From an optimization exercise on the open Yosys and OpenROAD flow, aimed at small area, a short achievable clock period and few clock cycles per item; shortcuts taken in it are not production practice.
RTL that was checked went through simulation tests only; none was proved equivalent to the original.
Some runs may be left out. An edit can pass the tests and still lose a function that they never use.
For runs 1, 2 and 4, only the layout was checked, not whether the RTL still works.

### flow/run.sh
#!/bin/bash
set -e
export BUFFER_PORTS_ARGS="-buffer_cell sky130_fd_sc_hd__buf_2"
export SKIP_BUFFER_REMOVAL=1
export SETUP_SLACK_MARGIN=7.5
bash standard.sh > standard.log 2>&1
### standard.sh
#!/bin/bash
# synth_recipe.tcl (not shown) runs the flow's synth.tcl, then flattens the netlist and writes it again
# the make line also repeats each setting of config.mk as NAME=value (left out here)
make -C /OpenROAD-flow-scripts/flow DESIGN_CONFIG=/design/flow/config.mk WORK_HOME=/design/flow/orfs CLKGATE_MAP_FILE= SYNTH_SCRIPT=/design/flow/synth_recipe.tcl "${@:-finish}"
### config.mk
export PLATFORM = sky130hd
export DESIGN_NAME = multiply_32
export DESIGN_NICKNAME = multiply_32
export VERILOG_FILES = /design/flow/design.v
export SDC_FILE = /design/flow/constraint.sdc
export NUM_CORES = 4
export LEC_CHECK = 0
export CAP_MARGIN = 20
export CORE_MARGIN = 2
export CORE_UTILIZATION = 40
export SLEW_MARGIN = 20
export SYNTH_HIERARCHICAL = 1
export SYNTH_MINIMUM_KEEP_SIZE = 0
### design.v
module full_adder(x, y, cin, s, cout);
	input x,y,cin;
	output s,cout;
   assign s = (x^y) ^ cin;
   assign cout = (y&cin)| (x&y) | (x&cin);
endmodule  
module add_sub #(parameter N=32) (opA, opB, cin, sum, cout, ovfl);
	input [N-1:0] opA, opB;
	input cin;
	output [N-1:0] sum;
	output cout, ovfl;
	wire [N-1:0] carry;
	wire overflow;
	genvar i;
	generate
	    for(i=0;i<N;i=i+1)
	    begin : loop_adder
		    if(i==0) begin
			    full_adder f(opA[i], opB[i], cin, sum[i], carry[i]);
		    end
		    else begin
			    full_adder f(opA[i], opB[i], carry[i-1], sum[i], carry[i]);
		    end
	    end
	endgenerate
	assign ovfl = carry[N-2] ^ carry[N-1];
	assign cout = carry[N-1];
endmodule
module multiply_32 #(parameter N=32) (clk, reset, enable, multiplier, multiplicand, ready, product_upper, product_lower);
   input clk;
   input reset;
   input enable;
   input [N-1:0] multiplier;
   input [N-1:0] multiplicand;
   output reg ready;
   output [N-1:0] product_upper;
   output [N-1:0] product_lower;
   wire [31:0] a = multiplicand;
   wire [31:0] b = multiplier;
   wire neg_0 = b[1];
   wire one_0 = b[0] ^ 1'b0;
   wire two_0 = (b[1] & ~b[0] & ~1'b0) | (~b[1] & b[0] & 1'b0);
   wire negn_0 = ~b[1];
   wire pp_0_0;
   booth_sel bs_0_0 (one_0, two_0, neg_0, a[0], 1'b0, pp_0_0);
   wire pp_0_1;
   booth_sel bs_0_1 (one_0, two_0, neg_0, a[1], a[0], pp_0_1);
   wire pp_0_2;
   booth_sel bs_0_2 (one_0, two_0, neg_0, a[2], a[1], pp_0_2);
   wire pp_0_3;
   booth_sel bs_0_3 (one_0, two_0, neg_0, a[3], a[2], pp_0_3);
   wire pp_0_4;
   booth_sel bs_0_4 (one_0, two_0, neg_0, a[4], a[3], pp_0_4);
   wire pp_0_5;
   booth_sel bs_0_5 (one_0, two_0, neg_0, a[5], a[4], pp_0_5);
   wire pp_0_6;
   booth_sel bs_0_6 (one_0, two_0, neg_0, a[6], a[5], pp_0_6);
   wire pp_0_7;
   booth_sel bs_0_7 (one_0, two_0, neg_0, a[7], a[6], pp_0_7);
   wire pp_0_8;
   booth_sel bs_0_8 (one_0, two_0, neg_0, a[8], a[7], pp_0_8);
   wire pp_0_9;
   booth_sel bs_0_9 (one_0, two_0, neg_0, a[9], a[8], pp_0_9);
   wire pp_0_10;
   booth_sel bs_0_10 (one_0, two_0, neg_0, a[10], a[9], pp_0_10);
   wire pp_0_11;
   booth_sel bs_0_11 (one_0, two_0, neg_0, a[11], a[10], pp_0_11);
   wire pp_0_12;
   booth_sel bs_0_12 (one_0, two_0, neg_0, a[12], a[11], pp_0_12);
   wire pp_0_13;
   booth_sel bs_0_13 (one_0, two_0, neg_0, a[13], a[12], pp_0_13);
   wire pp_0_14;
   booth_sel bs_0_14 (one_0, two_0, neg_0, a[14], a[13], pp_0_14);
   wire pp_0_15;
   booth_sel bs_0_15 (one_0, two_0, neg_0, a[15], a[14], pp_0_15);
   wire pp_0_16;
   booth_sel bs_0_16 (one_0, two_0, neg_0, a[16], a[15], pp_0_16);
   wire pp_0_17;
   booth_sel bs_0_17 (one_0, two_0, neg_0, a[17], a[16], pp_0_17);
   wire pp_0_18;
   booth_sel bs_0_18 (one_0, two_0, neg_0, a[18], a[17], pp_0_18);
   wire pp_0_19;
   booth_sel bs_0_19 (one_0, two_0, neg_0, a[19], a[18], pp_0_19);
   wire pp_0_20;
   booth_sel bs_0_20 (one_0, two_0, neg_0, a[20], a[19], pp_0_20);
   wire pp_0_21;
   booth_sel bs_0_21 (one_0, two_0, neg_0, a[21], a[20], pp_0_21);
   wire pp_0_22;
   booth_sel bs_0_22 (one_0, two_0, neg_0, a[22], a[21], pp_0_22);
   wire pp_0_23;
   booth_sel bs_0_23 (one_0, two_0, neg_0, a[23], a[22], pp_0_23);
   wire pp_0_24;
   booth_sel bs_0_24 (one_0, two_0, neg_0, a[24], a[23], pp_0_24);
   wire pp_0_25;
   booth_sel bs_0_25 (one_0, two_0, neg_0, a[25], a[24], pp_0_25);
   wire pp_0_26;
   booth_sel bs_0_26 (one_0, two_0, neg_0, a[26], a[25], pp_0_26);
   wire pp_0_27;
   booth_sel bs_0_27 (one_0, two_0, neg_0, a[27], a[26], pp_0_27);
   wire pp_0_28;
   booth_sel bs_0_28 (one_0, two_0, neg_0, a[28], a[27], pp_0_28);
   wire pp_0_29;
   booth_sel bs_0_29 (one_0, two_0, neg_0, a[29], a[28], pp_0_29);
   wire pp_0_30;
   booth_sel bs_0_30 (one_0, two_0, neg_0, a[30], a[29], pp_0_30);
   wire pp_0_31;
   booth_sel bs_0_31 (one_0, two_0, neg_0, a[31], a[30], pp_0_31);
   wire pp_0_32;
   booth_sel bs_0_32 (one_0, two_0, neg_0, 1'b0, a[31], pp_0_32);
   wire neg_1 = b[3];
   wire one_1 = b[2] ^ b[1];
   wire two_1 = (b[3] & ~b[2] & ~b[1]) | (~b[3] & b[2] & b[1]);
   wire negn_1 = ~b[3];
   wire pp_1_0;
   booth_sel bs_1_0 (one_1, two_1, neg_1, a[0], 1'b0, pp_1_0);
   wire pp_1_1;
   booth_sel bs_1_1 (one_1, two_1, neg_1, a[1], a[0], pp_1_1);
   wire pp_1_2;
   booth_sel bs_1_2 (one_1, two_1, neg_1, a[2], a[1], pp_1_2);
   wire pp_1_3;
   booth_sel bs_1_3 (one_1, two_1, neg_1, a[3], a[2], pp_1_3);
   wire pp_1_4;
   booth_sel bs_1_4 (one_1, two_1, neg_1, a[4], a[3], pp_1_4);
   wire pp_1_5;
   booth_sel bs_1_5 (one_1, two_1, neg_1, a[5], a[4], pp_1_5);
   wire pp_1_6;
   booth_sel bs_1_6 (one_1, two_1, neg_1, a[6], a[5], pp_1_6);
   wire pp_1_7;
   booth_sel bs_1_7 (one_1, two_1, neg_1, a[7], a[6], pp_1_7);
   wire pp_1_8;
   booth_sel bs_1_8 (one_1, two_1, neg_1, a[8], a[7], pp_1_8);
   wire pp_1_9;
   booth_sel bs_1_9 (one_1, two_1, neg_1, a[9], a[8], pp_1_9);
   wire pp_1_10;
   booth_sel bs_1_10 (one_1, two_1, neg_1, a[10], a[9], pp_1_10);
   wire pp_1_11;
   booth_sel bs_1_11 (one_1, two_1, neg_1, a[11], a[10], pp_1_11);
   wire pp_1_12;
   booth_sel bs_1_12 (one_1, two_1, neg_1, a[12], a[11], pp_1_12);
   wire pp_1_13;
   booth_sel bs_1_13 (one_1, two_1, neg_1, a[13], a[12], pp_1_13);
   wire pp_1_14;
   booth_sel bs_1_14 (one_1, two_1, neg_1, a[14], a[13], pp_1_14);
   wire pp_1_15;
   booth_sel bs_1_15 (one_1, two_1, neg_1, a[15], a[14], pp_1_15);
   wire pp_1_16;
   booth_sel bs_1_16 (one_1, two_1, neg_1, a[16], a[15], pp_1_16);
   wire pp_1_17;
   booth_sel bs_1_17 (one_1, two_1, neg_1, a[17], a[16], pp_1_17);
   wire pp_1_18;
   booth_sel bs_1_18 (one_1, two_1, neg_1, a[18], a[17], pp_1_18);
   wire pp_1_19;
   booth_sel bs_1_19 (one_1, two_1, neg_1, a[19], a[18], pp_1_19);
   wire pp_1_20;
   booth_sel bs_1_20 (one_1, two_1, neg_1, a[20], a[19], pp_1_20);
   wire pp_1_21;
   booth_sel bs_1_21 (one_1, two_1, neg_1, a[21], a[20], pp_1_21);
   wire pp_1_22;
   booth_sel bs_1_22 (one_1, two_1, neg_1, a[22], a[21], pp_1_22);
   wire pp_1_23;
   booth_sel bs_1_23 (one_1, two_1, neg_1, a[23], a[22], pp_1_23);
   wire pp_1_24;
   booth_sel bs_1_24 (one_1, two_1, neg_1, a[24], a[23], pp_1_24);
   wire pp_1_25;
   booth_sel bs_1_25 (one_1, two_1, neg_1, a[25], a[24], pp_1_25);
   wire pp_1_26;
   booth_sel bs_1_26 (one_1, two_1, neg_1, a[26], a[25], pp_1_26);
   wire pp_1_27;
   booth_sel bs_1_27 (one_1, two_1, neg_1, a[27], a[26], pp_1_27);
   wire pp_1_28;
   booth_sel bs_1_28 (one_1, two_1, neg_1, a[28], a[27], pp_1_28);
   wire pp_1_29;
   booth_sel bs_1_29 (one_1, two_1, neg_1, a[29], a[28], pp_1_29);
   wire pp_1_30;
   booth_sel bs_1_30 (one_1, two_1, neg_1, a[30], a[29], pp_1_30);
   wire pp_1_31;
   booth_sel bs_1_31 (one_1, two_1, neg_1, a[31], a[30], pp_1_31);
   wire pp_1_32;
   booth_sel bs_1_32 (one_1, two_1, neg_1, 1'b0, a[31], pp_1_32);
   wire neg_2 = b[5];
   wire one_2 = b[4] ^ b[3];
   wire two_2 = (b[5] & ~b[4] & ~b[3]) | (~b[5] & b[4] & b[3]);
   wire negn_2 = ~b[5];
   wire pp_2_0;
   booth_sel bs_2_0 (one_2, two_2, neg_2, a[0], 1'b0, pp_2_0);
   wire pp_2_1;
   booth_sel bs_2_1 (one_2, two_2, neg_2, a[1], a[0], pp_2_1);
   wire pp_2_2;
   booth_sel bs_2_2 (one_2, two_2, neg_2, a[2], a[1], pp_2_2);
   wire pp_2_3;
   booth_sel bs_2_3 (one_2, two_2, neg_2, a[3], a[2], pp_2_3);
   wire pp_2_4;
   booth_sel bs_2_4 (one_2, two_2, neg_2, a[4], a[3], pp_2_4);
   wire pp_2_5;
   booth_sel bs_2_5 (one_2, two_2, neg_2, a[5], a[4], pp_2_5);
   wire pp_2_6;
   booth_sel bs_2_6 (one_2, two_2, neg_2, a[6], a[5], pp_2_6);
   wire pp_2_7;
   booth_sel bs_2_7 (one_2, two_2, neg_2, a[7], a[6], pp_2_7);
   wire pp_2_8;
   booth_sel bs_2_8 (one_2, two_2, neg_2, a[8], a[7], pp_2_8);
   wire pp_2_9;
   booth_sel bs_2_9 (one_2, two_2, neg_2, a[9], a[8], pp_2_9);
   wire pp_2_10;
   booth_sel bs_2_10 (one_2, two_2, neg_2, a[10], a[9], pp_2_10);
   wire pp_2_11;
   booth_sel bs_2_11 (one_2, two_2, neg_2, a[11], a[10], pp_2_11);
   wire pp_2_12;
   booth_sel bs_2_12 (one_2, two_2, neg_2, a[12], a[11], pp_2_12);
   wire pp_2_13;
   booth_sel bs_2_13 (one_2, two_2, neg_2, a[13], a[12], pp_2_13);
   wire pp_2_14;
   booth_sel bs_2_14 (one_2, two_2, neg_2, a[14], a[13], pp_2_14);
   wire pp_2_15;
   booth_sel bs_2_15 (one_2, two_2, neg_2, a[15], a[14], pp_2_15);
   wire pp_2_16;
   booth_sel bs_2_16 (one_2, two_2, neg_2, a[16], a[15], pp_2_16);
   wire pp_2_17;
   booth_sel bs_2_17 (one_2, two_2, neg_2, a[17], a[16], pp_2_17);
   wire pp_2_18;
   booth_sel bs_2_18 (one_2, two_2, neg_2, a[18], a[17], pp_2_18);
   wire pp_2_19;
   booth_sel bs_2_19 (one_2, two_2, neg_2, a[19], a[18], pp_2_19);
   wire pp_2_20;
   booth_sel bs_2_20 (one_2, two_2, neg_2, a[20], a[19], pp_2_20);
   wire pp_2_21;
   booth_sel bs_2_21 (one_2, two_2, neg_2, a[21], a[20], pp_2_21);
   wire pp_2_22;
   booth_sel bs_2_22 (one_2, two_2, neg_2, a[22], a[21], pp_2_22);
   wire pp_2_23;
   booth_sel bs_2_23 (one_2, two_2, neg_2, a[23], a[22], pp_2_23);
   wire pp_2_24;
   booth_sel bs_2_24 (one_2, two_2, neg_2, a[24], a[23], pp_2_24);
   wire pp_2_25;
   booth_sel bs_2_25 (one_2, two_2, neg_2, a[25], a[24], pp_2_25);
   wire pp_2_26;
   booth_sel bs_2_26 (one_2, two_2, neg_2, a[26], a[25], pp_2_26);
   wire pp_2_27;
   booth_sel bs_2_27 (one_2, two_2, neg_2, a[27], a[26], pp_2_27);
   wire pp_2_28;
   booth_sel bs_2_28 (one_2, two_2, neg_2, a[28], a[27], pp_2_28);
   wire pp_2_29;
   booth_sel bs_2_29 (one_2, two_2, neg_2, a[29], a[28], pp_2_29);
   wire pp_2_30;
   booth_sel bs_2_30 (one_2, two_2, neg_2, a[30], a[29], pp_2_30);
   wire pp_2_31;
   booth_sel bs_2_31 (one_2, two_2, neg_2, a[31], a[30], pp_2_31);
   wire pp_2_32;
   booth_sel bs_2_32 (one_2, two_2, neg_2, 1'b0, a[31], pp_2_32);
   wire neg_3 = b[7];
   wire one_3 = b[6] ^ b[5];
   wire two_3 = (b[7] & ~b[6] & ~b[5]) | (~b[7] & b[6] & b[5]);
   wire negn_3 = ~b[7];
   wire pp_3_0;
   booth_sel bs_3_0 (one_3, two_3, neg_3, a[0], 1'b0, pp_3_0);
   wire pp_3_1;
   booth_sel bs_3_1 (one_3, two_3, neg_3, a[1], a[0], pp_3_1);
   wire pp_3_2;
   booth_sel bs_3_2 (one_3, two_3, neg_3, a[2], a[1], pp_3_2);
   wire pp_3_3;
   booth_sel bs_3_3 (one_3, two_3, neg_3, a[3], a[2], pp_3_3);
   wire pp_3_4;
   booth_sel bs_3_4 (one_3, two_3, neg_3, a[4], a[3], pp_3_4);
   wire pp_3_5;
   booth_sel bs_3_5 (one_3, two_3, neg_3, a[5], a[4], pp_3_5);
   wire pp_3_6;
   booth_sel bs_3_6 (one_3, two_3, neg_3, a[6], a[5], pp_3_6);
   wire pp_3_7;
   booth_sel bs_3_7 (one_3, two_3, neg_3, a[7], a[6], pp_3_7);
   wire pp_3_8;
   booth_sel bs_3_8 (one_3, two_3, neg_3, a[8], a[7], pp_3_8);
   wire pp_3_9;
   booth_sel bs_3_9 (one_3, two_3, neg_3, a[9], a[8], pp_3_9);
   wire pp_3_10;
   booth_sel bs_3_10 (one_3, two_3, neg_3, a[10], a[9], pp_3_10);
   wire pp_3_11;
   booth_sel bs_3_11 (one_3, two_3, neg_3, a[11], a[10], pp_3_11);
   wire pp_3_12;
   booth_sel bs_3_12 (one_3, two_3, neg_3, a[12], a[11], pp_3_12);
   wire pp_3_13;
   booth_sel bs_3_13 (one_3, two_3, neg_3, a[13], a[12], pp_3_13);
   wire pp_3_14;
   booth_sel bs_3_14 (one_3, two_3, neg_3, a[14], a[13], pp_3_14);
   wire pp_3_15;
   booth_sel bs_3_15 (one_3, two_3, neg_3, a[15], a[14], pp_3_15);
   wire pp_3_16;
   booth_sel bs_3_16 (one_3, two_3, neg_3, a[16], a[15], pp_3_16);
   wire pp_3_17;
   booth_sel bs_3_17 (one_3, two_3, neg_3, a[17], a[16], pp_3_17);
   wire pp_3_18;
   booth_sel bs_3_18 (one_3, two_3, neg_3, a[18], a[17], pp_3_18);
   wire pp_3_19;
   booth_sel bs_3_19 (one_3, two_3, neg_3, a[19], a[18], pp_3_19);
   wire pp_3_20;
   booth_sel bs_3_20 (one_3, two_3, neg_3, a[20], a[19], pp_3_20);
   wire pp_3_21;
   booth_sel bs_3_21 (one_3, two_3, neg_3, a[21], a[20], pp_3_21);
   wire pp_3_22;
   booth_sel bs_3_22 (one_3, two_3, neg_3, a[22], a[21], pp_3_22);
   wire pp_3_23;
   booth_sel bs_3_23 (one_3, two_3, neg_3, a[23], a[22], pp_3_23);
   wire pp_3_24;
   booth_sel bs_3_24 (one_3, two_3, neg_3, a[24], a[23], pp_3_24);
   wire pp_3_25;
   booth_sel bs_3_25 (one_3, two_3, neg_3, a[25], a[24], pp_3_25);
   wire pp_3_26;
   booth_sel bs_3_26 (one_3, two_3, neg_3, a[26], a[25], pp_3_26);
   wire pp_3_27;
   booth_sel bs_3_27 (one_3, two_3, neg_3, a[27], a[26], pp_3_27);
   wire pp_3_28;
   booth_sel bs_3_28 (one_3, two_3, neg_3, a[28], a[27], pp_3_28);
   wire pp_3_29;
   booth_sel bs_3_29 (one_3, two_3, neg_3, a[29], a[28], pp_3_29);
   wire pp_3_30;
   booth_sel bs_3_30 (one_3, two_3, neg_3, a[30], a[29], pp_3_30);
   wire pp_3_31;
   booth_sel bs_3_31 (one_3, two_3, neg_3, a[31], a[30], pp_3_31);
   wire pp_3_32;
   booth_sel bs_3_32 (one_3, two_3, neg_3, 1'b0, a[31], pp_3_32);
   wire neg_4 = b[9];
   wire one_4 = b[8] ^ b[7];
   wire two_4 = (b[9] & ~b[8] & ~b[7]) | (~b[9] & b[8] & b[7]);
   wire negn_4 = ~b[9];
   wire pp_4_0;
   booth_sel bs_4_0 (one_4, two_4, neg_4, a[0], 1'b0, pp_4_0);
   wire pp_4_1;
   booth_sel bs_4_1 (one_4, two_4, neg_4, a[1], a[0], pp_4_1);
   wire pp_4_2;
   booth_sel bs_4_2 (one_4, two_4, neg_4, a[2], a[1], pp_4_2);
   wire pp_4_3;
   booth_sel bs_4_3 (one_4, two_4, neg_4, a[3], a[2], pp_4_3);
   wire pp_4_4;
   booth_sel bs_4_4 (one_4, two_4, neg_4, a[4], a[3], pp_4_4);
   wire pp_4_5;
   booth_sel bs_4_5 (one_4, two_4, neg_4, a[5], a[4], pp_4_5);
   wire pp_4_6;
   booth_sel bs_4_6 (one_4, two_4, neg_4, a[6], a[5], pp_4_6);
   wire pp_4_7;
   booth_sel bs_4_7 (one_4, two_4, neg_4, a[7], a[6], pp_4_7);
   wire pp_4_8;
   booth_sel bs_4_8 (one_4, two_4, neg_4, a[8], a[7], pp_4_8);
   wire pp_4_9;
   booth_sel bs_4_9 (one_4, two_4, neg_4, a[9], a[8], pp_4_9);
   wire pp_4_10;
   booth_sel bs_4_10 (one_4, two_4, neg_4, a[10], a[9], pp_4_10);
   wire pp_4_11;
   booth_sel bs_4_11 (one_4, two_4, neg_4, a[11], a[10], pp_4_11);
   wire pp_4_12;
   booth_sel bs_4_12 (one_4, two_4, neg_4, a[12], a[11], pp_4_12);
   wire pp_4_13;
   booth_sel bs_4_13 (one_4, two_4, neg_4, a[13], a[12], pp_4_13);
   wire pp_4_14;
   booth_sel bs_4_14 (one_4, two_4, neg_4, a[14], a[13], pp_4_14);
   wire pp_4_15;
   booth_sel bs_4_15 (one_4, two_4, neg_4, a[15], a[14], pp_4_15);
   wire pp_4_16;
   booth_sel bs_4_16 (one_4, two_4, neg_4, a[16], a[15], pp_4_16);
   wire pp_4_17;
   booth_sel bs_4_17 (one_4, two_4, neg_4, a[17], a[16], pp_4_17);
   wire pp_4_18;
   booth_sel bs_4_18 (one_4, two_4, neg_4, a[18], a[17], pp_4_18);
   wire pp_4_19;
   booth_sel bs_4_19 (one_4, two_4, neg_4, a[19], a[18], pp_4_19);
   wire pp_4_20;
   booth_sel bs_4_20 (one_4, two_4, neg_4, a[20], a[19], pp_4_20);
   wire pp_4_21;
   booth_sel bs_4_21 (one_4, two_4, neg_4, a[21], a[20], pp_4_21);
   wire pp_4_22;
   booth_sel bs_4_22 (one_4, two_4, neg_4, a[22], a[21], pp_4_22);
   wire pp_4_23;
   booth_sel bs_4_23 (one_4, two_4, neg_4, a[23], a[22], pp_4_23);
   wire pp_4_24;
   booth_sel bs_4_24 (one_4, two_4, neg_4, a[24], a[23], pp_4_24);
   wire pp_4_25;
   booth_sel bs_4_25 (one_4, two_4, neg_4, a[25], a[24], pp_4_25);
   wire pp_4_26;
   booth_sel bs_4_26 (one_4, two_4, neg_4, a[26], a[25], pp_4_26);
   wire pp_4_27;
   booth_sel bs_4_27 (one_4, two_4, neg_4, a[27], a[26], pp_4_27);
   wire pp_4_28;
   booth_sel bs_4_28 (one_4, two_4, neg_4, a[28], a[27], pp_4_28);
   wire pp_4_29;
   booth_sel bs_4_29 (one_4, two_4, neg_4, a[29], a[28], pp_4_29);
   wire pp_4_30;
   booth_sel bs_4_30 (one_4, two_4, neg_4, a[30], a[29], pp_4_30);
   wire pp_4_31;
   booth_sel bs_4_31 (one_4, two_4, neg_4, a[31], a[30], pp_4_31);
   wire pp_4_32;
   booth_sel bs_4_32 (one_4, two_4, neg_4, 1'b0, a[31], pp_4_32);
   wire neg_5 = b[11];
   wire one_5 = b[10] ^ b[9];
   wire two_5 = (b[11] & ~b[10] & ~b[9]) | (~b[11] & b[10] & b[9]);
   wire negn_5 = ~b[11];
   wire pp_5_0;
   booth_sel bs_5_0 (one_5, two_5, neg_5, a[0], 1'b0, pp_5_0);
   wire pp_5_1;
   booth_sel bs_5_1 (one_5, two_5, neg_5, a[1], a[0], pp_5_1);
   wire pp_5_2;
   booth_sel bs_5_2 (one_5, two_5, neg_5, a[2], a[1], pp_5_2);
   wire pp_5_3;
   booth_sel bs_5_3 (one_5, two_5, neg_5, a[3], a[2], pp_5_3);
   wire pp_5_4;
   booth_sel bs_5_4 (one_5, two_5, neg_5, a[4], a[3], pp_5_4);
   wire pp_5_5;
   booth_sel bs_5_5 (one_5, two_5, neg_5, a[5], a[4], pp_5_5);
   wire pp_5_6;
   booth_sel bs_5_6 (one_5, two_5, neg_5, a[6], a[5], pp_5_6);
   wire pp_5_7;
   booth_sel bs_5_7 (one_5, two_5, neg_5, a[7], a[6], pp_5_7);
   wire pp_5_8;
   booth_sel bs_5_8 (one_5, two_5, neg_5, a[8], a[7], pp_5_8);
   wire pp_5_9;
   booth_sel bs_5_9 (one_5, two_5, neg_5, a[9], a[8], pp_5_9);
   wire pp_5_10;
   booth_sel bs_5_10 (one_5, two_5, neg_5, a[10], a[9], pp_5_10);
   wire pp_5_11;
   booth_sel bs_5_11 (one_5, two_5, neg_5, a[11], a[10], pp_5_11);
   wire pp_5_12;
   booth_sel bs_5_12 (one_5, two_5, neg_5, a[12], a[11], pp_5_12);
   wire pp_5_13;
   booth_sel bs_5_13 (one_5, two_5, neg_5, a[13], a[12], pp_5_13);
   wire pp_5_14;
   booth_sel bs_5_14 (one_5, two_5, neg_5, a[14], a[13], pp_5_14);
   wire pp_5_15;
   booth_sel bs_5_15 (one_5, two_5, neg_5, a[15], a[14], pp_5_15);
   wire pp_5_16;
   booth_sel bs_5_16 (one_5, two_5, neg_5, a[16], a[15], pp_5_16);
   wire pp_5_17;
   booth_sel bs_5_17 (one_5, two_5, neg_5, a[17], a[16], pp_5_17);
   wire pp_5_18;
   booth_sel bs_5_18 (one_5, two_5, neg_5, a[18], a[17], pp_5_18);
   wire pp_5_19;
   booth_sel bs_5_19 (one_5, two_5, neg_5, a[19], a[18], pp_5_19);
   wire pp_5_20;
   booth_sel bs_5_20 (one_5, two_5, neg_5, a[20], a[19], pp_5_20);
   wire pp_5_21;
   booth_sel bs_5_21 (one_5, two_5, neg_5, a[21], a[20], pp_5_21);
   wire pp_5_22;
   booth_sel bs_5_22 (one_5, two_5, neg_5, a[22], a[21], pp_5_22);
   wire pp_5_23;
   booth_sel bs_5_23 (one_5, two_5, neg_5, a[23], a[22], pp_5_23);
   wire pp_5_24;
   booth_sel bs_5_24 (one_5, two_5, neg_5, a[24], a[23], pp_5_24);
   wire pp_5_25;
   booth_sel bs_5_25 (one_5, two_5, neg_5, a[25], a[24], pp_5_25);
   wire pp_5_26;
   booth_sel bs_5_26 (one_5, two_5, neg_5, a[26], a[25], pp_5_26);
   wire pp_5_27;
   booth_sel bs_5_27 (one_5, two_5, neg_5, a[27], a[26], pp_5_27);
   wire pp_5_28;
   booth_sel bs_5_28 (one_5, two_5, neg_5, a[28], a[27], pp_5_28);
   wire pp_5_29;
   booth_sel bs_5_29 (one_5, two_5, neg_5, a[29], a[28], pp_5_29);
   wire pp_5_30;
   booth_sel bs_5_30 (one_5, two_5, neg_5, a[30], a[29], pp_5_30);
   wire pp_5_31;
   booth_sel bs_5_31 (one_5, two_5, neg_5, a[31], a[30], pp_5_31);
   wire pp_5_32;
   booth_sel bs_5_32 (one_5, two_5, neg_5, 1'b0, a[31], pp_5_32);
   wire neg_6 = b[13];
   wire one_6 = b[12] ^ b[11];
   wire two_6 = (b[13] & ~b[12] & ~b[11]) | (~b[13] & b[12] & b[11]);
   wire negn_6 = ~b[13];
   wire pp_6_0;
   booth_sel bs_6_0 (one_6, two_6, neg_6, a[0], 1'b0, pp_6_0);
   wire pp_6_1;
   booth_sel bs_6_1 (one_6, two_6, neg_6, a[1], a[0], pp_6_1);
   wire pp_6_2;
   booth_sel bs_6_2 (one_6, two_6, neg_6, a[2], a[1], pp_6_2);
   wire pp_6_3;
   booth_sel bs_6_3 (one_6, two_6, neg_6, a[3], a[2], pp_6_3);
   wire pp_6_4;
   booth_sel bs_6_4 (one_6, two_6, neg_6, a[4], a[3], pp_6_4);
   wire pp_6_5;
   booth_sel bs_6_5 (one_6, two_6, neg_6, a[5], a[4], pp_6_5);
   wire pp_6_6;
   booth_sel bs_6_6 (one_6, two_6, neg_6, a[6], a[5], pp_6_6);
   wire pp_6_7;
   booth_sel bs_6_7 (one_6, two_6, neg_6, a[7], a[6], pp_6_7);
   wire pp_6_8;
   booth_sel bs_6_8 (one_6, two_6, neg_6, a[8], a[7], pp_6_8);
   wire pp_6_9;
   booth_sel bs_6_9 (one_6, two_6, neg_6, a[9], a[8], pp_6_9);
   wire pp_6_10;
   booth_sel bs_6_10 (one_6, two_6, neg_6, a[10], a[9], pp_6_10);
   wire pp_6_11;
   booth_sel bs_6_11 (one_6, two_6, neg_6, a[11], a[10], pp_6_11);
   wire pp_6_12;
   booth_sel bs_6_12 (one_6, two_6, neg_6, a[12], a[11], pp_6_12);
   wire pp_6_13;
   booth_sel bs_6_13 (one_6, two_6, neg_6, a[13], a[12], pp_6_13);
   wire pp_6_14;
   booth_sel bs_6_14 (one_6, two_6, neg_6, a[14], a[13], pp_6_14);
   wire pp_6_15;
   booth_sel bs_6_15 (one_6, two_6, neg_6, a[15], a[14], pp_6_15);
   wire pp_6_16;
   booth_sel bs_6_16 (one_6, two_6, neg_6, a[16], a[15], pp_6_16);
   wire pp_6_17;
   booth_sel bs_6_17 (one_6, two_6, neg_6, a[17], a[16], pp_6_17);
   wire pp_6_18;
   booth_sel bs_6_18 (one_6, two_6, neg_6, a[18], a[17], pp_6_18);
   wire pp_6_19;
   booth_sel bs_6_19 (one_6, two_6, neg_6, a[19], a[18], pp_6_19);
   wire pp_6_20;
   booth_sel bs_6_20 (one_6, two_6, neg_6, a[20], a[19], pp_6_20);
   wire pp_6_21;
   booth_sel bs_6_21 (one_6, two_6, neg_6, a[21], a[20], pp_6_21);
   wire pp_6_22;
   booth_sel bs_6_22 (one_6, two_6, neg_6, a[22], a[21], pp_6_22);
   wire pp_6_23;
   booth_sel bs_6_23 (one_6, two_6, neg_6, a[23], a[22], pp_6_23);
   wire pp_6_24;
   booth_sel bs_6_24 (one_6, two_6, neg_6, a[24], a[23], pp_6_24);
   wire pp_6_25;
   booth_sel bs_6_25 (one_6, two_6, neg_6, a[25], a[24], pp_6_25);
   wire pp_6_26;
   booth_sel bs_6_26 (one_6, two_6, neg_6, a[26], a[25], pp_6_26);
   wire pp_6_27;
   booth_sel bs_6_27 (one_6, two_6, neg_6, a[27], a[26], pp_6_27);
   wire pp_6_28;
   booth_sel bs_6_28 (one_6, two_6, neg_6, a[28], a[27], pp_6_28);
   wire pp_6_29;
   booth_sel bs_6_29 (one_6, two_6, neg_6, a[29], a[28], pp_6_29);
   wire pp_6_30;
   booth_sel bs_6_30 (one_6, two_6, neg_6, a[30], a[29], pp_6_30);
   wire pp_6_31;
   booth_sel bs_6_31 (one_6, two_6, neg_6, a[31], a[30], pp_6_31);
   wire pp_6_32;
   booth_sel bs_6_32 (one_6, two_6, neg_6, 1'b0, a[31], pp_6_32);
   wire neg_7 = b[15];
   wire one_7 = b[14] ^ b[13];
   wire two_7 = (b[15] & ~b[14] & ~b[13]) | (~b[15] & b[14] & b[13]);
   wire negn_7 = ~b[15];
   wire pp_7_0;
   booth_sel bs_7_0 (one_7, two_7, neg_7, a[0], 1'b0, pp_7_0);
   wire pp_7_1;
   booth_sel bs_7_1 (one_7, two_7, neg_7, a[1], a[0], pp_7_1);
   wire pp_7_2;
   booth_sel bs_7_2 (one_7, two_7, neg_7, a[2], a[1], pp_7_2);
   wire pp_7_3;
   booth_sel bs_7_3 (one_7, two_7, neg_7, a[3], a[2], pp_7_3);
   wire pp_7_4;
   booth_sel bs_7_4 (one_7, two_7, neg_7, a[4], a[3], pp_7_4);
   wire pp_7_5;
   booth_sel bs_7_5 (one_7, two_7, neg_7, a[5], a[4], pp_7_5);
   wire pp_7_6;
   booth_sel bs_7_6 (one_7, two_7, neg_7, a[6], a[5], pp_7_6);
   wire pp_7_7;
   booth_sel bs_7_7 (one_7, two_7, neg_7, a[7], a[6], pp_7_7);
   wire pp_7_8;
   booth_sel bs_7_8 (one_7, two_7, neg_7, a[8], a[7], pp_7_8);
   wire pp_7_9;
   booth_sel bs_7_9 (one_7, two_7, neg_7, a[9], a[8], pp_7_9);
   wire pp_7_10;
   booth_sel bs_7_10 (one_7, two_7, neg_7, a[10], a[9], pp_7_10);
   wire pp_7_11;
   booth_sel bs_7_11 (one_7, two_7, neg_7, a[11], a[10], pp_7_11);
   wire pp_7_12;
   booth_sel bs_7_12 (one_7, two_7, neg_7, a[12], a[11], pp_7_12);
   wire pp_7_13;
   booth_sel bs_7_13 (one_7, two_7, neg_7, a[13], a[12], pp_7_13);
   wire pp_7_14;
   booth_sel bs_7_14 (one_7, two_7, neg_7, a[14], a[13], pp_7_14);
   wire pp_7_15;
   booth_sel bs_7_15 (one_7, two_7, neg_7, a[15], a[14], pp_7_15);
   wire pp_7_16;
   booth_sel bs_7_16 (one_7, two_7, neg_7, a[16], a[15], pp_7_16);
   wire pp_7_17;
   booth_sel bs_7_17 (one_7, two_7, neg_7, a[17], a[16], pp_7_17);
   wire pp_7_18;
   booth_sel bs_7_18 (one_7, two_7, neg_7, a[18], a[17], pp_7_18);
   wire pp_7_19;
   booth_sel bs_7_19 (one_7, two_7, neg_7, a[19], a[18], pp_7_19);
   wire pp_7_20;
   booth_sel bs_7_20 (one_7, two_7, neg_7, a[20], a[19], pp_7_20);
   wire pp_7_21;
   booth_sel bs_7_21 (one_7, two_7, neg_7, a[21], a[20], pp_7_21);
   wire pp_7_22;
   booth_sel bs_7_22 (one_7, two_7, neg_7, a[22], a[21], pp_7_22);
   wire pp_7_23;
   booth_sel bs_7_23 (one_7, two_7, neg_7, a[23], a[22], pp_7_23);
   wire pp_7_24;
   booth_sel bs_7_24 (one_7, two_7, neg_7, a[24], a[23], pp_7_24);
   wire pp_7_25;
   booth_sel bs_7_25 (one_7, two_7, neg_7, a[25], a[24], pp_7_25);
   wire pp_7_26;
   booth_sel bs_7_26 (one_7, two_7, neg_7, a[26], a[25], pp_7_26);
   wire pp_7_27;
   booth_sel bs_7_27 (one_7, two_7, neg_7, a[27], a[26], pp_7_27);
   wire pp_7_28;
   booth_sel bs_7_28 (one_7, two_7, neg_7, a[28], a[27], pp_7_28);
   wire pp_7_29;
   booth_sel bs_7_29 (one_7, two_7, neg_7, a[29], a[28], pp_7_29);
   wire pp_7_30;
   booth_sel bs_7_30 (one_7, two_7, neg_7, a[30], a[29], pp_7_30);
   wire pp_7_31;
   booth_sel bs_7_31 (one_7, two_7, neg_7, a[31], a[30], pp_7_31);
   wire pp_7_32;
   booth_sel bs_7_32 (one_7, two_7, neg_7, 1'b0, a[31], pp_7_32);
   wire neg_8 = b[17];
   wire one_8 = b[16] ^ b[15];
   wire two_8 = (b[17] & ~b[16] & ~b[15]) | (~b[17] & b[16] & b[15]);
   wire negn_8 = ~b[17];
   wire pp_8_0;
   booth_sel bs_8_0 (one_8, two_8, neg_8, a[0], 1'b0, pp_8_0);
   wire pp_8_1;
   booth_sel bs_8_1 (one_8, two_8, neg_8, a[1], a[0], pp_8_1);
   wire pp_8_2;
   booth_sel bs_8_2 (one_8, two_8, neg_8, a[2], a[1], pp_8_2);
   wire pp_8_3;
   booth_sel bs_8_3 (one_8, two_8, neg_8, a[3], a[2], pp_8_3);
   wire pp_8_4;
   booth_sel bs_8_4 (one_8, two_8, neg_8, a[4], a[3], pp_8_4);
   wire pp_8_5;
   booth_sel bs_8_5 (one_8, two_8, neg_8, a[5], a[4], pp_8_5);
   wire pp_8_6;
   booth_sel bs_8_6 (one_8, two_8, neg_8, a[6], a[5], pp_8_6);
   wire pp_8_7;
   booth_sel bs_8_7 (one_8, two_8, neg_8, a[7], a[6], pp_8_7);
   wire pp_8_8;
   booth_sel bs_8_8 (one_8, two_8, neg_8, a[8], a[7], pp_8_8);
   wire pp_8_9;
   booth_sel bs_8_9 (one_8, two_8, neg_8, a[9], a[8], pp_8_9);
   wire pp_8_10;
   booth_sel bs_8_10 (one_8, two_8, neg_8, a[10], a[9], pp_8_10);
   wire pp_8_11;
   booth_sel bs_8_11 (one_8, two_8, neg_8, a[11], a[10], pp_8_11);
   wire pp_8_12;
   booth_sel bs_8_12 (one_8, two_8, neg_8, a[12], a[11], pp_8_12);
   wire pp_8_13;
   booth_sel bs_8_13 (one_8, two_8, neg_8, a[13], a[12], pp_8_13);
   wire pp_8_14;
   booth_sel bs_8_14 (one_8, two_8, neg_8, a[14], a[13], pp_8_14);
   wire pp_8_15;
   booth_sel bs_8_15 (one_8, two_8, neg_8, a[15], a[14], pp_8_15);
   wire pp_8_16;
   booth_sel bs_8_16 (one_8, two_8, neg_8, a[16], a[15], pp_8_16);
   wire pp_8_17;
   booth_sel bs_8_17 (one_8, two_8, neg_8, a[17], a[16], pp_8_17);
   wire pp_8_18;
   booth_sel bs_8_18 (one_8, two_8, neg_8, a[18], a[17], pp_8_18);
   wire pp_8_19;
   booth_sel bs_8_19 (one_8, two_8, neg_8, a[19], a[18], pp_8_19);
   wire pp_8_20;
   booth_sel bs_8_20 (one_8, two_8, neg_8, a[20], a[19], pp_8_20);
   wire pp_8_21;
   booth_sel bs_8_21 (one_8, two_8, neg_8, a[21], a[20], pp_8_21);
   wire pp_8_22;
   booth_sel bs_8_22 (one_8, two_8, neg_8, a[22], a[21], pp_8_22);
   wire pp_8_23;
   booth_sel bs_8_23 (one_8, two_8, neg_8, a[23], a[22], pp_8_23);
   wire pp_8_24;
   booth_sel bs_8_24 (one_8, two_8, neg_8, a[24], a[23], pp_8_24);
   wire pp_8_25;
   booth_sel bs_8_25 (one_8, two_8, neg_8, a[25], a[24], pp_8_25);
   wire pp_8_26;
   booth_sel bs_8_26 (one_8, two_8, neg_8, a[26], a[25], pp_8_26);
   wire pp_8_27;
   booth_sel bs_8_27 (one_8, two_8, neg_8, a[27], a[26], pp_8_27);
   wire pp_8_28;
   booth_sel bs_8_28 (one_8, two_8, neg_8, a[28], a[27], pp_8_28);
   wire pp_8_29;
   booth_sel bs_8_29 (one_8, two_8, neg_8, a[29], a[28], pp_8_29);
   wire pp_8_30;
   booth_sel bs_8_30 (one_8, two_8, neg_8, a[30], a[29], pp_8_30);
   wire pp_8_31;
   booth_sel bs_8_31 (one_8, two_8, neg_8, a[31], a[30], pp_8_31);
   wire pp_8_32;
   booth_sel bs_8_32 (one_8, two_8, neg_8, 1'b0, a[31], pp_8_32);
   wire neg_9 = b[19];
   wire one_9 = b[18] ^ b[17];
   wire two_9 = (b[19] & ~b[18] & ~b[17]) | (~b[19] & b[18] & b[17]);
   wire negn_9 = ~b[19];
   wire pp_9_0;
   booth_sel bs_9_0 (one_9, two_9, neg_9, a[0], 1'b0, pp_9_0);
   wire pp_9_1;
   booth_sel bs_9_1 (one_9, two_9, neg_9, a[1], a[0], pp_9_1);
   wire pp_9_2;
   booth_sel bs_9_2 (one_9, two_9, neg_9, a[2], a[1], pp_9_2);
   wire pp_9_3;
   booth_sel bs_9_3 (one_9, two_9, neg_9, a[3], a[2], pp_9_3);
   wire pp_9_4;
   booth_sel bs_9_4 (one_9, two_9, neg_9, a[4], a[3], pp_9_4);
   wire pp_9_5;
   booth_sel bs_9_5 (one_9, two_9, neg_9, a[5], a[4], pp_9_5);
   wire pp_9_6;
   booth_sel bs_9_6 (one_9, two_9, neg_9, a[6], a[5], pp_9_6);
   wire pp_9_7;
   booth_sel bs_9_7 (one_9, two_9, neg_9, a[7], a[6], pp_9_7);
   wire pp_9_8;
   booth_sel bs_9_8 (one_9, two_9, neg_9, a[8], a[7], pp_9_8);
   wire pp_9_9;
   booth_sel bs_9_9 (one_9, two_9, neg_9, a[9], a[8], pp_9_9);
   wire pp_9_10;
   booth_sel bs_9_10 (one_9, two_9, neg_9, a[10], a[9], pp_9_10);
   wire pp_9_11;
   booth_sel bs_9_11 (one_9, two_9, neg_9, a[11], a[10], pp_9_11);
   wire pp_9_12;
   booth_sel bs_9_12 (one_9, two_9, neg_9, a[12], a[11], pp_9_12);
   wire pp_9_13;
   booth_sel bs_9_13 (one_9, two_9, neg_9, a[13], a[12], pp_9_13);
   wire pp_9_14;
   booth_sel bs_9_14 (one_9, two_9, neg_9, a[14], a[13], pp_9_14);
   wire pp_9_15;
   booth_sel bs_9_15 (one_9, two_9, neg_9, a[15], a[14], pp_9_15);
   wire pp_9_16;
   booth_sel bs_9_16 (one_9, two_9, neg_9, a[16], a[15], pp_9_16);
   wire pp_9_17;
   booth_sel bs_9_17 (one_9, two_9, neg_9, a[17], a[16], pp_9_17);
   wire pp_9_18;
   booth_sel bs_9_18 (one_9, two_9, neg_9, a[18], a[17], pp_9_18);
   wire pp_9_19;
   booth_sel bs_9_19 (one_9, two_9, neg_9, a[19], a[18], pp_9_19);
   wire pp_9_20;
   booth_sel bs_9_20 (one_9, two_9, neg_9, a[20], a[19], pp_9_20);
   wire pp_9_21;
   booth_sel bs_9_21 (one_9, two_9, neg_9, a[21], a[20], pp_9_21);
   wire pp_9_22;
   booth_sel bs_9_22 (one_9, two_9, neg_9, a[22], a[21], pp_9_22);
   wire pp_9_23;
   booth_sel bs_9_23 (one_9, two_9, neg_9, a[23], a[22], pp_9_23);
   wire pp_9_24;
   booth_sel bs_9_24 (one_9, two_9, neg_9, a[24], a[23], pp_9_24);
   wire pp_9_25;
   booth_sel bs_9_25 (one_9, two_9, neg_9, a[25], a[24], pp_9_25);
   wire pp_9_26;
   booth_sel bs_9_26 (one_9, two_9, neg_9, a[26], a[25], pp_9_26);
   wire pp_9_27;
   booth_sel bs_9_27 (one_9, two_9, neg_9, a[27], a[26], pp_9_27);
   wire pp_9_28;
   booth_sel bs_9_28 (one_9, two_9, neg_9, a[28], a[27], pp_9_28);
   wire pp_9_29;
   booth_sel bs_9_29 (one_9, two_9, neg_9, a[29], a[28], pp_9_29);
   wire pp_9_30;
   booth_sel bs_9_30 (one_9, two_9, neg_9, a[30], a[29], pp_9_30);
   wire pp_9_31;
   booth_sel bs_9_31 (one_9, two_9, neg_9, a[31], a[30], pp_9_31);
   wire pp_9_32;
   booth_sel bs_9_32 (one_9, two_9, neg_9, 1'b0, a[31], pp_9_32);
   wire neg_10 = b[21];
   wire one_10 = b[20] ^ b[19];
   wire two_10 = (b[21] & ~b[20] & ~b[19]) | (~b[21] & b[20] & b[19]);
   wire negn_10 = ~b[21];
   wire pp_10_0;
   booth_sel bs_10_0 (one_10, two_10, neg_10, a[0], 1'b0, pp_10_0);
   wire pp_10_1;
   booth_sel bs_10_1 (one_10, two_10, neg_10, a[1], a[0], pp_10_1);
   wire pp_10_2;
   booth_sel bs_10_2 (one_10, two_10, neg_10, a[2], a[1], pp_10_2);
   wire pp_10_3;
   booth_sel bs_10_3 (one_10, two_10, neg_10, a[3], a[2], pp_10_3);
   wire pp_10_4;
   booth_sel bs_10_4 (one_10, two_10, neg_10, a[4], a[3], pp_10_4);
   wire pp_10_5;
   booth_sel bs_10_5 (one_10, two_10, neg_10, a[5], a[4], pp_10_5);
   wire pp_10_6;
   booth_sel bs_10_6 (one_10, two_10, neg_10, a[6], a[5], pp_10_6);
   wire pp_10_7;
   booth_sel bs_10_7 (one_10, two_10, neg_10, a[7], a[6], pp_10_7);
   wire pp_10_8;
   booth_sel bs_10_8 (one_10, two_10, neg_10, a[8], a[7], pp_10_8);
   wire pp_10_9;
   booth_sel bs_10_9 (one_10, two_10, neg_10, a[9], a[8], pp_10_9);
   wire pp_10_10;
   booth_sel bs_10_10 (one_10, two_10, neg_10, a[10], a[9], pp_10_10);
   wire pp_10_11;
   booth_sel bs_10_11 (one_10, two_10, neg_10, a[11], a[10], pp_10_11);
   wire pp_10_12;
   booth_sel bs_10_12 (one_10, two_10, neg_10, a[12], a[11], pp_10_12);
   wire pp_10_13;
   booth_sel bs_10_13 (one_10, two_10, neg_10, a[13], a[12], pp_10_13);
   wire pp_10_14;
   booth_sel bs_10_14 (one_10, two_10, neg_10, a[14], a[13], pp_10_14);
   wire pp_10_15;
   booth_sel bs_10_15 (one_10, two_10, neg_10, a[15], a[14], pp_10_15);
   wire pp_10_16;
   booth_sel bs_10_16 (one_10, two_10, neg_10, a[16], a[15], pp_10_16);
   wire pp_10_17;
   booth_sel bs_10_17 (one_10, two_10, neg_10, a[17], a[16], pp_10_17);
   wire pp_10_18;
   booth_sel bs_10_18 (one_10, two_10, neg_10, a[18], a[17], pp_10_18);
   wire pp_10_19;
   booth_sel bs_10_19 (one_10, two_10, neg_10, a[19], a[18], pp_10_19);
   wire pp_10_20;
   booth_sel bs_10_20 (one_10, two_10, neg_10, a[20], a[19], pp_10_20);
   wire pp_10_21;
   booth_sel bs_10_21 (one_10, two_10, neg_10, a[21], a[20], pp_10_21);
   wire pp_10_22;
   booth_sel bs_10_22 (one_10, two_10, neg_10, a[22], a[21], pp_10_22);
   wire pp_10_23;
   booth_sel bs_10_23 (one_10, two_10, neg_10, a[23], a[22], pp_10_23);
   wire pp_10_24;
   booth_sel bs_10_24 (one_10, two_10, neg_10, a[24], a[23], pp_10_24);
   wire pp_10_25;
   booth_sel bs_10_25 (one_10, two_10, neg_10, a[25], a[24], pp_10_25);
   wire pp_10_26;
   booth_sel bs_10_26 (one_10, two_10, neg_10, a[26], a[25], pp_10_26);
   wire pp_10_27;
   booth_sel bs_10_27 (one_10, two_10, neg_10, a[27], a[26], pp_10_27);
   wire pp_10_28;
   booth_sel bs_10_28 (one_10, two_10, neg_10, a[28], a[27], pp_10_28);
   wire pp_10_29;
   booth_sel bs_10_29 (one_10, two_10, neg_10, a[29], a[28], pp_10_29);
   wire pp_10_30;
   booth_sel bs_10_30 (one_10, two_10, neg_10, a[30], a[29], pp_10_30);
   wire pp_10_31;
   booth_sel bs_10_31 (one_10, two_10, neg_10, a[31], a[30], pp_10_31);
   wire pp_10_32;
   booth_sel bs_10_32 (one_10, two_10, neg_10, 1'b0, a[31], pp_10_32);
   wire neg_11 = b[23];
   wire one_11 = b[22] ^ b[21];
   wire two_11 = (b[23] & ~b[22] & ~b[21]) | (~b[23] & b[22] & b[21]);
   wire negn_11 = ~b[23];
   wire pp_11_0;
   booth_sel bs_11_0 (one_11, two_11, neg_11, a[0], 1'b0, pp_11_0);
   wire pp_11_1;
   booth_sel bs_11_1 (one_11, two_11, neg_11, a[1], a[0], pp_11_1);
   wire pp_11_2;
   booth_sel bs_11_2 (one_11, two_11, neg_11, a[2], a[1], pp_11_2);
   wire pp_11_3;
   booth_sel bs_11_3 (one_11, two_11, neg_11, a[3], a[2], pp_11_3);
   wire pp_11_4;
   booth_sel bs_11_4 (one_11, two_11, neg_11, a[4], a[3], pp_11_4);
   wire pp_11_5;
   booth_sel bs_11_5 (one_11, two_11, neg_11, a[5], a[4], pp_11_5);
   wire pp_11_6;
   booth_sel bs_11_6 (one_11, two_11, neg_11, a[6], a[5], pp_11_6);
   wire pp_11_7;
   booth_sel bs_11_7 (one_11, two_11, neg_11, a[7], a[6], pp_11_7);
   wire pp_11_8;
   booth_sel bs_11_8 (one_11, two_11, neg_11, a[8], a[7], pp_11_8);
   wire pp_11_9;
   booth_sel bs_11_9 (one_11, two_11, neg_11, a[9], a[8], pp_11_9);
   wire pp_11_10;
   booth_sel bs_11_10 (one_11, two_11, neg_11, a[10], a[9], pp_11_10);
   wire pp_11_11;
   booth_sel bs_11_11 (one_11, two_11, neg_11, a[11], a[10], pp_11_11);
   wire pp_11_12;
   booth_sel bs_11_12 (one_11, two_11, neg_11, a[12], a[11], pp_11_12);
   wire pp_11_13;
   booth_sel bs_11_13 (one_11, two_11, neg_11, a[13], a[12], pp_11_13);
   wire pp_11_14;
   booth_sel bs_11_14 (one_11, two_11, neg_11, a[14], a[13], pp_11_14);
   wire pp_11_15;
   booth_sel bs_11_15 (one_11, two_11, neg_11, a[15], a[14], pp_11_15);
   wire pp_11_16;
   booth_sel bs_11_16 (one_11, two_11, neg_11, a[16], a[15], pp_11_16);
   wire pp_11_17;
   booth_sel bs_11_17 (one_11, two_11, neg_11, a[17], a[16], pp_11_17);
   wire pp_11_18;
   booth_sel bs_11_18 (one_11, two_11, neg_11, a[18], a[17], pp_11_18);
   wire pp_11_19;
   booth_sel bs_11_19 (one_11, two_11, neg_11, a[19], a[18], pp_11_19);
   wire pp_11_20;
   booth_sel bs_11_20 (one_11, two_11, neg_11, a[20], a[19], pp_11_20);
   wire pp_11_21;
   booth_sel bs_11_21 (one_11, two_11, neg_11, a[21], a[20], pp_11_21);
   wire pp_11_22;
   booth_sel bs_11_22 (one_11, two_11, neg_11, a[22], a[21], pp_11_22);
   wire pp_11_23;
   booth_sel bs_11_23 (one_11, two_11, neg_11, a[23], a[22], pp_11_23);
   wire pp_11_24;
   booth_sel bs_11_24 (one_11, two_11, neg_11, a[24], a[23], pp_11_24);
   wire pp_11_25;
   booth_sel bs_11_25 (one_11, two_11, neg_11, a[25], a[24], pp_11_25);
   wire pp_11_26;
   booth_sel bs_11_26 (one_11, two_11, neg_11, a[26], a[25], pp_11_26);
   wire pp_11_27;
   booth_sel bs_11_27 (one_11, two_11, neg_11, a[27], a[26], pp_11_27);
   wire pp_11_28;
   booth_sel bs_11_28 (one_11, two_11, neg_11, a[28], a[27], pp_11_28);
   wire pp_11_29;
   booth_sel bs_11_29 (one_11, two_11, neg_11, a[29], a[28], pp_11_29);
   wire pp_11_30;
   booth_sel bs_11_30 (one_11, two_11, neg_11, a[30], a[29], pp_11_30);
   wire pp_11_31;
   booth_sel bs_11_31 (one_11, two_11, neg_11, a[31], a[30], pp_11_31);
   wire pp_11_32;
   booth_sel bs_11_32 (one_11, two_11, neg_11, 1'b0, a[31], pp_11_32);
   wire neg_12 = b[25];
   wire one_12 = b[24] ^ b[23];
   wire two_12 = (b[25] & ~b[24] & ~b[23]) | (~b[25] & b[24] & b[23]);
   wire negn_12 = ~b[25];
   wire pp_12_0;
   booth_sel bs_12_0 (one_12, two_12, neg_12, a[0], 1'b0, pp_12_0);
   wire pp_12_1;
   booth_sel bs_12_1 (one_12, two_12, neg_12, a[1], a[0], pp_12_1);
   wire pp_12_2;
   booth_sel bs_12_2 (one_12, two_12, neg_12, a[2], a[1], pp_12_2);
   wire pp_12_3;
   booth_sel bs_12_3 (one_12, two_12, neg_12, a[3], a[2], pp_12_3);
   wire pp_12_4;
   booth_sel bs_12_4 (one_12, two_12, neg_12, a[4], a[3], pp_12_4);
   wire pp_12_5;
   booth_sel bs_12_5 (one_12, two_12, neg_12, a[5], a[4], pp_12_5);
   wire pp_12_6;
   booth_sel bs_12_6 (one_12, two_12, neg_12, a[6], a[5], pp_12_6);
   wire pp_12_7;
   booth_sel bs_12_7 (one_12, two_12, neg_12, a[7], a[6], pp_12_7);
   wire pp_12_8;
   booth_sel bs_12_8 (one_12, two_12, neg_12, a[8], a[7], pp_12_8);
   wire pp_12_9;
   booth_sel bs_12_9 (one_12, two_12, neg_12, a[9], a[8], pp_12_9);
   wire pp_12_10;
   booth_sel bs_12_10 (one_12, two_12, neg_12, a[10], a[9], pp_12_10);
   wire pp_12_11;
   booth_sel bs_12_11 (one_12, two_12, neg_12, a[11], a[10], pp_12_11);
   wire pp_12_12;
   booth_sel bs_12_12 (one_12, two_12, neg_12, a[12], a[11], pp_12_12);
   wire pp_12_13;
   booth_sel bs_12_13 (one_12, two_12, neg_12, a[13], a[12], pp_12_13);
   wire pp_12_14;
   booth_sel bs_12_14 (one_12, two_12, neg_12, a[14], a[13], pp_12_14);
   wire pp_12_15;
   booth_sel bs_12_15 (one_12, two_12, neg_12, a[15], a[14], pp_12_15);
   wire pp_12_16;
   booth_sel bs_12_16 (one_12, two_12, neg_12, a[16], a[15], pp_12_16);
   wire pp_12_17;
   booth_sel bs_12_17 (one_12, two_12, neg_12, a[17], a[16], pp_12_17);
   wire pp_12_18;
   booth_sel bs_12_18 (one_12, two_12, neg_12, a[18], a[17], pp_12_18);
   wire pp_12_19;
   booth_sel bs_12_19 (one_12, two_12, neg_12, a[19], a[18], pp_12_19);
   wire pp_12_20;
   booth_sel bs_12_20 (one_12, two_12, neg_12, a[20], a[19], pp_12_20);
   wire pp_12_21;
   booth_sel bs_12_21 (one_12, two_12, neg_12, a[21], a[20], pp_12_21);
   wire pp_12_22;
   booth_sel bs_12_22 (one_12, two_12, neg_12, a[22], a[21], pp_12_22);
   wire pp_12_23;
   booth_sel bs_12_23 (one_12, two_12, neg_12, a[23], a[22], pp_12_23);
   wire pp_12_24;
   booth_sel bs_12_24 (one_12, two_12, neg_12, a[24], a[23], pp_12_24);
   wire pp_12_25;
   booth_sel bs_12_25 (one_12, two_12, neg_12, a[25], a[24], pp_12_25);
   wire pp_12_26;
   booth_sel bs_12_26 (one_12, two_12, neg_12, a[26], a[25], pp_12_26);
   wire pp_12_27;
   booth_sel bs_12_27 (one_12, two_12, neg_12, a[27], a[26], pp_12_27);
   wire pp_12_28;
   booth_sel bs_12_28 (one_12, two_12, neg_12, a[28], a[27], pp_12_28);
   wire pp_12_29;
   booth_sel bs_12_29 (one_12, two_12, neg_12, a[29], a[28], pp_12_29);
   wire pp_12_30;
   booth_sel bs_12_30 (one_12, two_12, neg_12, a[30], a[29], pp_12_30);
   wire pp_12_31;
   booth_sel bs_12_31 (one_12, two_12, neg_12, a[31], a[30], pp_12_31);
   wire pp_12_32;
   booth_sel bs_12_32 (one_12, two_12, neg_12, 1'b0, a[31], pp_12_32);
   wire neg_13 = b[27];
   wire one_13 = b[26] ^ b[25];
   wire two_13 = (b[27] & ~b[26] & ~b[25]) | (~b[27] & b[26] & b[25]);
   wire negn_13 = ~b[27];
   wire pp_13_0;
   booth_sel bs_13_0 (one_13, two_13, neg_13, a[0], 1'b0, pp_13_0);
   wire pp_13_1;
   booth_sel bs_13_1 (one_13, two_13, neg_13, a[1], a[0], pp_13_1);
   wire pp_13_2;
   booth_sel bs_13_2 (one_13, two_13, neg_13, a[2], a[1], pp_13_2);
   wire pp_13_3;
   booth_sel bs_13_3 (one_13, two_13, neg_13, a[3], a[2], pp_13_3);
   wire pp_13_4;
   booth_sel bs_13_4 (one_13, two_13, neg_13, a[4], a[3], pp_13_4);
   wire pp_13_5;
   booth_sel bs_13_5 (one_13, two_13, neg_13, a[5], a[4], pp_13_5);
   wire pp_13_6;
   booth_sel bs_13_6 (one_13, two_13, neg_13, a[6], a[5], pp_13_6);
   wire pp_13_7;
   booth_sel bs_13_7 (one_13, two_13, neg_13, a[7], a[6], pp_13_7);
   wire pp_13_8;
   booth_sel bs_13_8 (one_13, two_13, neg_13, a[8], a[7], pp_13_8);
   wire pp_13_9;
   booth_sel bs_13_9 (one_13, two_13, neg_13, a[9], a[8], pp_13_9);
   wire pp_13_10;
   booth_sel bs_13_10 (one_13, two_13, neg_13, a[10], a[9], pp_13_10);
   wire pp_13_11;
   booth_sel bs_13_11 (one_13, two_13, neg_13, a[11], a[10], pp_13_11);
   wire pp_13_12;
   booth_sel bs_13_12 (one_13, two_13, neg_13, a[12], a[11], pp_13_12);
   wire pp_13_13;
   booth_sel bs_13_13 (one_13, two_13, neg_13, a[13], a[12], pp_13_13);
   wire pp_13_14;
   booth_sel bs_13_14 (one_13, two_13, neg_13, a[14], a[13], pp_13_14);
   wire pp_13_15;
   booth_sel bs_13_15 (one_13, two_13, neg_13, a[15], a[14], pp_13_15);
   wire pp_13_16;
   booth_sel bs_13_16 (one_13, two_13, neg_13, a[16], a[15], pp_13_16);
   wire pp_13_17;
   booth_sel bs_13_17 (one_13, two_13, neg_13, a[17], a[16], pp_13_17);
   wire pp_13_18;
   booth_sel bs_13_18 (one_13, two_13, neg_13, a[18], a[17], pp_13_18);
   wire pp_13_19;
   booth_sel bs_13_19 (one_13, two_13, neg_13, a[19], a[18], pp_13_19);
   wire pp_13_20;
   booth_sel bs_13_20 (one_13, two_13, neg_13, a[20], a[19], pp_13_20);
   wire pp_13_21;
   booth_sel bs_13_21 (one_13, two_13, neg_13, a[21], a[20], pp_13_21);
   wire pp_13_22;
   booth_sel bs_13_22 (one_13, two_13, neg_13, a[22], a[21], pp_13_22);
   wire pp_13_23;
   booth_sel bs_13_23 (one_13, two_13, neg_13, a[23], a[22], pp_13_23);
   wire pp_13_24;
   booth_sel bs_13_24 (one_13, two_13, neg_13, a[24], a[23], pp_13_24);
   wire pp_13_25;
   booth_sel bs_13_25 (one_13, two_13, neg_13, a[25], a[24], pp_13_25);
   wire pp_13_26;
   booth_sel bs_13_26 (one_13, two_13, neg_13, a[26], a[25], pp_13_26);
   wire pp_13_27;
   booth_sel bs_13_27 (one_13, two_13, neg_13, a[27], a[26], pp_13_27);
   wire pp_13_28;
   booth_sel bs_13_28 (one_13, two_13, neg_13, a[28], a[27], pp_13_28);
   wire pp_13_29;
   booth_sel bs_13_29 (one_13, two_13, neg_13, a[29], a[28], pp_13_29);
   wire pp_13_30;
   booth_sel bs_13_30 (one_13, two_13, neg_13, a[30], a[29], pp_13_30);
   wire pp_13_31;
   booth_sel bs_13_31 (one_13, two_13, neg_13, a[31], a[30], pp_13_31);
   wire pp_13_32;
   booth_sel bs_13_32 (one_13, two_13, neg_13, 1'b0, a[31], pp_13_32);
   wire neg_14 = b[29];
   wire one_14 = b[28] ^ b[27];
   wire two_14 = (b[29] & ~b[28] & ~b[27]) | (~b[29] & b[28] & b[27]);
   wire negn_14 = ~b[29];
   wire pp_14_0;
   booth_sel bs_14_0 (one_14, two_14, neg_14, a[0], 1'b0, pp_14_0);
   wire pp_14_1;
   booth_sel bs_14_1 (one_14, two_14, neg_14, a[1], a[0], pp_14_1);
   wire pp_14_2;
   booth_sel bs_14_2 (one_14, two_14, neg_14, a[2], a[1], pp_14_2);
   wire pp_14_3;
   booth_sel bs_14_3 (one_14, two_14, neg_14, a[3], a[2], pp_14_3);
   wire pp_14_4;
   booth_sel bs_14_4 (one_14, two_14, neg_14, a[4], a[3], pp_14_4);
   wire pp_14_5;
   booth_sel bs_14_5 (one_14, two_14, neg_14, a[5], a[4], pp_14_5);
   wire pp_14_6;
   booth_sel bs_14_6 (one_14, two_14, neg_14, a[6], a[5], pp_14_6);
   wire pp_14_7;
   booth_sel bs_14_7 (one_14, two_14, neg_14, a[7], a[6], pp_14_7);
   wire pp_14_8;
   booth_sel bs_14_8 (one_14, two_14, neg_14, a[8], a[7], pp_14_8);
   wire pp_14_9;
   booth_sel bs_14_9 (one_14, two_14, neg_14, a[9], a[8], pp_14_9);
   wire pp_14_10;
   booth_sel bs_14_10 (one_14, two_14, neg_14, a[10], a[9], pp_14_10);
   wire pp_14_11;
   booth_sel bs_14_11 (one_14, two_14, neg_14, a[11], a[10], pp_14_11);
   wire pp_14_12;
   booth_sel bs_14_12 (one_14, two_14, neg_14, a[12], a[11], pp_14_12);
   wire pp_14_13;
   booth_sel bs_14_13 (one_14, two_14, neg_14, a[13], a[12], pp_14_13);
   wire pp_14_14;
   booth_sel bs_14_14 (one_14, two_14, neg_14, a[14], a[13], pp_14_14);
   wire pp_14_15;
   booth_sel bs_14_15 (one_14, two_14, neg_14, a[15], a[14], pp_14_15);
   wire pp_14_16;
   booth_sel bs_14_16 (one_14, two_14, neg_14, a[16], a[15], pp_14_16);
   wire pp_14_17;
   booth_sel bs_14_17 (one_14, two_14, neg_14, a[17], a[16], pp_14_17);
   wire pp_14_18;
   booth_sel bs_14_18 (one_14, two_14, neg_14, a[18], a[17], pp_14_18);
   wire pp_14_19;
   booth_sel bs_14_19 (one_14, two_14, neg_14, a[19], a[18], pp_14_19);
   wire pp_14_20;
   booth_sel bs_14_20 (one_14, two_14, neg_14, a[20], a[19], pp_14_20);
   wire pp_14_21;
   booth_sel bs_14_21 (one_14, two_14, neg_14, a[21], a[20], pp_14_21);
   wire pp_14_22;
   booth_sel bs_14_22 (one_14, two_14, neg_14, a[22], a[21], pp_14_22);
   wire pp_14_23;
   booth_sel bs_14_23 (one_14, two_14, neg_14, a[23], a[22], pp_14_23);
   wire pp_14_24;
   booth_sel bs_14_24 (one_14, two_14, neg_14, a[24], a[23], pp_14_24);
   wire pp_14_25;
   booth_sel bs_14_25 (one_14, two_14, neg_14, a[25], a[24], pp_14_25);
   wire pp_14_26;
   booth_sel bs_14_26 (one_14, two_14, neg_14, a[26], a[25], pp_14_26);
   wire pp_14_27;
   booth_sel bs_14_27 (one_14, two_14, neg_14, a[27], a[26], pp_14_27);
   wire pp_14_28;
   booth_sel bs_14_28 (one_14, two_14, neg_14, a[28], a[27], pp_14_28);
   wire pp_14_29;
   booth_sel bs_14_29 (one_14, two_14, neg_14, a[29], a[28], pp_14_29);
   wire pp_14_30;
   booth_sel bs_14_30 (one_14, two_14, neg_14, a[30], a[29], pp_14_30);
   wire pp_14_31;
   booth_sel bs_14_31 (one_14, two_14, neg_14, a[31], a[30], pp_14_31);
   wire pp_14_32;
   booth_sel bs_14_32 (one_14, two_14, neg_14, 1'b0, a[31], pp_14_32);
   wire neg_15 = b[31];
   wire one_15 = b[30] ^ b[29];
   wire two_15 = (b[31] & ~b[30] & ~b[29]) | (~b[31] & b[30] & b[29]);
   wire negn_15 = ~b[31];
   wire pp_15_0;
   booth_sel bs_15_0 (one_15, two_15, neg_15, a[0], 1'b0, pp_15_0);
   wire pp_15_1;
   booth_sel bs_15_1 (one_15, two_15, neg_15, a[1], a[0], pp_15_1);
   wire pp_15_2;
   booth_sel bs_15_2 (one_15, two_15, neg_15, a[2], a[1], pp_15_2);
   wire pp_15_3;
   booth_sel bs_15_3 (one_15, two_15, neg_15, a[3], a[2], pp_15_3);
   wire pp_15_4;
   booth_sel bs_15_4 (one_15, two_15, neg_15, a[4], a[3], pp_15_4);
   wire pp_15_5;
   booth_sel bs_15_5 (one_15, two_15, neg_15, a[5], a[4], pp_15_5);
   wire pp_15_6;
   booth_sel bs_15_6 (one_15, two_15, neg_15, a[6], a[5], pp_15_6);
   wire pp_15_7;
   booth_sel bs_15_7 (one_15, two_15, neg_15, a[7], a[6], pp_15_7);
   wire pp_15_8;
   booth_sel bs_15_8 (one_15, two_15, neg_15, a[8], a[7], pp_15_8);
   wire pp_15_9;
   booth_sel bs_15_9 (one_15, two_15, neg_15, a[9], a[8], pp_15_9);
   wire pp_15_10;
   booth_sel bs_15_10 (one_15, two_15, neg_15, a[10], a[9], pp_15_10);
   wire pp_15_11;
   booth_sel bs_15_11 (one_15, two_15, neg_15, a[11], a[10], pp_15_11);
   wire pp_15_12;
   booth_sel bs_15_12 (one_15, two_15, neg_15, a[12], a[11], pp_15_12);
   wire pp_15_13;
   booth_sel bs_15_13 (one_15, two_15, neg_15, a[13], a[12], pp_15_13);
   wire pp_15_14;
   booth_sel bs_15_14 (one_15, two_15, neg_15, a[14], a[13], pp_15_14);
   wire pp_15_15;
   booth_sel bs_15_15 (one_15, two_15, neg_15, a[15], a[14], pp_15_15);
   wire pp_15_16;
   booth_sel bs_15_16 (one_15, two_15, neg_15, a[16], a[15], pp_15_16);
   wire pp_15_17;
   booth_sel bs_15_17 (one_15, two_15, neg_15, a[17], a[16], pp_15_17);
   wire pp_15_18;
   booth_sel bs_15_18 (one_15, two_15, neg_15, a[18], a[17], pp_15_18);
   wire pp_15_19;
   booth_sel bs_15_19 (one_15, two_15, neg_15, a[19], a[18], pp_15_19);
   wire pp_15_20;
   booth_sel bs_15_20 (one_15, two_15, neg_15, a[20], a[19], pp_15_20);
   wire pp_15_21;
   booth_sel bs_15_21 (one_15, two_15, neg_15, a[21], a[20], pp_15_21);
   wire pp_15_22;
   booth_sel bs_15_22 (one_15, two_15, neg_15, a[22], a[21], pp_15_22);
   wire pp_15_23;
   booth_sel bs_15_23 (one_15, two_15, neg_15, a[23], a[22], pp_15_23);
   wire pp_15_24;
   booth_sel bs_15_24 (one_15, two_15, neg_15, a[24], a[23], pp_15_24);
   wire pp_15_25;
   booth_sel bs_15_25 (one_15, two_15, neg_15, a[25], a[24], pp_15_25);
   wire pp_15_26;
   booth_sel bs_15_26 (one_15, two_15, neg_15, a[26], a[25], pp_15_26);
   wire pp_15_27;
   booth_sel bs_15_27 (one_15, two_15, neg_15, a[27], a[26], pp_15_27);
   wire pp_15_28;
   booth_sel bs_15_28 (one_15, two_15, neg_15, a[28], a[27], pp_15_28);
   wire pp_15_29;
   booth_sel bs_15_29 (one_15, two_15, neg_15, a[29], a[28], pp_15_29);
   wire pp_15_30;
   booth_sel bs_15_30 (one_15, two_15, neg_15, a[30], a[29], pp_15_30);
   wire pp_15_31;
   booth_sel bs_15_31 (one_15, two_15, neg_15, a[31], a[30], pp_15_31);
   wire pp_15_32;
   booth_sel bs_15_32 (one_15, two_15, neg_15, 1'b0, a[31], pp_15_32);
   wire pp_16_0 = ~(b[31] & a[0]);
   wire pp_16_1 = ~(b[31] & a[1]);
   wire pp_16_2 = ~(b[31] & a[2]);
   wire pp_16_3 = ~(b[31] & a[3]);
   wire pp_16_4 = ~(b[31] & a[4]);
   wire pp_16_5 = ~(b[31] & a[5]);
   wire pp_16_6 = ~(b[31] & a[6]);
   wire pp_16_7 = ~(b[31] & a[7]);
   wire pp_16_8 = ~(b[31] & a[8]);
   wire pp_16_9 = ~(b[31] & a[9]);
   wire pp_16_10 = ~(b[31] & a[10]);
   wire pp_16_11 = ~(b[31] & a[11]);
   wire pp_16_12 = ~(b[31] & a[12]);
   wire pp_16_13 = ~(b[31] & a[13]);
   wire pp_16_14 = ~(b[31] & a[14]);
   wire pp_16_15 = ~(b[31] & a[15]);
   wire pp_16_16 = ~(b[31] & a[16]);
   wire pp_16_17 = ~(b[31] & a[17]);
   wire pp_16_18 = ~(b[31] & a[18]);
   wire pp_16_19 = ~(b[31] & a[19]);
   wire pp_16_20 = ~(b[31] & a[20]);
   wire pp_16_21 = ~(b[31] & a[21]);
   wire pp_16_22 = ~(b[31] & a[22]);
   wire pp_16_23 = ~(b[31] & a[23]);
   wire pp_16_24 = ~(b[31] & a[24]);
   wire pp_16_25 = ~(b[31] & a[25]);
   wire pp_16_26 = ~(b[31] & a[26]);
   wire pp_16_27 = ~(b[31] & a[27]);
   wire pp_16_28 = ~(b[31] & a[28]);
   wire pp_16_29 = ~(b[31] & a[29]);
   wire pp_16_30 = ~(b[31] & a[30]);
   wire pp_16_31 = ~(b[31] & a[31]);
   wire t1;
   wire t2;
   full_adder fa0 (negn_1, pp_0_2, pp_1_0, t1, t2);
   wire t3;
   wire t4;
   full_adder fa1 (pp_0_3, pp_1_1, t2, t3, t4);
   wire t5;
   wire t6;
   full_adder fa2 (negn_2, pp_0_4, pp_1_2, t5, t6);
   wire t7;
   wire t8;
   full_adder fa3 (pp_2_0, t5, t4, t7, t8);
   wire t9;
   wire t10;
   full_adder fa4 (pp_0_5, pp_1_3, pp_2_1, t9, t10);
   wire t11;
   wire t12;
   full_adder fa5 (t6, t9, t8, t11, t12);
   wire t13;
   wire t14;
   full_adder fa6 (negn_3, pp_0_6, pp_1_4, t13, t14);
   wire t15;
   wire t16;
   full_adder fa7 (pp_2_2, pp_3_0, t10, t15, t16);
   wire t17;
   wire t18;
   full_adder fa8 (t13, t15, t12, t17, t18);
   wire t19;
   wire t20;
   full_adder fa9 (pp_0_7, pp_1_5, pp_2_3, t19, t20);
   wire t21;
   wire t22;
   full_adder fa10 (pp_3_1, t14, t19, t21, t22);
   wire t23;
   wire t24;
   full_adder fa11 (t16, t21, t18, t23, t24);
   wire t25;
   wire t26;
   full_adder fa12 (negn_4, pp_0_8, pp_1_6, t25, t26);
   wire t27;
   wire t28;
   full_adder fa13 (pp_2_4, pp_3_2, pp_4_0, t27, t28);
   wire t29;
   wire t30;
   full_adder fa14 (t20, t25, t27, t29, t30);
   wire t31;
   wire t32;
   full_adder fa15 (pp_0_9, pp_1_7, pp_2_5, t31, t32);
   wire t33;
   wire t34;
   full_adder fa16 (pp_3_3, pp_4_1, t26, t33, t34);
   wire t35;
   wire t36;
   full_adder fa17 (t28, t31, t30, t35, t36);
   wire t37;
   wire t38;
   full_adder fa18 (negn_5, pp_0_10, pp_1_8, t37, t38);
   wire t39;
   wire t40;
   full_adder fa19 (pp_2_6, pp_3_4, pp_4_2, t39, t40);
   wire t41;
   wire t42;
   full_adder fa20 (pp_5_0, t32, t37, t41, t42);
   wire t43;
   wire t44;
   full_adder fa21 (t39, t34, t41, t43, t44);
   wire t45;
   wire t46;
   full_adder fa22 (pp_0_11, pp_1_9, pp_2_7, t45, t46);
   wire t47;
   wire t48;
   full_adder fa23 (pp_3_5, pp_4_3, pp_5_1, t47, t48);
   wire t49;
   wire t50;
   full_adder fa24 (t38, t40, t45, t49, t50);
   wire t51;
   wire t52;
   full_adder fa25 (t47, t42, t49, t51, t52);
   wire t53;
   wire t54;
   full_adder fa26 (negn_6, pp_0_12, pp_1_10, t53, t54);
   wire t55;
   wire t56;
   full_adder fa27 (pp_2_8, pp_3_6, pp_4_4, t55, t56);
   wire t57;
   wire t58;
   full_adder fa28 (pp_5_2, pp_6_0, t46, t57, t58);
   wire t59;
   wire t60;
   full_adder fa29 (t48, t53, t55, t59, t60);
   wire t61;
   wire t62;
   full_adder fa30 (t50, t57, t59, t61, t62);
   wire t63;
   wire t64;
   full_adder fa31 (pp_0_13, pp_1_11, pp_2_9, t63, t64);
   wire t65;
   wire t66;
   full_adder fa32 (pp_3_7, pp_4_5, pp_5_3, t65, t66);
   wire t67;
   wire t68;
   full_adder fa33 (pp_6_1, t54, t56, t67, t68);
   wire t69;
   wire t70;
   full_adder fa34 (t63, t65, t58, t69, t70);
   wire t71;
   wire t72;
   full_adder fa35 (t60, t67, t69, t71, t72);
   wire t73;
   wire t74;
   full_adder fa36 (negn_7, pp_0_14, pp_1_12, t73, t74);
   wire t75;
   wire t76;
   full_adder fa37 (pp_2_10, pp_3_8, pp_4_6, t75, t76);
   wire t77;
   wire t78;
   full_adder fa38 (pp_5_4, pp_6_2, pp_7_0, t77, t78);
   wire t79;
   wire t80;
   full_adder fa39 (t64, t66, t73, t79, t80);
   wire t81;
   wire t82;
   full_adder fa40 (t75, t77, t68, t81, t82);
   wire t83;
   wire t84;
   full_adder fa41 (t79, t70, t81, t83, t84);
   wire t85;
   wire t86;
   full_adder fa42 (pp_0_15, pp_1_13, pp_2_11, t85, t86);
   wire t87;
   wire t88;
   full_adder fa43 (pp_3_9, pp_4_7, pp_5_5, t87, t88);
   wire t89;
   wire t90;
   full_adder fa44 (pp_6_3, pp_7_1, t74, t89, t90);
   wire t91;
   wire t92;
   full_adder fa45 (t76, t78, t85, t91, t92);
   wire t93;
   wire t94;
   full_adder fa46 (t87, t80, t89, t93, t94);
   wire t95;
   wire t96;
   full_adder fa47 (t91, t82, t93, t95, t96);
   wire t97;
   wire t98;
   full_adder fa48 (negn_8, pp_0_16, pp_1_14, t97, t98);
   wire t99;
   wire t100;
   full_adder fa49 (pp_2_12, pp_3_10, pp_4_8, t99, t100);
   wire t101;
   wire t102;
   full_adder fa50 (pp_5_6, pp_6_4, pp_7_2, t101, t102);
   wire t103;
   wire t104;
   full_adder fa51 (pp_8_0, t86, t88, t103, t104);
   wire t105;
   wire t106;
   full_adder fa52 (t97, t99, t101, t105, t106);
   wire t107;
   wire t108;
   full_adder fa53 (t90, t92, t103, t107, t108);
   wire t109;
   wire t110;
   full_adder fa54 (t105, t94, t107, t109, t110);
   wire t111;
   wire t112;
   full_adder fa55 (pp_0_17, pp_1_15, pp_2_13, t111, t112);
   wire t113;
   wire t114;
   full_adder fa56 (pp_3_11, pp_4_9, pp_5_7, t113, t114);
   wire t115;
   wire t116;
   full_adder fa57 (pp_6_5, pp_7_3, pp_8_1, t115, t116);
   wire t117;
   wire t118;
   full_adder fa58 (t98, t100, t102, t117, t118);
   wire t119;
   wire t120;
   full_adder fa59 (t111, t113, t115, t119, t120);
   wire t121;
   wire t122;
   full_adder fa60 (t104, t106, t117, t121, t122);
   wire t123;
   wire t124;
   full_adder fa61 (t119, t108, t121, t123, t124);
   wire t125;
   wire t126;
   full_adder fa62 (negn_9, pp_0_18, pp_1_16, t125, t126);
   wire t127;
   wire t128;
   full_adder fa63 (pp_2_14, pp_3_12, pp_4_10, t127, t128);
   wire t129;
   wire t130;
   full_adder fa64 (pp_5_8, pp_6_6, pp_7_4, t129, t130);
   wire t131;
   wire t132;
   full_adder fa65 (pp_8_2, pp_9_0, t112, t131, t132);
   wire t133;
   wire t134;
   full_adder fa66 (t114, t116, t125, t133, t134);
   wire t135;
   wire t136;
   full_adder fa67 (t127, t129, t118, t135, t136);
   wire t137;
   wire t138;
   full_adder fa68 (t120, t131, t133, t137, t138);
   wire t139;
   wire t140;
   full_adder fa69 (t122, t135, t137, t139, t140);
   wire t141;
   wire t142;
   full_adder fa70 (pp_0_19, pp_1_17, pp_2_15, t141, t142);
   wire t143;
   wire t144;
   full_adder fa71 (pp_3_13, pp_4_11, pp_5_9, t143, t144);
   wire t145;
   wire t146;
   full_adder fa72 (pp_6_7, pp_7_5, pp_8_3, t145, t146);
   wire t147;
   wire t148;
   full_adder fa73 (pp_9_1, t126, t128, t147, t148);
   wire t149;
   wire t150;
   full_adder fa74 (t130, t141, t143, t149, t150);
   wire t151;
   wire t152;
   full_adder fa75 (t145, t132, t134, t151, t152);
   wire t153;
   wire t154;
   full_adder fa76 (t147, t149, t136, t153, t154);
   wire t155;
   wire t156;
   full_adder fa77 (t138, t151, t153, t155, t156);
   wire t157;
   wire t158;
   full_adder fa78 (negn_10, pp_0_20, pp_1_18, t157, t158);
   wire t159;
   wire t160;
   full_adder fa79 (pp_2_16, pp_3_14, pp_4_12, t159, t160);
   wire t161;
   wire t162;
   full_adder fa80 (pp_5_10, pp_6_8, pp_7_6, t161, t162);
   wire t163;
   wire t164;
   full_adder fa81 (pp_8_4, pp_9_2, pp_10_0, t163, t164);
   wire t165;
   wire t166;
   full_adder fa82 (t142, t144, t146, t165, t166);
   wire t167;
   wire t168;
   full_adder fa83 (t157, t159, t161, t167, t168);
   wire t169;
   wire t170;
   full_adder fa84 (t163, t148, t150, t169, t170);
   wire t171;
   wire t172;
   full_adder fa85 (t165, t167, t152, t171, t172);
   wire t173;
   wire t174;
   full_adder fa86 (t169, t154, t171, t173, t174);
   wire t175;
   wire t176;
   full_adder fa87 (pp_0_21, pp_1_19, pp_2_17, t175, t176);
   wire t177;
   wire t178;
   full_adder fa88 (pp_3_15, pp_4_13, pp_5_11, t177, t178);
   wire t179;
   wire t180;
   full_adder fa89 (pp_6_9, pp_7_7, pp_8_5, t179, t180);
   wire t181;
   wire t182;
   full_adder fa90 (pp_9_3, pp_10_1, t158, t181, t182);
   wire t183;
   wire t184;
   full_adder fa91 (t160, t162, t164, t183, t184);
   wire t185;
   wire t186;
   full_adder fa92 (t175, t177, t179, t185, t186);
   wire t187;
   wire t188;
   full_adder fa93 (t166, t168, t181, t187, t188);
   wire t189;
   wire t190;
   full_adder fa94 (t183, t185, t170, t189, t190);
   wire t191;
   wire t192;
   full_adder fa95 (t187, t172, t189, t191, t192);
   wire t193;
   wire t194;
   full_adder fa96 (negn_11, pp_0_22, pp_1_20, t193, t194);
   wire t195;
   wire t196;
   full_adder fa97 (pp_2_18, pp_3_16, pp_4_14, t195, t196);
   wire t197;
   wire t198;
   full_adder fa98 (pp_5_12, pp_6_10, pp_7_8, t197, t198);
   wire t199;
   wire t200;
   full_adder fa99 (pp_8_6, pp_9_4, pp_10_2, t199, t200);
   wire t201;
   wire t202;
   full_adder fa100 (pp_11_0, t176, t178, t201, t202);
   wire t203;
   wire t204;
   full_adder fa101 (t180, t193, t195, t203, t204);
   wire t205;
   wire t206;
   full_adder fa102 (t197, t199, t182, t205, t206);
   wire t207;
   wire t208;
   full_adder fa103 (t184, t186, t201, t207, t208);
   wire t209;
   wire t210;
   full_adder fa104 (t203, t188, t205, t209, t210);
   wire t211;
   wire t212;
   full_adder fa105 (t207, t190, t209, t211, t212);
   wire t213;
   wire t214;
   full_adder fa106 (pp_0_23, pp_1_21, pp_2_19, t213, t214);
   wire t215;
   wire t216;
   full_adder fa107 (pp_3_17, pp_4_15, pp_5_13, t215, t216);
   wire t217;
   wire t218;
   full_adder fa108 (pp_6_11, pp_7_9, pp_8_7, t217, t218);
   wire t219;
   wire t220;
   full_adder fa109 (pp_9_5, pp_10_3, pp_11_1, t219, t220);
   wire t221;
   wire t222;
   full_adder fa110 (t194, t196, t198, t221, t222);
   wire t223;
   wire t224;
   full_adder fa111 (t200, t213, t215, t223, t224);
   wire t225;
   wire t226;
   full_adder fa112 (t217, t219, t202, t225, t226);
   wire t227;
   wire t228;
   full_adder fa113 (t204, t221, t223, t227, t228);
   wire t229;
   wire t230;
   full_adder fa114 (t206, t208, t225, t229, t230);
   wire t231;
   wire t232;
   full_adder fa115 (t227, t210, t229, t231, t232);
   wire t233;
   wire t234;
   full_adder fa116 (negn_12, pp_0_24, pp_1_22, t233, t234);
   wire t235;
   wire t236;
   full_adder fa117 (pp_2_20, pp_3_18, pp_4_16, t235, t236);
   wire t237;
   wire t238;
   full_adder fa118 (pp_5_14, pp_6_12, pp_7_10, t237, t238);
   wire t239;
   wire t240;
   full_adder fa119 (pp_8_8, pp_9_6, pp_10_4, t239, t240);
   wire t241;
   wire t242;
   full_adder fa120 (pp_11_2, pp_12_0, t214, t241, t242);
   wire t243;
   wire t244;
   full_adder fa121 (t216, t218, t220, t243, t244);
   wire t245;
   wire t246;
   full_adder fa122 (t233, t235, t237, t245, t246);
   wire t247;
   wire t248;
   full_adder fa123 (t239, t222, t224, t247, t248);
   wire t249;
   wire t250;
   full_adder fa124 (t241, t243, t245, t249, t250);
   wire t251;
   wire t252;
   full_adder fa125 (t226, t228, t247, t251, t252);
   wire t253;
   wire t254;
   full_adder fa126 (t249, t230, t251, t253, t254);
   wire t255;
   wire t256;
   full_adder fa127 (pp_0_25, pp_1_23, pp_2_21, t255, t256);
   wire t257;
   wire t258;
   full_adder fa128 (pp_3_19, pp_4_17, pp_5_15, t257, t258);
   wire t259;
   wire t260;
   full_adder fa129 (pp_6_13, pp_7_11, pp_8_9, t259, t260);
   wire t261;
   wire t262;
   full_adder fa130 (pp_9_7, pp_10_5, pp_11_3, t261, t262);
   wire t263;
   wire t264;
   full_adder fa131 (pp_12_1, t234, t236, t263, t264);
   wire t265;
   wire t266;
   full_adder fa132 (t238, t240, t255, t265, t266);
   wire t267;
   wire t268;
   full_adder fa133 (t257, t259, t261, t267, t268);
   wire t269;
   wire t270;
   full_adder fa134 (t242, t244, t246, t269, t270);
   wire t271;
   wire t272;
   full_adder fa135 (t263, t265, t267, t271, t272);
   wire t273;
   wire t274;
   full_adder fa136 (t248, t250, t269, t273, t274);
   wire t275;
   wire t276;
   full_adder fa137 (t271, t252, t273, t275, t276);
   wire t277;
   wire t278;
   full_adder fa138 (negn_13, pp_0_26, pp_1_24, t277, t278);
   wire t279;
   wire t280;
   full_adder fa139 (pp_2_22, pp_3_20, pp_4_18, t279, t280);
   wire t281;
   wire t282;
   full_adder fa140 (pp_5_16, pp_6_14, pp_7_12, t281, t282);
   wire t283;
   wire t284;
   full_adder fa141 (pp_8_10, pp_9_8, pp_10_6, t283, t284);
   wire t285;
   wire t286;
   full_adder fa142 (pp_11_4, pp_12_2, pp_13_0, t285, t286);
   wire t287;
   wire t288;
   full_adder fa143 (t256, t258, t260, t287, t288);
   wire t289;
   wire t290;
   full_adder fa144 (t262, t277, t279, t289, t290);
   wire t291;
   wire t292;
   full_adder fa145 (t281, t283, t285, t291, t292);
   wire t293;
   wire t294;
   full_adder fa146 (t264, t266, t268, t293, t294);
   wire t295;
   wire t296;
   full_adder fa147 (t287, t289, t291, t295, t296);
   wire t297;
   wire t298;
   full_adder fa148 (t270, t272, t293, t297, t298);
   wire t299;
   wire t300;
   full_adder fa149 (t295, t274, t297, t299, t300);
   wire t301;
   wire t302;
   full_adder fa150 (pp_0_27, pp_1_25, pp_2_23, t301, t302);
   wire t303;
   wire t304;
   full_adder fa151 (pp_3_21, pp_4_19, pp_5_17, t303, t304);
   wire t305;
   wire t306;
   full_adder fa152 (pp_6_15, pp_7_13, pp_8_11, t305, t306);
   wire t307;
   wire t308;
   full_adder fa153 (pp_9_9, pp_10_7, pp_11_5, t307, t308);
   wire t309;
   wire t310;
   full_adder fa154 (pp_12_3, pp_13_1, t278, t309, t310);
   wire t311;
   wire t312;
   full_adder fa155 (t280, t282, t284, t311, t312);
   wire t313;
   wire t314;
   full_adder fa156 (t286, t301, t303, t313, t314);
   wire t315;
   wire t316;
   full_adder fa157 (t305, t307, t288, t315, t316);
   wire t317;
   wire t318;
   full_adder fa158 (t290, t292, t309, t317, t318);
   wire t319;
   wire t320;
   full_adder fa159 (t311, t313, t294, t319, t320);
   wire t321;
   wire t322;
   full_adder fa160 (t315, t296, t317, t321, t322);
   wire t323;
   wire t324;
   full_adder fa161 (t298, t319, t321, t323, t324);
   wire t325;
   wire t326;
   full_adder fa162 (negn_14, pp_0_28, pp_1_26, t325, t326);
   wire t327;
   wire t328;
   full_adder fa163 (pp_2_24, pp_3_22, pp_4_20, t327, t328);
   wire t329;
   wire t330;
   full_adder fa164 (pp_5_18, pp_6_16, pp_7_14, t329, t330);
   wire t331;
   wire t332;
   full_adder fa165 (pp_8_12, pp_9_10, pp_10_8, t331, t332);
   wire t333;
   wire t334;
   full_adder fa166 (pp_11_6, pp_12_4, pp_13_2, t333, t334);
   wire t335;
   wire t336;
   full_adder fa167 (pp_14_0, t302, t304, t335, t336);
   wire t337;
   wire t338;
   full_adder fa168 (t306, t308, t325, t337, t338);
   wire t339;
   wire t340;
   full_adder fa169 (t327, t329, t331, t339, t340);
   wire t341;
   wire t342;
   full_adder fa170 (t333, t310, t312, t341, t342);
   wire t343;
   wire t344;
   full_adder fa171 (t314, t335, t337, t343, t344);
   wire t345;
   wire t346;
   full_adder fa172 (t339, t316, t318, t345, t346);
   wire t347;
   wire t348;
   full_adder fa173 (t341, t343, t320, t347, t348);
   wire t349;
   wire t350;
   full_adder fa174 (t322, t345, t347, t349, t350);
   wire t351;
   wire t352;
   full_adder fa175 (pp_0_29, pp_1_27, pp_2_25, t351, t352);
   wire t353;
   wire t354;
   full_adder fa176 (pp_3_23, pp_4_21, pp_5_19, t353, t354);
   wire t355;
   wire t356;
   full_adder fa177 (pp_6_17, pp_7_15, pp_8_13, t355, t356);
   wire t357;
   wire t358;
   full_adder fa178 (pp_9_11, pp_10_9, pp_11_7, t357, t358);
   wire t359;
   wire t360;
   full_adder fa179 (pp_12_5, pp_13_3, pp_14_1, t359, t360);
   wire t361;
   wire t362;
   full_adder fa180 (t326, t328, t330, t361, t362);
   wire t363;
   wire t364;
   full_adder fa181 (t332, t334, t351, t363, t364);
   wire t365;
   wire t366;
   full_adder fa182 (t353, t355, t357, t365, t366);
   wire t367;
   wire t368;
   full_adder fa183 (t359, t336, t338, t367, t368);
   wire t369;
   wire t370;
   full_adder fa184 (t340, t361, t363, t369, t370);
   wire t371;
   wire t372;
   full_adder fa185 (t365, t342, t344, t371, t372);
   wire t373;
   wire t374;
   full_adder fa186 (t367, t369, t346, t373, t374);
   wire t375;
   wire t376;
   full_adder fa187 (t371, t348, t373, t375, t376);
   wire t377;
   wire t378;
   full_adder fa188 (negn_15, pp_0_30, pp_1_28, t377, t378);
   wire t379;
   wire t380;
   full_adder fa189 (pp_2_26, pp_3_24, pp_4_22, t379, t380);
   wire t381;
   wire t382;
   full_adder fa190 (pp_5_20, pp_6_18, pp_7_16, t381, t382);
   wire t383;
   wire t384;
   full_adder fa191 (pp_8_14, pp_9_12, pp_10_10, t383, t384);
   wire t385;
   wire t386;
   full_adder fa192 (pp_11_8, pp_12_6, pp_13_4, t385, t386);
   wire t387;
   wire t388;
   full_adder fa193 (pp_14_2, pp_15_0, t352, t387, t388);
   wire t389;
   wire t390;
   full_adder fa194 (t354, t356, t358, t389, t390);
   wire t391;
   wire t392;
   full_adder fa195 (t360, t377, t379, t391, t392);
   wire t393;
   wire t394;
   full_adder fa196 (t381, t383, t385, t393, t394);
   wire t395;
   wire t396;
   full_adder fa197 (t362, t364, t366, t395, t396);
   wire t397;
   wire t398;
   full_adder fa198 (t387, t389, t391, t397, t398);
   wire t399;
   wire t400;
   full_adder fa199 (t393, t368, t370, t399, t400);
   wire t401;
   wire t402;
   full_adder fa200 (t395, t397, t372, t401, t402);
   wire t403;
   wire t404;
   full_adder fa201 (t399, t374, t401, t403, t404);
   wire t405;
   wire t406;
   full_adder fa202 (pp_0_31, pp_1_29, pp_2_27, t405, t406);
   wire t407;
   wire t408;
   full_adder fa203 (pp_3_25, pp_4_23, pp_5_21, t407, t408);
   wire t409;
   wire t410;
   full_adder fa204 (pp_6_19, pp_7_17, pp_8_15, t409, t410);
   wire t411;
   wire t412;
   full_adder fa205 (pp_9_13, pp_10_11, pp_11_9, t411, t412);
   wire t413;
   wire t414;
   full_adder fa206 (pp_12_7, pp_13_5, pp_14_3, t413, t414);
   wire t415;
   wire t416;
   full_adder fa207 (pp_15_1, t378, t380, t415, t416);
   wire t417;
   wire t418;
   full_adder fa208 (t382, t384, t386, t417, t418);
   wire t419;
   wire t420;
   full_adder fa209 (t405, t407, t409, t419, t420);
   wire t421;
   wire t422;
   full_adder fa210 (t411, t413, t388, t421, t422);
   wire t423;
   wire t424;
   full_adder fa211 (t390, t392, t394, t423, t424);
   wire t425;
   wire t426;
   full_adder fa212 (t415, t417, t419, t425, t426);
   wire t427;
   wire t428;
   full_adder fa213 (t396, t421, t398, t427, t428);
   wire t429;
   wire t430;
   full_adder fa214 (t423, t425, t400, t429, t430);
   wire t431;
   wire t432;
   full_adder fa215 (t427, t402, t429, t431, t432);
   wire t433;
   wire t434;
   full_adder fa216 (pp_16_0, pp_0_32, pp_1_30, t433, t434);
   wire t435;
   wire t436;
   full_adder fa217 (pp_2_28, pp_3_26, pp_4_24, t435, t436);
   wire t437;
   wire t438;
   full_adder fa218 (pp_5_22, pp_6_20, pp_7_18, t437, t438);
   wire t439;
   wire t440;
   full_adder fa219 (pp_8_16, pp_9_14, pp_10_12, t439, t440);
   wire t441;
   wire t442;
   full_adder fa220 (pp_11_10, pp_12_8, pp_13_6, t441, t442);
   wire t443;
   wire t444;
   full_adder fa221 (pp_14_4, pp_15_2, t406, t443, t444);
   wire t445;
   wire t446;
   full_adder fa222 (t408, t410, t412, t445, t446);
   wire t447;
   wire t448;
   full_adder fa223 (t414, t433, t435, t447, t448);
   wire t449;
   wire t450;
   full_adder fa224 (t437, t439, t441, t449, t450);
   wire t451;
   wire t452;
   full_adder fa225 (t416, t418, t420, t451, t452);
   wire t453;
   wire t454;
   full_adder fa226 (t443, t445, t447, t453, t454);
   wire t455;
   wire t456;
   full_adder fa227 (t449, t422, t424, t455, t456);
   wire t457;
   wire t458;
   full_adder fa228 (t426, t451, t453, t457, t458);
   wire t459;
   wire t460;
   full_adder fa229 (t428, t455, t457, t459, t460);
   wire t461;
   wire t462;
   half_adder hc0 (neg_0, pp_16_1, t461, t462);
   wire t463;
   wire t464;
   full_adder fa230 (t461, pp_1_31, pp_2_29, t463, t464);
   wire t465;
   wire t466;
   full_adder fa231 (pp_3_27, pp_4_25, pp_5_23, t465, t466);
   wire t467;
   wire t468;
   full_adder fa232 (pp_6_21, pp_7_19, pp_8_17, t467, t468);
   wire t469;
   wire t470;
   full_adder fa233 (pp_9_15, pp_10_13, pp_11_11, t469, t470);
   wire t471;
   wire t472;
   full_adder fa234 (pp_12_9, pp_13_7, pp_14_5, t471, t472);
   wire t473;
   wire t474;
   full_adder fa235 (pp_15_3, t434, t436, t473, t474);
   wire t475;
   wire t476;
   full_adder fa236 (t438, t440, t442, t475, t476);
   wire t477;
   wire t478;
   full_adder fa237 (t463, t465, t467, t477, t478);
   wire t479;
   wire t480;
   full_adder fa238 (t469, t471, t444, t479, t480);
   wire t481;
   wire t482;
   full_adder fa239 (t446, t448, t450, t481, t482);
   wire t483;
   wire t484;
   full_adder fa240 (t473, t475, t477, t483, t484);
   wire t485;
   wire t486;
   full_adder fa241 (t452, t479, t454, t485, t486);
   wire t487;
   wire t488;
   full_adder fa242 (t481, t483, t456, t487, t488);
   wire t489;
   wire t490;
   full_adder fa243 (t458, t485, t487, t489, t490);
   wire t491;
   wire t492;
   half_adder hc1 (pp_16_2, t462, t491, t492);
   wire t493;
   wire t494;
   full_adder fa244 (pp_1_32, pp_2_30, pp_3_28, t493, t494);
   wire t495;
   wire t496;
   full_adder fa245 (pp_4_26, pp_5_24, pp_6_22, t495, t496);
   wire t497;
   wire t498;
   full_adder fa246 (pp_7_20, pp_8_18, pp_9_16, t497, t498);
   wire t499;
   wire t500;
   full_adder fa247 (pp_10_14, pp_11_12, pp_12_10, t499, t500);
   wire t501;
   wire t502;
   full_adder fa248 (pp_13_8, pp_14_6, pp_15_4, t501, t502);
   wire t503;
   wire t504;
   full_adder fa249 (t491, t464, t466, t503, t504);
   wire t505;
   wire t506;
   full_adder fa250 (t468, t470, t472, t505, t506);
   wire t507;
   wire t508;
   full_adder fa251 (t493, t495, t497, t507, t508);
   wire t509;
   wire t510;
   full_adder fa252 (t499, t501, t474, t509, t510);
   wire t511;
   wire t512;
   full_adder fa253 (t476, t478, t503, t511, t512);
   wire t513;
   wire t514;
   full_adder fa254 (t505, t507, t480, t513, t514);
   wire t515;
   wire t516;
   full_adder fa255 (t482, t509, t484, t515, t516);
   wire t517;
   wire t518;
   full_adder fa256 (t511, t513, t486, t517, t518);
   wire t519;
   wire t520;
   full_adder fa257 (t515, t488, t517, t519, t520);
   wire t521;
   wire t522;
   full_adder fa258 (neg_1, pp_16_3, pp_2_31, t521, t522);
   wire t523;
   wire t524;
   full_adder fa259 (pp_3_29, pp_4_27, pp_5_25, t523, t524);
   wire t525;
   wire t526;
   full_adder fa260 (pp_6_23, pp_7_21, pp_8_19, t525, t526);
   wire t527;
   wire t528;
   full_adder fa261 (pp_9_17, pp_10_15, pp_11_13, t527, t528);
   wire t529;
   wire t530;
   full_adder fa262 (pp_12_11, pp_13_9, pp_14_7, t529, t530);
   wire t531;
   wire t532;
   full_adder fa263 (pp_15_5, t492, t494, t531, t532);
   wire t533;
   wire t534;
   full_adder fa264 (t496, t498, t500, t533, t534);
   wire t535;
   wire t536;
   full_adder fa265 (t502, t521, t523, t535, t536);
   wire t537;
   wire t538;
   full_adder fa266 (t525, t527, t529, t537, t538);
   wire t539;
   wire t540;
   full_adder fa267 (t504, t506, t508, t539, t540);
   wire t541;
   wire t542;
   full_adder fa268 (t531, t533, t535, t541, t542);
   wire t543;
   wire t544;
   full_adder fa269 (t537, t510, t512, t543, t544);
   wire t545;
   wire t546;
   full_adder fa270 (t539, t541, t514, t545, t546);
   wire t547;
   wire t548;
   full_adder fa271 (t516, t543, t545, t547, t548);
   wire t549;
   wire t550;
   half_adder hc2 (pp_16_4, pp_2_32, t549, t550);
   wire t551;
   wire t552;
   full_adder fa272 (pp_3_30, pp_4_28, pp_5_26, t551, t552);
   wire t553;
   wire t554;
   full_adder fa273 (pp_6_24, pp_7_22, pp_8_20, t553, t554);
   wire t555;
   wire t556;
   full_adder fa274 (pp_9_18, pp_10_16, pp_11_14, t555, t556);
   wire t557;
   wire t558;
   full_adder fa275 (pp_12_12, pp_13_10, pp_14_8, t557, t558);
   wire t559;
   wire t560;
   full_adder fa276 (pp_15_6, t549, t522, t559, t560);
   wire t561;
   wire t562;
   full_adder fa277 (t524, t526, t528, t561, t562);
   wire t563;
   wire t564;
   full_adder fa278 (t530, t551, t553, t563, t564);
   wire t565;
   wire t566;
   full_adder fa279 (t555, t557, t532, t565, t566);
   wire t567;
   wire t568;
   full_adder fa280 (t534, t536, t538, t567, t568);
   wire t569;
   wire t570;
   full_adder fa281 (t559, t561, t563, t569, t570);
   wire t571;
   wire t572;
   full_adder fa282 (t540, t565, t542, t571, t572);
   wire t573;
   wire t574;
   full_adder fa283 (t567, t569, t544, t573, t574);
   wire t575;
   wire t576;
   full_adder fa284 (t571, t546, t573, t575, t576);
   wire t577;
   wire t578;
   full_adder fa285 (neg_2, pp_16_5, pp_3_31, t577, t578);
   wire t579;
   wire t580;
   full_adder fa286 (pp_4_29, pp_5_27, pp_6_25, t579, t580);
   wire t581;
   wire t582;
   full_adder fa287 (pp_7_23, pp_8_21, pp_9_19, t581, t582);
   wire t583;
   wire t584;
   full_adder fa288 (pp_10_17, pp_11_15, pp_12_13, t583, t584);
   wire t585;
   wire t586;
   full_adder fa289 (pp_13_11, pp_14_9, pp_15_7, t585, t586);
   wire t587;
   wire t588;
   full_adder fa290 (t550, t552, t554, t587, t588);
   wire t589;
   wire t590;
   full_adder fa291 (t556, t558, t577, t589, t590);
   wire t591;
   wire t592;
   full_adder fa292 (t579, t581, t583, t591, t592);
   wire t593;
   wire t594;
   full_adder fa293 (t585, t560, t562, t593, t594);
   wire t595;
   wire t596;
   full_adder fa294 (t564, t587, t589, t595, t596);
   wire t597;
   wire t598;
   full_adder fa295 (t591, t566, t568, t597, t598);
   wire t599;
   wire t600;
   full_adder fa296 (t593, t570, t595, t599, t600);
   wire t601;
   wire t602;
   full_adder fa297 (t572, t597, t599, t601, t602);
   wire t603;
   wire t604;
   half_adder hc3 (pp_16_6, pp_3_32, t603, t604);
   wire t605;
   wire t606;
   full_adder fa298 (pp_4_30, pp_5_28, pp_6_26, t605, t606);
   wire t607;
   wire t608;
   full_adder fa299 (pp_7_24, pp_8_22, pp_9_20, t607, t608);
   wire t609;
   wire t610;
   full_adder fa300 (pp_10_18, pp_11_16, pp_12_14, t609, t610);
   wire t611;
   wire t612;
   full_adder fa301 (pp_13_12, pp_14_10, pp_15_8, t611, t612);
   wire t613;
   wire t614;
   full_adder fa302 (t603, t578, t580, t613, t614);
   wire t615;
   wire t616;
   full_adder fa303 (t582, t584, t586, t615, t616);
   wire t617;
   wire t618;
   full_adder fa304 (t605, t607, t609, t617, t618);
   wire t619;
   wire t620;
   full_adder fa305 (t611, t588, t590, t619, t620);
   wire t621;
   wire t622;
   full_adder fa306 (t592, t613, t615, t621, t622);
   wire t623;
   wire t624;
   full_adder fa307 (t617, t594, t596, t623, t624);
   wire t625;
   wire t626;
   full_adder fa308 (t619, t621, t598, t625, t626);
   wire t627;
   wire t628;
   full_adder fa309 (t600, t623, t625, t627, t628);
   wire t629;
   wire t630;
   full_adder fa310 (neg_3, pp_16_7, pp_4_31, t629, t630);
   wire t631;
   wire t632;
   full_adder fa311 (pp_5_29, pp_6_27, pp_7_25, t631, t632);
   wire t633;
   wire t634;
   full_adder fa312 (pp_8_23, pp_9_21, pp_10_19, t633, t634);
   wire t635;
   wire t636;
   full_adder fa313 (pp_11_17, pp_12_15, pp_13_13, t635, t636);
   wire t637;
   wire t638;
   full_adder fa314 (pp_14_11, pp_15_9, t604, t637, t638);
   wire t639;
   wire t640;
   full_adder fa315 (t606, t608, t610, t639, t640);
   wire t641;
   wire t642;
   full_adder fa316 (t612, t629, t631, t641, t642);
   wire t643;
   wire t644;
   full_adder fa317 (t633, t635, t637, t643, t644);
   wire t645;
   wire t646;
   full_adder fa318 (t614, t616, t618, t645, t646);
   wire t647;
   wire t648;
   full_adder fa319 (t639, t641, t643, t647, t648);
   wire t649;
   wire t650;
   full_adder fa320 (t620, t622, t645, t649, t650);
   wire t651;
   wire t652;
   full_adder fa321 (t647, t624, t649, t651, t652);
   wire t653;
   wire t654;
   half_adder hc4 (pp_16_8, pp_4_32, t653, t654);
   wire t655;
   wire t656;
   full_adder fa322 (pp_5_30, pp_6_28, pp_7_26, t655, t656);
   wire t657;
   wire t658;
   full_adder fa323 (pp_8_24, pp_9_22, pp_10_20, t657, t658);
   wire t659;
   wire t660;
   full_adder fa324 (pp_11_18, pp_12_16, pp_13_14, t659, t660);
   wire t661;
   wire t662;
   full_adder fa325 (pp_14_12, pp_15_10, t653, t661, t662);
   wire t663;
   wire t664;
   full_adder fa326 (t630, t632, t634, t663, t664);
   wire t665;
   wire t666;
   full_adder fa327 (t636, t655, t657, t665, t666);
   wire t667;
   wire t668;
   full_adder fa328 (t659, t638, t661, t667, t668);
   wire t669;
   wire t670;
   full_adder fa329 (t640, t642, t663, t669, t670);
   wire t671;
   wire t672;
   full_adder fa330 (t665, t644, t667, t671, t672);
   wire t673;
   wire t674;
   full_adder fa331 (t646, t669, t648, t673, t674);
   wire t675;
   wire t676;
   full_adder fa332 (t671, t650, t673, t675, t676);
   wire t677;
   wire t678;
   full_adder fa333 (neg_4, pp_16_9, pp_5_31, t677, t678);
   wire t679;
   wire t680;
   full_adder fa334 (pp_6_29, pp_7_27, pp_8_25, t679, t680);
   wire t681;
   wire t682;
   full_adder fa335 (pp_9_23, pp_10_21, pp_11_19, t681, t682);
   wire t683;
   wire t684;
   full_adder fa336 (pp_12_17, pp_13_15, pp_14_13, t683, t684);
   wire t685;
   wire t686;
   full_adder fa337 (pp_15_11, t654, t656, t685, t686);
   wire t687;
   wire t688;
   full_adder fa338 (t658, t660, t677, t687, t688);
   wire t689;
   wire t690;
   full_adder fa339 (t679, t681, t683, t689, t690);
   wire t691;
   wire t692;
   full_adder fa340 (t662, t664, t666, t691, t692);
   wire t693;
   wire t694;
   full_adder fa341 (t685, t687, t689, t693, t694);
   wire t695;
   wire t696;
   full_adder fa342 (t668, t670, t691, t695, t696);
   wire t697;
   wire t698;
   full_adder fa343 (t693, t672, t695, t697, t698);
   wire t699;
   wire t700;
   half_adder hc5 (pp_16_10, pp_5_32, t699, t700);
   wire t701;
   wire t702;
   full_adder fa344 (pp_6_30, pp_7_28, pp_8_26, t701, t702);
   wire t703;
   wire t704;
   full_adder fa345 (pp_9_24, pp_10_22, pp_11_20, t703, t704);
   wire t705;
   wire t706;
   full_adder fa346 (pp_12_18, pp_13_16, pp_14_14, t705, t706);
   wire t707;
   wire t708;
   full_adder fa347 (pp_15_12, t699, t678, t707, t708);
   wire t709;
   wire t710;
   full_adder fa348 (t680, t682, t684, t709, t710);
   wire t711;
   wire t712;
   full_adder fa349 (t701, t703, t705, t711, t712);
   wire t713;
   wire t714;
   full_adder fa350 (t686, t688, t690, t713, t714);
   wire t715;
   wire t716;
   full_adder fa351 (t707, t709, t711, t715, t716);
   wire t717;
   wire t718;
   full_adder fa352 (t692, t694, t713, t717, t718);
   wire t719;
   wire t720;
   full_adder fa353 (t715, t696, t717, t719, t720);
   wire t721;
   wire t722;
   full_adder fa354 (neg_5, pp_16_11, pp_6_31, t721, t722);
   wire t723;
   wire t724;
   full_adder fa355 (pp_7_29, pp_8_27, pp_9_25, t723, t724);
   wire t725;
   wire t726;
   full_adder fa356 (pp_10_23, pp_11_21, pp_12_19, t725, t726);
   wire t727;
   wire t728;
   full_adder fa357 (pp_13_17, pp_14_15, pp_15_13, t727, t728);
   wire t729;
   wire t730;
   full_adder fa358 (t700, t702, t704, t729, t730);
   wire t731;
   wire t732;
   full_adder fa359 (t706, t721, t723, t731, t732);
   wire t733;
   wire t734;
   full_adder fa360 (t725, t727, t708, t733, t734);
   wire t735;
   wire t736;
   full_adder fa361 (t710, t712, t729, t735, t736);
   wire t737;
   wire t738;
   full_adder fa362 (t731, t714, t733, t737, t738);
   wire t739;
   wire t740;
   full_adder fa363 (t716, t735, t718, t739, t740);
   wire t741;
   wire t742;
   full_adder fa364 (t737, t720, t739, t741, t742);
   wire t743;
   wire t744;
   half_adder hc6 (pp_16_12, pp_6_32, t743, t744);
   wire t745;
   wire t746;
   full_adder fa365 (pp_7_30, pp_8_28, pp_9_26, t745, t746);
   wire t747;
   wire t748;
   full_adder fa366 (pp_10_24, pp_11_22, pp_12_20, t747, t748);
   wire t749;
   wire t750;
   full_adder fa367 (pp_13_18, pp_14_16, pp_15_14, t749, t750);
   wire t751;
   wire t752;
   full_adder fa368 (t743, t722, t724, t751, t752);
   wire t753;
   wire t754;
   full_adder fa369 (t726, t728, t745, t753, t754);
   wire t755;
   wire t756;
   full_adder fa370 (t747, t749, t730, t755, t756);
   wire t757;
   wire t758;
   full_adder fa371 (t732, t751, t753, t757, t758);
   wire t759;
   wire t760;
   full_adder fa372 (t734, t736, t755, t759, t760);
   wire t761;
   wire t762;
   full_adder fa373 (t757, t738, t759, t761, t762);
   wire t763;
   wire t764;
   full_adder fa374 (neg_6, pp_16_13, pp_7_31, t763, t764);
   wire t765;
   wire t766;
   full_adder fa375 (pp_8_29, pp_9_27, pp_10_25, t765, t766);
   wire t767;
   wire t768;
   full_adder fa376 (pp_11_23, pp_12_21, pp_13_19, t767, t768);
   wire t769;
   wire t770;
   full_adder fa377 (pp_14_17, pp_15_15, t744, t769, t770);
   wire t771;
   wire t772;
   full_adder fa378 (t746, t748, t750, t771, t772);
   wire t773;
   wire t774;
   full_adder fa379 (t763, t765, t767, t773, t774);
   wire t775;
   wire t776;
   full_adder fa380 (t769, t752, t754, t775, t776);
   wire t777;
   wire t778;
   full_adder fa381 (t771, t773, t756, t777, t778);
   wire t779;
   wire t780;
   full_adder fa382 (t758, t775, t760, t779, t780);
   wire t781;
   wire t782;
   full_adder fa383 (t777, t762, t779, t781, t782);
   wire t783;
   wire t784;
   half_adder hc7 (pp_16_14, pp_7_32, t783, t784);
   wire t785;
   wire t786;
   full_adder fa384 (pp_8_30, pp_9_28, pp_10_26, t785, t786);
   wire t787;
   wire t788;
   full_adder fa385 (pp_11_24, pp_12_22, pp_13_20, t787, t788);
   wire t789;
   wire t790;
   full_adder fa386 (pp_14_18, pp_15_16, t783, t789, t790);
   wire t791;
   wire t792;
   full_adder fa387 (t764, t766, t768, t791, t792);
   wire t793;
   wire t794;
   full_adder fa388 (t785, t787, t770, t793, t794);
   wire t795;
   wire t796;
   full_adder fa389 (t789, t772, t774, t795, t796);
   wire t797;
   wire t798;
   full_adder fa390 (t791, t793, t776, t797, t798);
   wire t799;
   wire t800;
   full_adder fa391 (t795, t778, t797, t799, t800);
   wire t801;
   wire t802;
   full_adder fa392 (neg_7, pp_16_15, pp_8_31, t801, t802);
   wire t803;
   wire t804;
   full_adder fa393 (pp_9_29, pp_10_27, pp_11_25, t803, t804);
   wire t805;
   wire t806;
   full_adder fa394 (pp_12_23, pp_13_21, pp_14_19, t805, t806);
   wire t807;
   wire t808;
   full_adder fa395 (pp_15_17, t784, t786, t807, t808);
   wire t809;
   wire t810;
   full_adder fa396 (t788, t801, t803, t809, t810);
   wire t811;
   wire t812;
   full_adder fa397 (t805, t790, t792, t811, t812);
   wire t813;
   wire t814;
   full_adder fa398 (t807, t809, t794, t813, t814);
   wire t815;
   wire t816;
   full_adder fa399 (t796, t811, t813, t815, t816);
   wire t817;
   wire t818;
   full_adder fa400 (t798, t815, t800, t817, t818);
   wire t819;
   wire t820;
   half_adder hc8 (pp_16_16, pp_8_32, t819, t820);
   wire t821;
   wire t822;
   full_adder fa401 (pp_9_30, pp_10_28, pp_11_26, t821, t822);
   wire t823;
   wire t824;
   full_adder fa402 (pp_12_24, pp_13_22, pp_14_20, t823, t824);
   wire t825;
   wire t826;
   full_adder fa403 (pp_15_18, t819, t802, t825, t826);
   wire t827;
   wire t828;
   full_adder fa404 (t804, t806, t821, t827, t828);
   wire t829;
   wire t830;
   full_adder fa405 (t823, t808, t810, t829, t830);
   wire t831;
   wire t832;
   full_adder fa406 (t825, t827, t812, t831, t832);
   wire t833;
   wire t834;
   full_adder fa407 (t829, t814, t831, t833, t834);
   wire t835;
   wire t836;
   full_adder fa408 (neg_8, pp_16_17, pp_9_31, t835, t836);
   wire t837;
   wire t838;
   full_adder fa409 (pp_10_29, pp_11_27, pp_12_25, t837, t838);
   wire t839;
   wire t840;
   full_adder fa410 (pp_13_23, pp_14_21, pp_15_19, t839, t840);
   wire t841;
   wire t842;
   full_adder fa411 (t820, t822, t824, t841, t842);
   wire t843;
   wire t844;
   full_adder fa412 (t835, t837, t839, t843, t844);
   wire t845;
   wire t846;
   full_adder fa413 (t826, t828, t841, t845, t846);
   wire t847;
   wire t848;
   full_adder fa414 (t843, t830, t845, t847, t848);
   wire t849;
   wire t850;
   full_adder fa415 (t832, t847, t834, t849, t850);
   wire t851;
   wire t852;
   half_adder hc9 (pp_16_18, pp_9_32, t851, t852);
   wire t853;
   wire t854;
   full_adder fa416 (pp_10_30, pp_11_28, pp_12_26, t853, t854);
   wire t855;
   wire t856;
   full_adder fa417 (pp_13_24, pp_14_22, pp_15_20, t855, t856);
   wire t857;
   wire t858;
   full_adder fa418 (t851, t836, t838, t857, t858);
   wire t859;
   wire t860;
   full_adder fa419 (t840, t853, t855, t859, t860);
   wire t861;
   wire t862;
   full_adder fa420 (t842, t844, t857, t861, t862);
   wire t863;
   wire t864;
   full_adder fa421 (t859, t846, t861, t863, t864);
   wire t865;
   wire t866;
   full_adder fa422 (neg_9, pp_16_19, pp_10_31, t865, t866);
   wire t867;
   wire t868;
   full_adder fa423 (pp_11_29, pp_12_27, pp_13_25, t867, t868);
   wire t869;
   wire t870;
   full_adder fa424 (pp_14_23, pp_15_21, t852, t869, t870);
   wire t871;
   wire t872;
   full_adder fa425 (t854, t856, t865, t871, t872);
   wire t873;
   wire t874;
   full_adder fa426 (t867, t869, t858, t873, t874);
   wire t875;
   wire t876;
   full_adder fa427 (t860, t871, t862, t875, t876);
   wire t877;
   wire t878;
   full_adder fa428 (t873, t864, t875, t877, t878);
   wire t879;
   wire t880;
   half_adder hc10 (pp_16_20, pp_10_32, t879, t880);
   wire t881;
   wire t882;
   full_adder fa429 (pp_11_30, pp_12_28, pp_13_26, t881, t882);
   wire t883;
   wire t884;
   full_adder fa430 (pp_14_24, pp_15_22, t879, t883, t884);
   wire t885;
   wire t886;
   full_adder fa431 (t866, t868, t881, t885, t886);
   wire t887;
   wire t888;
   full_adder fa432 (t870, t883, t872, t887, t888);
   wire t889;
   wire t890;
   full_adder fa433 (t885, t874, t887, t889, t890);
   wire t891;
   wire t892;
   full_adder fa434 (t876, t889, t878, t891, t892);
   wire t893;
   wire t894;
   full_adder fa435 (neg_10, pp_16_21, pp_11_31, t893, t894);
   wire t895;
   wire t896;
   full_adder fa436 (pp_12_29, pp_13_27, pp_14_25, t895, t896);
   wire t897;
   wire t898;
   full_adder fa437 (pp_15_23, t880, t882, t897, t898);
   wire t899;
   wire t900;
   full_adder fa438 (t893, t895, t884, t899, t900);
   wire t901;
   wire t902;
   full_adder fa439 (t886, t897, t899, t901, t902);
   wire t903;
   wire t904;
   full_adder fa440 (t888, t901, t890, t903, t904);
   wire t905;
   wire t906;
   half_adder hc11 (pp_16_22, pp_11_32, t905, t906);
   wire t907;
   wire t908;
   full_adder fa441 (pp_12_30, pp_13_28, pp_14_26, t907, t908);
   wire t909;
   wire t910;
   full_adder fa442 (pp_15_24, t905, t894, t909, t910);
   wire t911;
   wire t912;
   full_adder fa443 (t896, t907, t898, t911, t912);
   wire t913;
   wire t914;
   full_adder fa444 (t909, t900, t911, t913, t914);
   wire t915;
   wire t916;
   full_adder fa445 (t902, t913, t904, t915, t916);
   wire t917;
   wire t918;
   full_adder fa446 (neg_11, pp_16_23, pp_12_31, t917, t918);
   wire t919;
   wire t920;
   full_adder fa447 (pp_13_29, pp_14_27, pp_15_25, t919, t920);
   wire t921;
   wire t922;
   full_adder fa448 (t906, t908, t917, t921, t922);
   wire t923;
   wire t924;
   full_adder fa449 (t919, t910, t921, t923, t924);
   wire t925;
   wire t926;
   full_adder fa450 (t912, t923, t914, t925, t926);
   wire t927;
   wire t928;
   half_adder hc12 (pp_16_24, pp_12_32, t927, t928);
   wire t929;
   wire t930;
   full_adder fa451 (pp_13_30, pp_14_28, pp_15_26, t929, t930);
   wire t931;
   wire t932;
   full_adder fa452 (t927, t918, t920, t931, t932);
   wire t933;
   wire t934;
   full_adder fa453 (t929, t922, t931, t933, t934);
   wire t935;
   wire t936;
   full_adder fa454 (t924, t933, t926, t935, t936);
   wire t937;
   wire t938;
   full_adder fa455 (neg_12, pp_16_25, pp_13_31, t937, t938);
   wire t939;
   wire t940;
   full_adder fa456 (pp_14_29, pp_15_27, t928, t939, t940);
   wire t941;
   wire t942;
   full_adder fa457 (t930, t937, t939, t941, t942);
   wire t943;
   wire t944;
   full_adder fa458 (t932, t941, t934, t943, t944);
   wire t945;
   wire t946;
   half_adder hc13 (pp_16_26, pp_13_32, t945, t946);
   wire t947;
   wire t948;
   full_adder fa459 (pp_14_30, pp_15_28, t945, t947, t948);
   wire t949;
   wire t950;
   full_adder fa460 (t938, t940, t947, t949, t950);
   wire t951;
   wire t952;
   full_adder fa461 (t942, t949, t944, t951, t952);
   wire t953;
   wire t954;
   full_adder fa462 (neg_13, pp_16_27, pp_14_31, t953, t954);
   wire t955;
   wire t956;
   full_adder fa463 (pp_15_29, t946, t953, t955, t956);
   wire t957;
   wire t958;
   full_adder fa464 (t948, t955, t950, t957, t958);
   wire t959;
   wire t960;
   half_adder hc14 (pp_16_28, pp_14_32, t959, t960);
   wire t961;
   wire t962;
   full_adder fa465 (pp_15_30, t959, t954, t961, t962);
   wire t963;
   wire t964;
   full_adder fa466 (t956, t961, t958, t963, t964);
   wire t965;
   wire t966;
   full_adder fa467 (neg_14, pp_16_29, pp_15_31, t965, t966);
   wire t967;
   wire t968;
   full_adder fa468 (t960, t965, t962, t967, t968);
   wire t969;
   wire t970;
   half_adder hc15 (pp_16_30, pp_15_32, t969, t970);
   wire t971;
   wire t972;
   full_adder fa469 (t969, t966, t968, t971, t972);
   wire t973;
   wire t974;
   full_adder fa470 (neg_15, pp_16_31, t970, t973, t974);
   reg [119:0] r;
   always @(posedge clk) begin
      if (reset) ready <= 1'b0;
      else if (enable) ready <= 1'b1;
      if (enable) r <= {t973, t972, t971, t967, t964, t963, t957, t952, t951, t943, t936, t935, t925, t916, t915, t903, t892, t891, t877, t850, t863, t848, t849, t818, t833, t816, t817, t782, t799, t780, t781, t742, t761, t740, t741, t719, t698, t676, t697, t674, t675, t652, t628, t651, t626, t627, t602, t576, t601, t574, t575, t548, t520, t547, t518, t519, t490, t489, t460, t432, t459, t430, t431, t404, t403, t376, t375, t350, t349, t324, t323, t300, t299, t276, t275, t254, t253, t232, t231, t212, t211, t192, t191, t174, t173, t156, t155, t140, t139, t124, t123, t110, t109, t96, t95, t84, t83, t72, t71, t62, t61, t52, t51, t44, t43, t36, t35, t33, t24, t29, t22, t23, t17, t11, t7, t3, t1, pp_0_1, negn_0, pp_0_0};
   end
   wire t975;
   wire t976;
   full_adder fa471 (r[9], r[10], r[11], t975, t976);
   wire t977;
   wire t978;
   half_adder_n ha16 (r[12], r[13], t977, t978);
   wire t979;
   wire t980;
   half_adder_n ha17 (r[14], r[15], t979, t980);
   wire t981;
   wire t982;
   half_adder_n ha18 (r[16], r[17], t981, t982);
   wire t983;
   wire t984;
   half_adder_n ha19 (r[18], r[19], t983, t984);
   wire t985;
   wire t986;
   half_adder_n ha20 (r[20], r[21], t985, t986);
   wire t987;
   wire t988;
   half_adder_n ha21 (r[22], r[23], t987, t988);
   wire t989;
   wire t990;
   half_adder_n ha22 (r[24], r[25], t989, t990);
   wire t991;
   wire t992;
   half_adder_n ha23 (r[26], r[27], t991, t992);
   wire t993;
   wire t994;
   half_adder_n ha24 (r[28], r[29], t993, t994);
   wire t995;
   wire t996;
   half_adder_n ha25 (r[30], r[31], t995, t996);
   wire t997;
   wire t998;
   half_adder_n ha26 (r[32], r[33], t997, t998);
   wire t999;
   wire t1000;
   half_adder_n ha27 (r[34], r[35], t999, t1000);
   wire t1001;
   wire t1002;
   half_adder_n ha28 (r[36], r[37], t1001, t1002);
   wire t1003;
   wire t1004;
   half_adder_n ha29 (r[38], r[39], t1003, t1004);
   wire t1005;
   wire t1006;
   half_adder_n ha30 (r[40], r[41], t1005, t1006);
   wire t1007;
   wire t1008;
   half_adder_n ha31 (r[42], r[43], t1007, t1008);
   wire t1009;
   wire t1010;
   half_adder_n ha32 (r[44], r[45], t1009, t1010);
   wire t1011;
   wire t1012;
   half_adder_n ha33 (r[46], r[47], t1011, t1012);
   wire t1013;
   wire t1014;
   half_adder_n ha34 (r[48], r[49], t1013, t1014);
   wire t1015;
   wire t1016;
   half_adder_n ha35 (r[50], r[51], t1015, t1016);
   wire t1017;
   wire t1018;
   half_adder_n ha36 (r[52], r[53], t1017, t1018);
   wire t1019;
   wire t1020;
   half_adder_n ha37 (r[54], r[55], t1019, t1020);
   wire t1021;
   wire t1022;
   half_adder_n ha38 (r[56], r[57], t1021, t1022);
   wire t1023;
   wire t1024;
   full_adder fa472 (r[58], r[59], r[60], t1023, t1024);
   wire t1025;
   wire t1026;
   half_adder_n ha39 (r[61], r[62], t1025, t1026);
   wire t1027;
   wire t1028;
   half_adder_n ha40 (r[63], r[64], t1027, t1028);
   wire t1029;
   wire t1030;
   full_adder fa473 (r[65], r[66], r[67], t1029, t1030);
   wire t1031;
   wire t1032;
   half_adder_n ha41 (r[68], r[69], t1031, t1032);
   wire t1033;
   wire t1034;
   full_adder fa474 (r[70], r[71], r[72], t1033, t1034);
   wire t1035;
   wire t1036;
   half_adder_n ha42 (r[73], r[74], t1035, t1036);
   wire t1037;
   wire t1038;
   full_adder fa475 (r[75], r[76], r[77], t1037, t1038);
   wire t1039;
   wire t1040;
   half_adder_n ha43 (r[78], r[79], t1039, t1040);
   wire t1041;
   wire t1042;
   full_adder fa476 (r[80], r[81], r[82], t1041, t1042);
   wire t1043;
   wire t1044;
   half_adder_n ha44 (r[83], r[84], t1043, t1044);
   wire t1045;
   wire t1046;
   full_adder fa477 (r[86], r[87], r[88], t1045, t1046);
   wire t1047;
   wire t1048;
   full_adder fa478 (r[90], r[91], r[92], t1047, t1048);
   wire t1049;
   wire t1050;
   full_adder fa479 (r[94], r[95], r[96], t1049, t1050);
   wire t1051;
   wire t1052;
   full_adder fa480 (r[98], r[99], r[100], t1051, t1052);
   wire t1053;
   cpa_nor2 u1053 (r[0], r[1], t1053);
   wire t1054;
   cpa_nand2 u1054 (r[0], r[1], t1054);
   wire t1055;
   cpa_xor2 u1055 (r[0], r[1], t1055);
   wire t1056;
   cpa_nor2 u1056 (t977, t976, t1056);
   wire t1057;
   cpa_nand2 u1057 (t977, t976, t1057);
   wire t1058;
   cpa_xor2 u1058 (t977, t976, t1058);
   wire t1059;
   cpa_nor2 u1059 (t979, t978, t1059);
   wire t1060;
   cpa_nand2 u1060 (t979, t978, t1060);
   wire t1061;
   cpa_xor2 u1061 (t979, t978, t1061);
   wire t1062;
   cpa_nor2 u1062 (t981, t980, t1062);
   wire t1063;
   cpa_nand2 u1063 (t981, t980, t1063);
   wire t1064;
   cpa_xor2 u1064 (t981, t980, t1064);
   wire t1065;
   cpa_nor2 u1065 (t983, t982, t1065);
   wire t1066;
   cpa_nand2 u1066 (t983, t982, t1066);
   wire t1067;
   cpa_xor2 u1067 (t983, t982, t1067);
   wire t1068;
   cpa_nor2 u1068 (t985, t984, t1068);
   wire t1069;
   cpa_nand2 u1069 (t985, t984, t1069);
   wire t1070;
   cpa_xor2 u1070 (t985, t984, t1070);
   wire t1071;
   cpa_nor2 u1071 (t987, t986, t1071);
   wire t1072;
   cpa_nand2 u1072 (t987, t986, t1072);
   wire t1073;
   cpa_xor2 u1073 (t987, t986, t1073);
   wire t1074;
   cpa_nor2 u1074 (t989, t988, t1074);
   wire t1075;
   cpa_nand2 u1075 (t989, t988, t1075);
   wire t1076;
   cpa_xor2 u1076 (t989, t988, t1076);
   wire t1077;
   cpa_nor2 u1077 (t991, t990, t1077);
   wire t1078;
   cpa_nand2 u1078 (t991, t990, t1078);
   wire t1079;
   cpa_xor2 u1079 (t991, t990, t1079);
   wire t1080;
   cpa_nor2 u1080 (t993, t992, t1080);
   wire t1081;
   cpa_nand2 u1081 (t993, t992, t1081);
   wire t1082;
   cpa_xor2 u1082 (t993, t992, t1082);
   wire t1083;
   cpa_nor2 u1083 (t995, t994, t1083);
   wire t1084;
   cpa_nand2 u1084 (t995, t994, t1084);
   wire t1085;
   cpa_xor2 u1085 (t995, t994, t1085);
   wire t1086;
   cpa_nor2 u1086 (t997, t996, t1086);
   wire t1087;
   cpa_nand2 u1087 (t997, t996, t1087);
   wire t1088;
   cpa_xor2 u1088 (t997, t996, t1088);
   wire t1089;
   cpa_nor2 u1089 (t999, t998, t1089);
   wire t1090;
   cpa_nand2 u1090 (t999, t998, t1090);
   wire t1091;
   cpa_xor2 u1091 (t999, t998, t1091);
   wire t1092;
   cpa_nor2 u1092 (t1001, t1000, t1092);
   wire t1093;
   cpa_nand2 u1093 (t1001, t1000, t1093);
   wire t1094;
   cpa_xor2 u1094 (t1001, t1000, t1094);
   wire t1095;
   cpa_nor2 u1095 (t1003, t1002, t1095);
   wire t1096;
   cpa_nand2 u1096 (t1003, t1002, t1096);
   wire t1097;
   cpa_xor2 u1097 (t1003, t1002, t1097);
   wire t1098;
   cpa_nor2 u1098 (t1005, t1004, t1098);
   wire t1099;
   cpa_nand2 u1099 (t1005, t1004, t1099);
   wire t1100;
   cpa_xor2 u1100 (t1005, t1004, t1100);
   wire t1101;
   cpa_nor2 u1101 (t1007, t1006, t1101);
   wire t1102;
   cpa_nand2 u1102 (t1007, t1006, t1102);
   wire t1103;
   cpa_xor2 u1103 (t1007, t1006, t1103);
   wire t1104;
   cpa_nor2 u1104 (t1009, t1008, t1104);
   wire t1105;
   cpa_nand2 u1105 (t1009, t1008, t1105);
   wire t1106;
   cpa_xor2 u1106 (t1009, t1008, t1106);
   wire t1107;
   cpa_nor2 u1107 (t1011, t1010, t1107);
   wire t1108;
   cpa_nand2 u1108 (t1011, t1010, t1108);
   wire t1109;
   cpa_xor2 u1109 (t1011, t1010, t1109);
   wire t1110;
   cpa_nor2 u1110 (t1013, t1012, t1110);
   wire t1111;
   cpa_nand2 u1111 (t1013, t1012, t1111);
   wire t1112;
   cpa_xor2 u1112 (t1013, t1012, t1112);
   wire t1113;
   cpa_nor2 u1113 (t1015, t1014, t1113);
   wire t1114;
   cpa_nand2 u1114 (t1015, t1014, t1114);
   wire t1115;
   cpa_xor2 u1115 (t1015, t1014, t1115);
   wire t1116;
   cpa_nor2 u1116 (t1017, t1016, t1116);
   wire t1117;
   cpa_nand2 u1117 (t1017, t1016, t1117);
   wire t1118;
   cpa_xor2 u1118 (t1017, t1016, t1118);
   wire t1119;
   cpa_nor2 u1119 (t1019, t1018, t1119);
   wire t1120;
   cpa_nand2 u1120 (t1019, t1018, t1120);
   wire t1121;
   cpa_xor2 u1121 (t1019, t1018, t1121);
   wire t1122;
   cpa_nor2 u1122 (t1021, t1020, t1122);
   wire t1123;
   cpa_nand2 u1123 (t1021, t1020, t1123);
   wire t1124;
   cpa_xor2 u1124 (t1021, t1020, t1124);
   wire t1125;
   cpa_nor2 u1125 (t1023, t1022, t1125);
   wire t1126;
   cpa_nand2 u1126 (t1023, t1022, t1126);
   wire t1127;
   cpa_xor2 u1127 (t1023, t1022, t1127);
   wire t1128;
   cpa_nor2 u1128 (t1025, t1024, t1128);
   wire t1129;
   cpa_nand2 u1129 (t1025, t1024, t1129);
   wire t1130;
   cpa_xor2 u1130 (t1025, t1024, t1130);
   wire t1131;
   cpa_nor2 u1131 (t1027, t1026, t1131);
   wire t1132;
   cpa_nand2 u1132 (t1027, t1026, t1132);
   wire t1133;
   cpa_xor2 u1133 (t1027, t1026, t1133);
   wire t1134;
   cpa_nor2 u1134 (t1029, t1028, t1134);
   wire t1135;
   cpa_nand2 u1135 (t1029, t1028, t1135);
   wire t1136;
   cpa_xor2 u1136 (t1029, t1028, t1136);
   wire t1137;
   cpa_nor2 u1137 (t1031, t1030, t1137);
   wire t1138;
   cpa_nand2 u1138 (t1031, t1030, t1138);
   wire t1139;
   cpa_xor2 u1139 (t1031, t1030, t1139);
   wire t1140;
   cpa_nor2 u1140 (t1033, t1032, t1140);
   wire t1141;
   cpa_nand2 u1141 (t1033, t1032, t1141);
   wire t1142;
   cpa_xor2 u1142 (t1033, t1032, t1142);
   wire t1143;
   cpa_nor2 u1143 (t1035, t1034, t1143);
   wire t1144;
   cpa_nand2 u1144 (t1035, t1034, t1144);
   wire t1145;
   cpa_xor2 u1145 (t1035, t1034, t1145);
   wire t1146;
   cpa_nor2 u1146 (t1037, t1036, t1146);
   wire t1147;
   cpa_nand2 u1147 (t1037, t1036, t1147);
   wire t1148;
   cpa_xor2 u1148 (t1037, t1036, t1148);
   wire t1149;
   cpa_nor2 u1149 (t1039, t1038, t1149);
   wire t1150;
   cpa_nand2 u1150 (t1039, t1038, t1150);
   wire t1151;
   cpa_xor2 u1151 (t1039, t1038, t1151);
   wire t1152;
   cpa_nor2 u1152 (t1041, t1040, t1152);
   wire t1153;
   cpa_nand2 u1153 (t1041, t1040, t1153);
   wire t1154;
   cpa_xor2 u1154 (t1041, t1040, t1154);
   wire t1155;
   cpa_nor2 u1155 (t1043, t1042, t1155);
   wire t1156;
   cpa_nand2 u1156 (t1043, t1042, t1156);
   wire t1157;
   cpa_xor2 u1157 (t1043, t1042, t1157);
   wire t1158;
   cpa_nor2 u1158 (r[85], t1044, t1158);
   wire t1159;
   cpa_nand2 u1159 (r[85], t1044, t1159);
   wire t1160;
   cpa_xor2 u1160 (r[85], t1044, t1160);
   wire t1161;
   cpa_nor2 u1161 (r[89], t1046, t1161);
   wire t1162;
   cpa_nand2 u1162 (r[89], t1046, t1162);
   wire t1163;
   cpa_xor2 u1163 (r[89], t1046, t1163);
   wire t1164;
   cpa_nor2 u1164 (r[93], t1048, t1164);
   wire t1165;
   cpa_nand2 u1165 (r[93], t1048, t1165);
   wire t1166;
   cpa_xor2 u1166 (r[93], t1048, t1166);
   wire t1167;
   cpa_nor2 u1167 (r[97], t1050, t1167);
   wire t1168;
   cpa_nand2 u1168 (r[97], t1050, t1168);
   wire t1169;
   cpa_xor2 u1169 (r[97], t1050, t1169);
   wire t1170;
   cpa_nor2 u1170 (r[101], t1052, t1170);
   wire t1171;
   cpa_nand2 u1171 (r[101], t1052, t1171);
   wire t1172;
   cpa_xor2 u1172 (r[101], t1052, t1172);
   wire t1173;
   cpa_nor2 u1173 (r[103], r[104], t1173);
   wire t1174;
   cpa_nand2 u1174 (r[103], r[104], t1174);
   wire t1175;
   cpa_xor2 u1175 (r[103], r[104], t1175);
   wire t1176;
   cpa_nor2 u1176 (r[106], r[107], t1176);
   wire t1177;
   cpa_nand2 u1177 (r[106], r[107], t1177);
   wire t1178;
   cpa_xor2 u1178 (r[106], r[107], t1178);
   wire t1179;
   cpa_nor2 u1179 (r[109], r[110], t1179);
   wire t1180;
   cpa_nand2 u1180 (r[109], r[110], t1180);
   wire t1181;
   cpa_xor2 u1181 (r[109], r[110], t1181);
   wire t1182;
   cpa_nor2 u1182 (r[112], r[113], t1182);
   wire t1183;
   cpa_nand2 u1183 (r[112], r[113], t1183);
   wire t1184;
   cpa_xor2 u1184 (r[112], r[113], t1184);
   wire t1185;
   cpa_nor2 u1185 (r[115], r[116], t1185);
   wire t1186;
   cpa_nand2 u1186 (r[115], r[116], t1186);
   wire t1187;
   cpa_xor2 u1187 (r[115], r[116], t1187);
   wire t1188;
   cpa_nor2 u1188 (r[118], r[119], t1188);
   wire t1189;
   cpa_nand2 u1189 (r[118], r[119], t1189);
   wire t1190;
   cpa_xor2 u1190 (r[118], r[119], t1190);
   wire t1191;
   cpa_inv u1191 (t1053, t1191);
   wire t1192;
   cpa_nor2 u1192 (r[2], t1191, t1192);
   wire t1193;
   cpa_nor2 u1193 (r[4], r[3], t1193);
   wire t1194;
   cpa_nor2 u1194 (r[6], r[5], t1194);
   wire t1195;
   cpa_nor2 u1195 (r[8], r[7], t1195);
   wire t1196;
   cpa_inv u1196 (t975, t1196);
   wire t1197;
   cpa_nand2 u1197 (t1057, t1196, t1197);
   wire t1198;
   cpa_aoi21 u1198 (t1063, t1059, t1062, t1198);
   wire t1199;
   cpa_nand2 u1199 (t1063, t1060, t1199);
   wire t1200;
   cpa_aoi21 u1200 (t1069, t1065, t1068, t1200);
   wire t1201;
   cpa_nand2 u1201 (t1069, t1066, t1201);
   wire t1202;
   cpa_aoi21 u1202 (t1075, t1071, t1074, t1202);
   wire t1203;
   cpa_nand2 u1203 (t1075, t1072, t1203);
   wire t1204;
   cpa_aoi21 u1204 (t1081, t1077, t1080, t1204);
   wire t1205;
   cpa_nand2 u1205 (t1081, t1078, t1205);
   wire t1206;
   cpa_aoi21 u1206 (t1087, t1083, t1086, t1206);
   wire t1207;
   cpa_nand2 u1207 (t1087, t1084, t1207);
   wire t1208;
   cpa_aoi21 u1208 (t1093, t1089, t1092, t1208);
   wire t1209;
   cpa_nand2 u1209 (t1093, t1090, t1209);
   wire t1210;
   cpa_aoi21 u1210 (t1099, t1095, t1098, t1210);
   wire t1211;
   cpa_nand2 u1211 (t1099, t1096, t1211);
   wire t1212;
   cpa_aoi21 u1212 (t1105, t1101, t1104, t1212);
   wire t1213;
   cpa_nand2 u1213 (t1105, t1102, t1213);
   wire t1214;
   cpa_aoi21 u1214 (t1111, t1107, t1110, t1214);
   wire t1215;
   cpa_nand2 u1215 (t1111, t1108, t1215);
   wire t1216;
   cpa_aoi21 u1216 (t1117, t1113, t1116, t1216);
   wire t1217;
   cpa_nand2 u1217 (t1117, t1114, t1217);
   wire t1218;
   cpa_aoi21 u1218 (t1123, t1119, t1122, t1218);
   wire t1219;
   cpa_nand2 u1219 (t1123, t1120, t1219);
   wire t1220;
   cpa_aoi21 u1220 (t1129, t1125, t1128, t1220);
   wire t1221;
   cpa_nand2 u1221 (t1129, t1126, t1221);
   wire t1222;
   cpa_aoi21 u1222 (t1135, t1131, t1134, t1222);
   wire t1223;
   cpa_nand2 u1223 (t1135, t1132, t1223);
   wire t1224;
   cpa_aoi21 u1224 (t1141, t1137, t1140, t1224);
   wire t1225;
   cpa_nand2 u1225 (t1141, t1138, t1225);
   wire t1226;
   cpa_aoi21 u1226 (t1147, t1143, t1146, t1226);
   wire t1227;
   cpa_nand2 u1227 (t1147, t1144, t1227);
   wire t1228;
   cpa_aoi21 u1228 (t1153, t1149, t1152, t1228);
   wire t1229;
   cpa_nand2 u1229 (t1153, t1150, t1229);
   wire t1230;
   cpa_aoi21 u1230 (t1159, t1155, t1158, t1230);
   wire t1231;
   cpa_nand2 u1231 (t1159, t1156, t1231);
   wire t1232;
   cpa_inv u1232 (t1045, t1232);
   wire t1233;
   cpa_nand2 u1233 (t1162, t1232, t1233);
   wire t1234;
   cpa_inv u1234 (t1047, t1234);
   wire t1235;
   cpa_nand2 u1235 (t1165, t1234, t1235);
   wire t1236;
   cpa_inv u1236 (t1049, t1236);
   wire t1237;
   cpa_nand2 u1237 (t1168, t1236, t1237);
   wire t1238;
   cpa_inv u1238 (t1051, t1238);
   wire t1239;
   cpa_nand2 u1239 (t1171, t1238, t1239);
   wire t1240;
   cpa_inv u1240 (r[102], t1240);
   wire t1241;
   cpa_nand2 u1241 (t1174, t1240, t1241);
   wire t1242;
   cpa_inv u1242 (r[105], t1242);
   wire t1243;
   cpa_nand2 u1243 (t1177, t1242, t1243);
   wire t1244;
   cpa_inv u1244 (r[108], t1244);
   wire t1245;
   cpa_nand2 u1245 (t1180, t1244, t1245);
   wire t1246;
   cpa_inv u1246 (r[111], t1246);
   wire t1247;
   cpa_nand2 u1247 (t1183, t1246, t1247);
   wire t1248;
   cpa_inv u1248 (r[114], t1248);
   wire t1249;
   cpa_nand2 u1249 (t1186, t1248, t1249);
   wire t1250;
   cpa_inv u1250 (r[117], t1250);
   wire t1251;
   cpa_nand2 u1251 (t1189, t1250, t1251);
   wire t1252;
   cpa_nand2 u1252 (t1193, t1192, t1252);
   wire t1253;
   cpa_nand2 u1253 (t1194, t1193, t1253);
   wire t1254;
   cpa_nand2 u1254 (t1195, t1194, t1254);
   wire t1255;
   cpa_inv u1255 (t1197, t1255);
   wire t1256;
   cpa_inv u1256 (t1195, t1256);
   wire t1257;
   cpa_nor2 u1257 (t1197, t1256, t1257);
   wire t1258;
   cpa_inv u1258 (t1056, t1258);
   wire t1259;
   cpa_oai21 u1259 (t1199, t1258, t1198, t1259);
   wire t1260;
   cpa_nor2 u1260 (t1199, t1197, t1260);
   wire t1261;
   cpa_oai21 u1261 (t1201, t1198, t1200, t1261);
   wire t1262;
   cpa_nor2 u1262 (t1201, t1199, t1262);
   wire t1263;
   cpa_oai21 u1263 (t1203, t1200, t1202, t1263);
   wire t1264;
   cpa_nor2 u1264 (t1203, t1201, t1264);
   wire t1265;
   cpa_oai21 u1265 (t1205, t1202, t1204, t1265);
   wire t1266;
   cpa_nor2 u1266 (t1205, t1203, t1266);
   wire t1267;
   cpa_oai21 u1267 (t1207, t1204, t1206, t1267);
   wire t1268;
   cpa_nor2 u1268 (t1207, t1205, t1268);
   wire t1269;
   cpa_oai21 u1269 (t1209, t1206, t1208, t1269);
   wire t1270;
   cpa_nor2 u1270 (t1209, t1207, t1270);
   wire t1271;
   cpa_oai21 u1271 (t1211, t1208, t1210, t1271);
   wire t1272;
   cpa_nor2 u1272 (t1211, t1209, t1272);
   wire t1273;
   cpa_oai21 u1273 (t1213, t1210, t1212, t1273);
   wire t1274;
   cpa_nor2 u1274 (t1213, t1211, t1274);
   wire t1275;
   cpa_oai21 u1275 (t1215, t1212, t1214, t1275);
   wire t1276;
   cpa_nor2 u1276 (t1215, t1213, t1276);
   wire t1277;
   cpa_oai21 u1277 (t1217, t1214, t1216, t1277);
   wire t1278;
   cpa_nor2 u1278 (t1217, t1215, t1278);
   wire t1279;
   cpa_oai21 u1279 (t1219, t1216, t1218, t1279);
   wire t1280;
   cpa_nor2 u1280 (t1219, t1217, t1280);
   wire t1281;
   cpa_oai21 u1281 (t1221, t1218, t1220, t1281);
   wire t1282;
   cpa_nor2 u1282 (t1221, t1219, t1282);
   wire t1283;
   cpa_oai21 u1283 (t1223, t1220, t1222, t1283);
   wire t1284;
   cpa_nor2 u1284 (t1223, t1221, t1284);
   wire t1285;
   cpa_oai21 u1285 (t1225, t1222, t1224, t1285);
   wire t1286;
   cpa_nor2 u1286 (t1225, t1223, t1286);
   wire t1287;
   cpa_oai21 u1287 (t1227, t1224, t1226, t1287);
   wire t1288;
   cpa_nor2 u1288 (t1227, t1225, t1288);
   wire t1289;
   cpa_oai21 u1289 (t1229, t1226, t1228, t1289);
   wire t1290;
   cpa_nor2 u1290 (t1229, t1227, t1290);
   wire t1291;
   cpa_oai21 u1291 (t1231, t1228, t1230, t1291);
   wire t1292;
   cpa_nor2 u1292 (t1231, t1229, t1292);
   wire t1293;
   cpa_inv u1293 (t1233, t1293);
   wire t1294;
   cpa_inv u1294 (t1230, t1294);
   wire t1295;
   cpa_aoi21 u1295 (t1293, t1294, t1161, t1295);
   wire t1296;
   cpa_nor2 u1296 (t1233, t1231, t1296);
   wire t1297;
   cpa_inv u1297 (t1235, t1297);
   wire t1298;
   cpa_aoi21 u1298 (t1297, t1161, t1164, t1298);
   wire t1299;
   cpa_nor2 u1299 (t1235, t1233, t1299);
   wire t1300;
   cpa_inv u1300 (t1237, t1300);
   wire t1301;
   cpa_aoi21 u1301 (t1300, t1164, t1167, t1301);
   wire t1302;
   cpa_nor2 u1302 (t1237, t1235, t1302);
   wire t1303;
   cpa_inv u1303 (t1239, t1303);
   wire t1304;
   cpa_aoi21 u1304 (t1303, t1167, t1170, t1304);
   wire t1305;
   cpa_nor2 u1305 (t1239, t1237, t1305);
   wire t1306;
   cpa_inv u1306 (t1241, t1306);
   wire t1307;
   cpa_aoi21 u1307 (t1306, t1170, t1173, t1307);
   wire t1308;
   cpa_nor2 u1308 (t1241, t1239, t1308);
   wire t1309;
   cpa_inv u1309 (t1243, t1309);
   wire t1310;
   cpa_aoi21 u1310 (t1309, t1173, t1176, t1310);
   wire t1311;
   cpa_nor2 u1311 (t1243, t1241, t1311);
   wire t1312;
   cpa_inv u1312 (t1245, t1312);
   wire t1313;
   cpa_aoi21 u1313 (t1312, t1176, t1179, t1313);
   wire t1314;
   cpa_nor2 u1314 (t1245, t1243, t1314);
   wire t1315;
   cpa_inv u1315 (t1247, t1315);
   wire t1316;
   cpa_aoi21 u1316 (t1315, t1179, t1182, t1316);
   wire t1317;
   cpa_nor2 u1317 (t1247, t1245, t1317);
   wire t1318;
   cpa_inv u1318 (t1249, t1318);
   wire t1319;
   cpa_aoi21 u1319 (t1318, t1182, t1185, t1319);
   wire t1320;
   cpa_nor2 u1320 (t1249, t1247, t1320);
   wire t1321;
   cpa_inv u1321 (t1251, t1321);
   wire t1322;
   cpa_aoi21 u1322 (t1321, t1185, t1188, t1322);
   wire t1323;
   cpa_nor2 u1323 (t1251, t1249, t1323);
   wire t1324;
   cpa_inv u1324 (t1192, t1324);
   wire t1325;
   cpa_nor2 u1325 (t1253, t1324, t1325);
   wire t1326;
   cpa_nor2 u1326 (t1254, t1252, t1326);
   wire t1327;
   cpa_inv u1327 (t1253, t1327);
   wire t1328;
   cpa_nand2 u1328 (t1257, t1327, t1328);
   wire t1329;
   cpa_inv u1329 (t1254, t1329);
   wire t1330;
   cpa_nand2 u1330 (t1260, t1329, t1330);
   wire t1331;
   cpa_aoi21 u1331 (t1262, t1056, t1261, t1331);
   wire t1332;
   cpa_nand2 u1332 (t1262, t1257, t1332);
   wire t1333;
   cpa_aoi21 u1333 (t1264, t1259, t1263, t1333);
   wire t1334;
   cpa_nand2 u1334 (t1264, t1260, t1334);
   wire t1335;
   cpa_aoi21 u1335 (t1266, t1261, t1265, t1335);
   wire t1336;
   cpa_nand2 u1336 (t1266, t1262, t1336);
   wire t1337;
   cpa_aoi21 u1337 (t1268, t1263, t1267, t1337);
   wire t1338;
   cpa_nand2 u1338 (t1268, t1264, t1338);
   wire t1339;
   cpa_aoi21 u1339 (t1270, t1265, t1269, t1339);
   wire t1340;
   cpa_nand2 u1340 (t1270, t1266, t1340);
   wire t1341;
   cpa_aoi21 u1341 (t1272, t1267, t1271, t1341);
   wire t1342;
   cpa_nand2 u1342 (t1272, t1268, t1342);
   wire t1343;
   cpa_aoi21 u1343 (t1274, t1269, t1273, t1343);
   wire t1344;
   cpa_nand2 u1344 (t1274, t1270, t1344);
   wire t1345;
   cpa_aoi21 u1345 (t1276, t1271, t1275, t1345);
   wire t1346;
   cpa_nand2 u1346 (t1276, t1272, t1346);
   wire t1347;
   cpa_aoi21 u1347 (t1278, t1273, t1277, t1347);
   wire t1348;
   cpa_nand2 u1348 (t1278, t1274, t1348);
   wire t1349;
   cpa_aoi21 u1349 (t1280, t1275, t1279, t1349);
   wire t1350;
   cpa_nand2 u1350 (t1280, t1276, t1350);
   wire t1351;
   cpa_aoi21 u1351 (t1282, t1277, t1281, t1351);
   wire t1352;
   cpa_nand2 u1352 (t1282, t1278, t1352);
   wire t1353;
   cpa_aoi21 u1353 (t1284, t1279, t1283, t1353);
   wire t1354;
   cpa_nand2 u1354 (t1284, t1280, t1354);
   wire t1355;
   cpa_aoi21 u1355 (t1286, t1281, t1285, t1355);
   wire t1356;
   cpa_nand2 u1356 (t1286, t1282, t1356);
   wire t1357;
   cpa_aoi21 u1357 (t1288, t1283, t1287, t1357);
   wire t1358;
   cpa_nand2 u1358 (t1288, t1284, t1358);
   wire t1359;
   cpa_aoi21 u1359 (t1290, t1285, t1289, t1359);
   wire t1360;
   cpa_nand2 u1360 (t1290, t1286, t1360);
   wire t1361;
   cpa_aoi21 u1361 (t1292, t1287, t1291, t1361);
   wire t1362;
   cpa_nand2 u1362 (t1292, t1288, t1362);
   wire t1363;
   cpa_inv u1363 (t1296, t1363);
   wire t1364;
   cpa_inv u1364 (t1289, t1364);
   wire t1365;
   cpa_oai21 u1365 (t1363, t1364, t1295, t1365);
   wire t1366;
   cpa_nand2 u1366 (t1296, t1290, t1366);
   wire t1367;
   cpa_inv u1367 (t1299, t1367);
   wire t1368;
   cpa_inv u1368 (t1291, t1368);
   wire t1369;
   cpa_oai21 u1369 (t1367, t1368, t1298, t1369);
   wire t1370;
   cpa_nand2 u1370 (t1299, t1292, t1370);
   wire t1371;
   cpa_inv u1371 (t1302, t1371);
   wire t1372;
   cpa_oai21 u1372 (t1371, t1295, t1301, t1372);
   wire t1373;
   cpa_nand2 u1373 (t1302, t1296, t1373);
   wire t1374;
   cpa_inv u1374 (t1305, t1374);
   wire t1375;
   cpa_oai21 u1375 (t1374, t1298, t1304, t1375);
   wire t1376;
   cpa_nand2 u1376 (t1305, t1299, t1376);
   wire t1377;
   cpa_inv u1377 (t1308, t1377);
   wire t1378;
   cpa_oai21 u1378 (t1377, t1301, t1307, t1378);
   wire t1379;
   cpa_nand2 u1379 (t1308, t1302, t1379);
   wire t1380;
   cpa_inv u1380 (t1311, t1380);
   wire t1381;
   cpa_oai21 u1381 (t1380, t1304, t1310, t1381);
   wire t1382;
   cpa_nand2 u1382 (t1311, t1305, t1382);
   wire t1383;
   cpa_inv u1383 (t1314, t1383);
   wire t1384;
   cpa_oai21 u1384 (t1383, t1307, t1313, t1384);
   wire t1385;
   cpa_nand2 u1385 (t1314, t1308, t1385);
   wire t1386;
   cpa_inv u1386 (t1317, t1386);
   wire t1387;
   cpa_oai21 u1387 (t1386, t1310, t1316, t1387);
   wire t1388;
   cpa_nand2 u1388 (t1317, t1311, t1388);
   wire t1389;
   cpa_inv u1389 (t1320, t1389);
   wire t1390;
   cpa_oai21 u1390 (t1389, t1313, t1319, t1390);
   wire t1391;
   cpa_nand2 u1391 (t1320, t1314, t1391);
   wire t1392;
   cpa_inv u1392 (t1323, t1392);
   wire t1393;
   cpa_oai21 u1393 (t1392, t1316, t1322, t1393);
   wire t1394;
   cpa_nand2 u1394 (t1323, t1317, t1394);
   wire t1395;
   cpa_inv u1395 (t1328, t1395);
   wire t1396;
   cpa_aoi21 u1396 (t1395, t1192, t1056, t1396);
   wire t1397;
   cpa_inv u1397 (t1330, t1397);
   wire t1398;
   cpa_inv u1398 (t1252, t1398);
   wire t1399;
   cpa_aoi21 u1399 (t1397, t1398, t1259, t1399);
   wire t1400;
   cpa_inv u1400 (t1325, t1400);
   wire t1401;
   cpa_oai21 u1401 (t1332, t1400, t1331, t1401);
   wire t1402;
   cpa_inv u1402 (t1326, t1402);
   wire t1403;
   cpa_oai21 u1403 (t1334, t1402, t1333, t1403);
   wire t1404;
   cpa_oai21 u1404 (t1336, t1258, t1335, t1404);
   wire t1405;
   cpa_nor2 u1405 (t1336, t1328, t1405);
   wire t1406;
   cpa_inv u1406 (t1259, t1406);
   wire t1407;
   cpa_oai21 u1407 (t1338, t1406, t1337, t1407);
   wire t1408;
   cpa_nor2 u1408 (t1338, t1330, t1408);
   wire t1409;
   cpa_oai21 u1409 (t1340, t1331, t1339, t1409);
   wire t1410;
   cpa_nor2 u1410 (t1340, t1332, t1410);
   wire t1411;
   cpa_oai21 u1411 (t1342, t1333, t1341, t1411);
   wire t1412;
   cpa_nor2 u1412 (t1342, t1334, t1412);
   wire t1413;
   cpa_oai21 u1413 (t1344, t1335, t1343, t1413);
   wire t1414;
   cpa_nor2 u1414 (t1344, t1336, t1414);
   wire t1415;
   cpa_oai21 u1415 (t1346, t1337, t1345, t1415);
   wire t1416;
   cpa_nor2 u1416 (t1346, t1338, t1416);
   wire t1417;
   cpa_oai21 u1417 (t1348, t1339, t1347, t1417);
   wire t1418;
   cpa_nor2 u1418 (t1348, t1340, t1418);
   wire t1419;
   cpa_oai21 u1419 (t1350, t1341, t1349, t1419);
   wire t1420;
   cpa_nor2 u1420 (t1350, t1342, t1420);
   wire t1421;
   cpa_oai21 u1421 (t1352, t1343, t1351, t1421);
   wire t1422;
   cpa_nor2 u1422 (t1352, t1344, t1422);
   wire t1423;
   cpa_oai21 u1423 (t1354, t1345, t1353, t1423);
   wire t1424;
   cpa_nor2 u1424 (t1354, t1346, t1424);
   wire t1425;
   cpa_oai21 u1425 (t1356, t1347, t1355, t1425);
   wire t1426;
   cpa_nor2 u1426 (t1356, t1348, t1426);
   wire t1427;
   cpa_oai21 u1427 (t1358, t1349, t1357, t1427);
   wire t1428;
   cpa_nor2 u1428 (t1358, t1350, t1428);
   wire t1429;
   cpa_oai21 u1429 (t1360, t1351, t1359, t1429);
   wire t1430;
   cpa_nor2 u1430 (t1360, t1352, t1430);
   wire t1431;
   cpa_oai21 u1431 (t1362, t1353, t1361, t1431);
   wire t1432;
   cpa_nor2 u1432 (t1362, t1354, t1432);
   wire t1433;
   cpa_inv u1433 (t1366, t1433);
   wire t1434;
   cpa_inv u1434 (t1355, t1434);
   wire t1435;
   cpa_aoi21 u1435 (t1433, t1434, t1365, t1435);
   wire t1436;
   cpa_nor2 u1436 (t1366, t1356, t1436);
   wire t1437;
   cpa_inv u1437 (t1370, t1437);
   wire t1438;
   cpa_inv u1438 (t1357, t1438);
   wire t1439;
   cpa_aoi21 u1439 (t1437, t1438, t1369, t1439);
   wire t1440;
   cpa_nor2 u1440 (t1370, t1358, t1440);
   wire t1441;
   cpa_inv u1441 (t1373, t1441);
   wire t1442;
   cpa_inv u1442 (t1359, t1442);
   wire t1443;
   cpa_aoi21 u1443 (t1441, t1442, t1372, t1443);
   wire t1444;
   cpa_nor2 u1444 (t1373, t1360, t1444);
   wire t1445;
   cpa_inv u1445 (t1376, t1445);
   wire t1446;
   cpa_inv u1446 (t1361, t1446);
   wire t1447;
   cpa_aoi21 u1447 (t1445, t1446, t1375, t1447);
   wire t1448;
   cpa_nor2 u1448 (t1376, t1362, t1448);
   wire t1449;
   cpa_inv u1449 (t1379, t1449);
   wire t1450;
   cpa_aoi21 u1450 (t1449, t1365, t1378, t1450);
   wire t1451;
   cpa_nor2 u1451 (t1379, t1366, t1451);
   wire t1452;
   cpa_inv u1452 (t1382, t1452);
   wire t1453;
   cpa_aoi21 u1453 (t1452, t1369, t1381, t1453);
   wire t1454;
   cpa_nor2 u1454 (t1382, t1370, t1454);
   wire t1455;
   cpa_inv u1455 (t1385, t1455);
   wire t1456;
   cpa_aoi21 u1456 (t1455, t1372, t1384, t1456);
   wire t1457;
   cpa_nor2 u1457 (t1385, t1373, t1457);
   wire t1458;
   cpa_inv u1458 (t1388, t1458);
   wire t1459;
   cpa_aoi21 u1459 (t1458, t1375, t1387, t1459);
   wire t1460;
   cpa_nor2 u1460 (t1388, t1376, t1460);
   wire t1461;
   cpa_inv u1461 (t1391, t1461);
   wire t1462;
   cpa_aoi21 u1462 (t1461, t1378, t1390, t1462);
   wire t1463;
   cpa_nor2 u1463 (t1391, t1379, t1463);
   wire t1464;
   cpa_inv u1464 (t1394, t1464);
   wire t1465;
   cpa_aoi21 u1465 (t1464, t1381, t1393, t1465);
   wire t1466;
   cpa_nor2 u1466 (t1394, t1382, t1466);
   wire t1467;
   cpa_aoi21 u1467 (t1405, t1192, t1404, t1467);
   wire t1468;
   cpa_aoi21 u1468 (t1408, t1398, t1407, t1468);
   wire t1469;
   cpa_aoi21 u1469 (t1410, t1325, t1409, t1469);
   wire t1470;
   cpa_aoi21 u1470 (t1412, t1326, t1411, t1470);
   wire t1471;
   cpa_inv u1471 (t1396, t1471);
   wire t1472;
   cpa_aoi21 u1472 (t1414, t1471, t1413, t1472);
   wire t1473;
   cpa_inv u1473 (t1399, t1473);
   wire t1474;
   cpa_aoi21 u1474 (t1416, t1473, t1415, t1474);
   wire t1475;
   cpa_aoi21 u1475 (t1418, t1401, t1417, t1475);
   wire t1476;
   cpa_aoi21 u1476 (t1420, t1403, t1419, t1476);
   wire t1477;
   cpa_aoi21 u1477 (t1422, t1404, t1421, t1477);
   wire t1478;
   cpa_nand2 u1478 (t1422, t1405, t1478);
   wire t1479;
   cpa_aoi21 u1479 (t1424, t1407, t1423, t1479);
   wire t1480;
   cpa_nand2 u1480 (t1424, t1408, t1480);
   wire t1481;
   cpa_aoi21 u1481 (t1426, t1409, t1425, t1481);
   wire t1482;
   cpa_nand2 u1482 (t1426, t1410, t1482);
   wire t1483;
   cpa_aoi21 u1483 (t1428, t1411, t1427, t1483);
   wire t1484;
   cpa_nand2 u1484 (t1428, t1412, t1484);
   wire t1485;
   cpa_aoi21 u1485 (t1430, t1413, t1429, t1485);
   wire t1486;
   cpa_nand2 u1486 (t1430, t1414, t1486);
   wire t1487;
   cpa_aoi21 u1487 (t1432, t1415, t1431, t1487);
   wire t1488;
   cpa_nand2 u1488 (t1432, t1416, t1488);
   wire t1489;
   cpa_inv u1489 (t1436, t1489);
   wire t1490;
   cpa_inv u1490 (t1417, t1490);
   wire t1491;
   cpa_oai21 u1491 (t1489, t1490, t1435, t1491);
   wire t1492;
   cpa_nand2 u1492 (t1436, t1418, t1492);
   wire t1493;
   cpa_inv u1493 (t1440, t1493);
   wire t1494;
   cpa_inv u1494 (t1419, t1494);
   wire t1495;
   cpa_oai21 u1495 (t1493, t1494, t1439, t1495);
   wire t1496;
   cpa_nand2 u1496 (t1440, t1420, t1496);
   wire t1497;
   cpa_inv u1497 (t1444, t1497);
   wire t1498;
   cpa_inv u1498 (t1421, t1498);
   wire t1499;
   cpa_oai21 u1499 (t1497, t1498, t1443, t1499);
   wire t1500;
   cpa_nand2 u1500 (t1444, t1422, t1500);
   wire t1501;
   cpa_inv u1501 (t1448, t1501);
   wire t1502;
   cpa_inv u1502 (t1423, t1502);
   wire t1503;
   cpa_oai21 u1503 (t1501, t1502, t1447, t1503);
   wire t1504;
   cpa_nand2 u1504 (t1448, t1424, t1504);
   wire t1505;
   cpa_inv u1505 (t1451, t1505);
   wire t1506;
   cpa_inv u1506 (t1425, t1506);
   wire t1507;
   cpa_oai21 u1507 (t1505, t1506, t1450, t1507);
   wire t1508;
   cpa_nand2 u1508 (t1451, t1426, t1508);
   wire t1509;
   cpa_inv u1509 (t1454, t1509);
   wire t1510;
   cpa_inv u1510 (t1427, t1510);
   wire t1511;
   cpa_oai21 u1511 (t1509, t1510, t1453, t1511);
   wire t1512;
   cpa_nand2 u1512 (t1454, t1428, t1512);
   wire t1513;
   cpa_inv u1513 (t1457, t1513);
   wire t1514;
   cpa_inv u1514 (t1429, t1514);
   wire t1515;
   cpa_oai21 u1515 (t1513, t1514, t1456, t1515);
   wire t1516;
   cpa_nand2 u1516 (t1457, t1430, t1516);
   wire t1517;
   cpa_inv u1517 (t1460, t1517);
   wire t1518;
   cpa_inv u1518 (t1431, t1518);
   wire t1519;
   cpa_oai21 u1519 (t1517, t1518, t1459, t1519);
   wire t1520;
   cpa_nand2 u1520 (t1460, t1432, t1520);
   wire t1521;
   cpa_inv u1521 (t1463, t1521);
   wire t1522;
   cpa_oai21 u1522 (t1521, t1435, t1462, t1522);
   wire t1523;
   cpa_nand2 u1523 (t1463, t1436, t1523);
   wire t1524;
   cpa_inv u1524 (t1466, t1524);
   wire t1525;
   cpa_oai21 u1525 (t1524, t1439, t1465, t1525);
   wire t1526;
   cpa_nand2 u1526 (t1466, t1440, t1526);
   wire t1527;
   cpa_oai21 u1527 (t1478, t1324, t1477, t1527);
   wire t1528;
   cpa_oai21 u1528 (t1480, t1252, t1479, t1528);
   wire t1529;
   cpa_oai21 u1529 (t1482, t1400, t1481, t1529);
   wire t1530;
   cpa_oai21 u1530 (t1484, t1402, t1483, t1530);
   wire t1531;
   cpa_oai21 u1531 (t1486, t1396, t1485, t1531);
   wire t1532;
   cpa_oai21 u1532 (t1488, t1399, t1487, t1532);
   wire t1533;
   cpa_inv u1533 (t1492, t1533);
   wire t1534;
   cpa_aoi21 u1534 (t1533, t1401, t1491, t1534);
   wire t1535;
   cpa_inv u1535 (t1496, t1535);
   wire t1536;
   cpa_aoi21 u1536 (t1535, t1403, t1495, t1536);
   wire t1537;
   cpa_inv u1537 (t1500, t1537);
   wire t1538;
   cpa_inv u1538 (t1467, t1538);
   wire t1539;
   cpa_aoi21 u1539 (t1537, t1538, t1499, t1539);
   wire t1540;
   cpa_inv u1540 (t1504, t1540);
   wire t1541;
   cpa_inv u1541 (t1468, t1541);
   wire t1542;
   cpa_aoi21 u1542 (t1540, t1541, t1503, t1542);
   wire t1543;
   cpa_inv u1543 (t1508, t1543);
   wire t1544;
   cpa_inv u1544 (t1469, t1544);
   wire t1545;
   cpa_aoi21 u1545 (t1543, t1544, t1507, t1545);
   wire t1546;
   cpa_inv u1546 (t1512, t1546);
   wire t1547;
   cpa_inv u1547 (t1470, t1547);
   wire t1548;
   cpa_aoi21 u1548 (t1546, t1547, t1511, t1548);
   wire t1549;
   cpa_inv u1549 (t1516, t1549);
   wire t1550;
   cpa_inv u1550 (t1472, t1550);
   wire t1551;
   cpa_aoi21 u1551 (t1549, t1550, t1515, t1551);
   wire t1552;
   cpa_inv u1552 (t1520, t1552);
   wire t1553;
   cpa_inv u1553 (t1474, t1553);
   wire t1554;
   cpa_aoi21 u1554 (t1552, t1553, t1519, t1554);
   wire t1555;
   cpa_inv u1555 (t1523, t1555);
   wire t1556;
   cpa_inv u1556 (t1475, t1556);
   wire t1557;
   cpa_aoi21 u1557 (t1555, t1556, t1522, t1557);
   wire t1558;
   cpa_inv u1558 (t1526, t1558);
   wire t1559;
   cpa_inv u1559 (t1476, t1559);
   wire t1560;
   cpa_aoi21 u1560 (t1558, t1559, t1525, t1560);
   wire t1561;
   cpa_nor2 u1561 (r[3], t1324, t1561);
   wire t1562;
   cpa_nor2 u1562 (r[5], t1252, t1562);
   wire t1563;
   cpa_nor2 u1563 (r[7], t1400, t1563);
   wire t1564;
   cpa_nor2 u1564 (t975, t1402, t1564);
   wire t1565;
   cpa_aoi21 u1565 (t1060, t1471, t1059, t1565);
   wire t1566;
   cpa_aoi21 u1566 (t1066, t1473, t1065, t1566);
   wire t1567;
   cpa_aoi21 u1567 (t1072, t1401, t1071, t1567);
   wire t1568;
   cpa_aoi21 u1568 (t1078, t1403, t1077, t1568);
   wire t1569;
   cpa_aoi21 u1569 (t1084, t1538, t1083, t1569);
   wire t1570;
   cpa_aoi21 u1570 (t1090, t1541, t1089, t1570);
   wire t1571;
   cpa_aoi21 u1571 (t1096, t1544, t1095, t1571);
   wire t1572;
   cpa_aoi21 u1572 (t1102, t1547, t1101, t1572);
   wire t1573;
   cpa_aoi21 u1573 (t1108, t1550, t1107, t1573);
   wire t1574;
   cpa_aoi21 u1574 (t1114, t1553, t1113, t1574);
   wire t1575;
   cpa_aoi21 u1575 (t1120, t1556, t1119, t1575);
   wire t1576;
   cpa_aoi21 u1576 (t1126, t1559, t1125, t1576);
   wire t1577;
   cpa_aoi21 u1577 (t1132, t1527, t1131, t1577);
   wire t1578;
   cpa_aoi21 u1578 (t1138, t1528, t1137, t1578);
   wire t1579;
   cpa_aoi21 u1579 (t1144, t1529, t1143, t1579);
   wire t1580;
   cpa_aoi21 u1580 (t1150, t1530, t1149, t1580);
   wire t1581;
   cpa_aoi21 u1581 (t1156, t1531, t1155, t1581);
   wire t1582;
   cpa_inv u1582 (t1532, t1582);
   wire t1583;
   cpa_nor2 u1583 (t1045, t1582, t1583);
   wire t1584;
   cpa_nor2 u1584 (t1047, t1534, t1584);
   wire t1585;
   cpa_nor2 u1585 (t1049, t1536, t1585);
   wire t1586;
   cpa_nor2 u1586 (t1051, t1539, t1586);
   wire t1587;
   cpa_nor2 u1587 (r[102], t1542, t1587);
   wire t1588;
   cpa_nor2 u1588 (r[105], t1545, t1588);
   wire t1589;
   cpa_nor2 u1589 (r[108], t1548, t1589);
   wire t1590;
   cpa_nor2 u1590 (r[111], t1551, t1590);
   wire t1591;
   cpa_nor2 u1591 (r[114], t1554, t1591);
   wire t1592;
   cpa_nor2 u1592 (r[117], t1557, t1592);
   wire t1593;
   cpa_xnor2 u1593 (r[2], t1053, t1593);
   wire t1594;
   cpa_xnor2 u1594 (r[3], t1192, t1594);
   wire t1595;
   cpa_xnor2 u1595 (r[4], t1561, t1595);
   wire t1596;
   cpa_xor2 u1596 (r[5], t1252, t1596);
   wire t1597;
   cpa_xnor2 u1597 (r[6], t1562, t1597);
   wire t1598;
   cpa_xnor2 u1598 (r[7], t1325, t1598);
   wire t1599;
   cpa_xnor2 u1599 (r[8], t1563, t1599);
   wire t1600;
   cpa_xnor2 u1600 (t975, t1326, t1600);
   wire t1601;
   cpa_xor2 u1601 (t1058, t1564, t1601);
   wire t1602;
   cpa_xnor2 u1602 (t1061, t1396, t1602);
   wire t1603;
   cpa_xnor2 u1603 (t1064, t1565, t1603);
   wire t1604;
   cpa_xnor2 u1604 (t1067, t1399, t1604);
   wire t1605;
   cpa_xnor2 u1605 (t1070, t1566, t1605);
   wire t1606;
   cpa_xor2 u1606 (t1073, t1401, t1606);
   wire t1607;
   cpa_xnor2 u1607 (t1076, t1567, t1607);
   wire t1608;
   cpa_xor2 u1608 (t1079, t1403, t1608);
   wire t1609;
   cpa_xnor2 u1609 (t1082, t1568, t1609);
   wire t1610;
   cpa_xnor2 u1610 (t1085, t1467, t1610);
   wire t1611;
   cpa_xnor2 u1611 (t1088, t1569, t1611);
   wire t1612;
   cpa_xnor2 u1612 (t1091, t1468, t1612);
   wire t1613;
   cpa_xnor2 u1613 (t1094, t1570, t1613);
   wire t1614;
   cpa_xnor2 u1614 (t1097, t1469, t1614);
   wire t1615;
   cpa_xnor2 u1615 (t1100, t1571, t1615);
   wire t1616;
   cpa_xnor2 u1616 (t1103, t1470, t1616);
   wire t1617;
   cpa_xnor2 u1617 (t1106, t1572, t1617);
   wire t1618;
   cpa_xnor2 u1618 (t1109, t1472, t1618);
   wire t1619;
   cpa_xnor2 u1619 (t1112, t1573, t1619);
   wire t1620;
   cpa_xnor2 u1620 (t1115, t1474, t1620);
   wire t1621;
   cpa_xnor2 u1621 (t1118, t1574, t1621);
   wire t1622;
   cpa_xnor2 u1622 (t1121, t1475, t1622);
   wire t1623;
   cpa_xnor2 u1623 (t1124, t1575, t1623);
   wire t1624;
   cpa_xnor2 u1624 (t1127, t1476, t1624);
   wire t1625;
   cpa_xnor2 u1625 (t1130, t1576, t1625);
   wire t1626;
   cpa_xor2 u1626 (t1133, t1527, t1626);
   wire t1627;
   cpa_xnor2 u1627 (t1136, t1577, t1627);
   wire t1628;
   cpa_xor2 u1628 (t1139, t1528, t1628);
   wire t1629;
   cpa_xnor2 u1629 (t1142, t1578, t1629);
   wire t1630;
   cpa_xor2 u1630 (t1145, t1529, t1630);
   wire t1631;
   cpa_xnor2 u1631 (t1148, t1579, t1631);
   wire t1632;
   cpa_xor2 u1632 (t1151, t1530, t1632);
   wire t1633;
   cpa_xnor2 u1633 (t1154, t1580, t1633);
   wire t1634;
   cpa_xor2 u1634 (t1157, t1531, t1634);
   wire t1635;
   cpa_xnor2 u1635 (t1160, t1581, t1635);
   wire t1636;
   cpa_xnor2 u1636 (t1045, t1532, t1636);
   wire t1637;
   cpa_xor2 u1637 (t1163, t1583, t1637);
   wire t1638;
   cpa_xor2 u1638 (t1047, t1534, t1638);
   wire t1639;
   cpa_xor2 u1639 (t1166, t1584, t1639);
   wire t1640;
   cpa_xor2 u1640 (t1049, t1536, t1640);
   wire t1641;
   cpa_xor2 u1641 (t1169, t1585, t1641);
   wire t1642;
   cpa_xor2 u1642 (t1051, t1539, t1642);
   wire t1643;
   cpa_xor2 u1643 (t1172, t1586, t1643);
   wire t1644;
   cpa_xor2 u1644 (r[102], t1542, t1644);
   wire t1645;
   cpa_xor2 u1645 (t1175, t1587, t1645);
   wire t1646;
   cpa_xor2 u1646 (r[105], t1545, t1646);
   wire t1647;
   cpa_xor2 u1647 (t1178, t1588, t1647);
   wire t1648;
   cpa_xor2 u1648 (r[108], t1548, t1648);
   wire t1649;
   cpa_xor2 u1649 (t1181, t1589, t1649);
   wire t1650;
   cpa_xor2 u1650 (r[111], t1551, t1650);
   wire t1651;
   cpa_xor2 u1651 (t1184, t1590, t1651);
   wire t1652;
   cpa_xor2 u1652 (r[114], t1554, t1652);
   wire t1653;
   cpa_xor2 u1653 (t1187, t1591, t1653);
   wire t1654;
   cpa_xor2 u1654 (r[117], t1557, t1654);
   wire t1655;
   cpa_xor2 u1655 (t1190, t1592, t1655);
   wire [63:0] prod = {t1655, t1654, t1653, t1652, t1651, t1650, t1649, t1648, t1647, t1646, t1645, t1644, t1643, t1642, t1641, t1640, t1639, t1638, t1637, t1636, t1635, t1634, t1633, t1632, t1631, t1630, t1629, t1628, t1627, t1626, t1625, t1624, t1623, t1622, t1621, t1620, t1619, t1618, t1617, t1616, t1615, t1614, t1613, t1612, t1611, t1610, t1609, t1608, t1607, t1606, t1605, t1604, t1603, t1602, t1601, t1600, t1599, t1598, t1597, t1596, t1595, t1594, t1593, t1055};
   assign product_upper = prod[2*N-1:N];
   assign product_lower = prod[N-1:0];
endmodule
module half_adder_n (xn, yn, sn, cn);
   input xn, yn;
   output sn, cn;
   ha_sum_n s (xn, yn, sn);
   ha_carry_n c (xn, yn, cn);
endmodule
module half_adder (a, b, s, c);
   input a, b;
   output s, c;
   assign s = a ^ b;
   assign c = a & b;
endmodule
module booth_sel (one, two, neg, aj, ajm1, ppn);
   input one, two, neg, aj, ajm1;
   output ppn;
   assign ppn = ~(((one & aj) | (two & ajm1)) ^ neg);
endmodule
module ha_sum_n (xn, yn, sn);
   input xn, yn;
   output sn;
   assign sn = ~(xn ^ yn);
endmodule
module ha_carry_n (xn, yn, cn);
   input xn, yn;
   output cn;
   assign cn = xn | yn;
endmodule
module cpa_aoi21 (a1, a2, b1, y);
   input a1, a2, b1;
   output y;
   assign y = ~((a1 & a2) | b1);
endmodule
module cpa_inv (a, y);
   input a;
   output y;
   assign y = ~a;
endmodule
module cpa_nand2 (a, b, y);
   input a, b;
   output y;
   assign y = ~(a & b);
endmodule
module cpa_nor2 (a, b, y);
   input a, b;
   output y;
   assign y = ~(a | b);
endmodule
module cpa_oai21 (a1, a2, b1, y);
   input a1, a2, b1;
   output y;
   assign y = ~((a1 | a2) & b1);
endmodule
module cpa_xnor2 (a, b, y);
   input a, b;
   output y;
   assign y = ~(a ^ b);
endmodule
module cpa_xor2 (a, b, y);
   input a, b;
   output y;
   assign y = a ^ b;
endmodule
### constraint.sdc
create_clock -name core_clock -period 14.0 [get_ports {clk}]
set_input_delay 2.8000 -clock core_clock [delete_from_list [all_inputs] [get_ports {clk}]]
set_output_delay 2.8000 -clock core_clock [all_outputs]
set_load 0.01 [all_outputs]
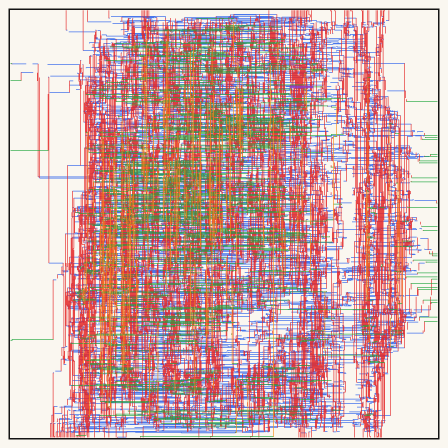
Figure 1: run 1, routed metal, one colour a layer.
legend:
  met4:
    colour: orange
    wire_length: 6,620 um
  met3:
    colour: green
    wire_length: 14,500 um
  met5:
    colour: purple
    wire_length: 13.8 um
  met2:
    colour: red
    wire_length: 56.2 mm
  met1:
    colour: blue
    wire_length: 47.8 mm
number of vias after detailed routing: 24,000
wire length after detailed routing: 125,000 um
total global routing track utilization: 0.326
wire length per cell after detailed routing: 32.3 um

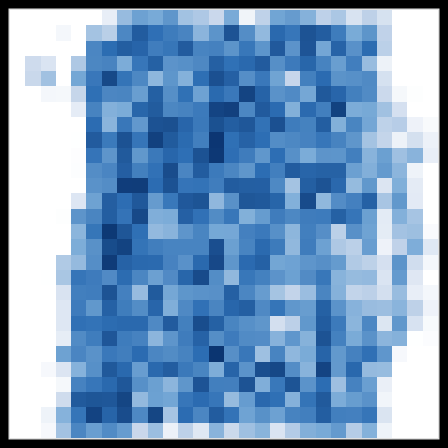
Figure 2: run 1, cell area per tile.
The die is cut into 28 by 28 equal tiles; white is low, dark blue is high, 0 to 100% covered.
nearly empty tiles: 18%
tiles over 75% full: 20%
fullest tile: 98%
emptiest ninth of the die: top left
mean over tiles: 48%
area of the core region: 73,000 um^2
Core Util, Final: 0.516
initial cell density of the core: 0.405

==> report_table.html, run 1 <==
<table>
<tr><th>Metric</th><th>Value</th></tr>
<tr><th colspan="2">STA</th></tr>
<tr><td>Share of the clock period used by the worst path</td><td>0.472</td></tr>
<tr><td>Final critical delay including setup and external delays</td><td>6.61 ns</td></tr>
<tr><td>Measured slew at the worst slew-check pin</td><td>a little under 0.9 ns</td></tr>
<tr><td>Count of endpoints failing hold in the final timing report</td><td>0</td></tr>
<tr><td>Final setup skew</td><td>0 ns</td></tr>
<tr><td>Total of endpoints with negative setup slack in the final report</td><td>0</td></tr>
<tr><td>Max-slew violation count</td><td>0</td></tr>
<tr><td>Tightest slew margin relative to the limit</td><td>0.418</td></tr>
<tr><td>Unrepaired setup endpoints after global routing</td><td>true</td></tr>
<tr><th colspan="2">Synth</th></tr>
<tr><td>Proportion of register bits with asynchronous set or reset after synthesis</td><td>0</td></tr>
<tr><td>Share of synthesized area occupied by flip-flops and latches</td><td>0.123</td></tr>
<tr><td>Number of enable-type register cells in the synthesized netlist</td><td>between 100 and 150</td></tr>
<tr><td>Total of warnings raised by yosys</td><td>7</td></tr>
<tr><td>Gate Count Post-Synth</td><td>between 2,000 and 2,500</td></tr>
<tr><td>Mapped Area</td><td>29,500 um^2</td></tr>
<tr><td>Flip-flop and latch count after synthesis</td><td>between 100 and 150</td></tr>
<tr><th colspan="2">Layout</th></tr>
<tr><td>Count of antenna diodes in the layout</td><td>0</td></tr>
<tr><td>Share of layout cells above drive strength 1</td><td>0.475</td></tr>
<tr><td>Highest-count cells in the layout ignoring fill and taps</td><td>572 x xor2_1, 528 x a22oi_2, 256 x fa_1</td></tr>
<tr><td>Total of fill cells in the finished design</td><td>approximately 6,000</td></tr>
<tr><td>Area overhead of the layout relative to synthesis</td><td>27.5%</td></tr>
<tr><td>Most common cell after layout, fill and taps aside</td><td>xor2_1</td></tr>
<tr><td>Final Net Count</td><td>3,470</td></tr>
<tr><td>Design area</td><td>37,600 um^2</td></tr>
<tr><th colspan="2">Global routing</th></tr>
<tr><td>Met3 Use GR</td><td>0.0911</td></tr>
<tr><td>GRT overflow</td><td>0</td></tr>
<tr><td>Maximum number of pins on one net before global-route repair</td><td>67</td></tr>
<tr><td>Number of antenna violations at the first check in global routing</td><td>1</td></tr>
<tr><td>Wire length of the first global-routing pass</td><td>177,000 um</td></tr>
<tr><td>Most heavily used metal layer in global routing</td><td>met2</td></tr>
<tr><td>GR Util met2</td><td>0.499</td></tr>
<tr><td>Met1 Use GR</td><td>0.424</td></tr>
<tr><th colspan="2">Place</th></tr>
<tr><td>PortBufs</td><td>between 100 and 150</td></tr>
<tr><td>Instance count after placement with tap cells included</td><td>between 3,000 and 4,000</td></tr>
<tr><td>Post-placement cell area</td><td>~33,000 um^2</td></tr>
<tr><td>Final HPWL from detailed placement</td><td>a little over 70,000 um</td></tr>
<tr><td>RD Place Congestion</td><td>roughly 1.0</td></tr>
<tr><th colspan="2">Clocking</th></tr>
<tr><td>Number of buffers added by the clock tree synthesis step</td><td>17</td></tr>
<tr><td>Setup fix buffers added after clock tree synthesis</td><td>between 70 and 80</td></tr>
<tr><td>H-tree depth</td><td>4</td></tr>
<tr><td>Total clock sinks</td><td>approximately 120</td></tr>
<tr><td>TritonCTS clock tree</td><td>yes</td></tr>
<tr><td>Register clock-pin slew on the reported worst setup and hold paths</td><td>about 0.06 ns</td></tr>
<tr><td>Root Buffer</td><td>clkbuf_16</td></tr>
<tr><td># resized after CTS</td><td>180</td></tr>
<tr><td>Worst-case clock buffer depth</td><td>2</td></tr>
<tr><td>Count of hold-fix buffers inserted at cts</td><td>0</td></tr>
<tr><td>Clock latency reported for the late side of the worst-skew pair</td><td>approximately 0.43 ns</td></tr>
<tr><th colspan="2">Routing</th></tr>
<tr><td>Detailed router's first-iteration violation count</td><td>~2,700</td></tr>
<tr><td>Post-detailed-route count of antenna-violating nets</td><td>0</td></tr>
<tr><td>Post-Route M1 WL</td><td>roughly 48,000 um</td></tr>
<tr><td>Wire length on met2</td><td>approximately 56,000 um</td></tr>
<tr><td>Number of search-and-repair iterations in the first detailed-routing pass</td><td>7</td></tr>
<tr><th colspan="2">Worst setup path</th></tr>
<tr><td>Worst Setup End Kind</td><td>flip-flop</td></tr>
<tr><td>End point of the critical path</td><td>r[55]</td></tr>
<tr><td>WS Path Type</td><td>input port to flip-flop</td></tr>
<tr><td>Destination of the worst register-to-register timing path</td><td>ready</td></tr>
<tr><td>Setup crit start kind</td><td>input port</td></tr>
<tr><td>Dominant cell type by count on the critical path</td><td>fa_2</td></tr>
<tr><td>Data arrival at the endpoint of the critical path</td><td>slightly below 7 ns</td></tr>
<tr><td>Critical Path Source</td><td>multiplier[13]</td></tr>
<tr><td>Cell Chain, Critical Path</td><td>buf_12 &gt; buf_12 &gt; nand3b_1 &gt; o21ai_4 &gt; buf_12 &gt; buf_12 &gt; buf_16 &gt; a22oi_2 &gt; xor2_2 &gt; fa_2 &gt; fa_2 &gt; fa_2 &gt; fa_2 &gt; fa_2 &gt; fa_2</td></tr>
<tr><td>Delay contributed by the slowest stage of the critical path</td><td>0.56 ns</td></tr>
<tr><td>Data required time of the critical path</td><td>14.17 ns</td></tr>
<tr><td>Startpoint of the worst register-to-register path</td><td>ready</td></tr>
<tr><td>Critical path fanouts, max</td><td>8</td></tr>
<tr><td>Worst setup slack for register-to-register paths</td><td>approximately 13 ns</td></tr>
<tr><th colspan="2">Floorplanning</th></tr>
<tr><td>Height of the die</td><td>roughly 280 um</td></tr>
<tr><td>Standard-cell rows</td><td>between 90 and 100</td></tr>
<tr><td>Count of boundary I/O pins</td><td>132</td></tr>
<tr><td>Die X-Extent</td><td>~280 um</td></tr>
<tr><td>Die Footprint</td><td>roughly 76,000 um^2</td></tr>
<tr><th colspan="2">Status</th></tr>
<tr><td>Result of the run</td><td>no timing/DRC/antenna violations</td></tr>
<tr><th colspan="2">Run</th></tr>
<tr><td>Number of maximum-capacitance violations</td><td>0</td></tr>
<tr><th colspan="2">Hold path</th></tr>
<tr><td>Min-Delay Startpoint</td><td>ready</td></tr>
<tr><td>Depth of the worst hold-timing path</td><td>2</td></tr>
<tr><td>End of the worst hold path</td><td>ready</td></tr>
</table>
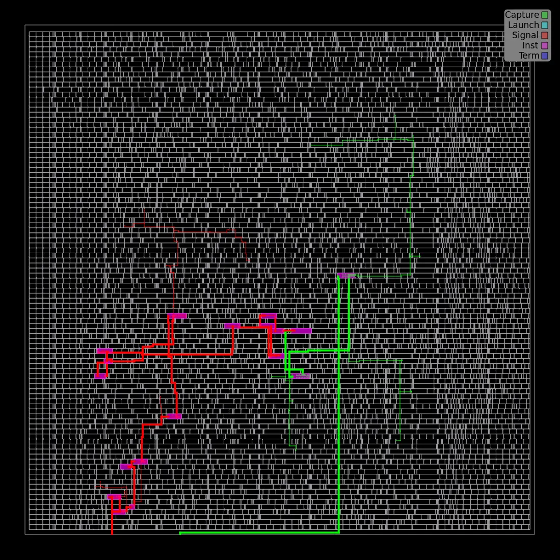
Figure 3: run 1, critical path on the layout.
Sum Neg Setup Slack: 0 ns
setup slack after layout: 7.39 ns
Final Instance Count excl. Fillers: 3,878

-- run 1: Yosys cell counts, types with 3 or more instances --
cell      count  area, um^2
a22oi_2     528        6610
xnor2_1      64         561
buf_4        65         488
nand2b_1     15        93.8
nor2_1      118         443
xor2_1      617        5400
a21oi_2      93         815
nand2_1     150         563
ha_1         16         200
o21ai_1      70         350
or2_1        29         181
edfxtp_1    120        3600
inv_1       108         405
buf_6         3        33.8
fa_1        481        9630
nand3b_1     13        97.6
-- run 1: final cells by class --
type	instances	area, um^2	share of cell area
multi-input cells	2228	26500	0.703
repair buffers	429	5350	0.142
flip-flops and latches	121	3620	0.0963
well taps	959	1200	0.0319
clock buffers	20	437	0.0116
inverters	109	409	0.0109
clock inverters	12	150	0.00399
-- run 1: kinds of logic after synthesis --
| logic type | Yosys count | synth area share |
|---|---|---|
| compound gates | 693 | 0.264 |
| simple gates | 325 | 0.0467 |
| other cells | 1 | 0.000127 |
| xor+xnor | 681 | 0.202 |
| flops | 121 | 0.123 |
| buf+inv | 177 | 0.0315 |
| fa+ha+maj | 497 | 0.333 |
-- run 1: stage by stage --
stage / worst slack [ns]
after global routing: 7.35
after detailed placement: 6.15
after CTS: 7.45
after global placement: 6.19
after floorplan: 7.04
final: 7.39
-- run 1: Yosys stat by module (local to each module, per instance), a selection --
module,area [um^2],copies in the design
ha_carry_n,6.26,29
cpa_xor2,8.76,74
cpa_oai21,5.00,57
full_adder,20.0,481
ha_sum_n,8.76,29
booth_sel,21.3,528
cpa_xnor2,8.76,35
cpa_aoi21,8.76,93
cpa_inv,3.75,93
multiply_32,4750,1
half_adder,12.5,16
cpa_nor2,3.75,115
-- run 1: state kept, by name (all words and copies together) (netlist names) --
register	cells
r	120
ready	1
-- run 1: critical path: cells and delay by family --
kind | cells | cell delay (ns)
AO/OA/AOI/OAI | 2 | 0.18
adder cells (fa/ha/maj) | 6 | 2.72
XOR/XNOR | 1 | 0.23
buffers and inverters | 5 | 0.62
AND/OR/NAND/NOR | 1 | 0.21
==> run 2: changes to the inputs <==
--- a/config.mk
+++ b/config.mk
@@ -7,7 +7,9 @@
 export LEC_CHECK = 0
 export CAP_MARGIN = 20
 export CORE_MARGIN = 2
-export CORE_UTILIZATION = 40
+export CORE_UTILIZATION = 60
+export CTS_BUF_LIST = sky130_fd_sc_hd__clkbuf_4 sky130_fd_sc_hd__clkbuf_8
+export PLACE_DENSITY = 0.7
 export SLEW_MARGIN = 20
 export SYNTH_HIERARCHICAL = 1
 export SYNTH_MINIMUM_KEEP_SIZE = 0
==> report_table.html, run 2 <==
<table>
<tr><th>Metric</th><th>Value</th></tr>
<tr><th colspan="2">Routing</th></tr>
<tr><td>Wire length per cell after detailed routing</td><td>33.9 um</td></tr>
<tr><td>Number of search-and-repair iterations in the first detailed-routing pass</td><td>10</td></tr>
<tr><td>Number of vias after detailed routing</td><td>around 25,000</td></tr>
<tr><td>Detailed router's first-iteration violation count</td><td>3,549</td></tr>
<tr><th colspan="2">Worst setup path</th></tr>
<tr><td>Worst setup slack for register-to-register paths</td><td>roughly 13 ns</td></tr>
<tr><td>Destination of the worst register-to-register timing path</td><td>ready</td></tr>
<tr><td>Cell count along the critical path</td><td>15</td></tr>
<tr><td>WS Path Type</td><td>input port to flip-flop</td></tr>
<tr><td>Critical path fanouts, max</td><td>6</td></tr>
<tr><td>Worst Setup End Kind</td><td>flip-flop</td></tr>
<tr><td>End point of the critical path</td><td>r[62]</td></tr>
<tr><th colspan="2">Floorplanning</th></tr>
<tr><td>Initial cell density of the core</td><td>0.606</td></tr>
<tr><td>Die Footprint</td><td>a little over 50,000 um^2</td></tr>
<tr><td>Standard-cell rows</td><td>just over 80</td></tr>
<tr><td>Die X-Extent</td><td>about 230 um</td></tr>
<tr><td>Count of boundary I/O pins</td><td>about 130</td></tr>
<tr><td>Area of the core region</td><td>between 40,000 and 50,000 um^2</td></tr>
<tr><th colspan="2">Clocking</th></tr>
<tr><td>Number of buffers added by the clock tree synthesis step</td><td>17</td></tr>
<tr><td>Root Buffer</td><td>clkbuf_8</td></tr>
<tr><td>Worst-case clock buffer depth</td><td>2</td></tr>
<tr><td>TritonCTS clock tree</td><td>yes</td></tr>
<tr><td># resized after CTS</td><td>149</td></tr>
<tr><td>Clock latency reported for the late side of the worst-skew pair</td><td>~0.48 ns</td></tr>
<tr><td>Register clock-pin slew on the reported worst setup and hold paths</td><td>roughly 0.080 ns</td></tr>
<tr><td>Total clock sinks</td><td>~120</td></tr>
<tr><th colspan="2">Hold path</th></tr>
<tr><td>Min-Delay Startpoint</td><td>ready</td></tr>
<tr><td>End of the worst hold path</td><td>ready</td></tr>
<tr><th colspan="2">Layout</th></tr>
<tr><td>Highest-count cells in the layout ignoring fill and taps</td><td>572 x xor2_1, 528 x a22oi_2, 258 x fa_1</td></tr>
<tr><td>Most flop-heavy register</td><td>r</td></tr>
<tr><td>Share of layout cells above drive strength 1</td><td>0.484</td></tr>
<tr><td>Area overhead of the layout relative to synthesis</td><td>27.3%</td></tr>
<tr><td>Most common cell after layout, fill and taps aside</td><td>xor2_1</td></tr>
<tr><td>Combined area of the multi-input logic cells</td><td>about 26,000 um^2</td></tr>
<tr><th colspan="2">Place</th></tr>
<tr><td>RD Place Congestion</td><td>a little under 1</td></tr>
<tr><td>PortBufs</td><td>131</td></tr>
<tr><th colspan="2">Synth</th></tr>
<tr><td>Main area contributors after synthesis</td><td>fa_1 33%, a22oi_2 22%, xor2_1 18%</td></tr>
<tr><td>Post-synth top cells</td><td>617 x xor2_1, 528 x a22oi_2, 481 x fa_1, 150 x nand2_1, 120 x edfxtp_1</td></tr>
<tr><td>Total of warnings raised by yosys</td><td>7</td></tr>
<tr><td>Mapped Area</td><td>29,500 um^2</td></tr>
<tr><td>Top cell type's share of synthesized area</td><td>0.326</td></tr>
<tr><td>Flip-flop and latch count after synthesis</td><td>around 120</td></tr>
<tr><th colspan="2">STA</th></tr>
<tr><td>Final setup skew</td><td>0 ns</td></tr>
<tr><td>Count of endpoints failing hold in the final timing report</td><td>0</td></tr>
<tr><td>Share of the clock period used by the worst path</td><td>0.487</td></tr>
<tr><td>Max-slew violation count</td><td>0</td></tr>
<tr><td>Total of endpoints with negative setup slack in the final report</td><td>0</td></tr>
<tr><th colspan="2">Run</th></tr>
<tr><td>Number of maximum-capacitance violations</td><td>0</td></tr>
<tr><th colspan="2">Status</th></tr>
<tr><td>Result of the run</td><td>no timing/DRC/antenna violations</td></tr>
<tr><th colspan="2">Global routing</th></tr>
<tr><td>Total global routing track utilization</td><td>0.463</td></tr>
<tr><td>Maximum number of pins on one net before global-route repair</td><td>73</td></tr>
<tr><td>Wire length of the first global-routing pass</td><td>168,000 um</td></tr>
</table>
run 2: cell types whose count changed in the layout (fill, tap and decap cells not counted), sizes merged:
cell,delta
clkbuf,+1
bufbuf,-3
buf,+51
diode,+1
bufinv,-1
inv,+5
clkinvlp,-2
run 2: layer usage:
layer	wire [um]	vias up	part of all wire	GRT usage
met3	20500	730	0.17	0.198
met2	50600	2449	0.41	0.662
met4	9690	12	0.079	0.255
met5	161	-	0.0013	0
met1	42300	12600	0.34	0.591
li1	-	9628	-	-
run 2: cells by family (layout without fill, tap and decap cells):
family / after synthesis / after routing / synth area share
other cells: 1 / 33 / 0.000127
simple gates: 325 / 325 / 0.0467
compound gates: 693 / 693 / 0.264
buf+inv: 177 / 621 / 0.0315
fa+ha+maj: 497 / 497 / 0.333
flops: 121 / 121 / 0.123
xor+xnor: 681 / 681 / 0.202
run 2: modules after synthesis (local to each module, per instance), excerpt:
module / cells inside / cell area, um^2 / flops+latches
cpa_xnor2: 1 / 8.76 / 0
multiply_32: 301 / 4750 / 121
ha_carry_n: 1 / 6.26 / 0
cpa_inv: 1 / 3.75 / 0
half_adder: 1 / 12.5 / 0
cpa_oai21: 1 / 5.00 / 0
full_adder: 1 / 20.0 / 0
cpa_nand2: 1 / 3.75 / 0
cpa_xor2: 1 / 8.76 / 0
run 2: metrics by stage:
stage / hold slack [ns] / instances / area [um^2] / worst slack, ns
finish: 0.484 / 3635 / 37600 / 7.19
global placement: 0.444 / 3335 / 32300 / 6.11
detailed placement: 0.469 / 3335 / 32300 / 6.03
floorplan: 0.503 / 2526 / 30700 / 7.04
CTS: 0.492 / 3469 / 35400 / 7.48
global route: 0.515 / 3635 / 37600 / 7.18
run 2: cell type report:
class | instances | share of cell area
Multi-Input combinational cell | 2228 | 0.704
Timing Repair Buffer | 480 | 0.156
Sequential cell | 121 | 0.0964
Tap cell | 664 | 0.0221
Inverter | 109 | 0.0109
Clock buffer | 18 | 0.00643
Clock inverter | 14 | 0.00440
Antenna cell | 1 | 0.0000666
run 2: worst register-to-register path: stages (launching register included):
cell     delay [ns]
dfxtp_1        0.32
nor2_1         0.10
nor2_1         0.05
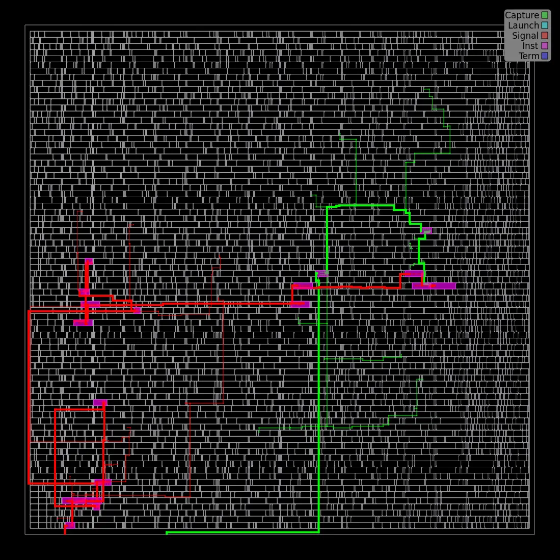
Figure 4: run 2, critical path on the layout.
final critical delay including setup and external delays: 6.81 ns
Final Instance Count excl. Fillers: 3,635

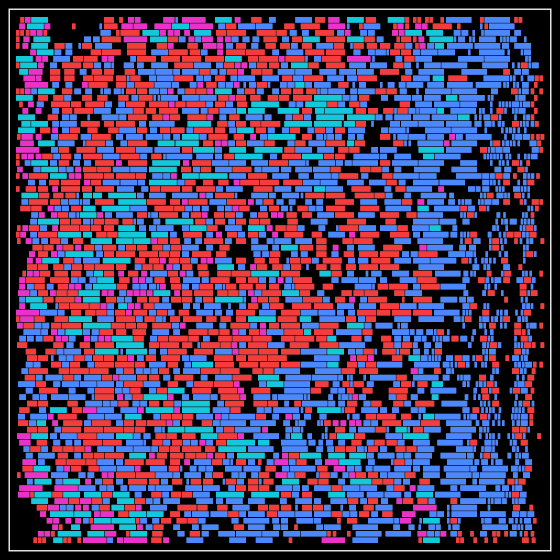
Figure 5: run 2, drive-strength map.
legend:
  drive 3 to 4:
    colour: magenta
    cells: 251
    most_used: buf_4
  drive 1 or less:
    colour: blue
    cells: 1,533
    most_used: xor2_1
  drive 2:
    colour: red
    cells: 996
    most_used: a22oi_2
  drive 6 and up:
    colour: cyan
    cells: 190
    most_used: buf_12

## Run 3: large edit since run 2, in outline
design.v: 4047 -> 3881 lines; modules unchanged: 5
  multiply_32: edited, 3957 -> 3837 lines
  removed: half_adder, booth_sel, cpa_aoi21, cpa_inv, cpa_nand2, cpa_nor2, cpa_oai21, cpa_xnor2, cpa_xor2
==> run.sh (new file) <==
#!/bin/bash
# synth_recipe.tcl (not shown) runs the flow's synth.tcl, then flattens the netlist and writes it again
# the make line also repeats each setting of config.mk as NAME=value (left out here)
make -C /OpenROAD-flow-scripts/flow DESIGN_CONFIG=/design/flow/config.mk WORK_HOME=/design/flow/orfs CLKGATE_MAP_FILE= SYNTH_SCRIPT=/design/flow/synth_recipe.tcl finish
--- a/config.mk
+++ b/config.mk
@@ -8,7 +8,5 @@
 export CAP_MARGIN = 20
 export CORE_MARGIN = 2
-export CORE_UTILIZATION = 60
-export CTS_BUF_LIST = sky130_fd_sc_hd__clkbuf_4 sky130_fd_sc_hd__clkbuf_8
-export PLACE_DENSITY = 0.7
+export CORE_UTILIZATION = 40
 export SLEW_MARGIN = 20
 export SYNTH_HIERARCHICAL = 1
removed: flow/run.sh
removed: standard.sh
==> report_table.html, run 3 <==
<table>
<tr><th>Metric</th><th>Value</th></tr>
<tr><th colspan="2">Status</th></tr>
<tr><td>Result of the run</td><td>no timing/DRC/antenna violations</td></tr>
<tr><th colspan="2">Clocking</th></tr>
<tr><td>Clock latency reported for the late side of the worst-skew pair</td><td>slightly below 0.5 ns</td></tr>
<tr><td># resized after CTS</td><td>0</td></tr>
<tr><td>Total clock sinks</td><td>125</td></tr>
<tr><td>Count of hold-fix buffers inserted at cts</td><td>0</td></tr>
<tr><td>Root Buffer</td><td>clkbuf_16</td></tr>
<tr><td>TritonCTS clock tree</td><td>yes</td></tr>
<tr><th colspan="2">Place</th></tr>
<tr><td>PortBufs</td><td>roughly 130</td></tr>
<tr><td>Final HPWL from detailed placement</td><td>approximately 72,000 um</td></tr>
<tr><td>Instance count after placement with tap cells included</td><td>between 3,000 and 4,000</td></tr>
<tr><th colspan="2">Worst setup path</th></tr>
<tr><td>Worst Setup End Kind</td><td>output pin</td></tr>
<tr><td>Critical path fanouts, max</td><td>10</td></tr>
<tr><td>WP buf/inv</td><td>2</td></tr>
<tr><td>Delay contributed by the slowest stage of the critical path</td><td>about 0.92 ns</td></tr>
<tr><td>Setup crit start kind</td><td>flip-flop</td></tr>
<tr><td>WS Path Type</td><td>flip-flop to output pin</td></tr>
<tr><td>Data arrival at the endpoint of the critical path</td><td>slightly above 5 ns</td></tr>
<tr><td>Cell Chain, Critical Path</td><td>ha_1 &gt; nand4_1 &gt; a21oi_1 &gt; o21ai_0 &gt; buf_4 &gt; a2111oi_0 &gt; o31ai_1 &gt; o21ai_1 &gt; xnor2_1 &gt; clkdlybuf4s50_1</td></tr>
<tr><td>Data required time of the critical path</td><td>around 11 ns</td></tr>
<tr><th colspan="2">STA</th></tr>
<tr><td>Final setup skew</td><td>0 ns</td></tr>
<tr><td>Max-slew violation count</td><td>0</td></tr>
<tr><td>Final critical delay including setup and external delays</td><td>slightly below 8 ns</td></tr>
<tr><td>Sum Neg Setup Slack</td><td>0 ns</td></tr>
<tr><td>Measured slew at the worst slew-check pin</td><td>~1.1 ns</td></tr>
<tr><th colspan="2">Layout</th></tr>
<tr><td>Share of layout cells above drive strength 1</td><td>0.0396</td></tr>
<tr><td>Area overhead of the layout relative to synthesis</td><td>9.26%</td></tr>
<tr><td>Final Instance Count excl. Fillers</td><td>3,855</td></tr>
<tr><td>Most flop-heavy register</td><td>r</td></tr>
<tr><td>Largest regs</td><td>r x124, ready x1</td></tr>
<tr><td>Flip-flop count of the largest register, all copies and words added</td><td>between 100 and 150</td></tr>
<tr><td>Highest-count cells in the layout ignoring fill and taps</td><td>1,089 x nand2_1, 900 x fa_1, 130 x clkdlybuf4s50_1</td></tr>
<tr><td>Most common cell after layout, fill and taps aside</td><td>nand2_1</td></tr>
<tr><th colspan="2">Synth</th></tr>
<tr><td>Post-synth top cells</td><td>1,089 x nand2_1, 900 x fa_1, 217 x clkbuf_1, 124 x edfxtp_1, 86 x a21oi_1</td></tr>
<tr><td>Top cell type's share of synthesized area</td><td>0.591</td></tr>
<tr><td>Mapped Area</td><td>just over 30,000 um^2</td></tr>
<tr><td>Number of enable-type register cells in the synthesized netlist</td><td>124</td></tr>
<tr><td>Share of synthesized area occupied by flip-flops and latches</td><td>0.123</td></tr>
<tr><td>Proportion of register bits with asynchronous set or reset after synthesis</td><td>0</td></tr>
<tr><td>Main area contributors after synthesis</td><td>fa_1 59%, nand2_1 13%, edfxtp_1 12%</td></tr>
<tr><td>Cell with the most instances after synthesis</td><td>nand2_1</td></tr>
<tr><th colspan="2">Floorplanning</th></tr>
<tr><td>Standard-cell rows</td><td>101</td></tr>
<tr><th colspan="2">Routing</th></tr>
<tr><td>Number of search-and-repair iterations in the first detailed-routing pass</td><td>7</td></tr>
<tr><td>Wire length per cell after detailed routing</td><td>about 28 um</td></tr>
<tr><td>Wire length after detailed routing</td><td>between 100,000 and 150,000 um</td></tr>
<tr><td>Number of vias after detailed routing</td><td>23,400</td></tr>
<tr><td>Detailed router's first-iteration violation count</td><td>between 2,000 and 3,000</td></tr>
<tr><th colspan="2">Global routing</th></tr>
<tr><td>GRT overflow</td><td>0</td></tr>
<tr><td>Number of antenna violations at the first check in global routing</td><td>2</td></tr>
<tr><td>Wire length of the first global-routing pass</td><td>around 160,000 um</td></tr>
<tr><td>Maximum number of pins on one net before global-route repair</td><td>between 70 and 80</td></tr>
<tr><th colspan="2">Run</th></tr>
<tr><td>Number of maximum-capacitance violations</td><td>0</td></tr>
</table>
Testbench counts for the RTL of run 3, summed over its fixed seeds: cycles 2,400, items 2,400.
-- run 3: cell types whose count changed after synthesis, moves of 92 or more --
cell / previous run / this run
nand2_1: 150 / 1089
xor2_1: 617 / 24
a22oi_2: 528 / 0
fa_1: 481 / 900
clkbuf_1: 0 / 217
a21oi_2: 93 / 1
-- run 3: final timing paths --
| path | endpoint | cells after the start | slack, ns | from |
|---|---|---|---|---|
| max | product_upper[30] | 10 | 6.05 | r[67] |
| min | ready | 2 | 0.49 | ready |
| max reg2reg | ready | 2 | 13.44 | ready |
| min reg2reg | ready | 2 | 0.49 | ready |
-- run 3: cell families after synthesis --
| family | count (synthesis) | share of synthesized area |
|---|---|---|
| simple gates | 1226 | 0.159 |
| fa+ha+maj | 962 | 0.617 |
| buf+inv | 242 | 0.0300 |
| compound gates | 221 | 0.0455 |
| flops | 125 | 0.123 |
| xor+xnor | 89 | 0.0256 |
-- run 3: area by class of cell --
cell class | instances | area (um^2)
Antenna cell | 1 | 2.50
Fill cell | 6961 | 42400
Inverter | 20 | 75.1
Tap cell | 978 | 1220
Clock inverter | 15 | 173
Multi-Input combinational cell | 2498 | 25800
Timing Repair Buffer | 201 | 1840
Sequential cell | 125 | 3740
Clock buffer | 17 | 425
-- run 3: worst min-delay path, cell delays in order (launching register included) --
cell	delay [ns]
dfxtp_1	0.33
nor2_1	0.05
nor2_1	0.08
-- run 3: routing by layer --
metal	vias up	wire, um	GRT usage
met3	379	13500	0.0791
li1	8949	-	-
met1	12200	37800	0.364
met5	-	17	0
met2	1809	49800	0.450
met4	4	6390	0.149
-- run 3: modules after synthesis, one instance, submodules excluded, a selection --
module,times used,cells inside
full_adder,900,1
ha_carry_n,30,1
multiply_32,1,1905
ha_sum_n,30,1
-- run 3: metrics by stage --
step / hold WS, ns / utilization / area, um^2 / worst slack, ns
floorplan: 0.503 / - / 30500 / 6.74
global placement: 0.455 / 0.432 / 32700 / 5.91
detailed placement: 0.474 / 0.432 / 32700 / 5.80
CTS: 0.491 / 0.440 / 33300 / 6.26
global route: 0.506 / 0.440 / 33300 / 5.94
finish: 0.486 / 0.440 / 33300 / 6.05
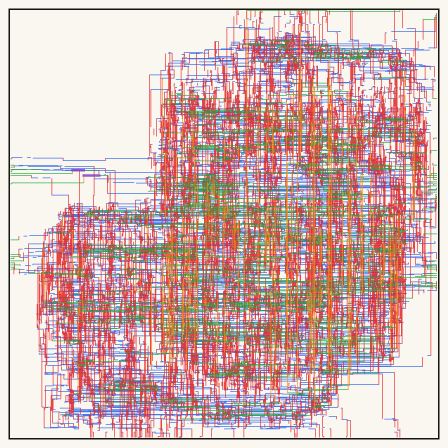
Figure 6: run 3, routed metal, one colour a layer.
legend:
  met3:
    colour: green
    wire_length: 13,500 um
  met4:
    colour: orange
    wire_length: 6,390 um
  met1:
    colour: blue
    wire_length: 37.8 mm
  met2:
    colour: red
    wire_length: 49.8 mm
  met5:
    colour: purple
    wire_length: 17.5 um

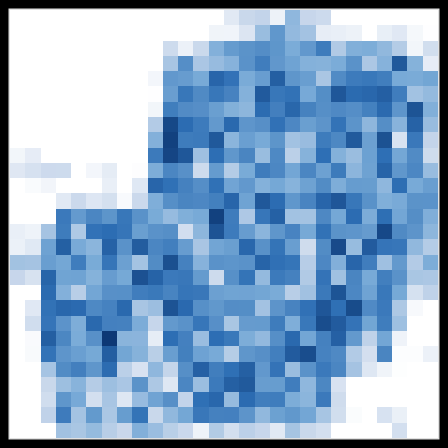
Figure 7: run 3, cell area per tile.
The die is cut into 28 by 28 equal tiles; white is low, dark blue is high, 0 to 100% covered.
mean over tiles: 41%
fullest tile: 97%
emptiest ninth of the die: top left
nearly empty tiles: 22%
tiles over 75% full: 9.8%
initial cell density of the core: 0.403
Core Util, Final: 0.440

--- run 4: outline of the changes from run 3 ---
design.v: 3881 -> 5021 lines; modules unchanged: 5
  multiply_32: edited, 3837 -> 4931 lines
  half_adder: new, 6 lines
  booth_sel: new, 5 lines
  cpa_aoi21: new, 5 lines
  cpa_inv: new, 5 lines
  cpa_nand2: new, 5 lines
  cpa_nor2: new, 5 lines
  cpa_oai21: new, 5 lines
  cpa_xnor2: new, 5 lines
  cpa_xor2: new, 5 lines
==> module cpa_aoi21 as of run 4 <==
module cpa_aoi21 (a1, a2, b1, y);
   input a1, a2, b1;
   output y;
   assign y = ~((a1 & a2) | b1);
endmodule
==> module cpa_inv as of run 4 <==
module cpa_inv (a, y);
   input a;
   output y;
   assign y = ~a;
endmodule
==> module cpa_xor2 as of run 4 <==
module cpa_xor2 (a, b, y);
   input a, b;
   output y;
   assign y = a ^ b;
endmodule
==> module half_adder as of run 4 <==
module half_adder (a, b, s, c);
   input a, b;
   output s, c;
   assign s = a ^ b;
   assign c = a & b;
endmodule
==> module cpa_nand2 as of run 4 <==
module cpa_nand2 (a, b, y);
   input a, b;
   output y;
   assign y = ~(a & b);
endmodule
==> module cpa_oai21 as of run 4 <==
module cpa_oai21 (a1, a2, b1, y);
   input a1, a2, b1;
   output y;
   assign y = ~((a1 | a2) & b1);
endmodule
==> module cpa_nor2 as of run 4 <==
module cpa_nor2 (a, b, y);
   input a, b;
   output y;
   assign y = ~(a | b);
endmodule
==> module booth_sel as of run 4 <==
module booth_sel (one, two, neg, aj, ajm1, ppn);
   input one, two, neg, aj, ajm1;
   output ppn;
   assign ppn = ~(((one & aj) | (two & ajm1)) ^ neg);
endmodule
==> module cpa_xnor2 as of run 4 <==
module cpa_xnor2 (a, b, y);
   input a, b;
   output y;
   assign y = ~(a ^ b);
endmodule
==> flow/run.sh (new file) <==
#!/bin/bash
set -e
export BUFFER_PORTS_ARGS="-buffer_cell sky130_fd_sc_hd__buf_2"
export SKIP_BUFFER_REMOVAL=1
export SETUP_SLACK_MARGIN=7.5
bash standard.sh > standard.log 2>&1
==> standard.sh (new file) <==
#!/bin/bash
# synth_recipe.tcl (not shown) runs the flow's synth.tcl, then flattens the netlist and writes it again
# the make line also repeats each setting of config.mk as NAME=value (left out here)
make -C /OpenROAD-flow-scripts/flow DESIGN_CONFIG=/design/flow/config.mk WORK_HOME=/design/flow/orfs CLKGATE_MAP_FILE= SYNTH_SCRIPT=/design/flow/synth_recipe.tcl "${@:-finish}"
--- a/config.mk
+++ b/config.mk
@@ -8,5 +8,7 @@
 export CAP_MARGIN = 20
 export CORE_MARGIN = 2
-export CORE_UTILIZATION = 40
+export CORE_UTILIZATION = 60
+export CTS_BUF_LIST = sky130_fd_sc_hd__clkbuf_4 sky130_fd_sc_hd__clkbuf_8
+export PLACE_DENSITY = 0.7
 export SLEW_MARGIN = 20
 export SYNTH_HIERARCHICAL = 1
removed: run.sh
==> report_table.html, run 4 <==
<table>
<tr><th>Metric</th><th>Value</th></tr>
<tr><th colspan="2">Floorplanning</th></tr>
<tr><td>Standard-cell rows</td><td>between 80 and 90</td></tr>
<tr><td>Die Footprint</td><td>about 55,000 um^2</td></tr>
<tr><td>Height of the die</td><td>about 230 um</td></tr>
<tr><td>Initial cell density of the core</td><td>0.605</td></tr>
<tr><td>Count of boundary I/O pins</td><td>about 130</td></tr>
<tr><th colspan="2">Worst setup path</th></tr>
<tr><td>WS Path Type</td><td>input port to flip-flop</td></tr>
<tr><td>Cell Chain, Critical Path</td><td>buf_6 &gt; nand2_1 &gt; fa_1 &gt; fa_1 &gt; fa_2 &gt; fa_1 &gt; fa_2 &gt; fa_2 &gt; fa_1</td></tr>
<tr><td>Worst Reg2Reg Path Length in Cells</td><td>1</td></tr>
<tr><td>Worst Setup End Kind</td><td>flip-flop</td></tr>
<tr><td>WP buf/inv</td><td>1</td></tr>
<tr><td>Dominant cell type by count on the critical path</td><td>fa_1</td></tr>
<tr><td>Data required time of the critical path</td><td>between 10 and 15 ns</td></tr>
<tr><td>Critical Path Source</td><td>multiplicand[11]</td></tr>
<tr><td>Startpoint of the worst register-to-register path</td><td>ready</td></tr>
<tr><td>Data arrival at the endpoint of the critical path</td><td>between 6 and 7 ns</td></tr>
<tr><td>Delay contributed by the slowest stage of the critical path</td><td>0.62 ns</td></tr>
<tr><th colspan="2">STA</th></tr>
<tr><td>Max-slew violation count</td><td>0</td></tr>
<tr><td>Unrepaired setup endpoints after global routing</td><td>false</td></tr>
<tr><td>Share of the clock period used by the worst path</td><td>0.465</td></tr>
<tr><td>Sum Neg Setup Slack</td><td>0 ns</td></tr>
<tr><td>Tightest slew margin relative to the limit</td><td>0.418</td></tr>
<tr><td>Measured slew at the worst slew-check pin</td><td>0.873 ns</td></tr>
<tr><td>Final setup skew</td><td>0 ns</td></tr>
<tr><td>Count of endpoints failing hold in the final timing report</td><td>0</td></tr>
<tr><td>Worst hold slack</td><td>~0.5 ns</td></tr>
<tr><th colspan="2">Global routing</th></tr>
<tr><td>Total global routing track utilization</td><td>0.405</td></tr>
<tr><td>GRT overflow</td><td>0</td></tr>
<tr><td>Maximum number of pins on one net before global-route repair</td><td>85</td></tr>
<tr><th colspan="2">Clocking</th></tr>
<tr><td>Clock latency reported for the late side of the worst-skew pair</td><td>about 0.58 ns</td></tr>
<tr><td>Number of buffers added by the clock tree synthesis step</td><td>17</td></tr>
<tr><td>TritonCTS clock tree</td><td>yes</td></tr>
<tr><td>Worst-case clock buffer depth</td><td>2</td></tr>
<tr><td>H-tree depth</td><td>4</td></tr>
<tr><th colspan="2">Layout</th></tr>
<tr><td>Combined area of the multi-input logic cells</td><td>25,800 um^2</td></tr>
<tr><td>Most common cell after layout, fill and taps aside</td><td>nand2_1</td></tr>
<tr><td>Total of fill cells in the finished design</td><td>~4,200</td></tr>
<tr><td>Largest regs</td><td>r x124, ready x1</td></tr>
<tr><td>Design area</td><td>32,400 um^2</td></tr>
<tr><td>Flip-flop count of the largest register, all copies and words added</td><td>around 120</td></tr>
<tr><td>Storage element area</td><td>about 3700 um^2</td></tr>
<tr><th colspan="2">Synth</th></tr>
<tr><td>Dominant cell type by area after synthesis</td><td>fa_1</td></tr>
<tr><td>Number of enable-type register cells in the synthesized netlist</td><td>between 100 and 150</td></tr>
<tr><td>Share of synthesized area occupied by flip-flops and latches</td><td>0.118</td></tr>
<tr><td>Flip-flop and latch count after synthesis</td><td>between 100 and 150</td></tr>
<tr><td>Share of the synthesized area in compound gates (AO/OA/AOI/OAI)</td><td>0.0382</td></tr>
<tr><td>Synthesized-area fraction occupied by adder cells</td><td>0.573</td></tr>
<tr><td>Gate Count Post-Synth</td><td>around 2,900</td></tr>
<tr><td>Simple-Gate Fraction of Synth Area</td><td>0.154</td></tr>
<tr><td>Post-synthesis xor/xnor area fraction</td><td>0.0381</td></tr>
<tr><td>Mapped Area</td><td>around 32,000 um^2</td></tr>
<tr><td>Combinational family with the most area after synthesis</td><td>adder cells</td></tr>
<tr><th colspan="2">Place</th></tr>
<tr><td>RD Place Congestion</td><td>0.948</td></tr>
<tr><td>PortBufs</td><td>between 100 and 150</td></tr>
<tr><th colspan="2">Routing</th></tr>
<tr><td>Post-detailed-route count of antenna-violating nets</td><td>0</td></tr>
<tr><td>Number of vias after detailed routing</td><td>23,000</td></tr>
<tr><td>Detailed router's first-iteration violation count</td><td>between 2,000 and 3,000</td></tr>
<tr><td>Wire length per cell after detailed routing</td><td>~30 um</td></tr>
<tr><td>Wire length after detailed routing</td><td>about 110,000 um</td></tr>
<tr><th colspan="2">Status</th></tr>
<tr><td>Result of the run</td><td>no timing/DRC/antenna violations</td></tr>
<tr><th colspan="2">Run</th></tr>
<tr><td>Number of maximum-capacitance violations</td><td>0</td></tr>
</table>
run 4: cell types whose count changed after synthesis, moves of 49 or more:
cell	delta
buf_4	+64
nand2_1	+60
ha_1	-62
a21oi_2	+99
xor2_1	+49
clkbuf_1	-217
a21oi_1	-86
nor2_1	+82
buf_6	+153
o21ai_1	+64
run 4: metrics by stage:
step | std cells | worst slack, ns | utilization
global route | 3523 | 7.49 | 0.618
CTS | 3509 | 7.46 | 0.607
finish | 3523 | 7.49 | 0.618
detailed placement | 3477 | 6.40 | 0.593
global placement | 3477 | 6.45 | 0.593
floorplan | 2905 | 7.46 | -
run 4: per-module statistics from Yosys (local to each module, per instance), excerpt:
module | times used | cells
ha_sum_n | 23 | 1
cpa_nor2 | 114 | 1
cpa_nand2 | 125 | 1
ha_carry_n | 23 | 1
cpa_inv | 27 | 1
full_adder | 907 | 1
cpa_xor2 | 73 | 1
cpa_oai21 | 65 | 1
cpa_aoi21 | 100 | 1
cpa_xnor2 | 42 | 1
multiply_32 | 1 | 1406
run 4: cells by family (layout without fill, tap and decap cells):
| group | Yosys count | after routing |
|---|---|---|
| buf+inv | 283 | 212 |
| fa+ha+maj | 907 | 907 |
| other cells | 0 | 1 |
| simple gates | 1286 | 1286 |
| xor+xnor | 138 | 138 |
| flops | 125 | 125 |
| compound gates | 166 | 166 |
run 4: metal layers:
| metal | global-route usage | wire [um] | up-vias |
|---|---|---|---|
| met4 | 0.243 | 7400 | 4 |
| met5 | 0 | 32 | - |
| li1 | - | - | 8595 |
| met1 | 0.489 | 33900 | 11600 |
| met3 | 0.186 | 18200 | 587 |
| met2 | 0.597 | 45900 | 2206 |
run 4: area by class of cell:
class / instances / area share
timing repair buffer: 153 / 0.0473
clock inverter: 14 / 0.00409
clock buffer: 18 / 0.00764
inverter: 27 / 0.00313
multi-input combinational: 2497 / 0.796
tap: 688 / 0.0266
sequential: 125 / 0.115
antenna: 1 / 0.0000772
run 4: worst paths after layout:
kind	endpoint	slack (ns)
max	r[56]	7.49
min	ready	0.49
max reg2reg	ready	13.39
min reg2reg	ready	0.49
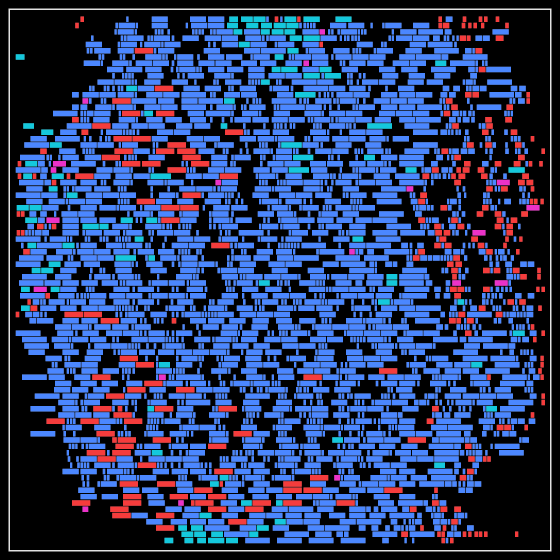
Figure 8: run 4, drive-strength map.
legend:
  drive 6 and up:
    colour: cyan
    cells: 99
    most_used: buf_8
  drive 3 to 4:
    colour: magenta
    cells: 19
    most_used: buf_4
  drive 1 or less:
    colour: blue
    cells: 2,445
    most_used: nand2_1
  drive 2:
    colour: red
    cells: 271
    most_used: a21oi_2

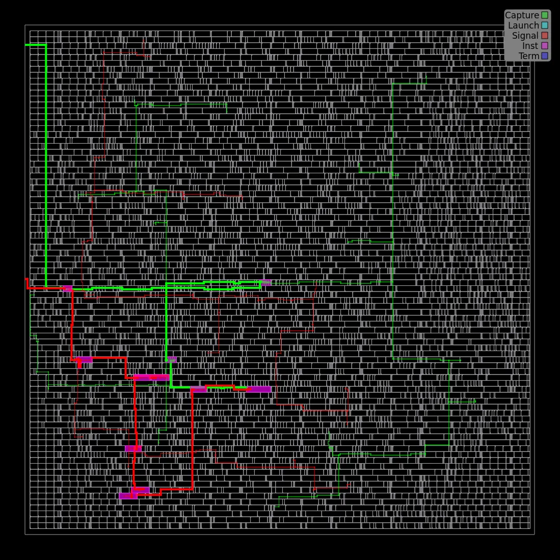
Figure 9: run 4, critical path on the layout.
setup slack after layout: 7.49 ns
final critical delay including setup and external delays: 6.51 ns
Final Instance Count excl. Fillers: 3,523
Core Util, Final: 0.618


==> gallery <==
Signal metal coverage by tile.
picture 1
Scale bar: 100 um. The die is cut into 28 by 28 equal tiles; white is low, dark blue is high, scaled to the fullest tile. Values are wire area over tile area, all layers added.
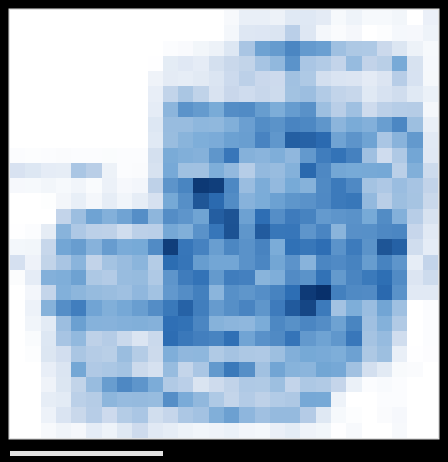
picture 2
Scale bar: 50 um. The die is cut into 23 by 23 equal tiles; white is low, dark blue is high, scaled to the fullest tile. Values are wire area over tile area, all layers added.
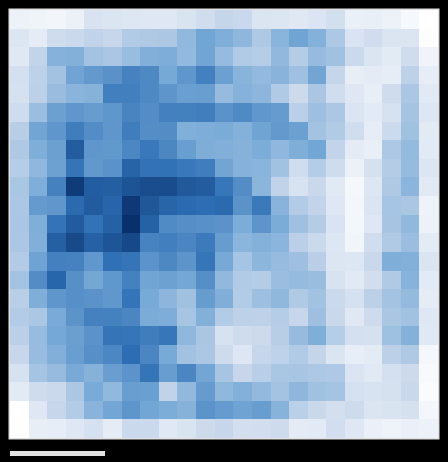
picture 3
Scale bar: 100 um. The die is cut into 28 by 28 equal tiles; white is low, dark blue is high, scaled to the fullest tile. Values are wire area over tile area, all layers added.
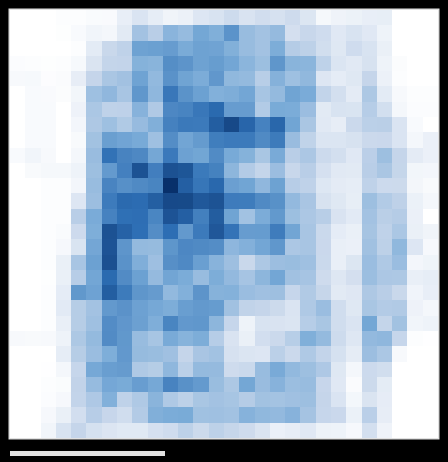
picture 4
Scale bar: 50 um. The die is cut into 23 by 23 equal tiles; white is low, dark blue is high, scaled to the fullest tile. Values are wire area over tile area, all layers added.
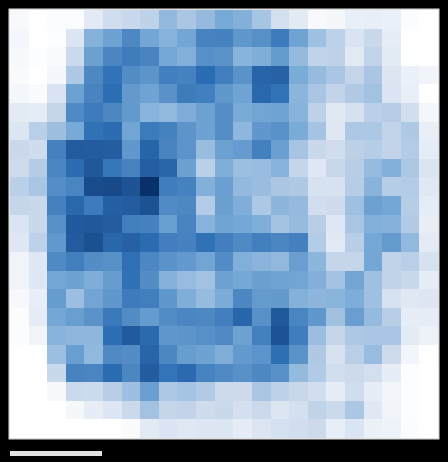
| from | picture |
|---|---|
| run 2 | picture 2 |
| run 3 | picture 1 |
| run 1 | picture 3 |
| run 4 | picture 4 |

Key to picture 4:
nearly empty tiles: 7.6%
tiles over half the peak: 40%
fullest tile: 0.90
mean over tiles: 0.36

-- separate check: timing with driven ports --
The results above use ideal ports. As a check the final layouts listed here were re-extracted and re-timed, cells and wires unchanged. Step 1 (the two cells are an assumption about what drives the block):
set clk [get_ports {clk}]
set_driving_cell -lib_cell sky130_fd_sc_hd__clkbuf_16 $clk
set_driving_cell -lib_cell sky130_fd_sc_hd__buf_2 [delete_from_list [all_inputs] $clk]
Step 2 adds t to the input delays and takes it off the output delays; t is the mean of the earliest and latest rising clock arrival at the registers after step 1. Input paths then give back, and output paths get back, about the clock's delay inside the block. Slacks: ideal / step 1 / step 2; pairs: ideal / step 1.
run | shift t [ns] | setup WS [ns] | clock arrival spread, ns | worst register clock-pin slew, ns
run 1 | 0.487 | 7.393 / 7.398 / 6.911 | 0.015 / 0.014 | 0.06 / 0.06
run 2 | 0.530 | 7.187 / 7.208 / 6.678 | 0.029 / 0.029 | 0.10 / 0.10
run 3 | 0.550 | 6.050 / 5.987 / 5.745 | 0.010 / 0.011 | 0.07 / 0.07
run 4 | 0.643 | 7.486 / 7.497 / 6.854 | 0.034 / 0.035 | 0.12 / 0.12
After both steps every run listed still meets setup and hold. For run 4, which loses most, drivers alone change the setup slack by +0.011 ns; drivers and shift together by -0.632 ns.
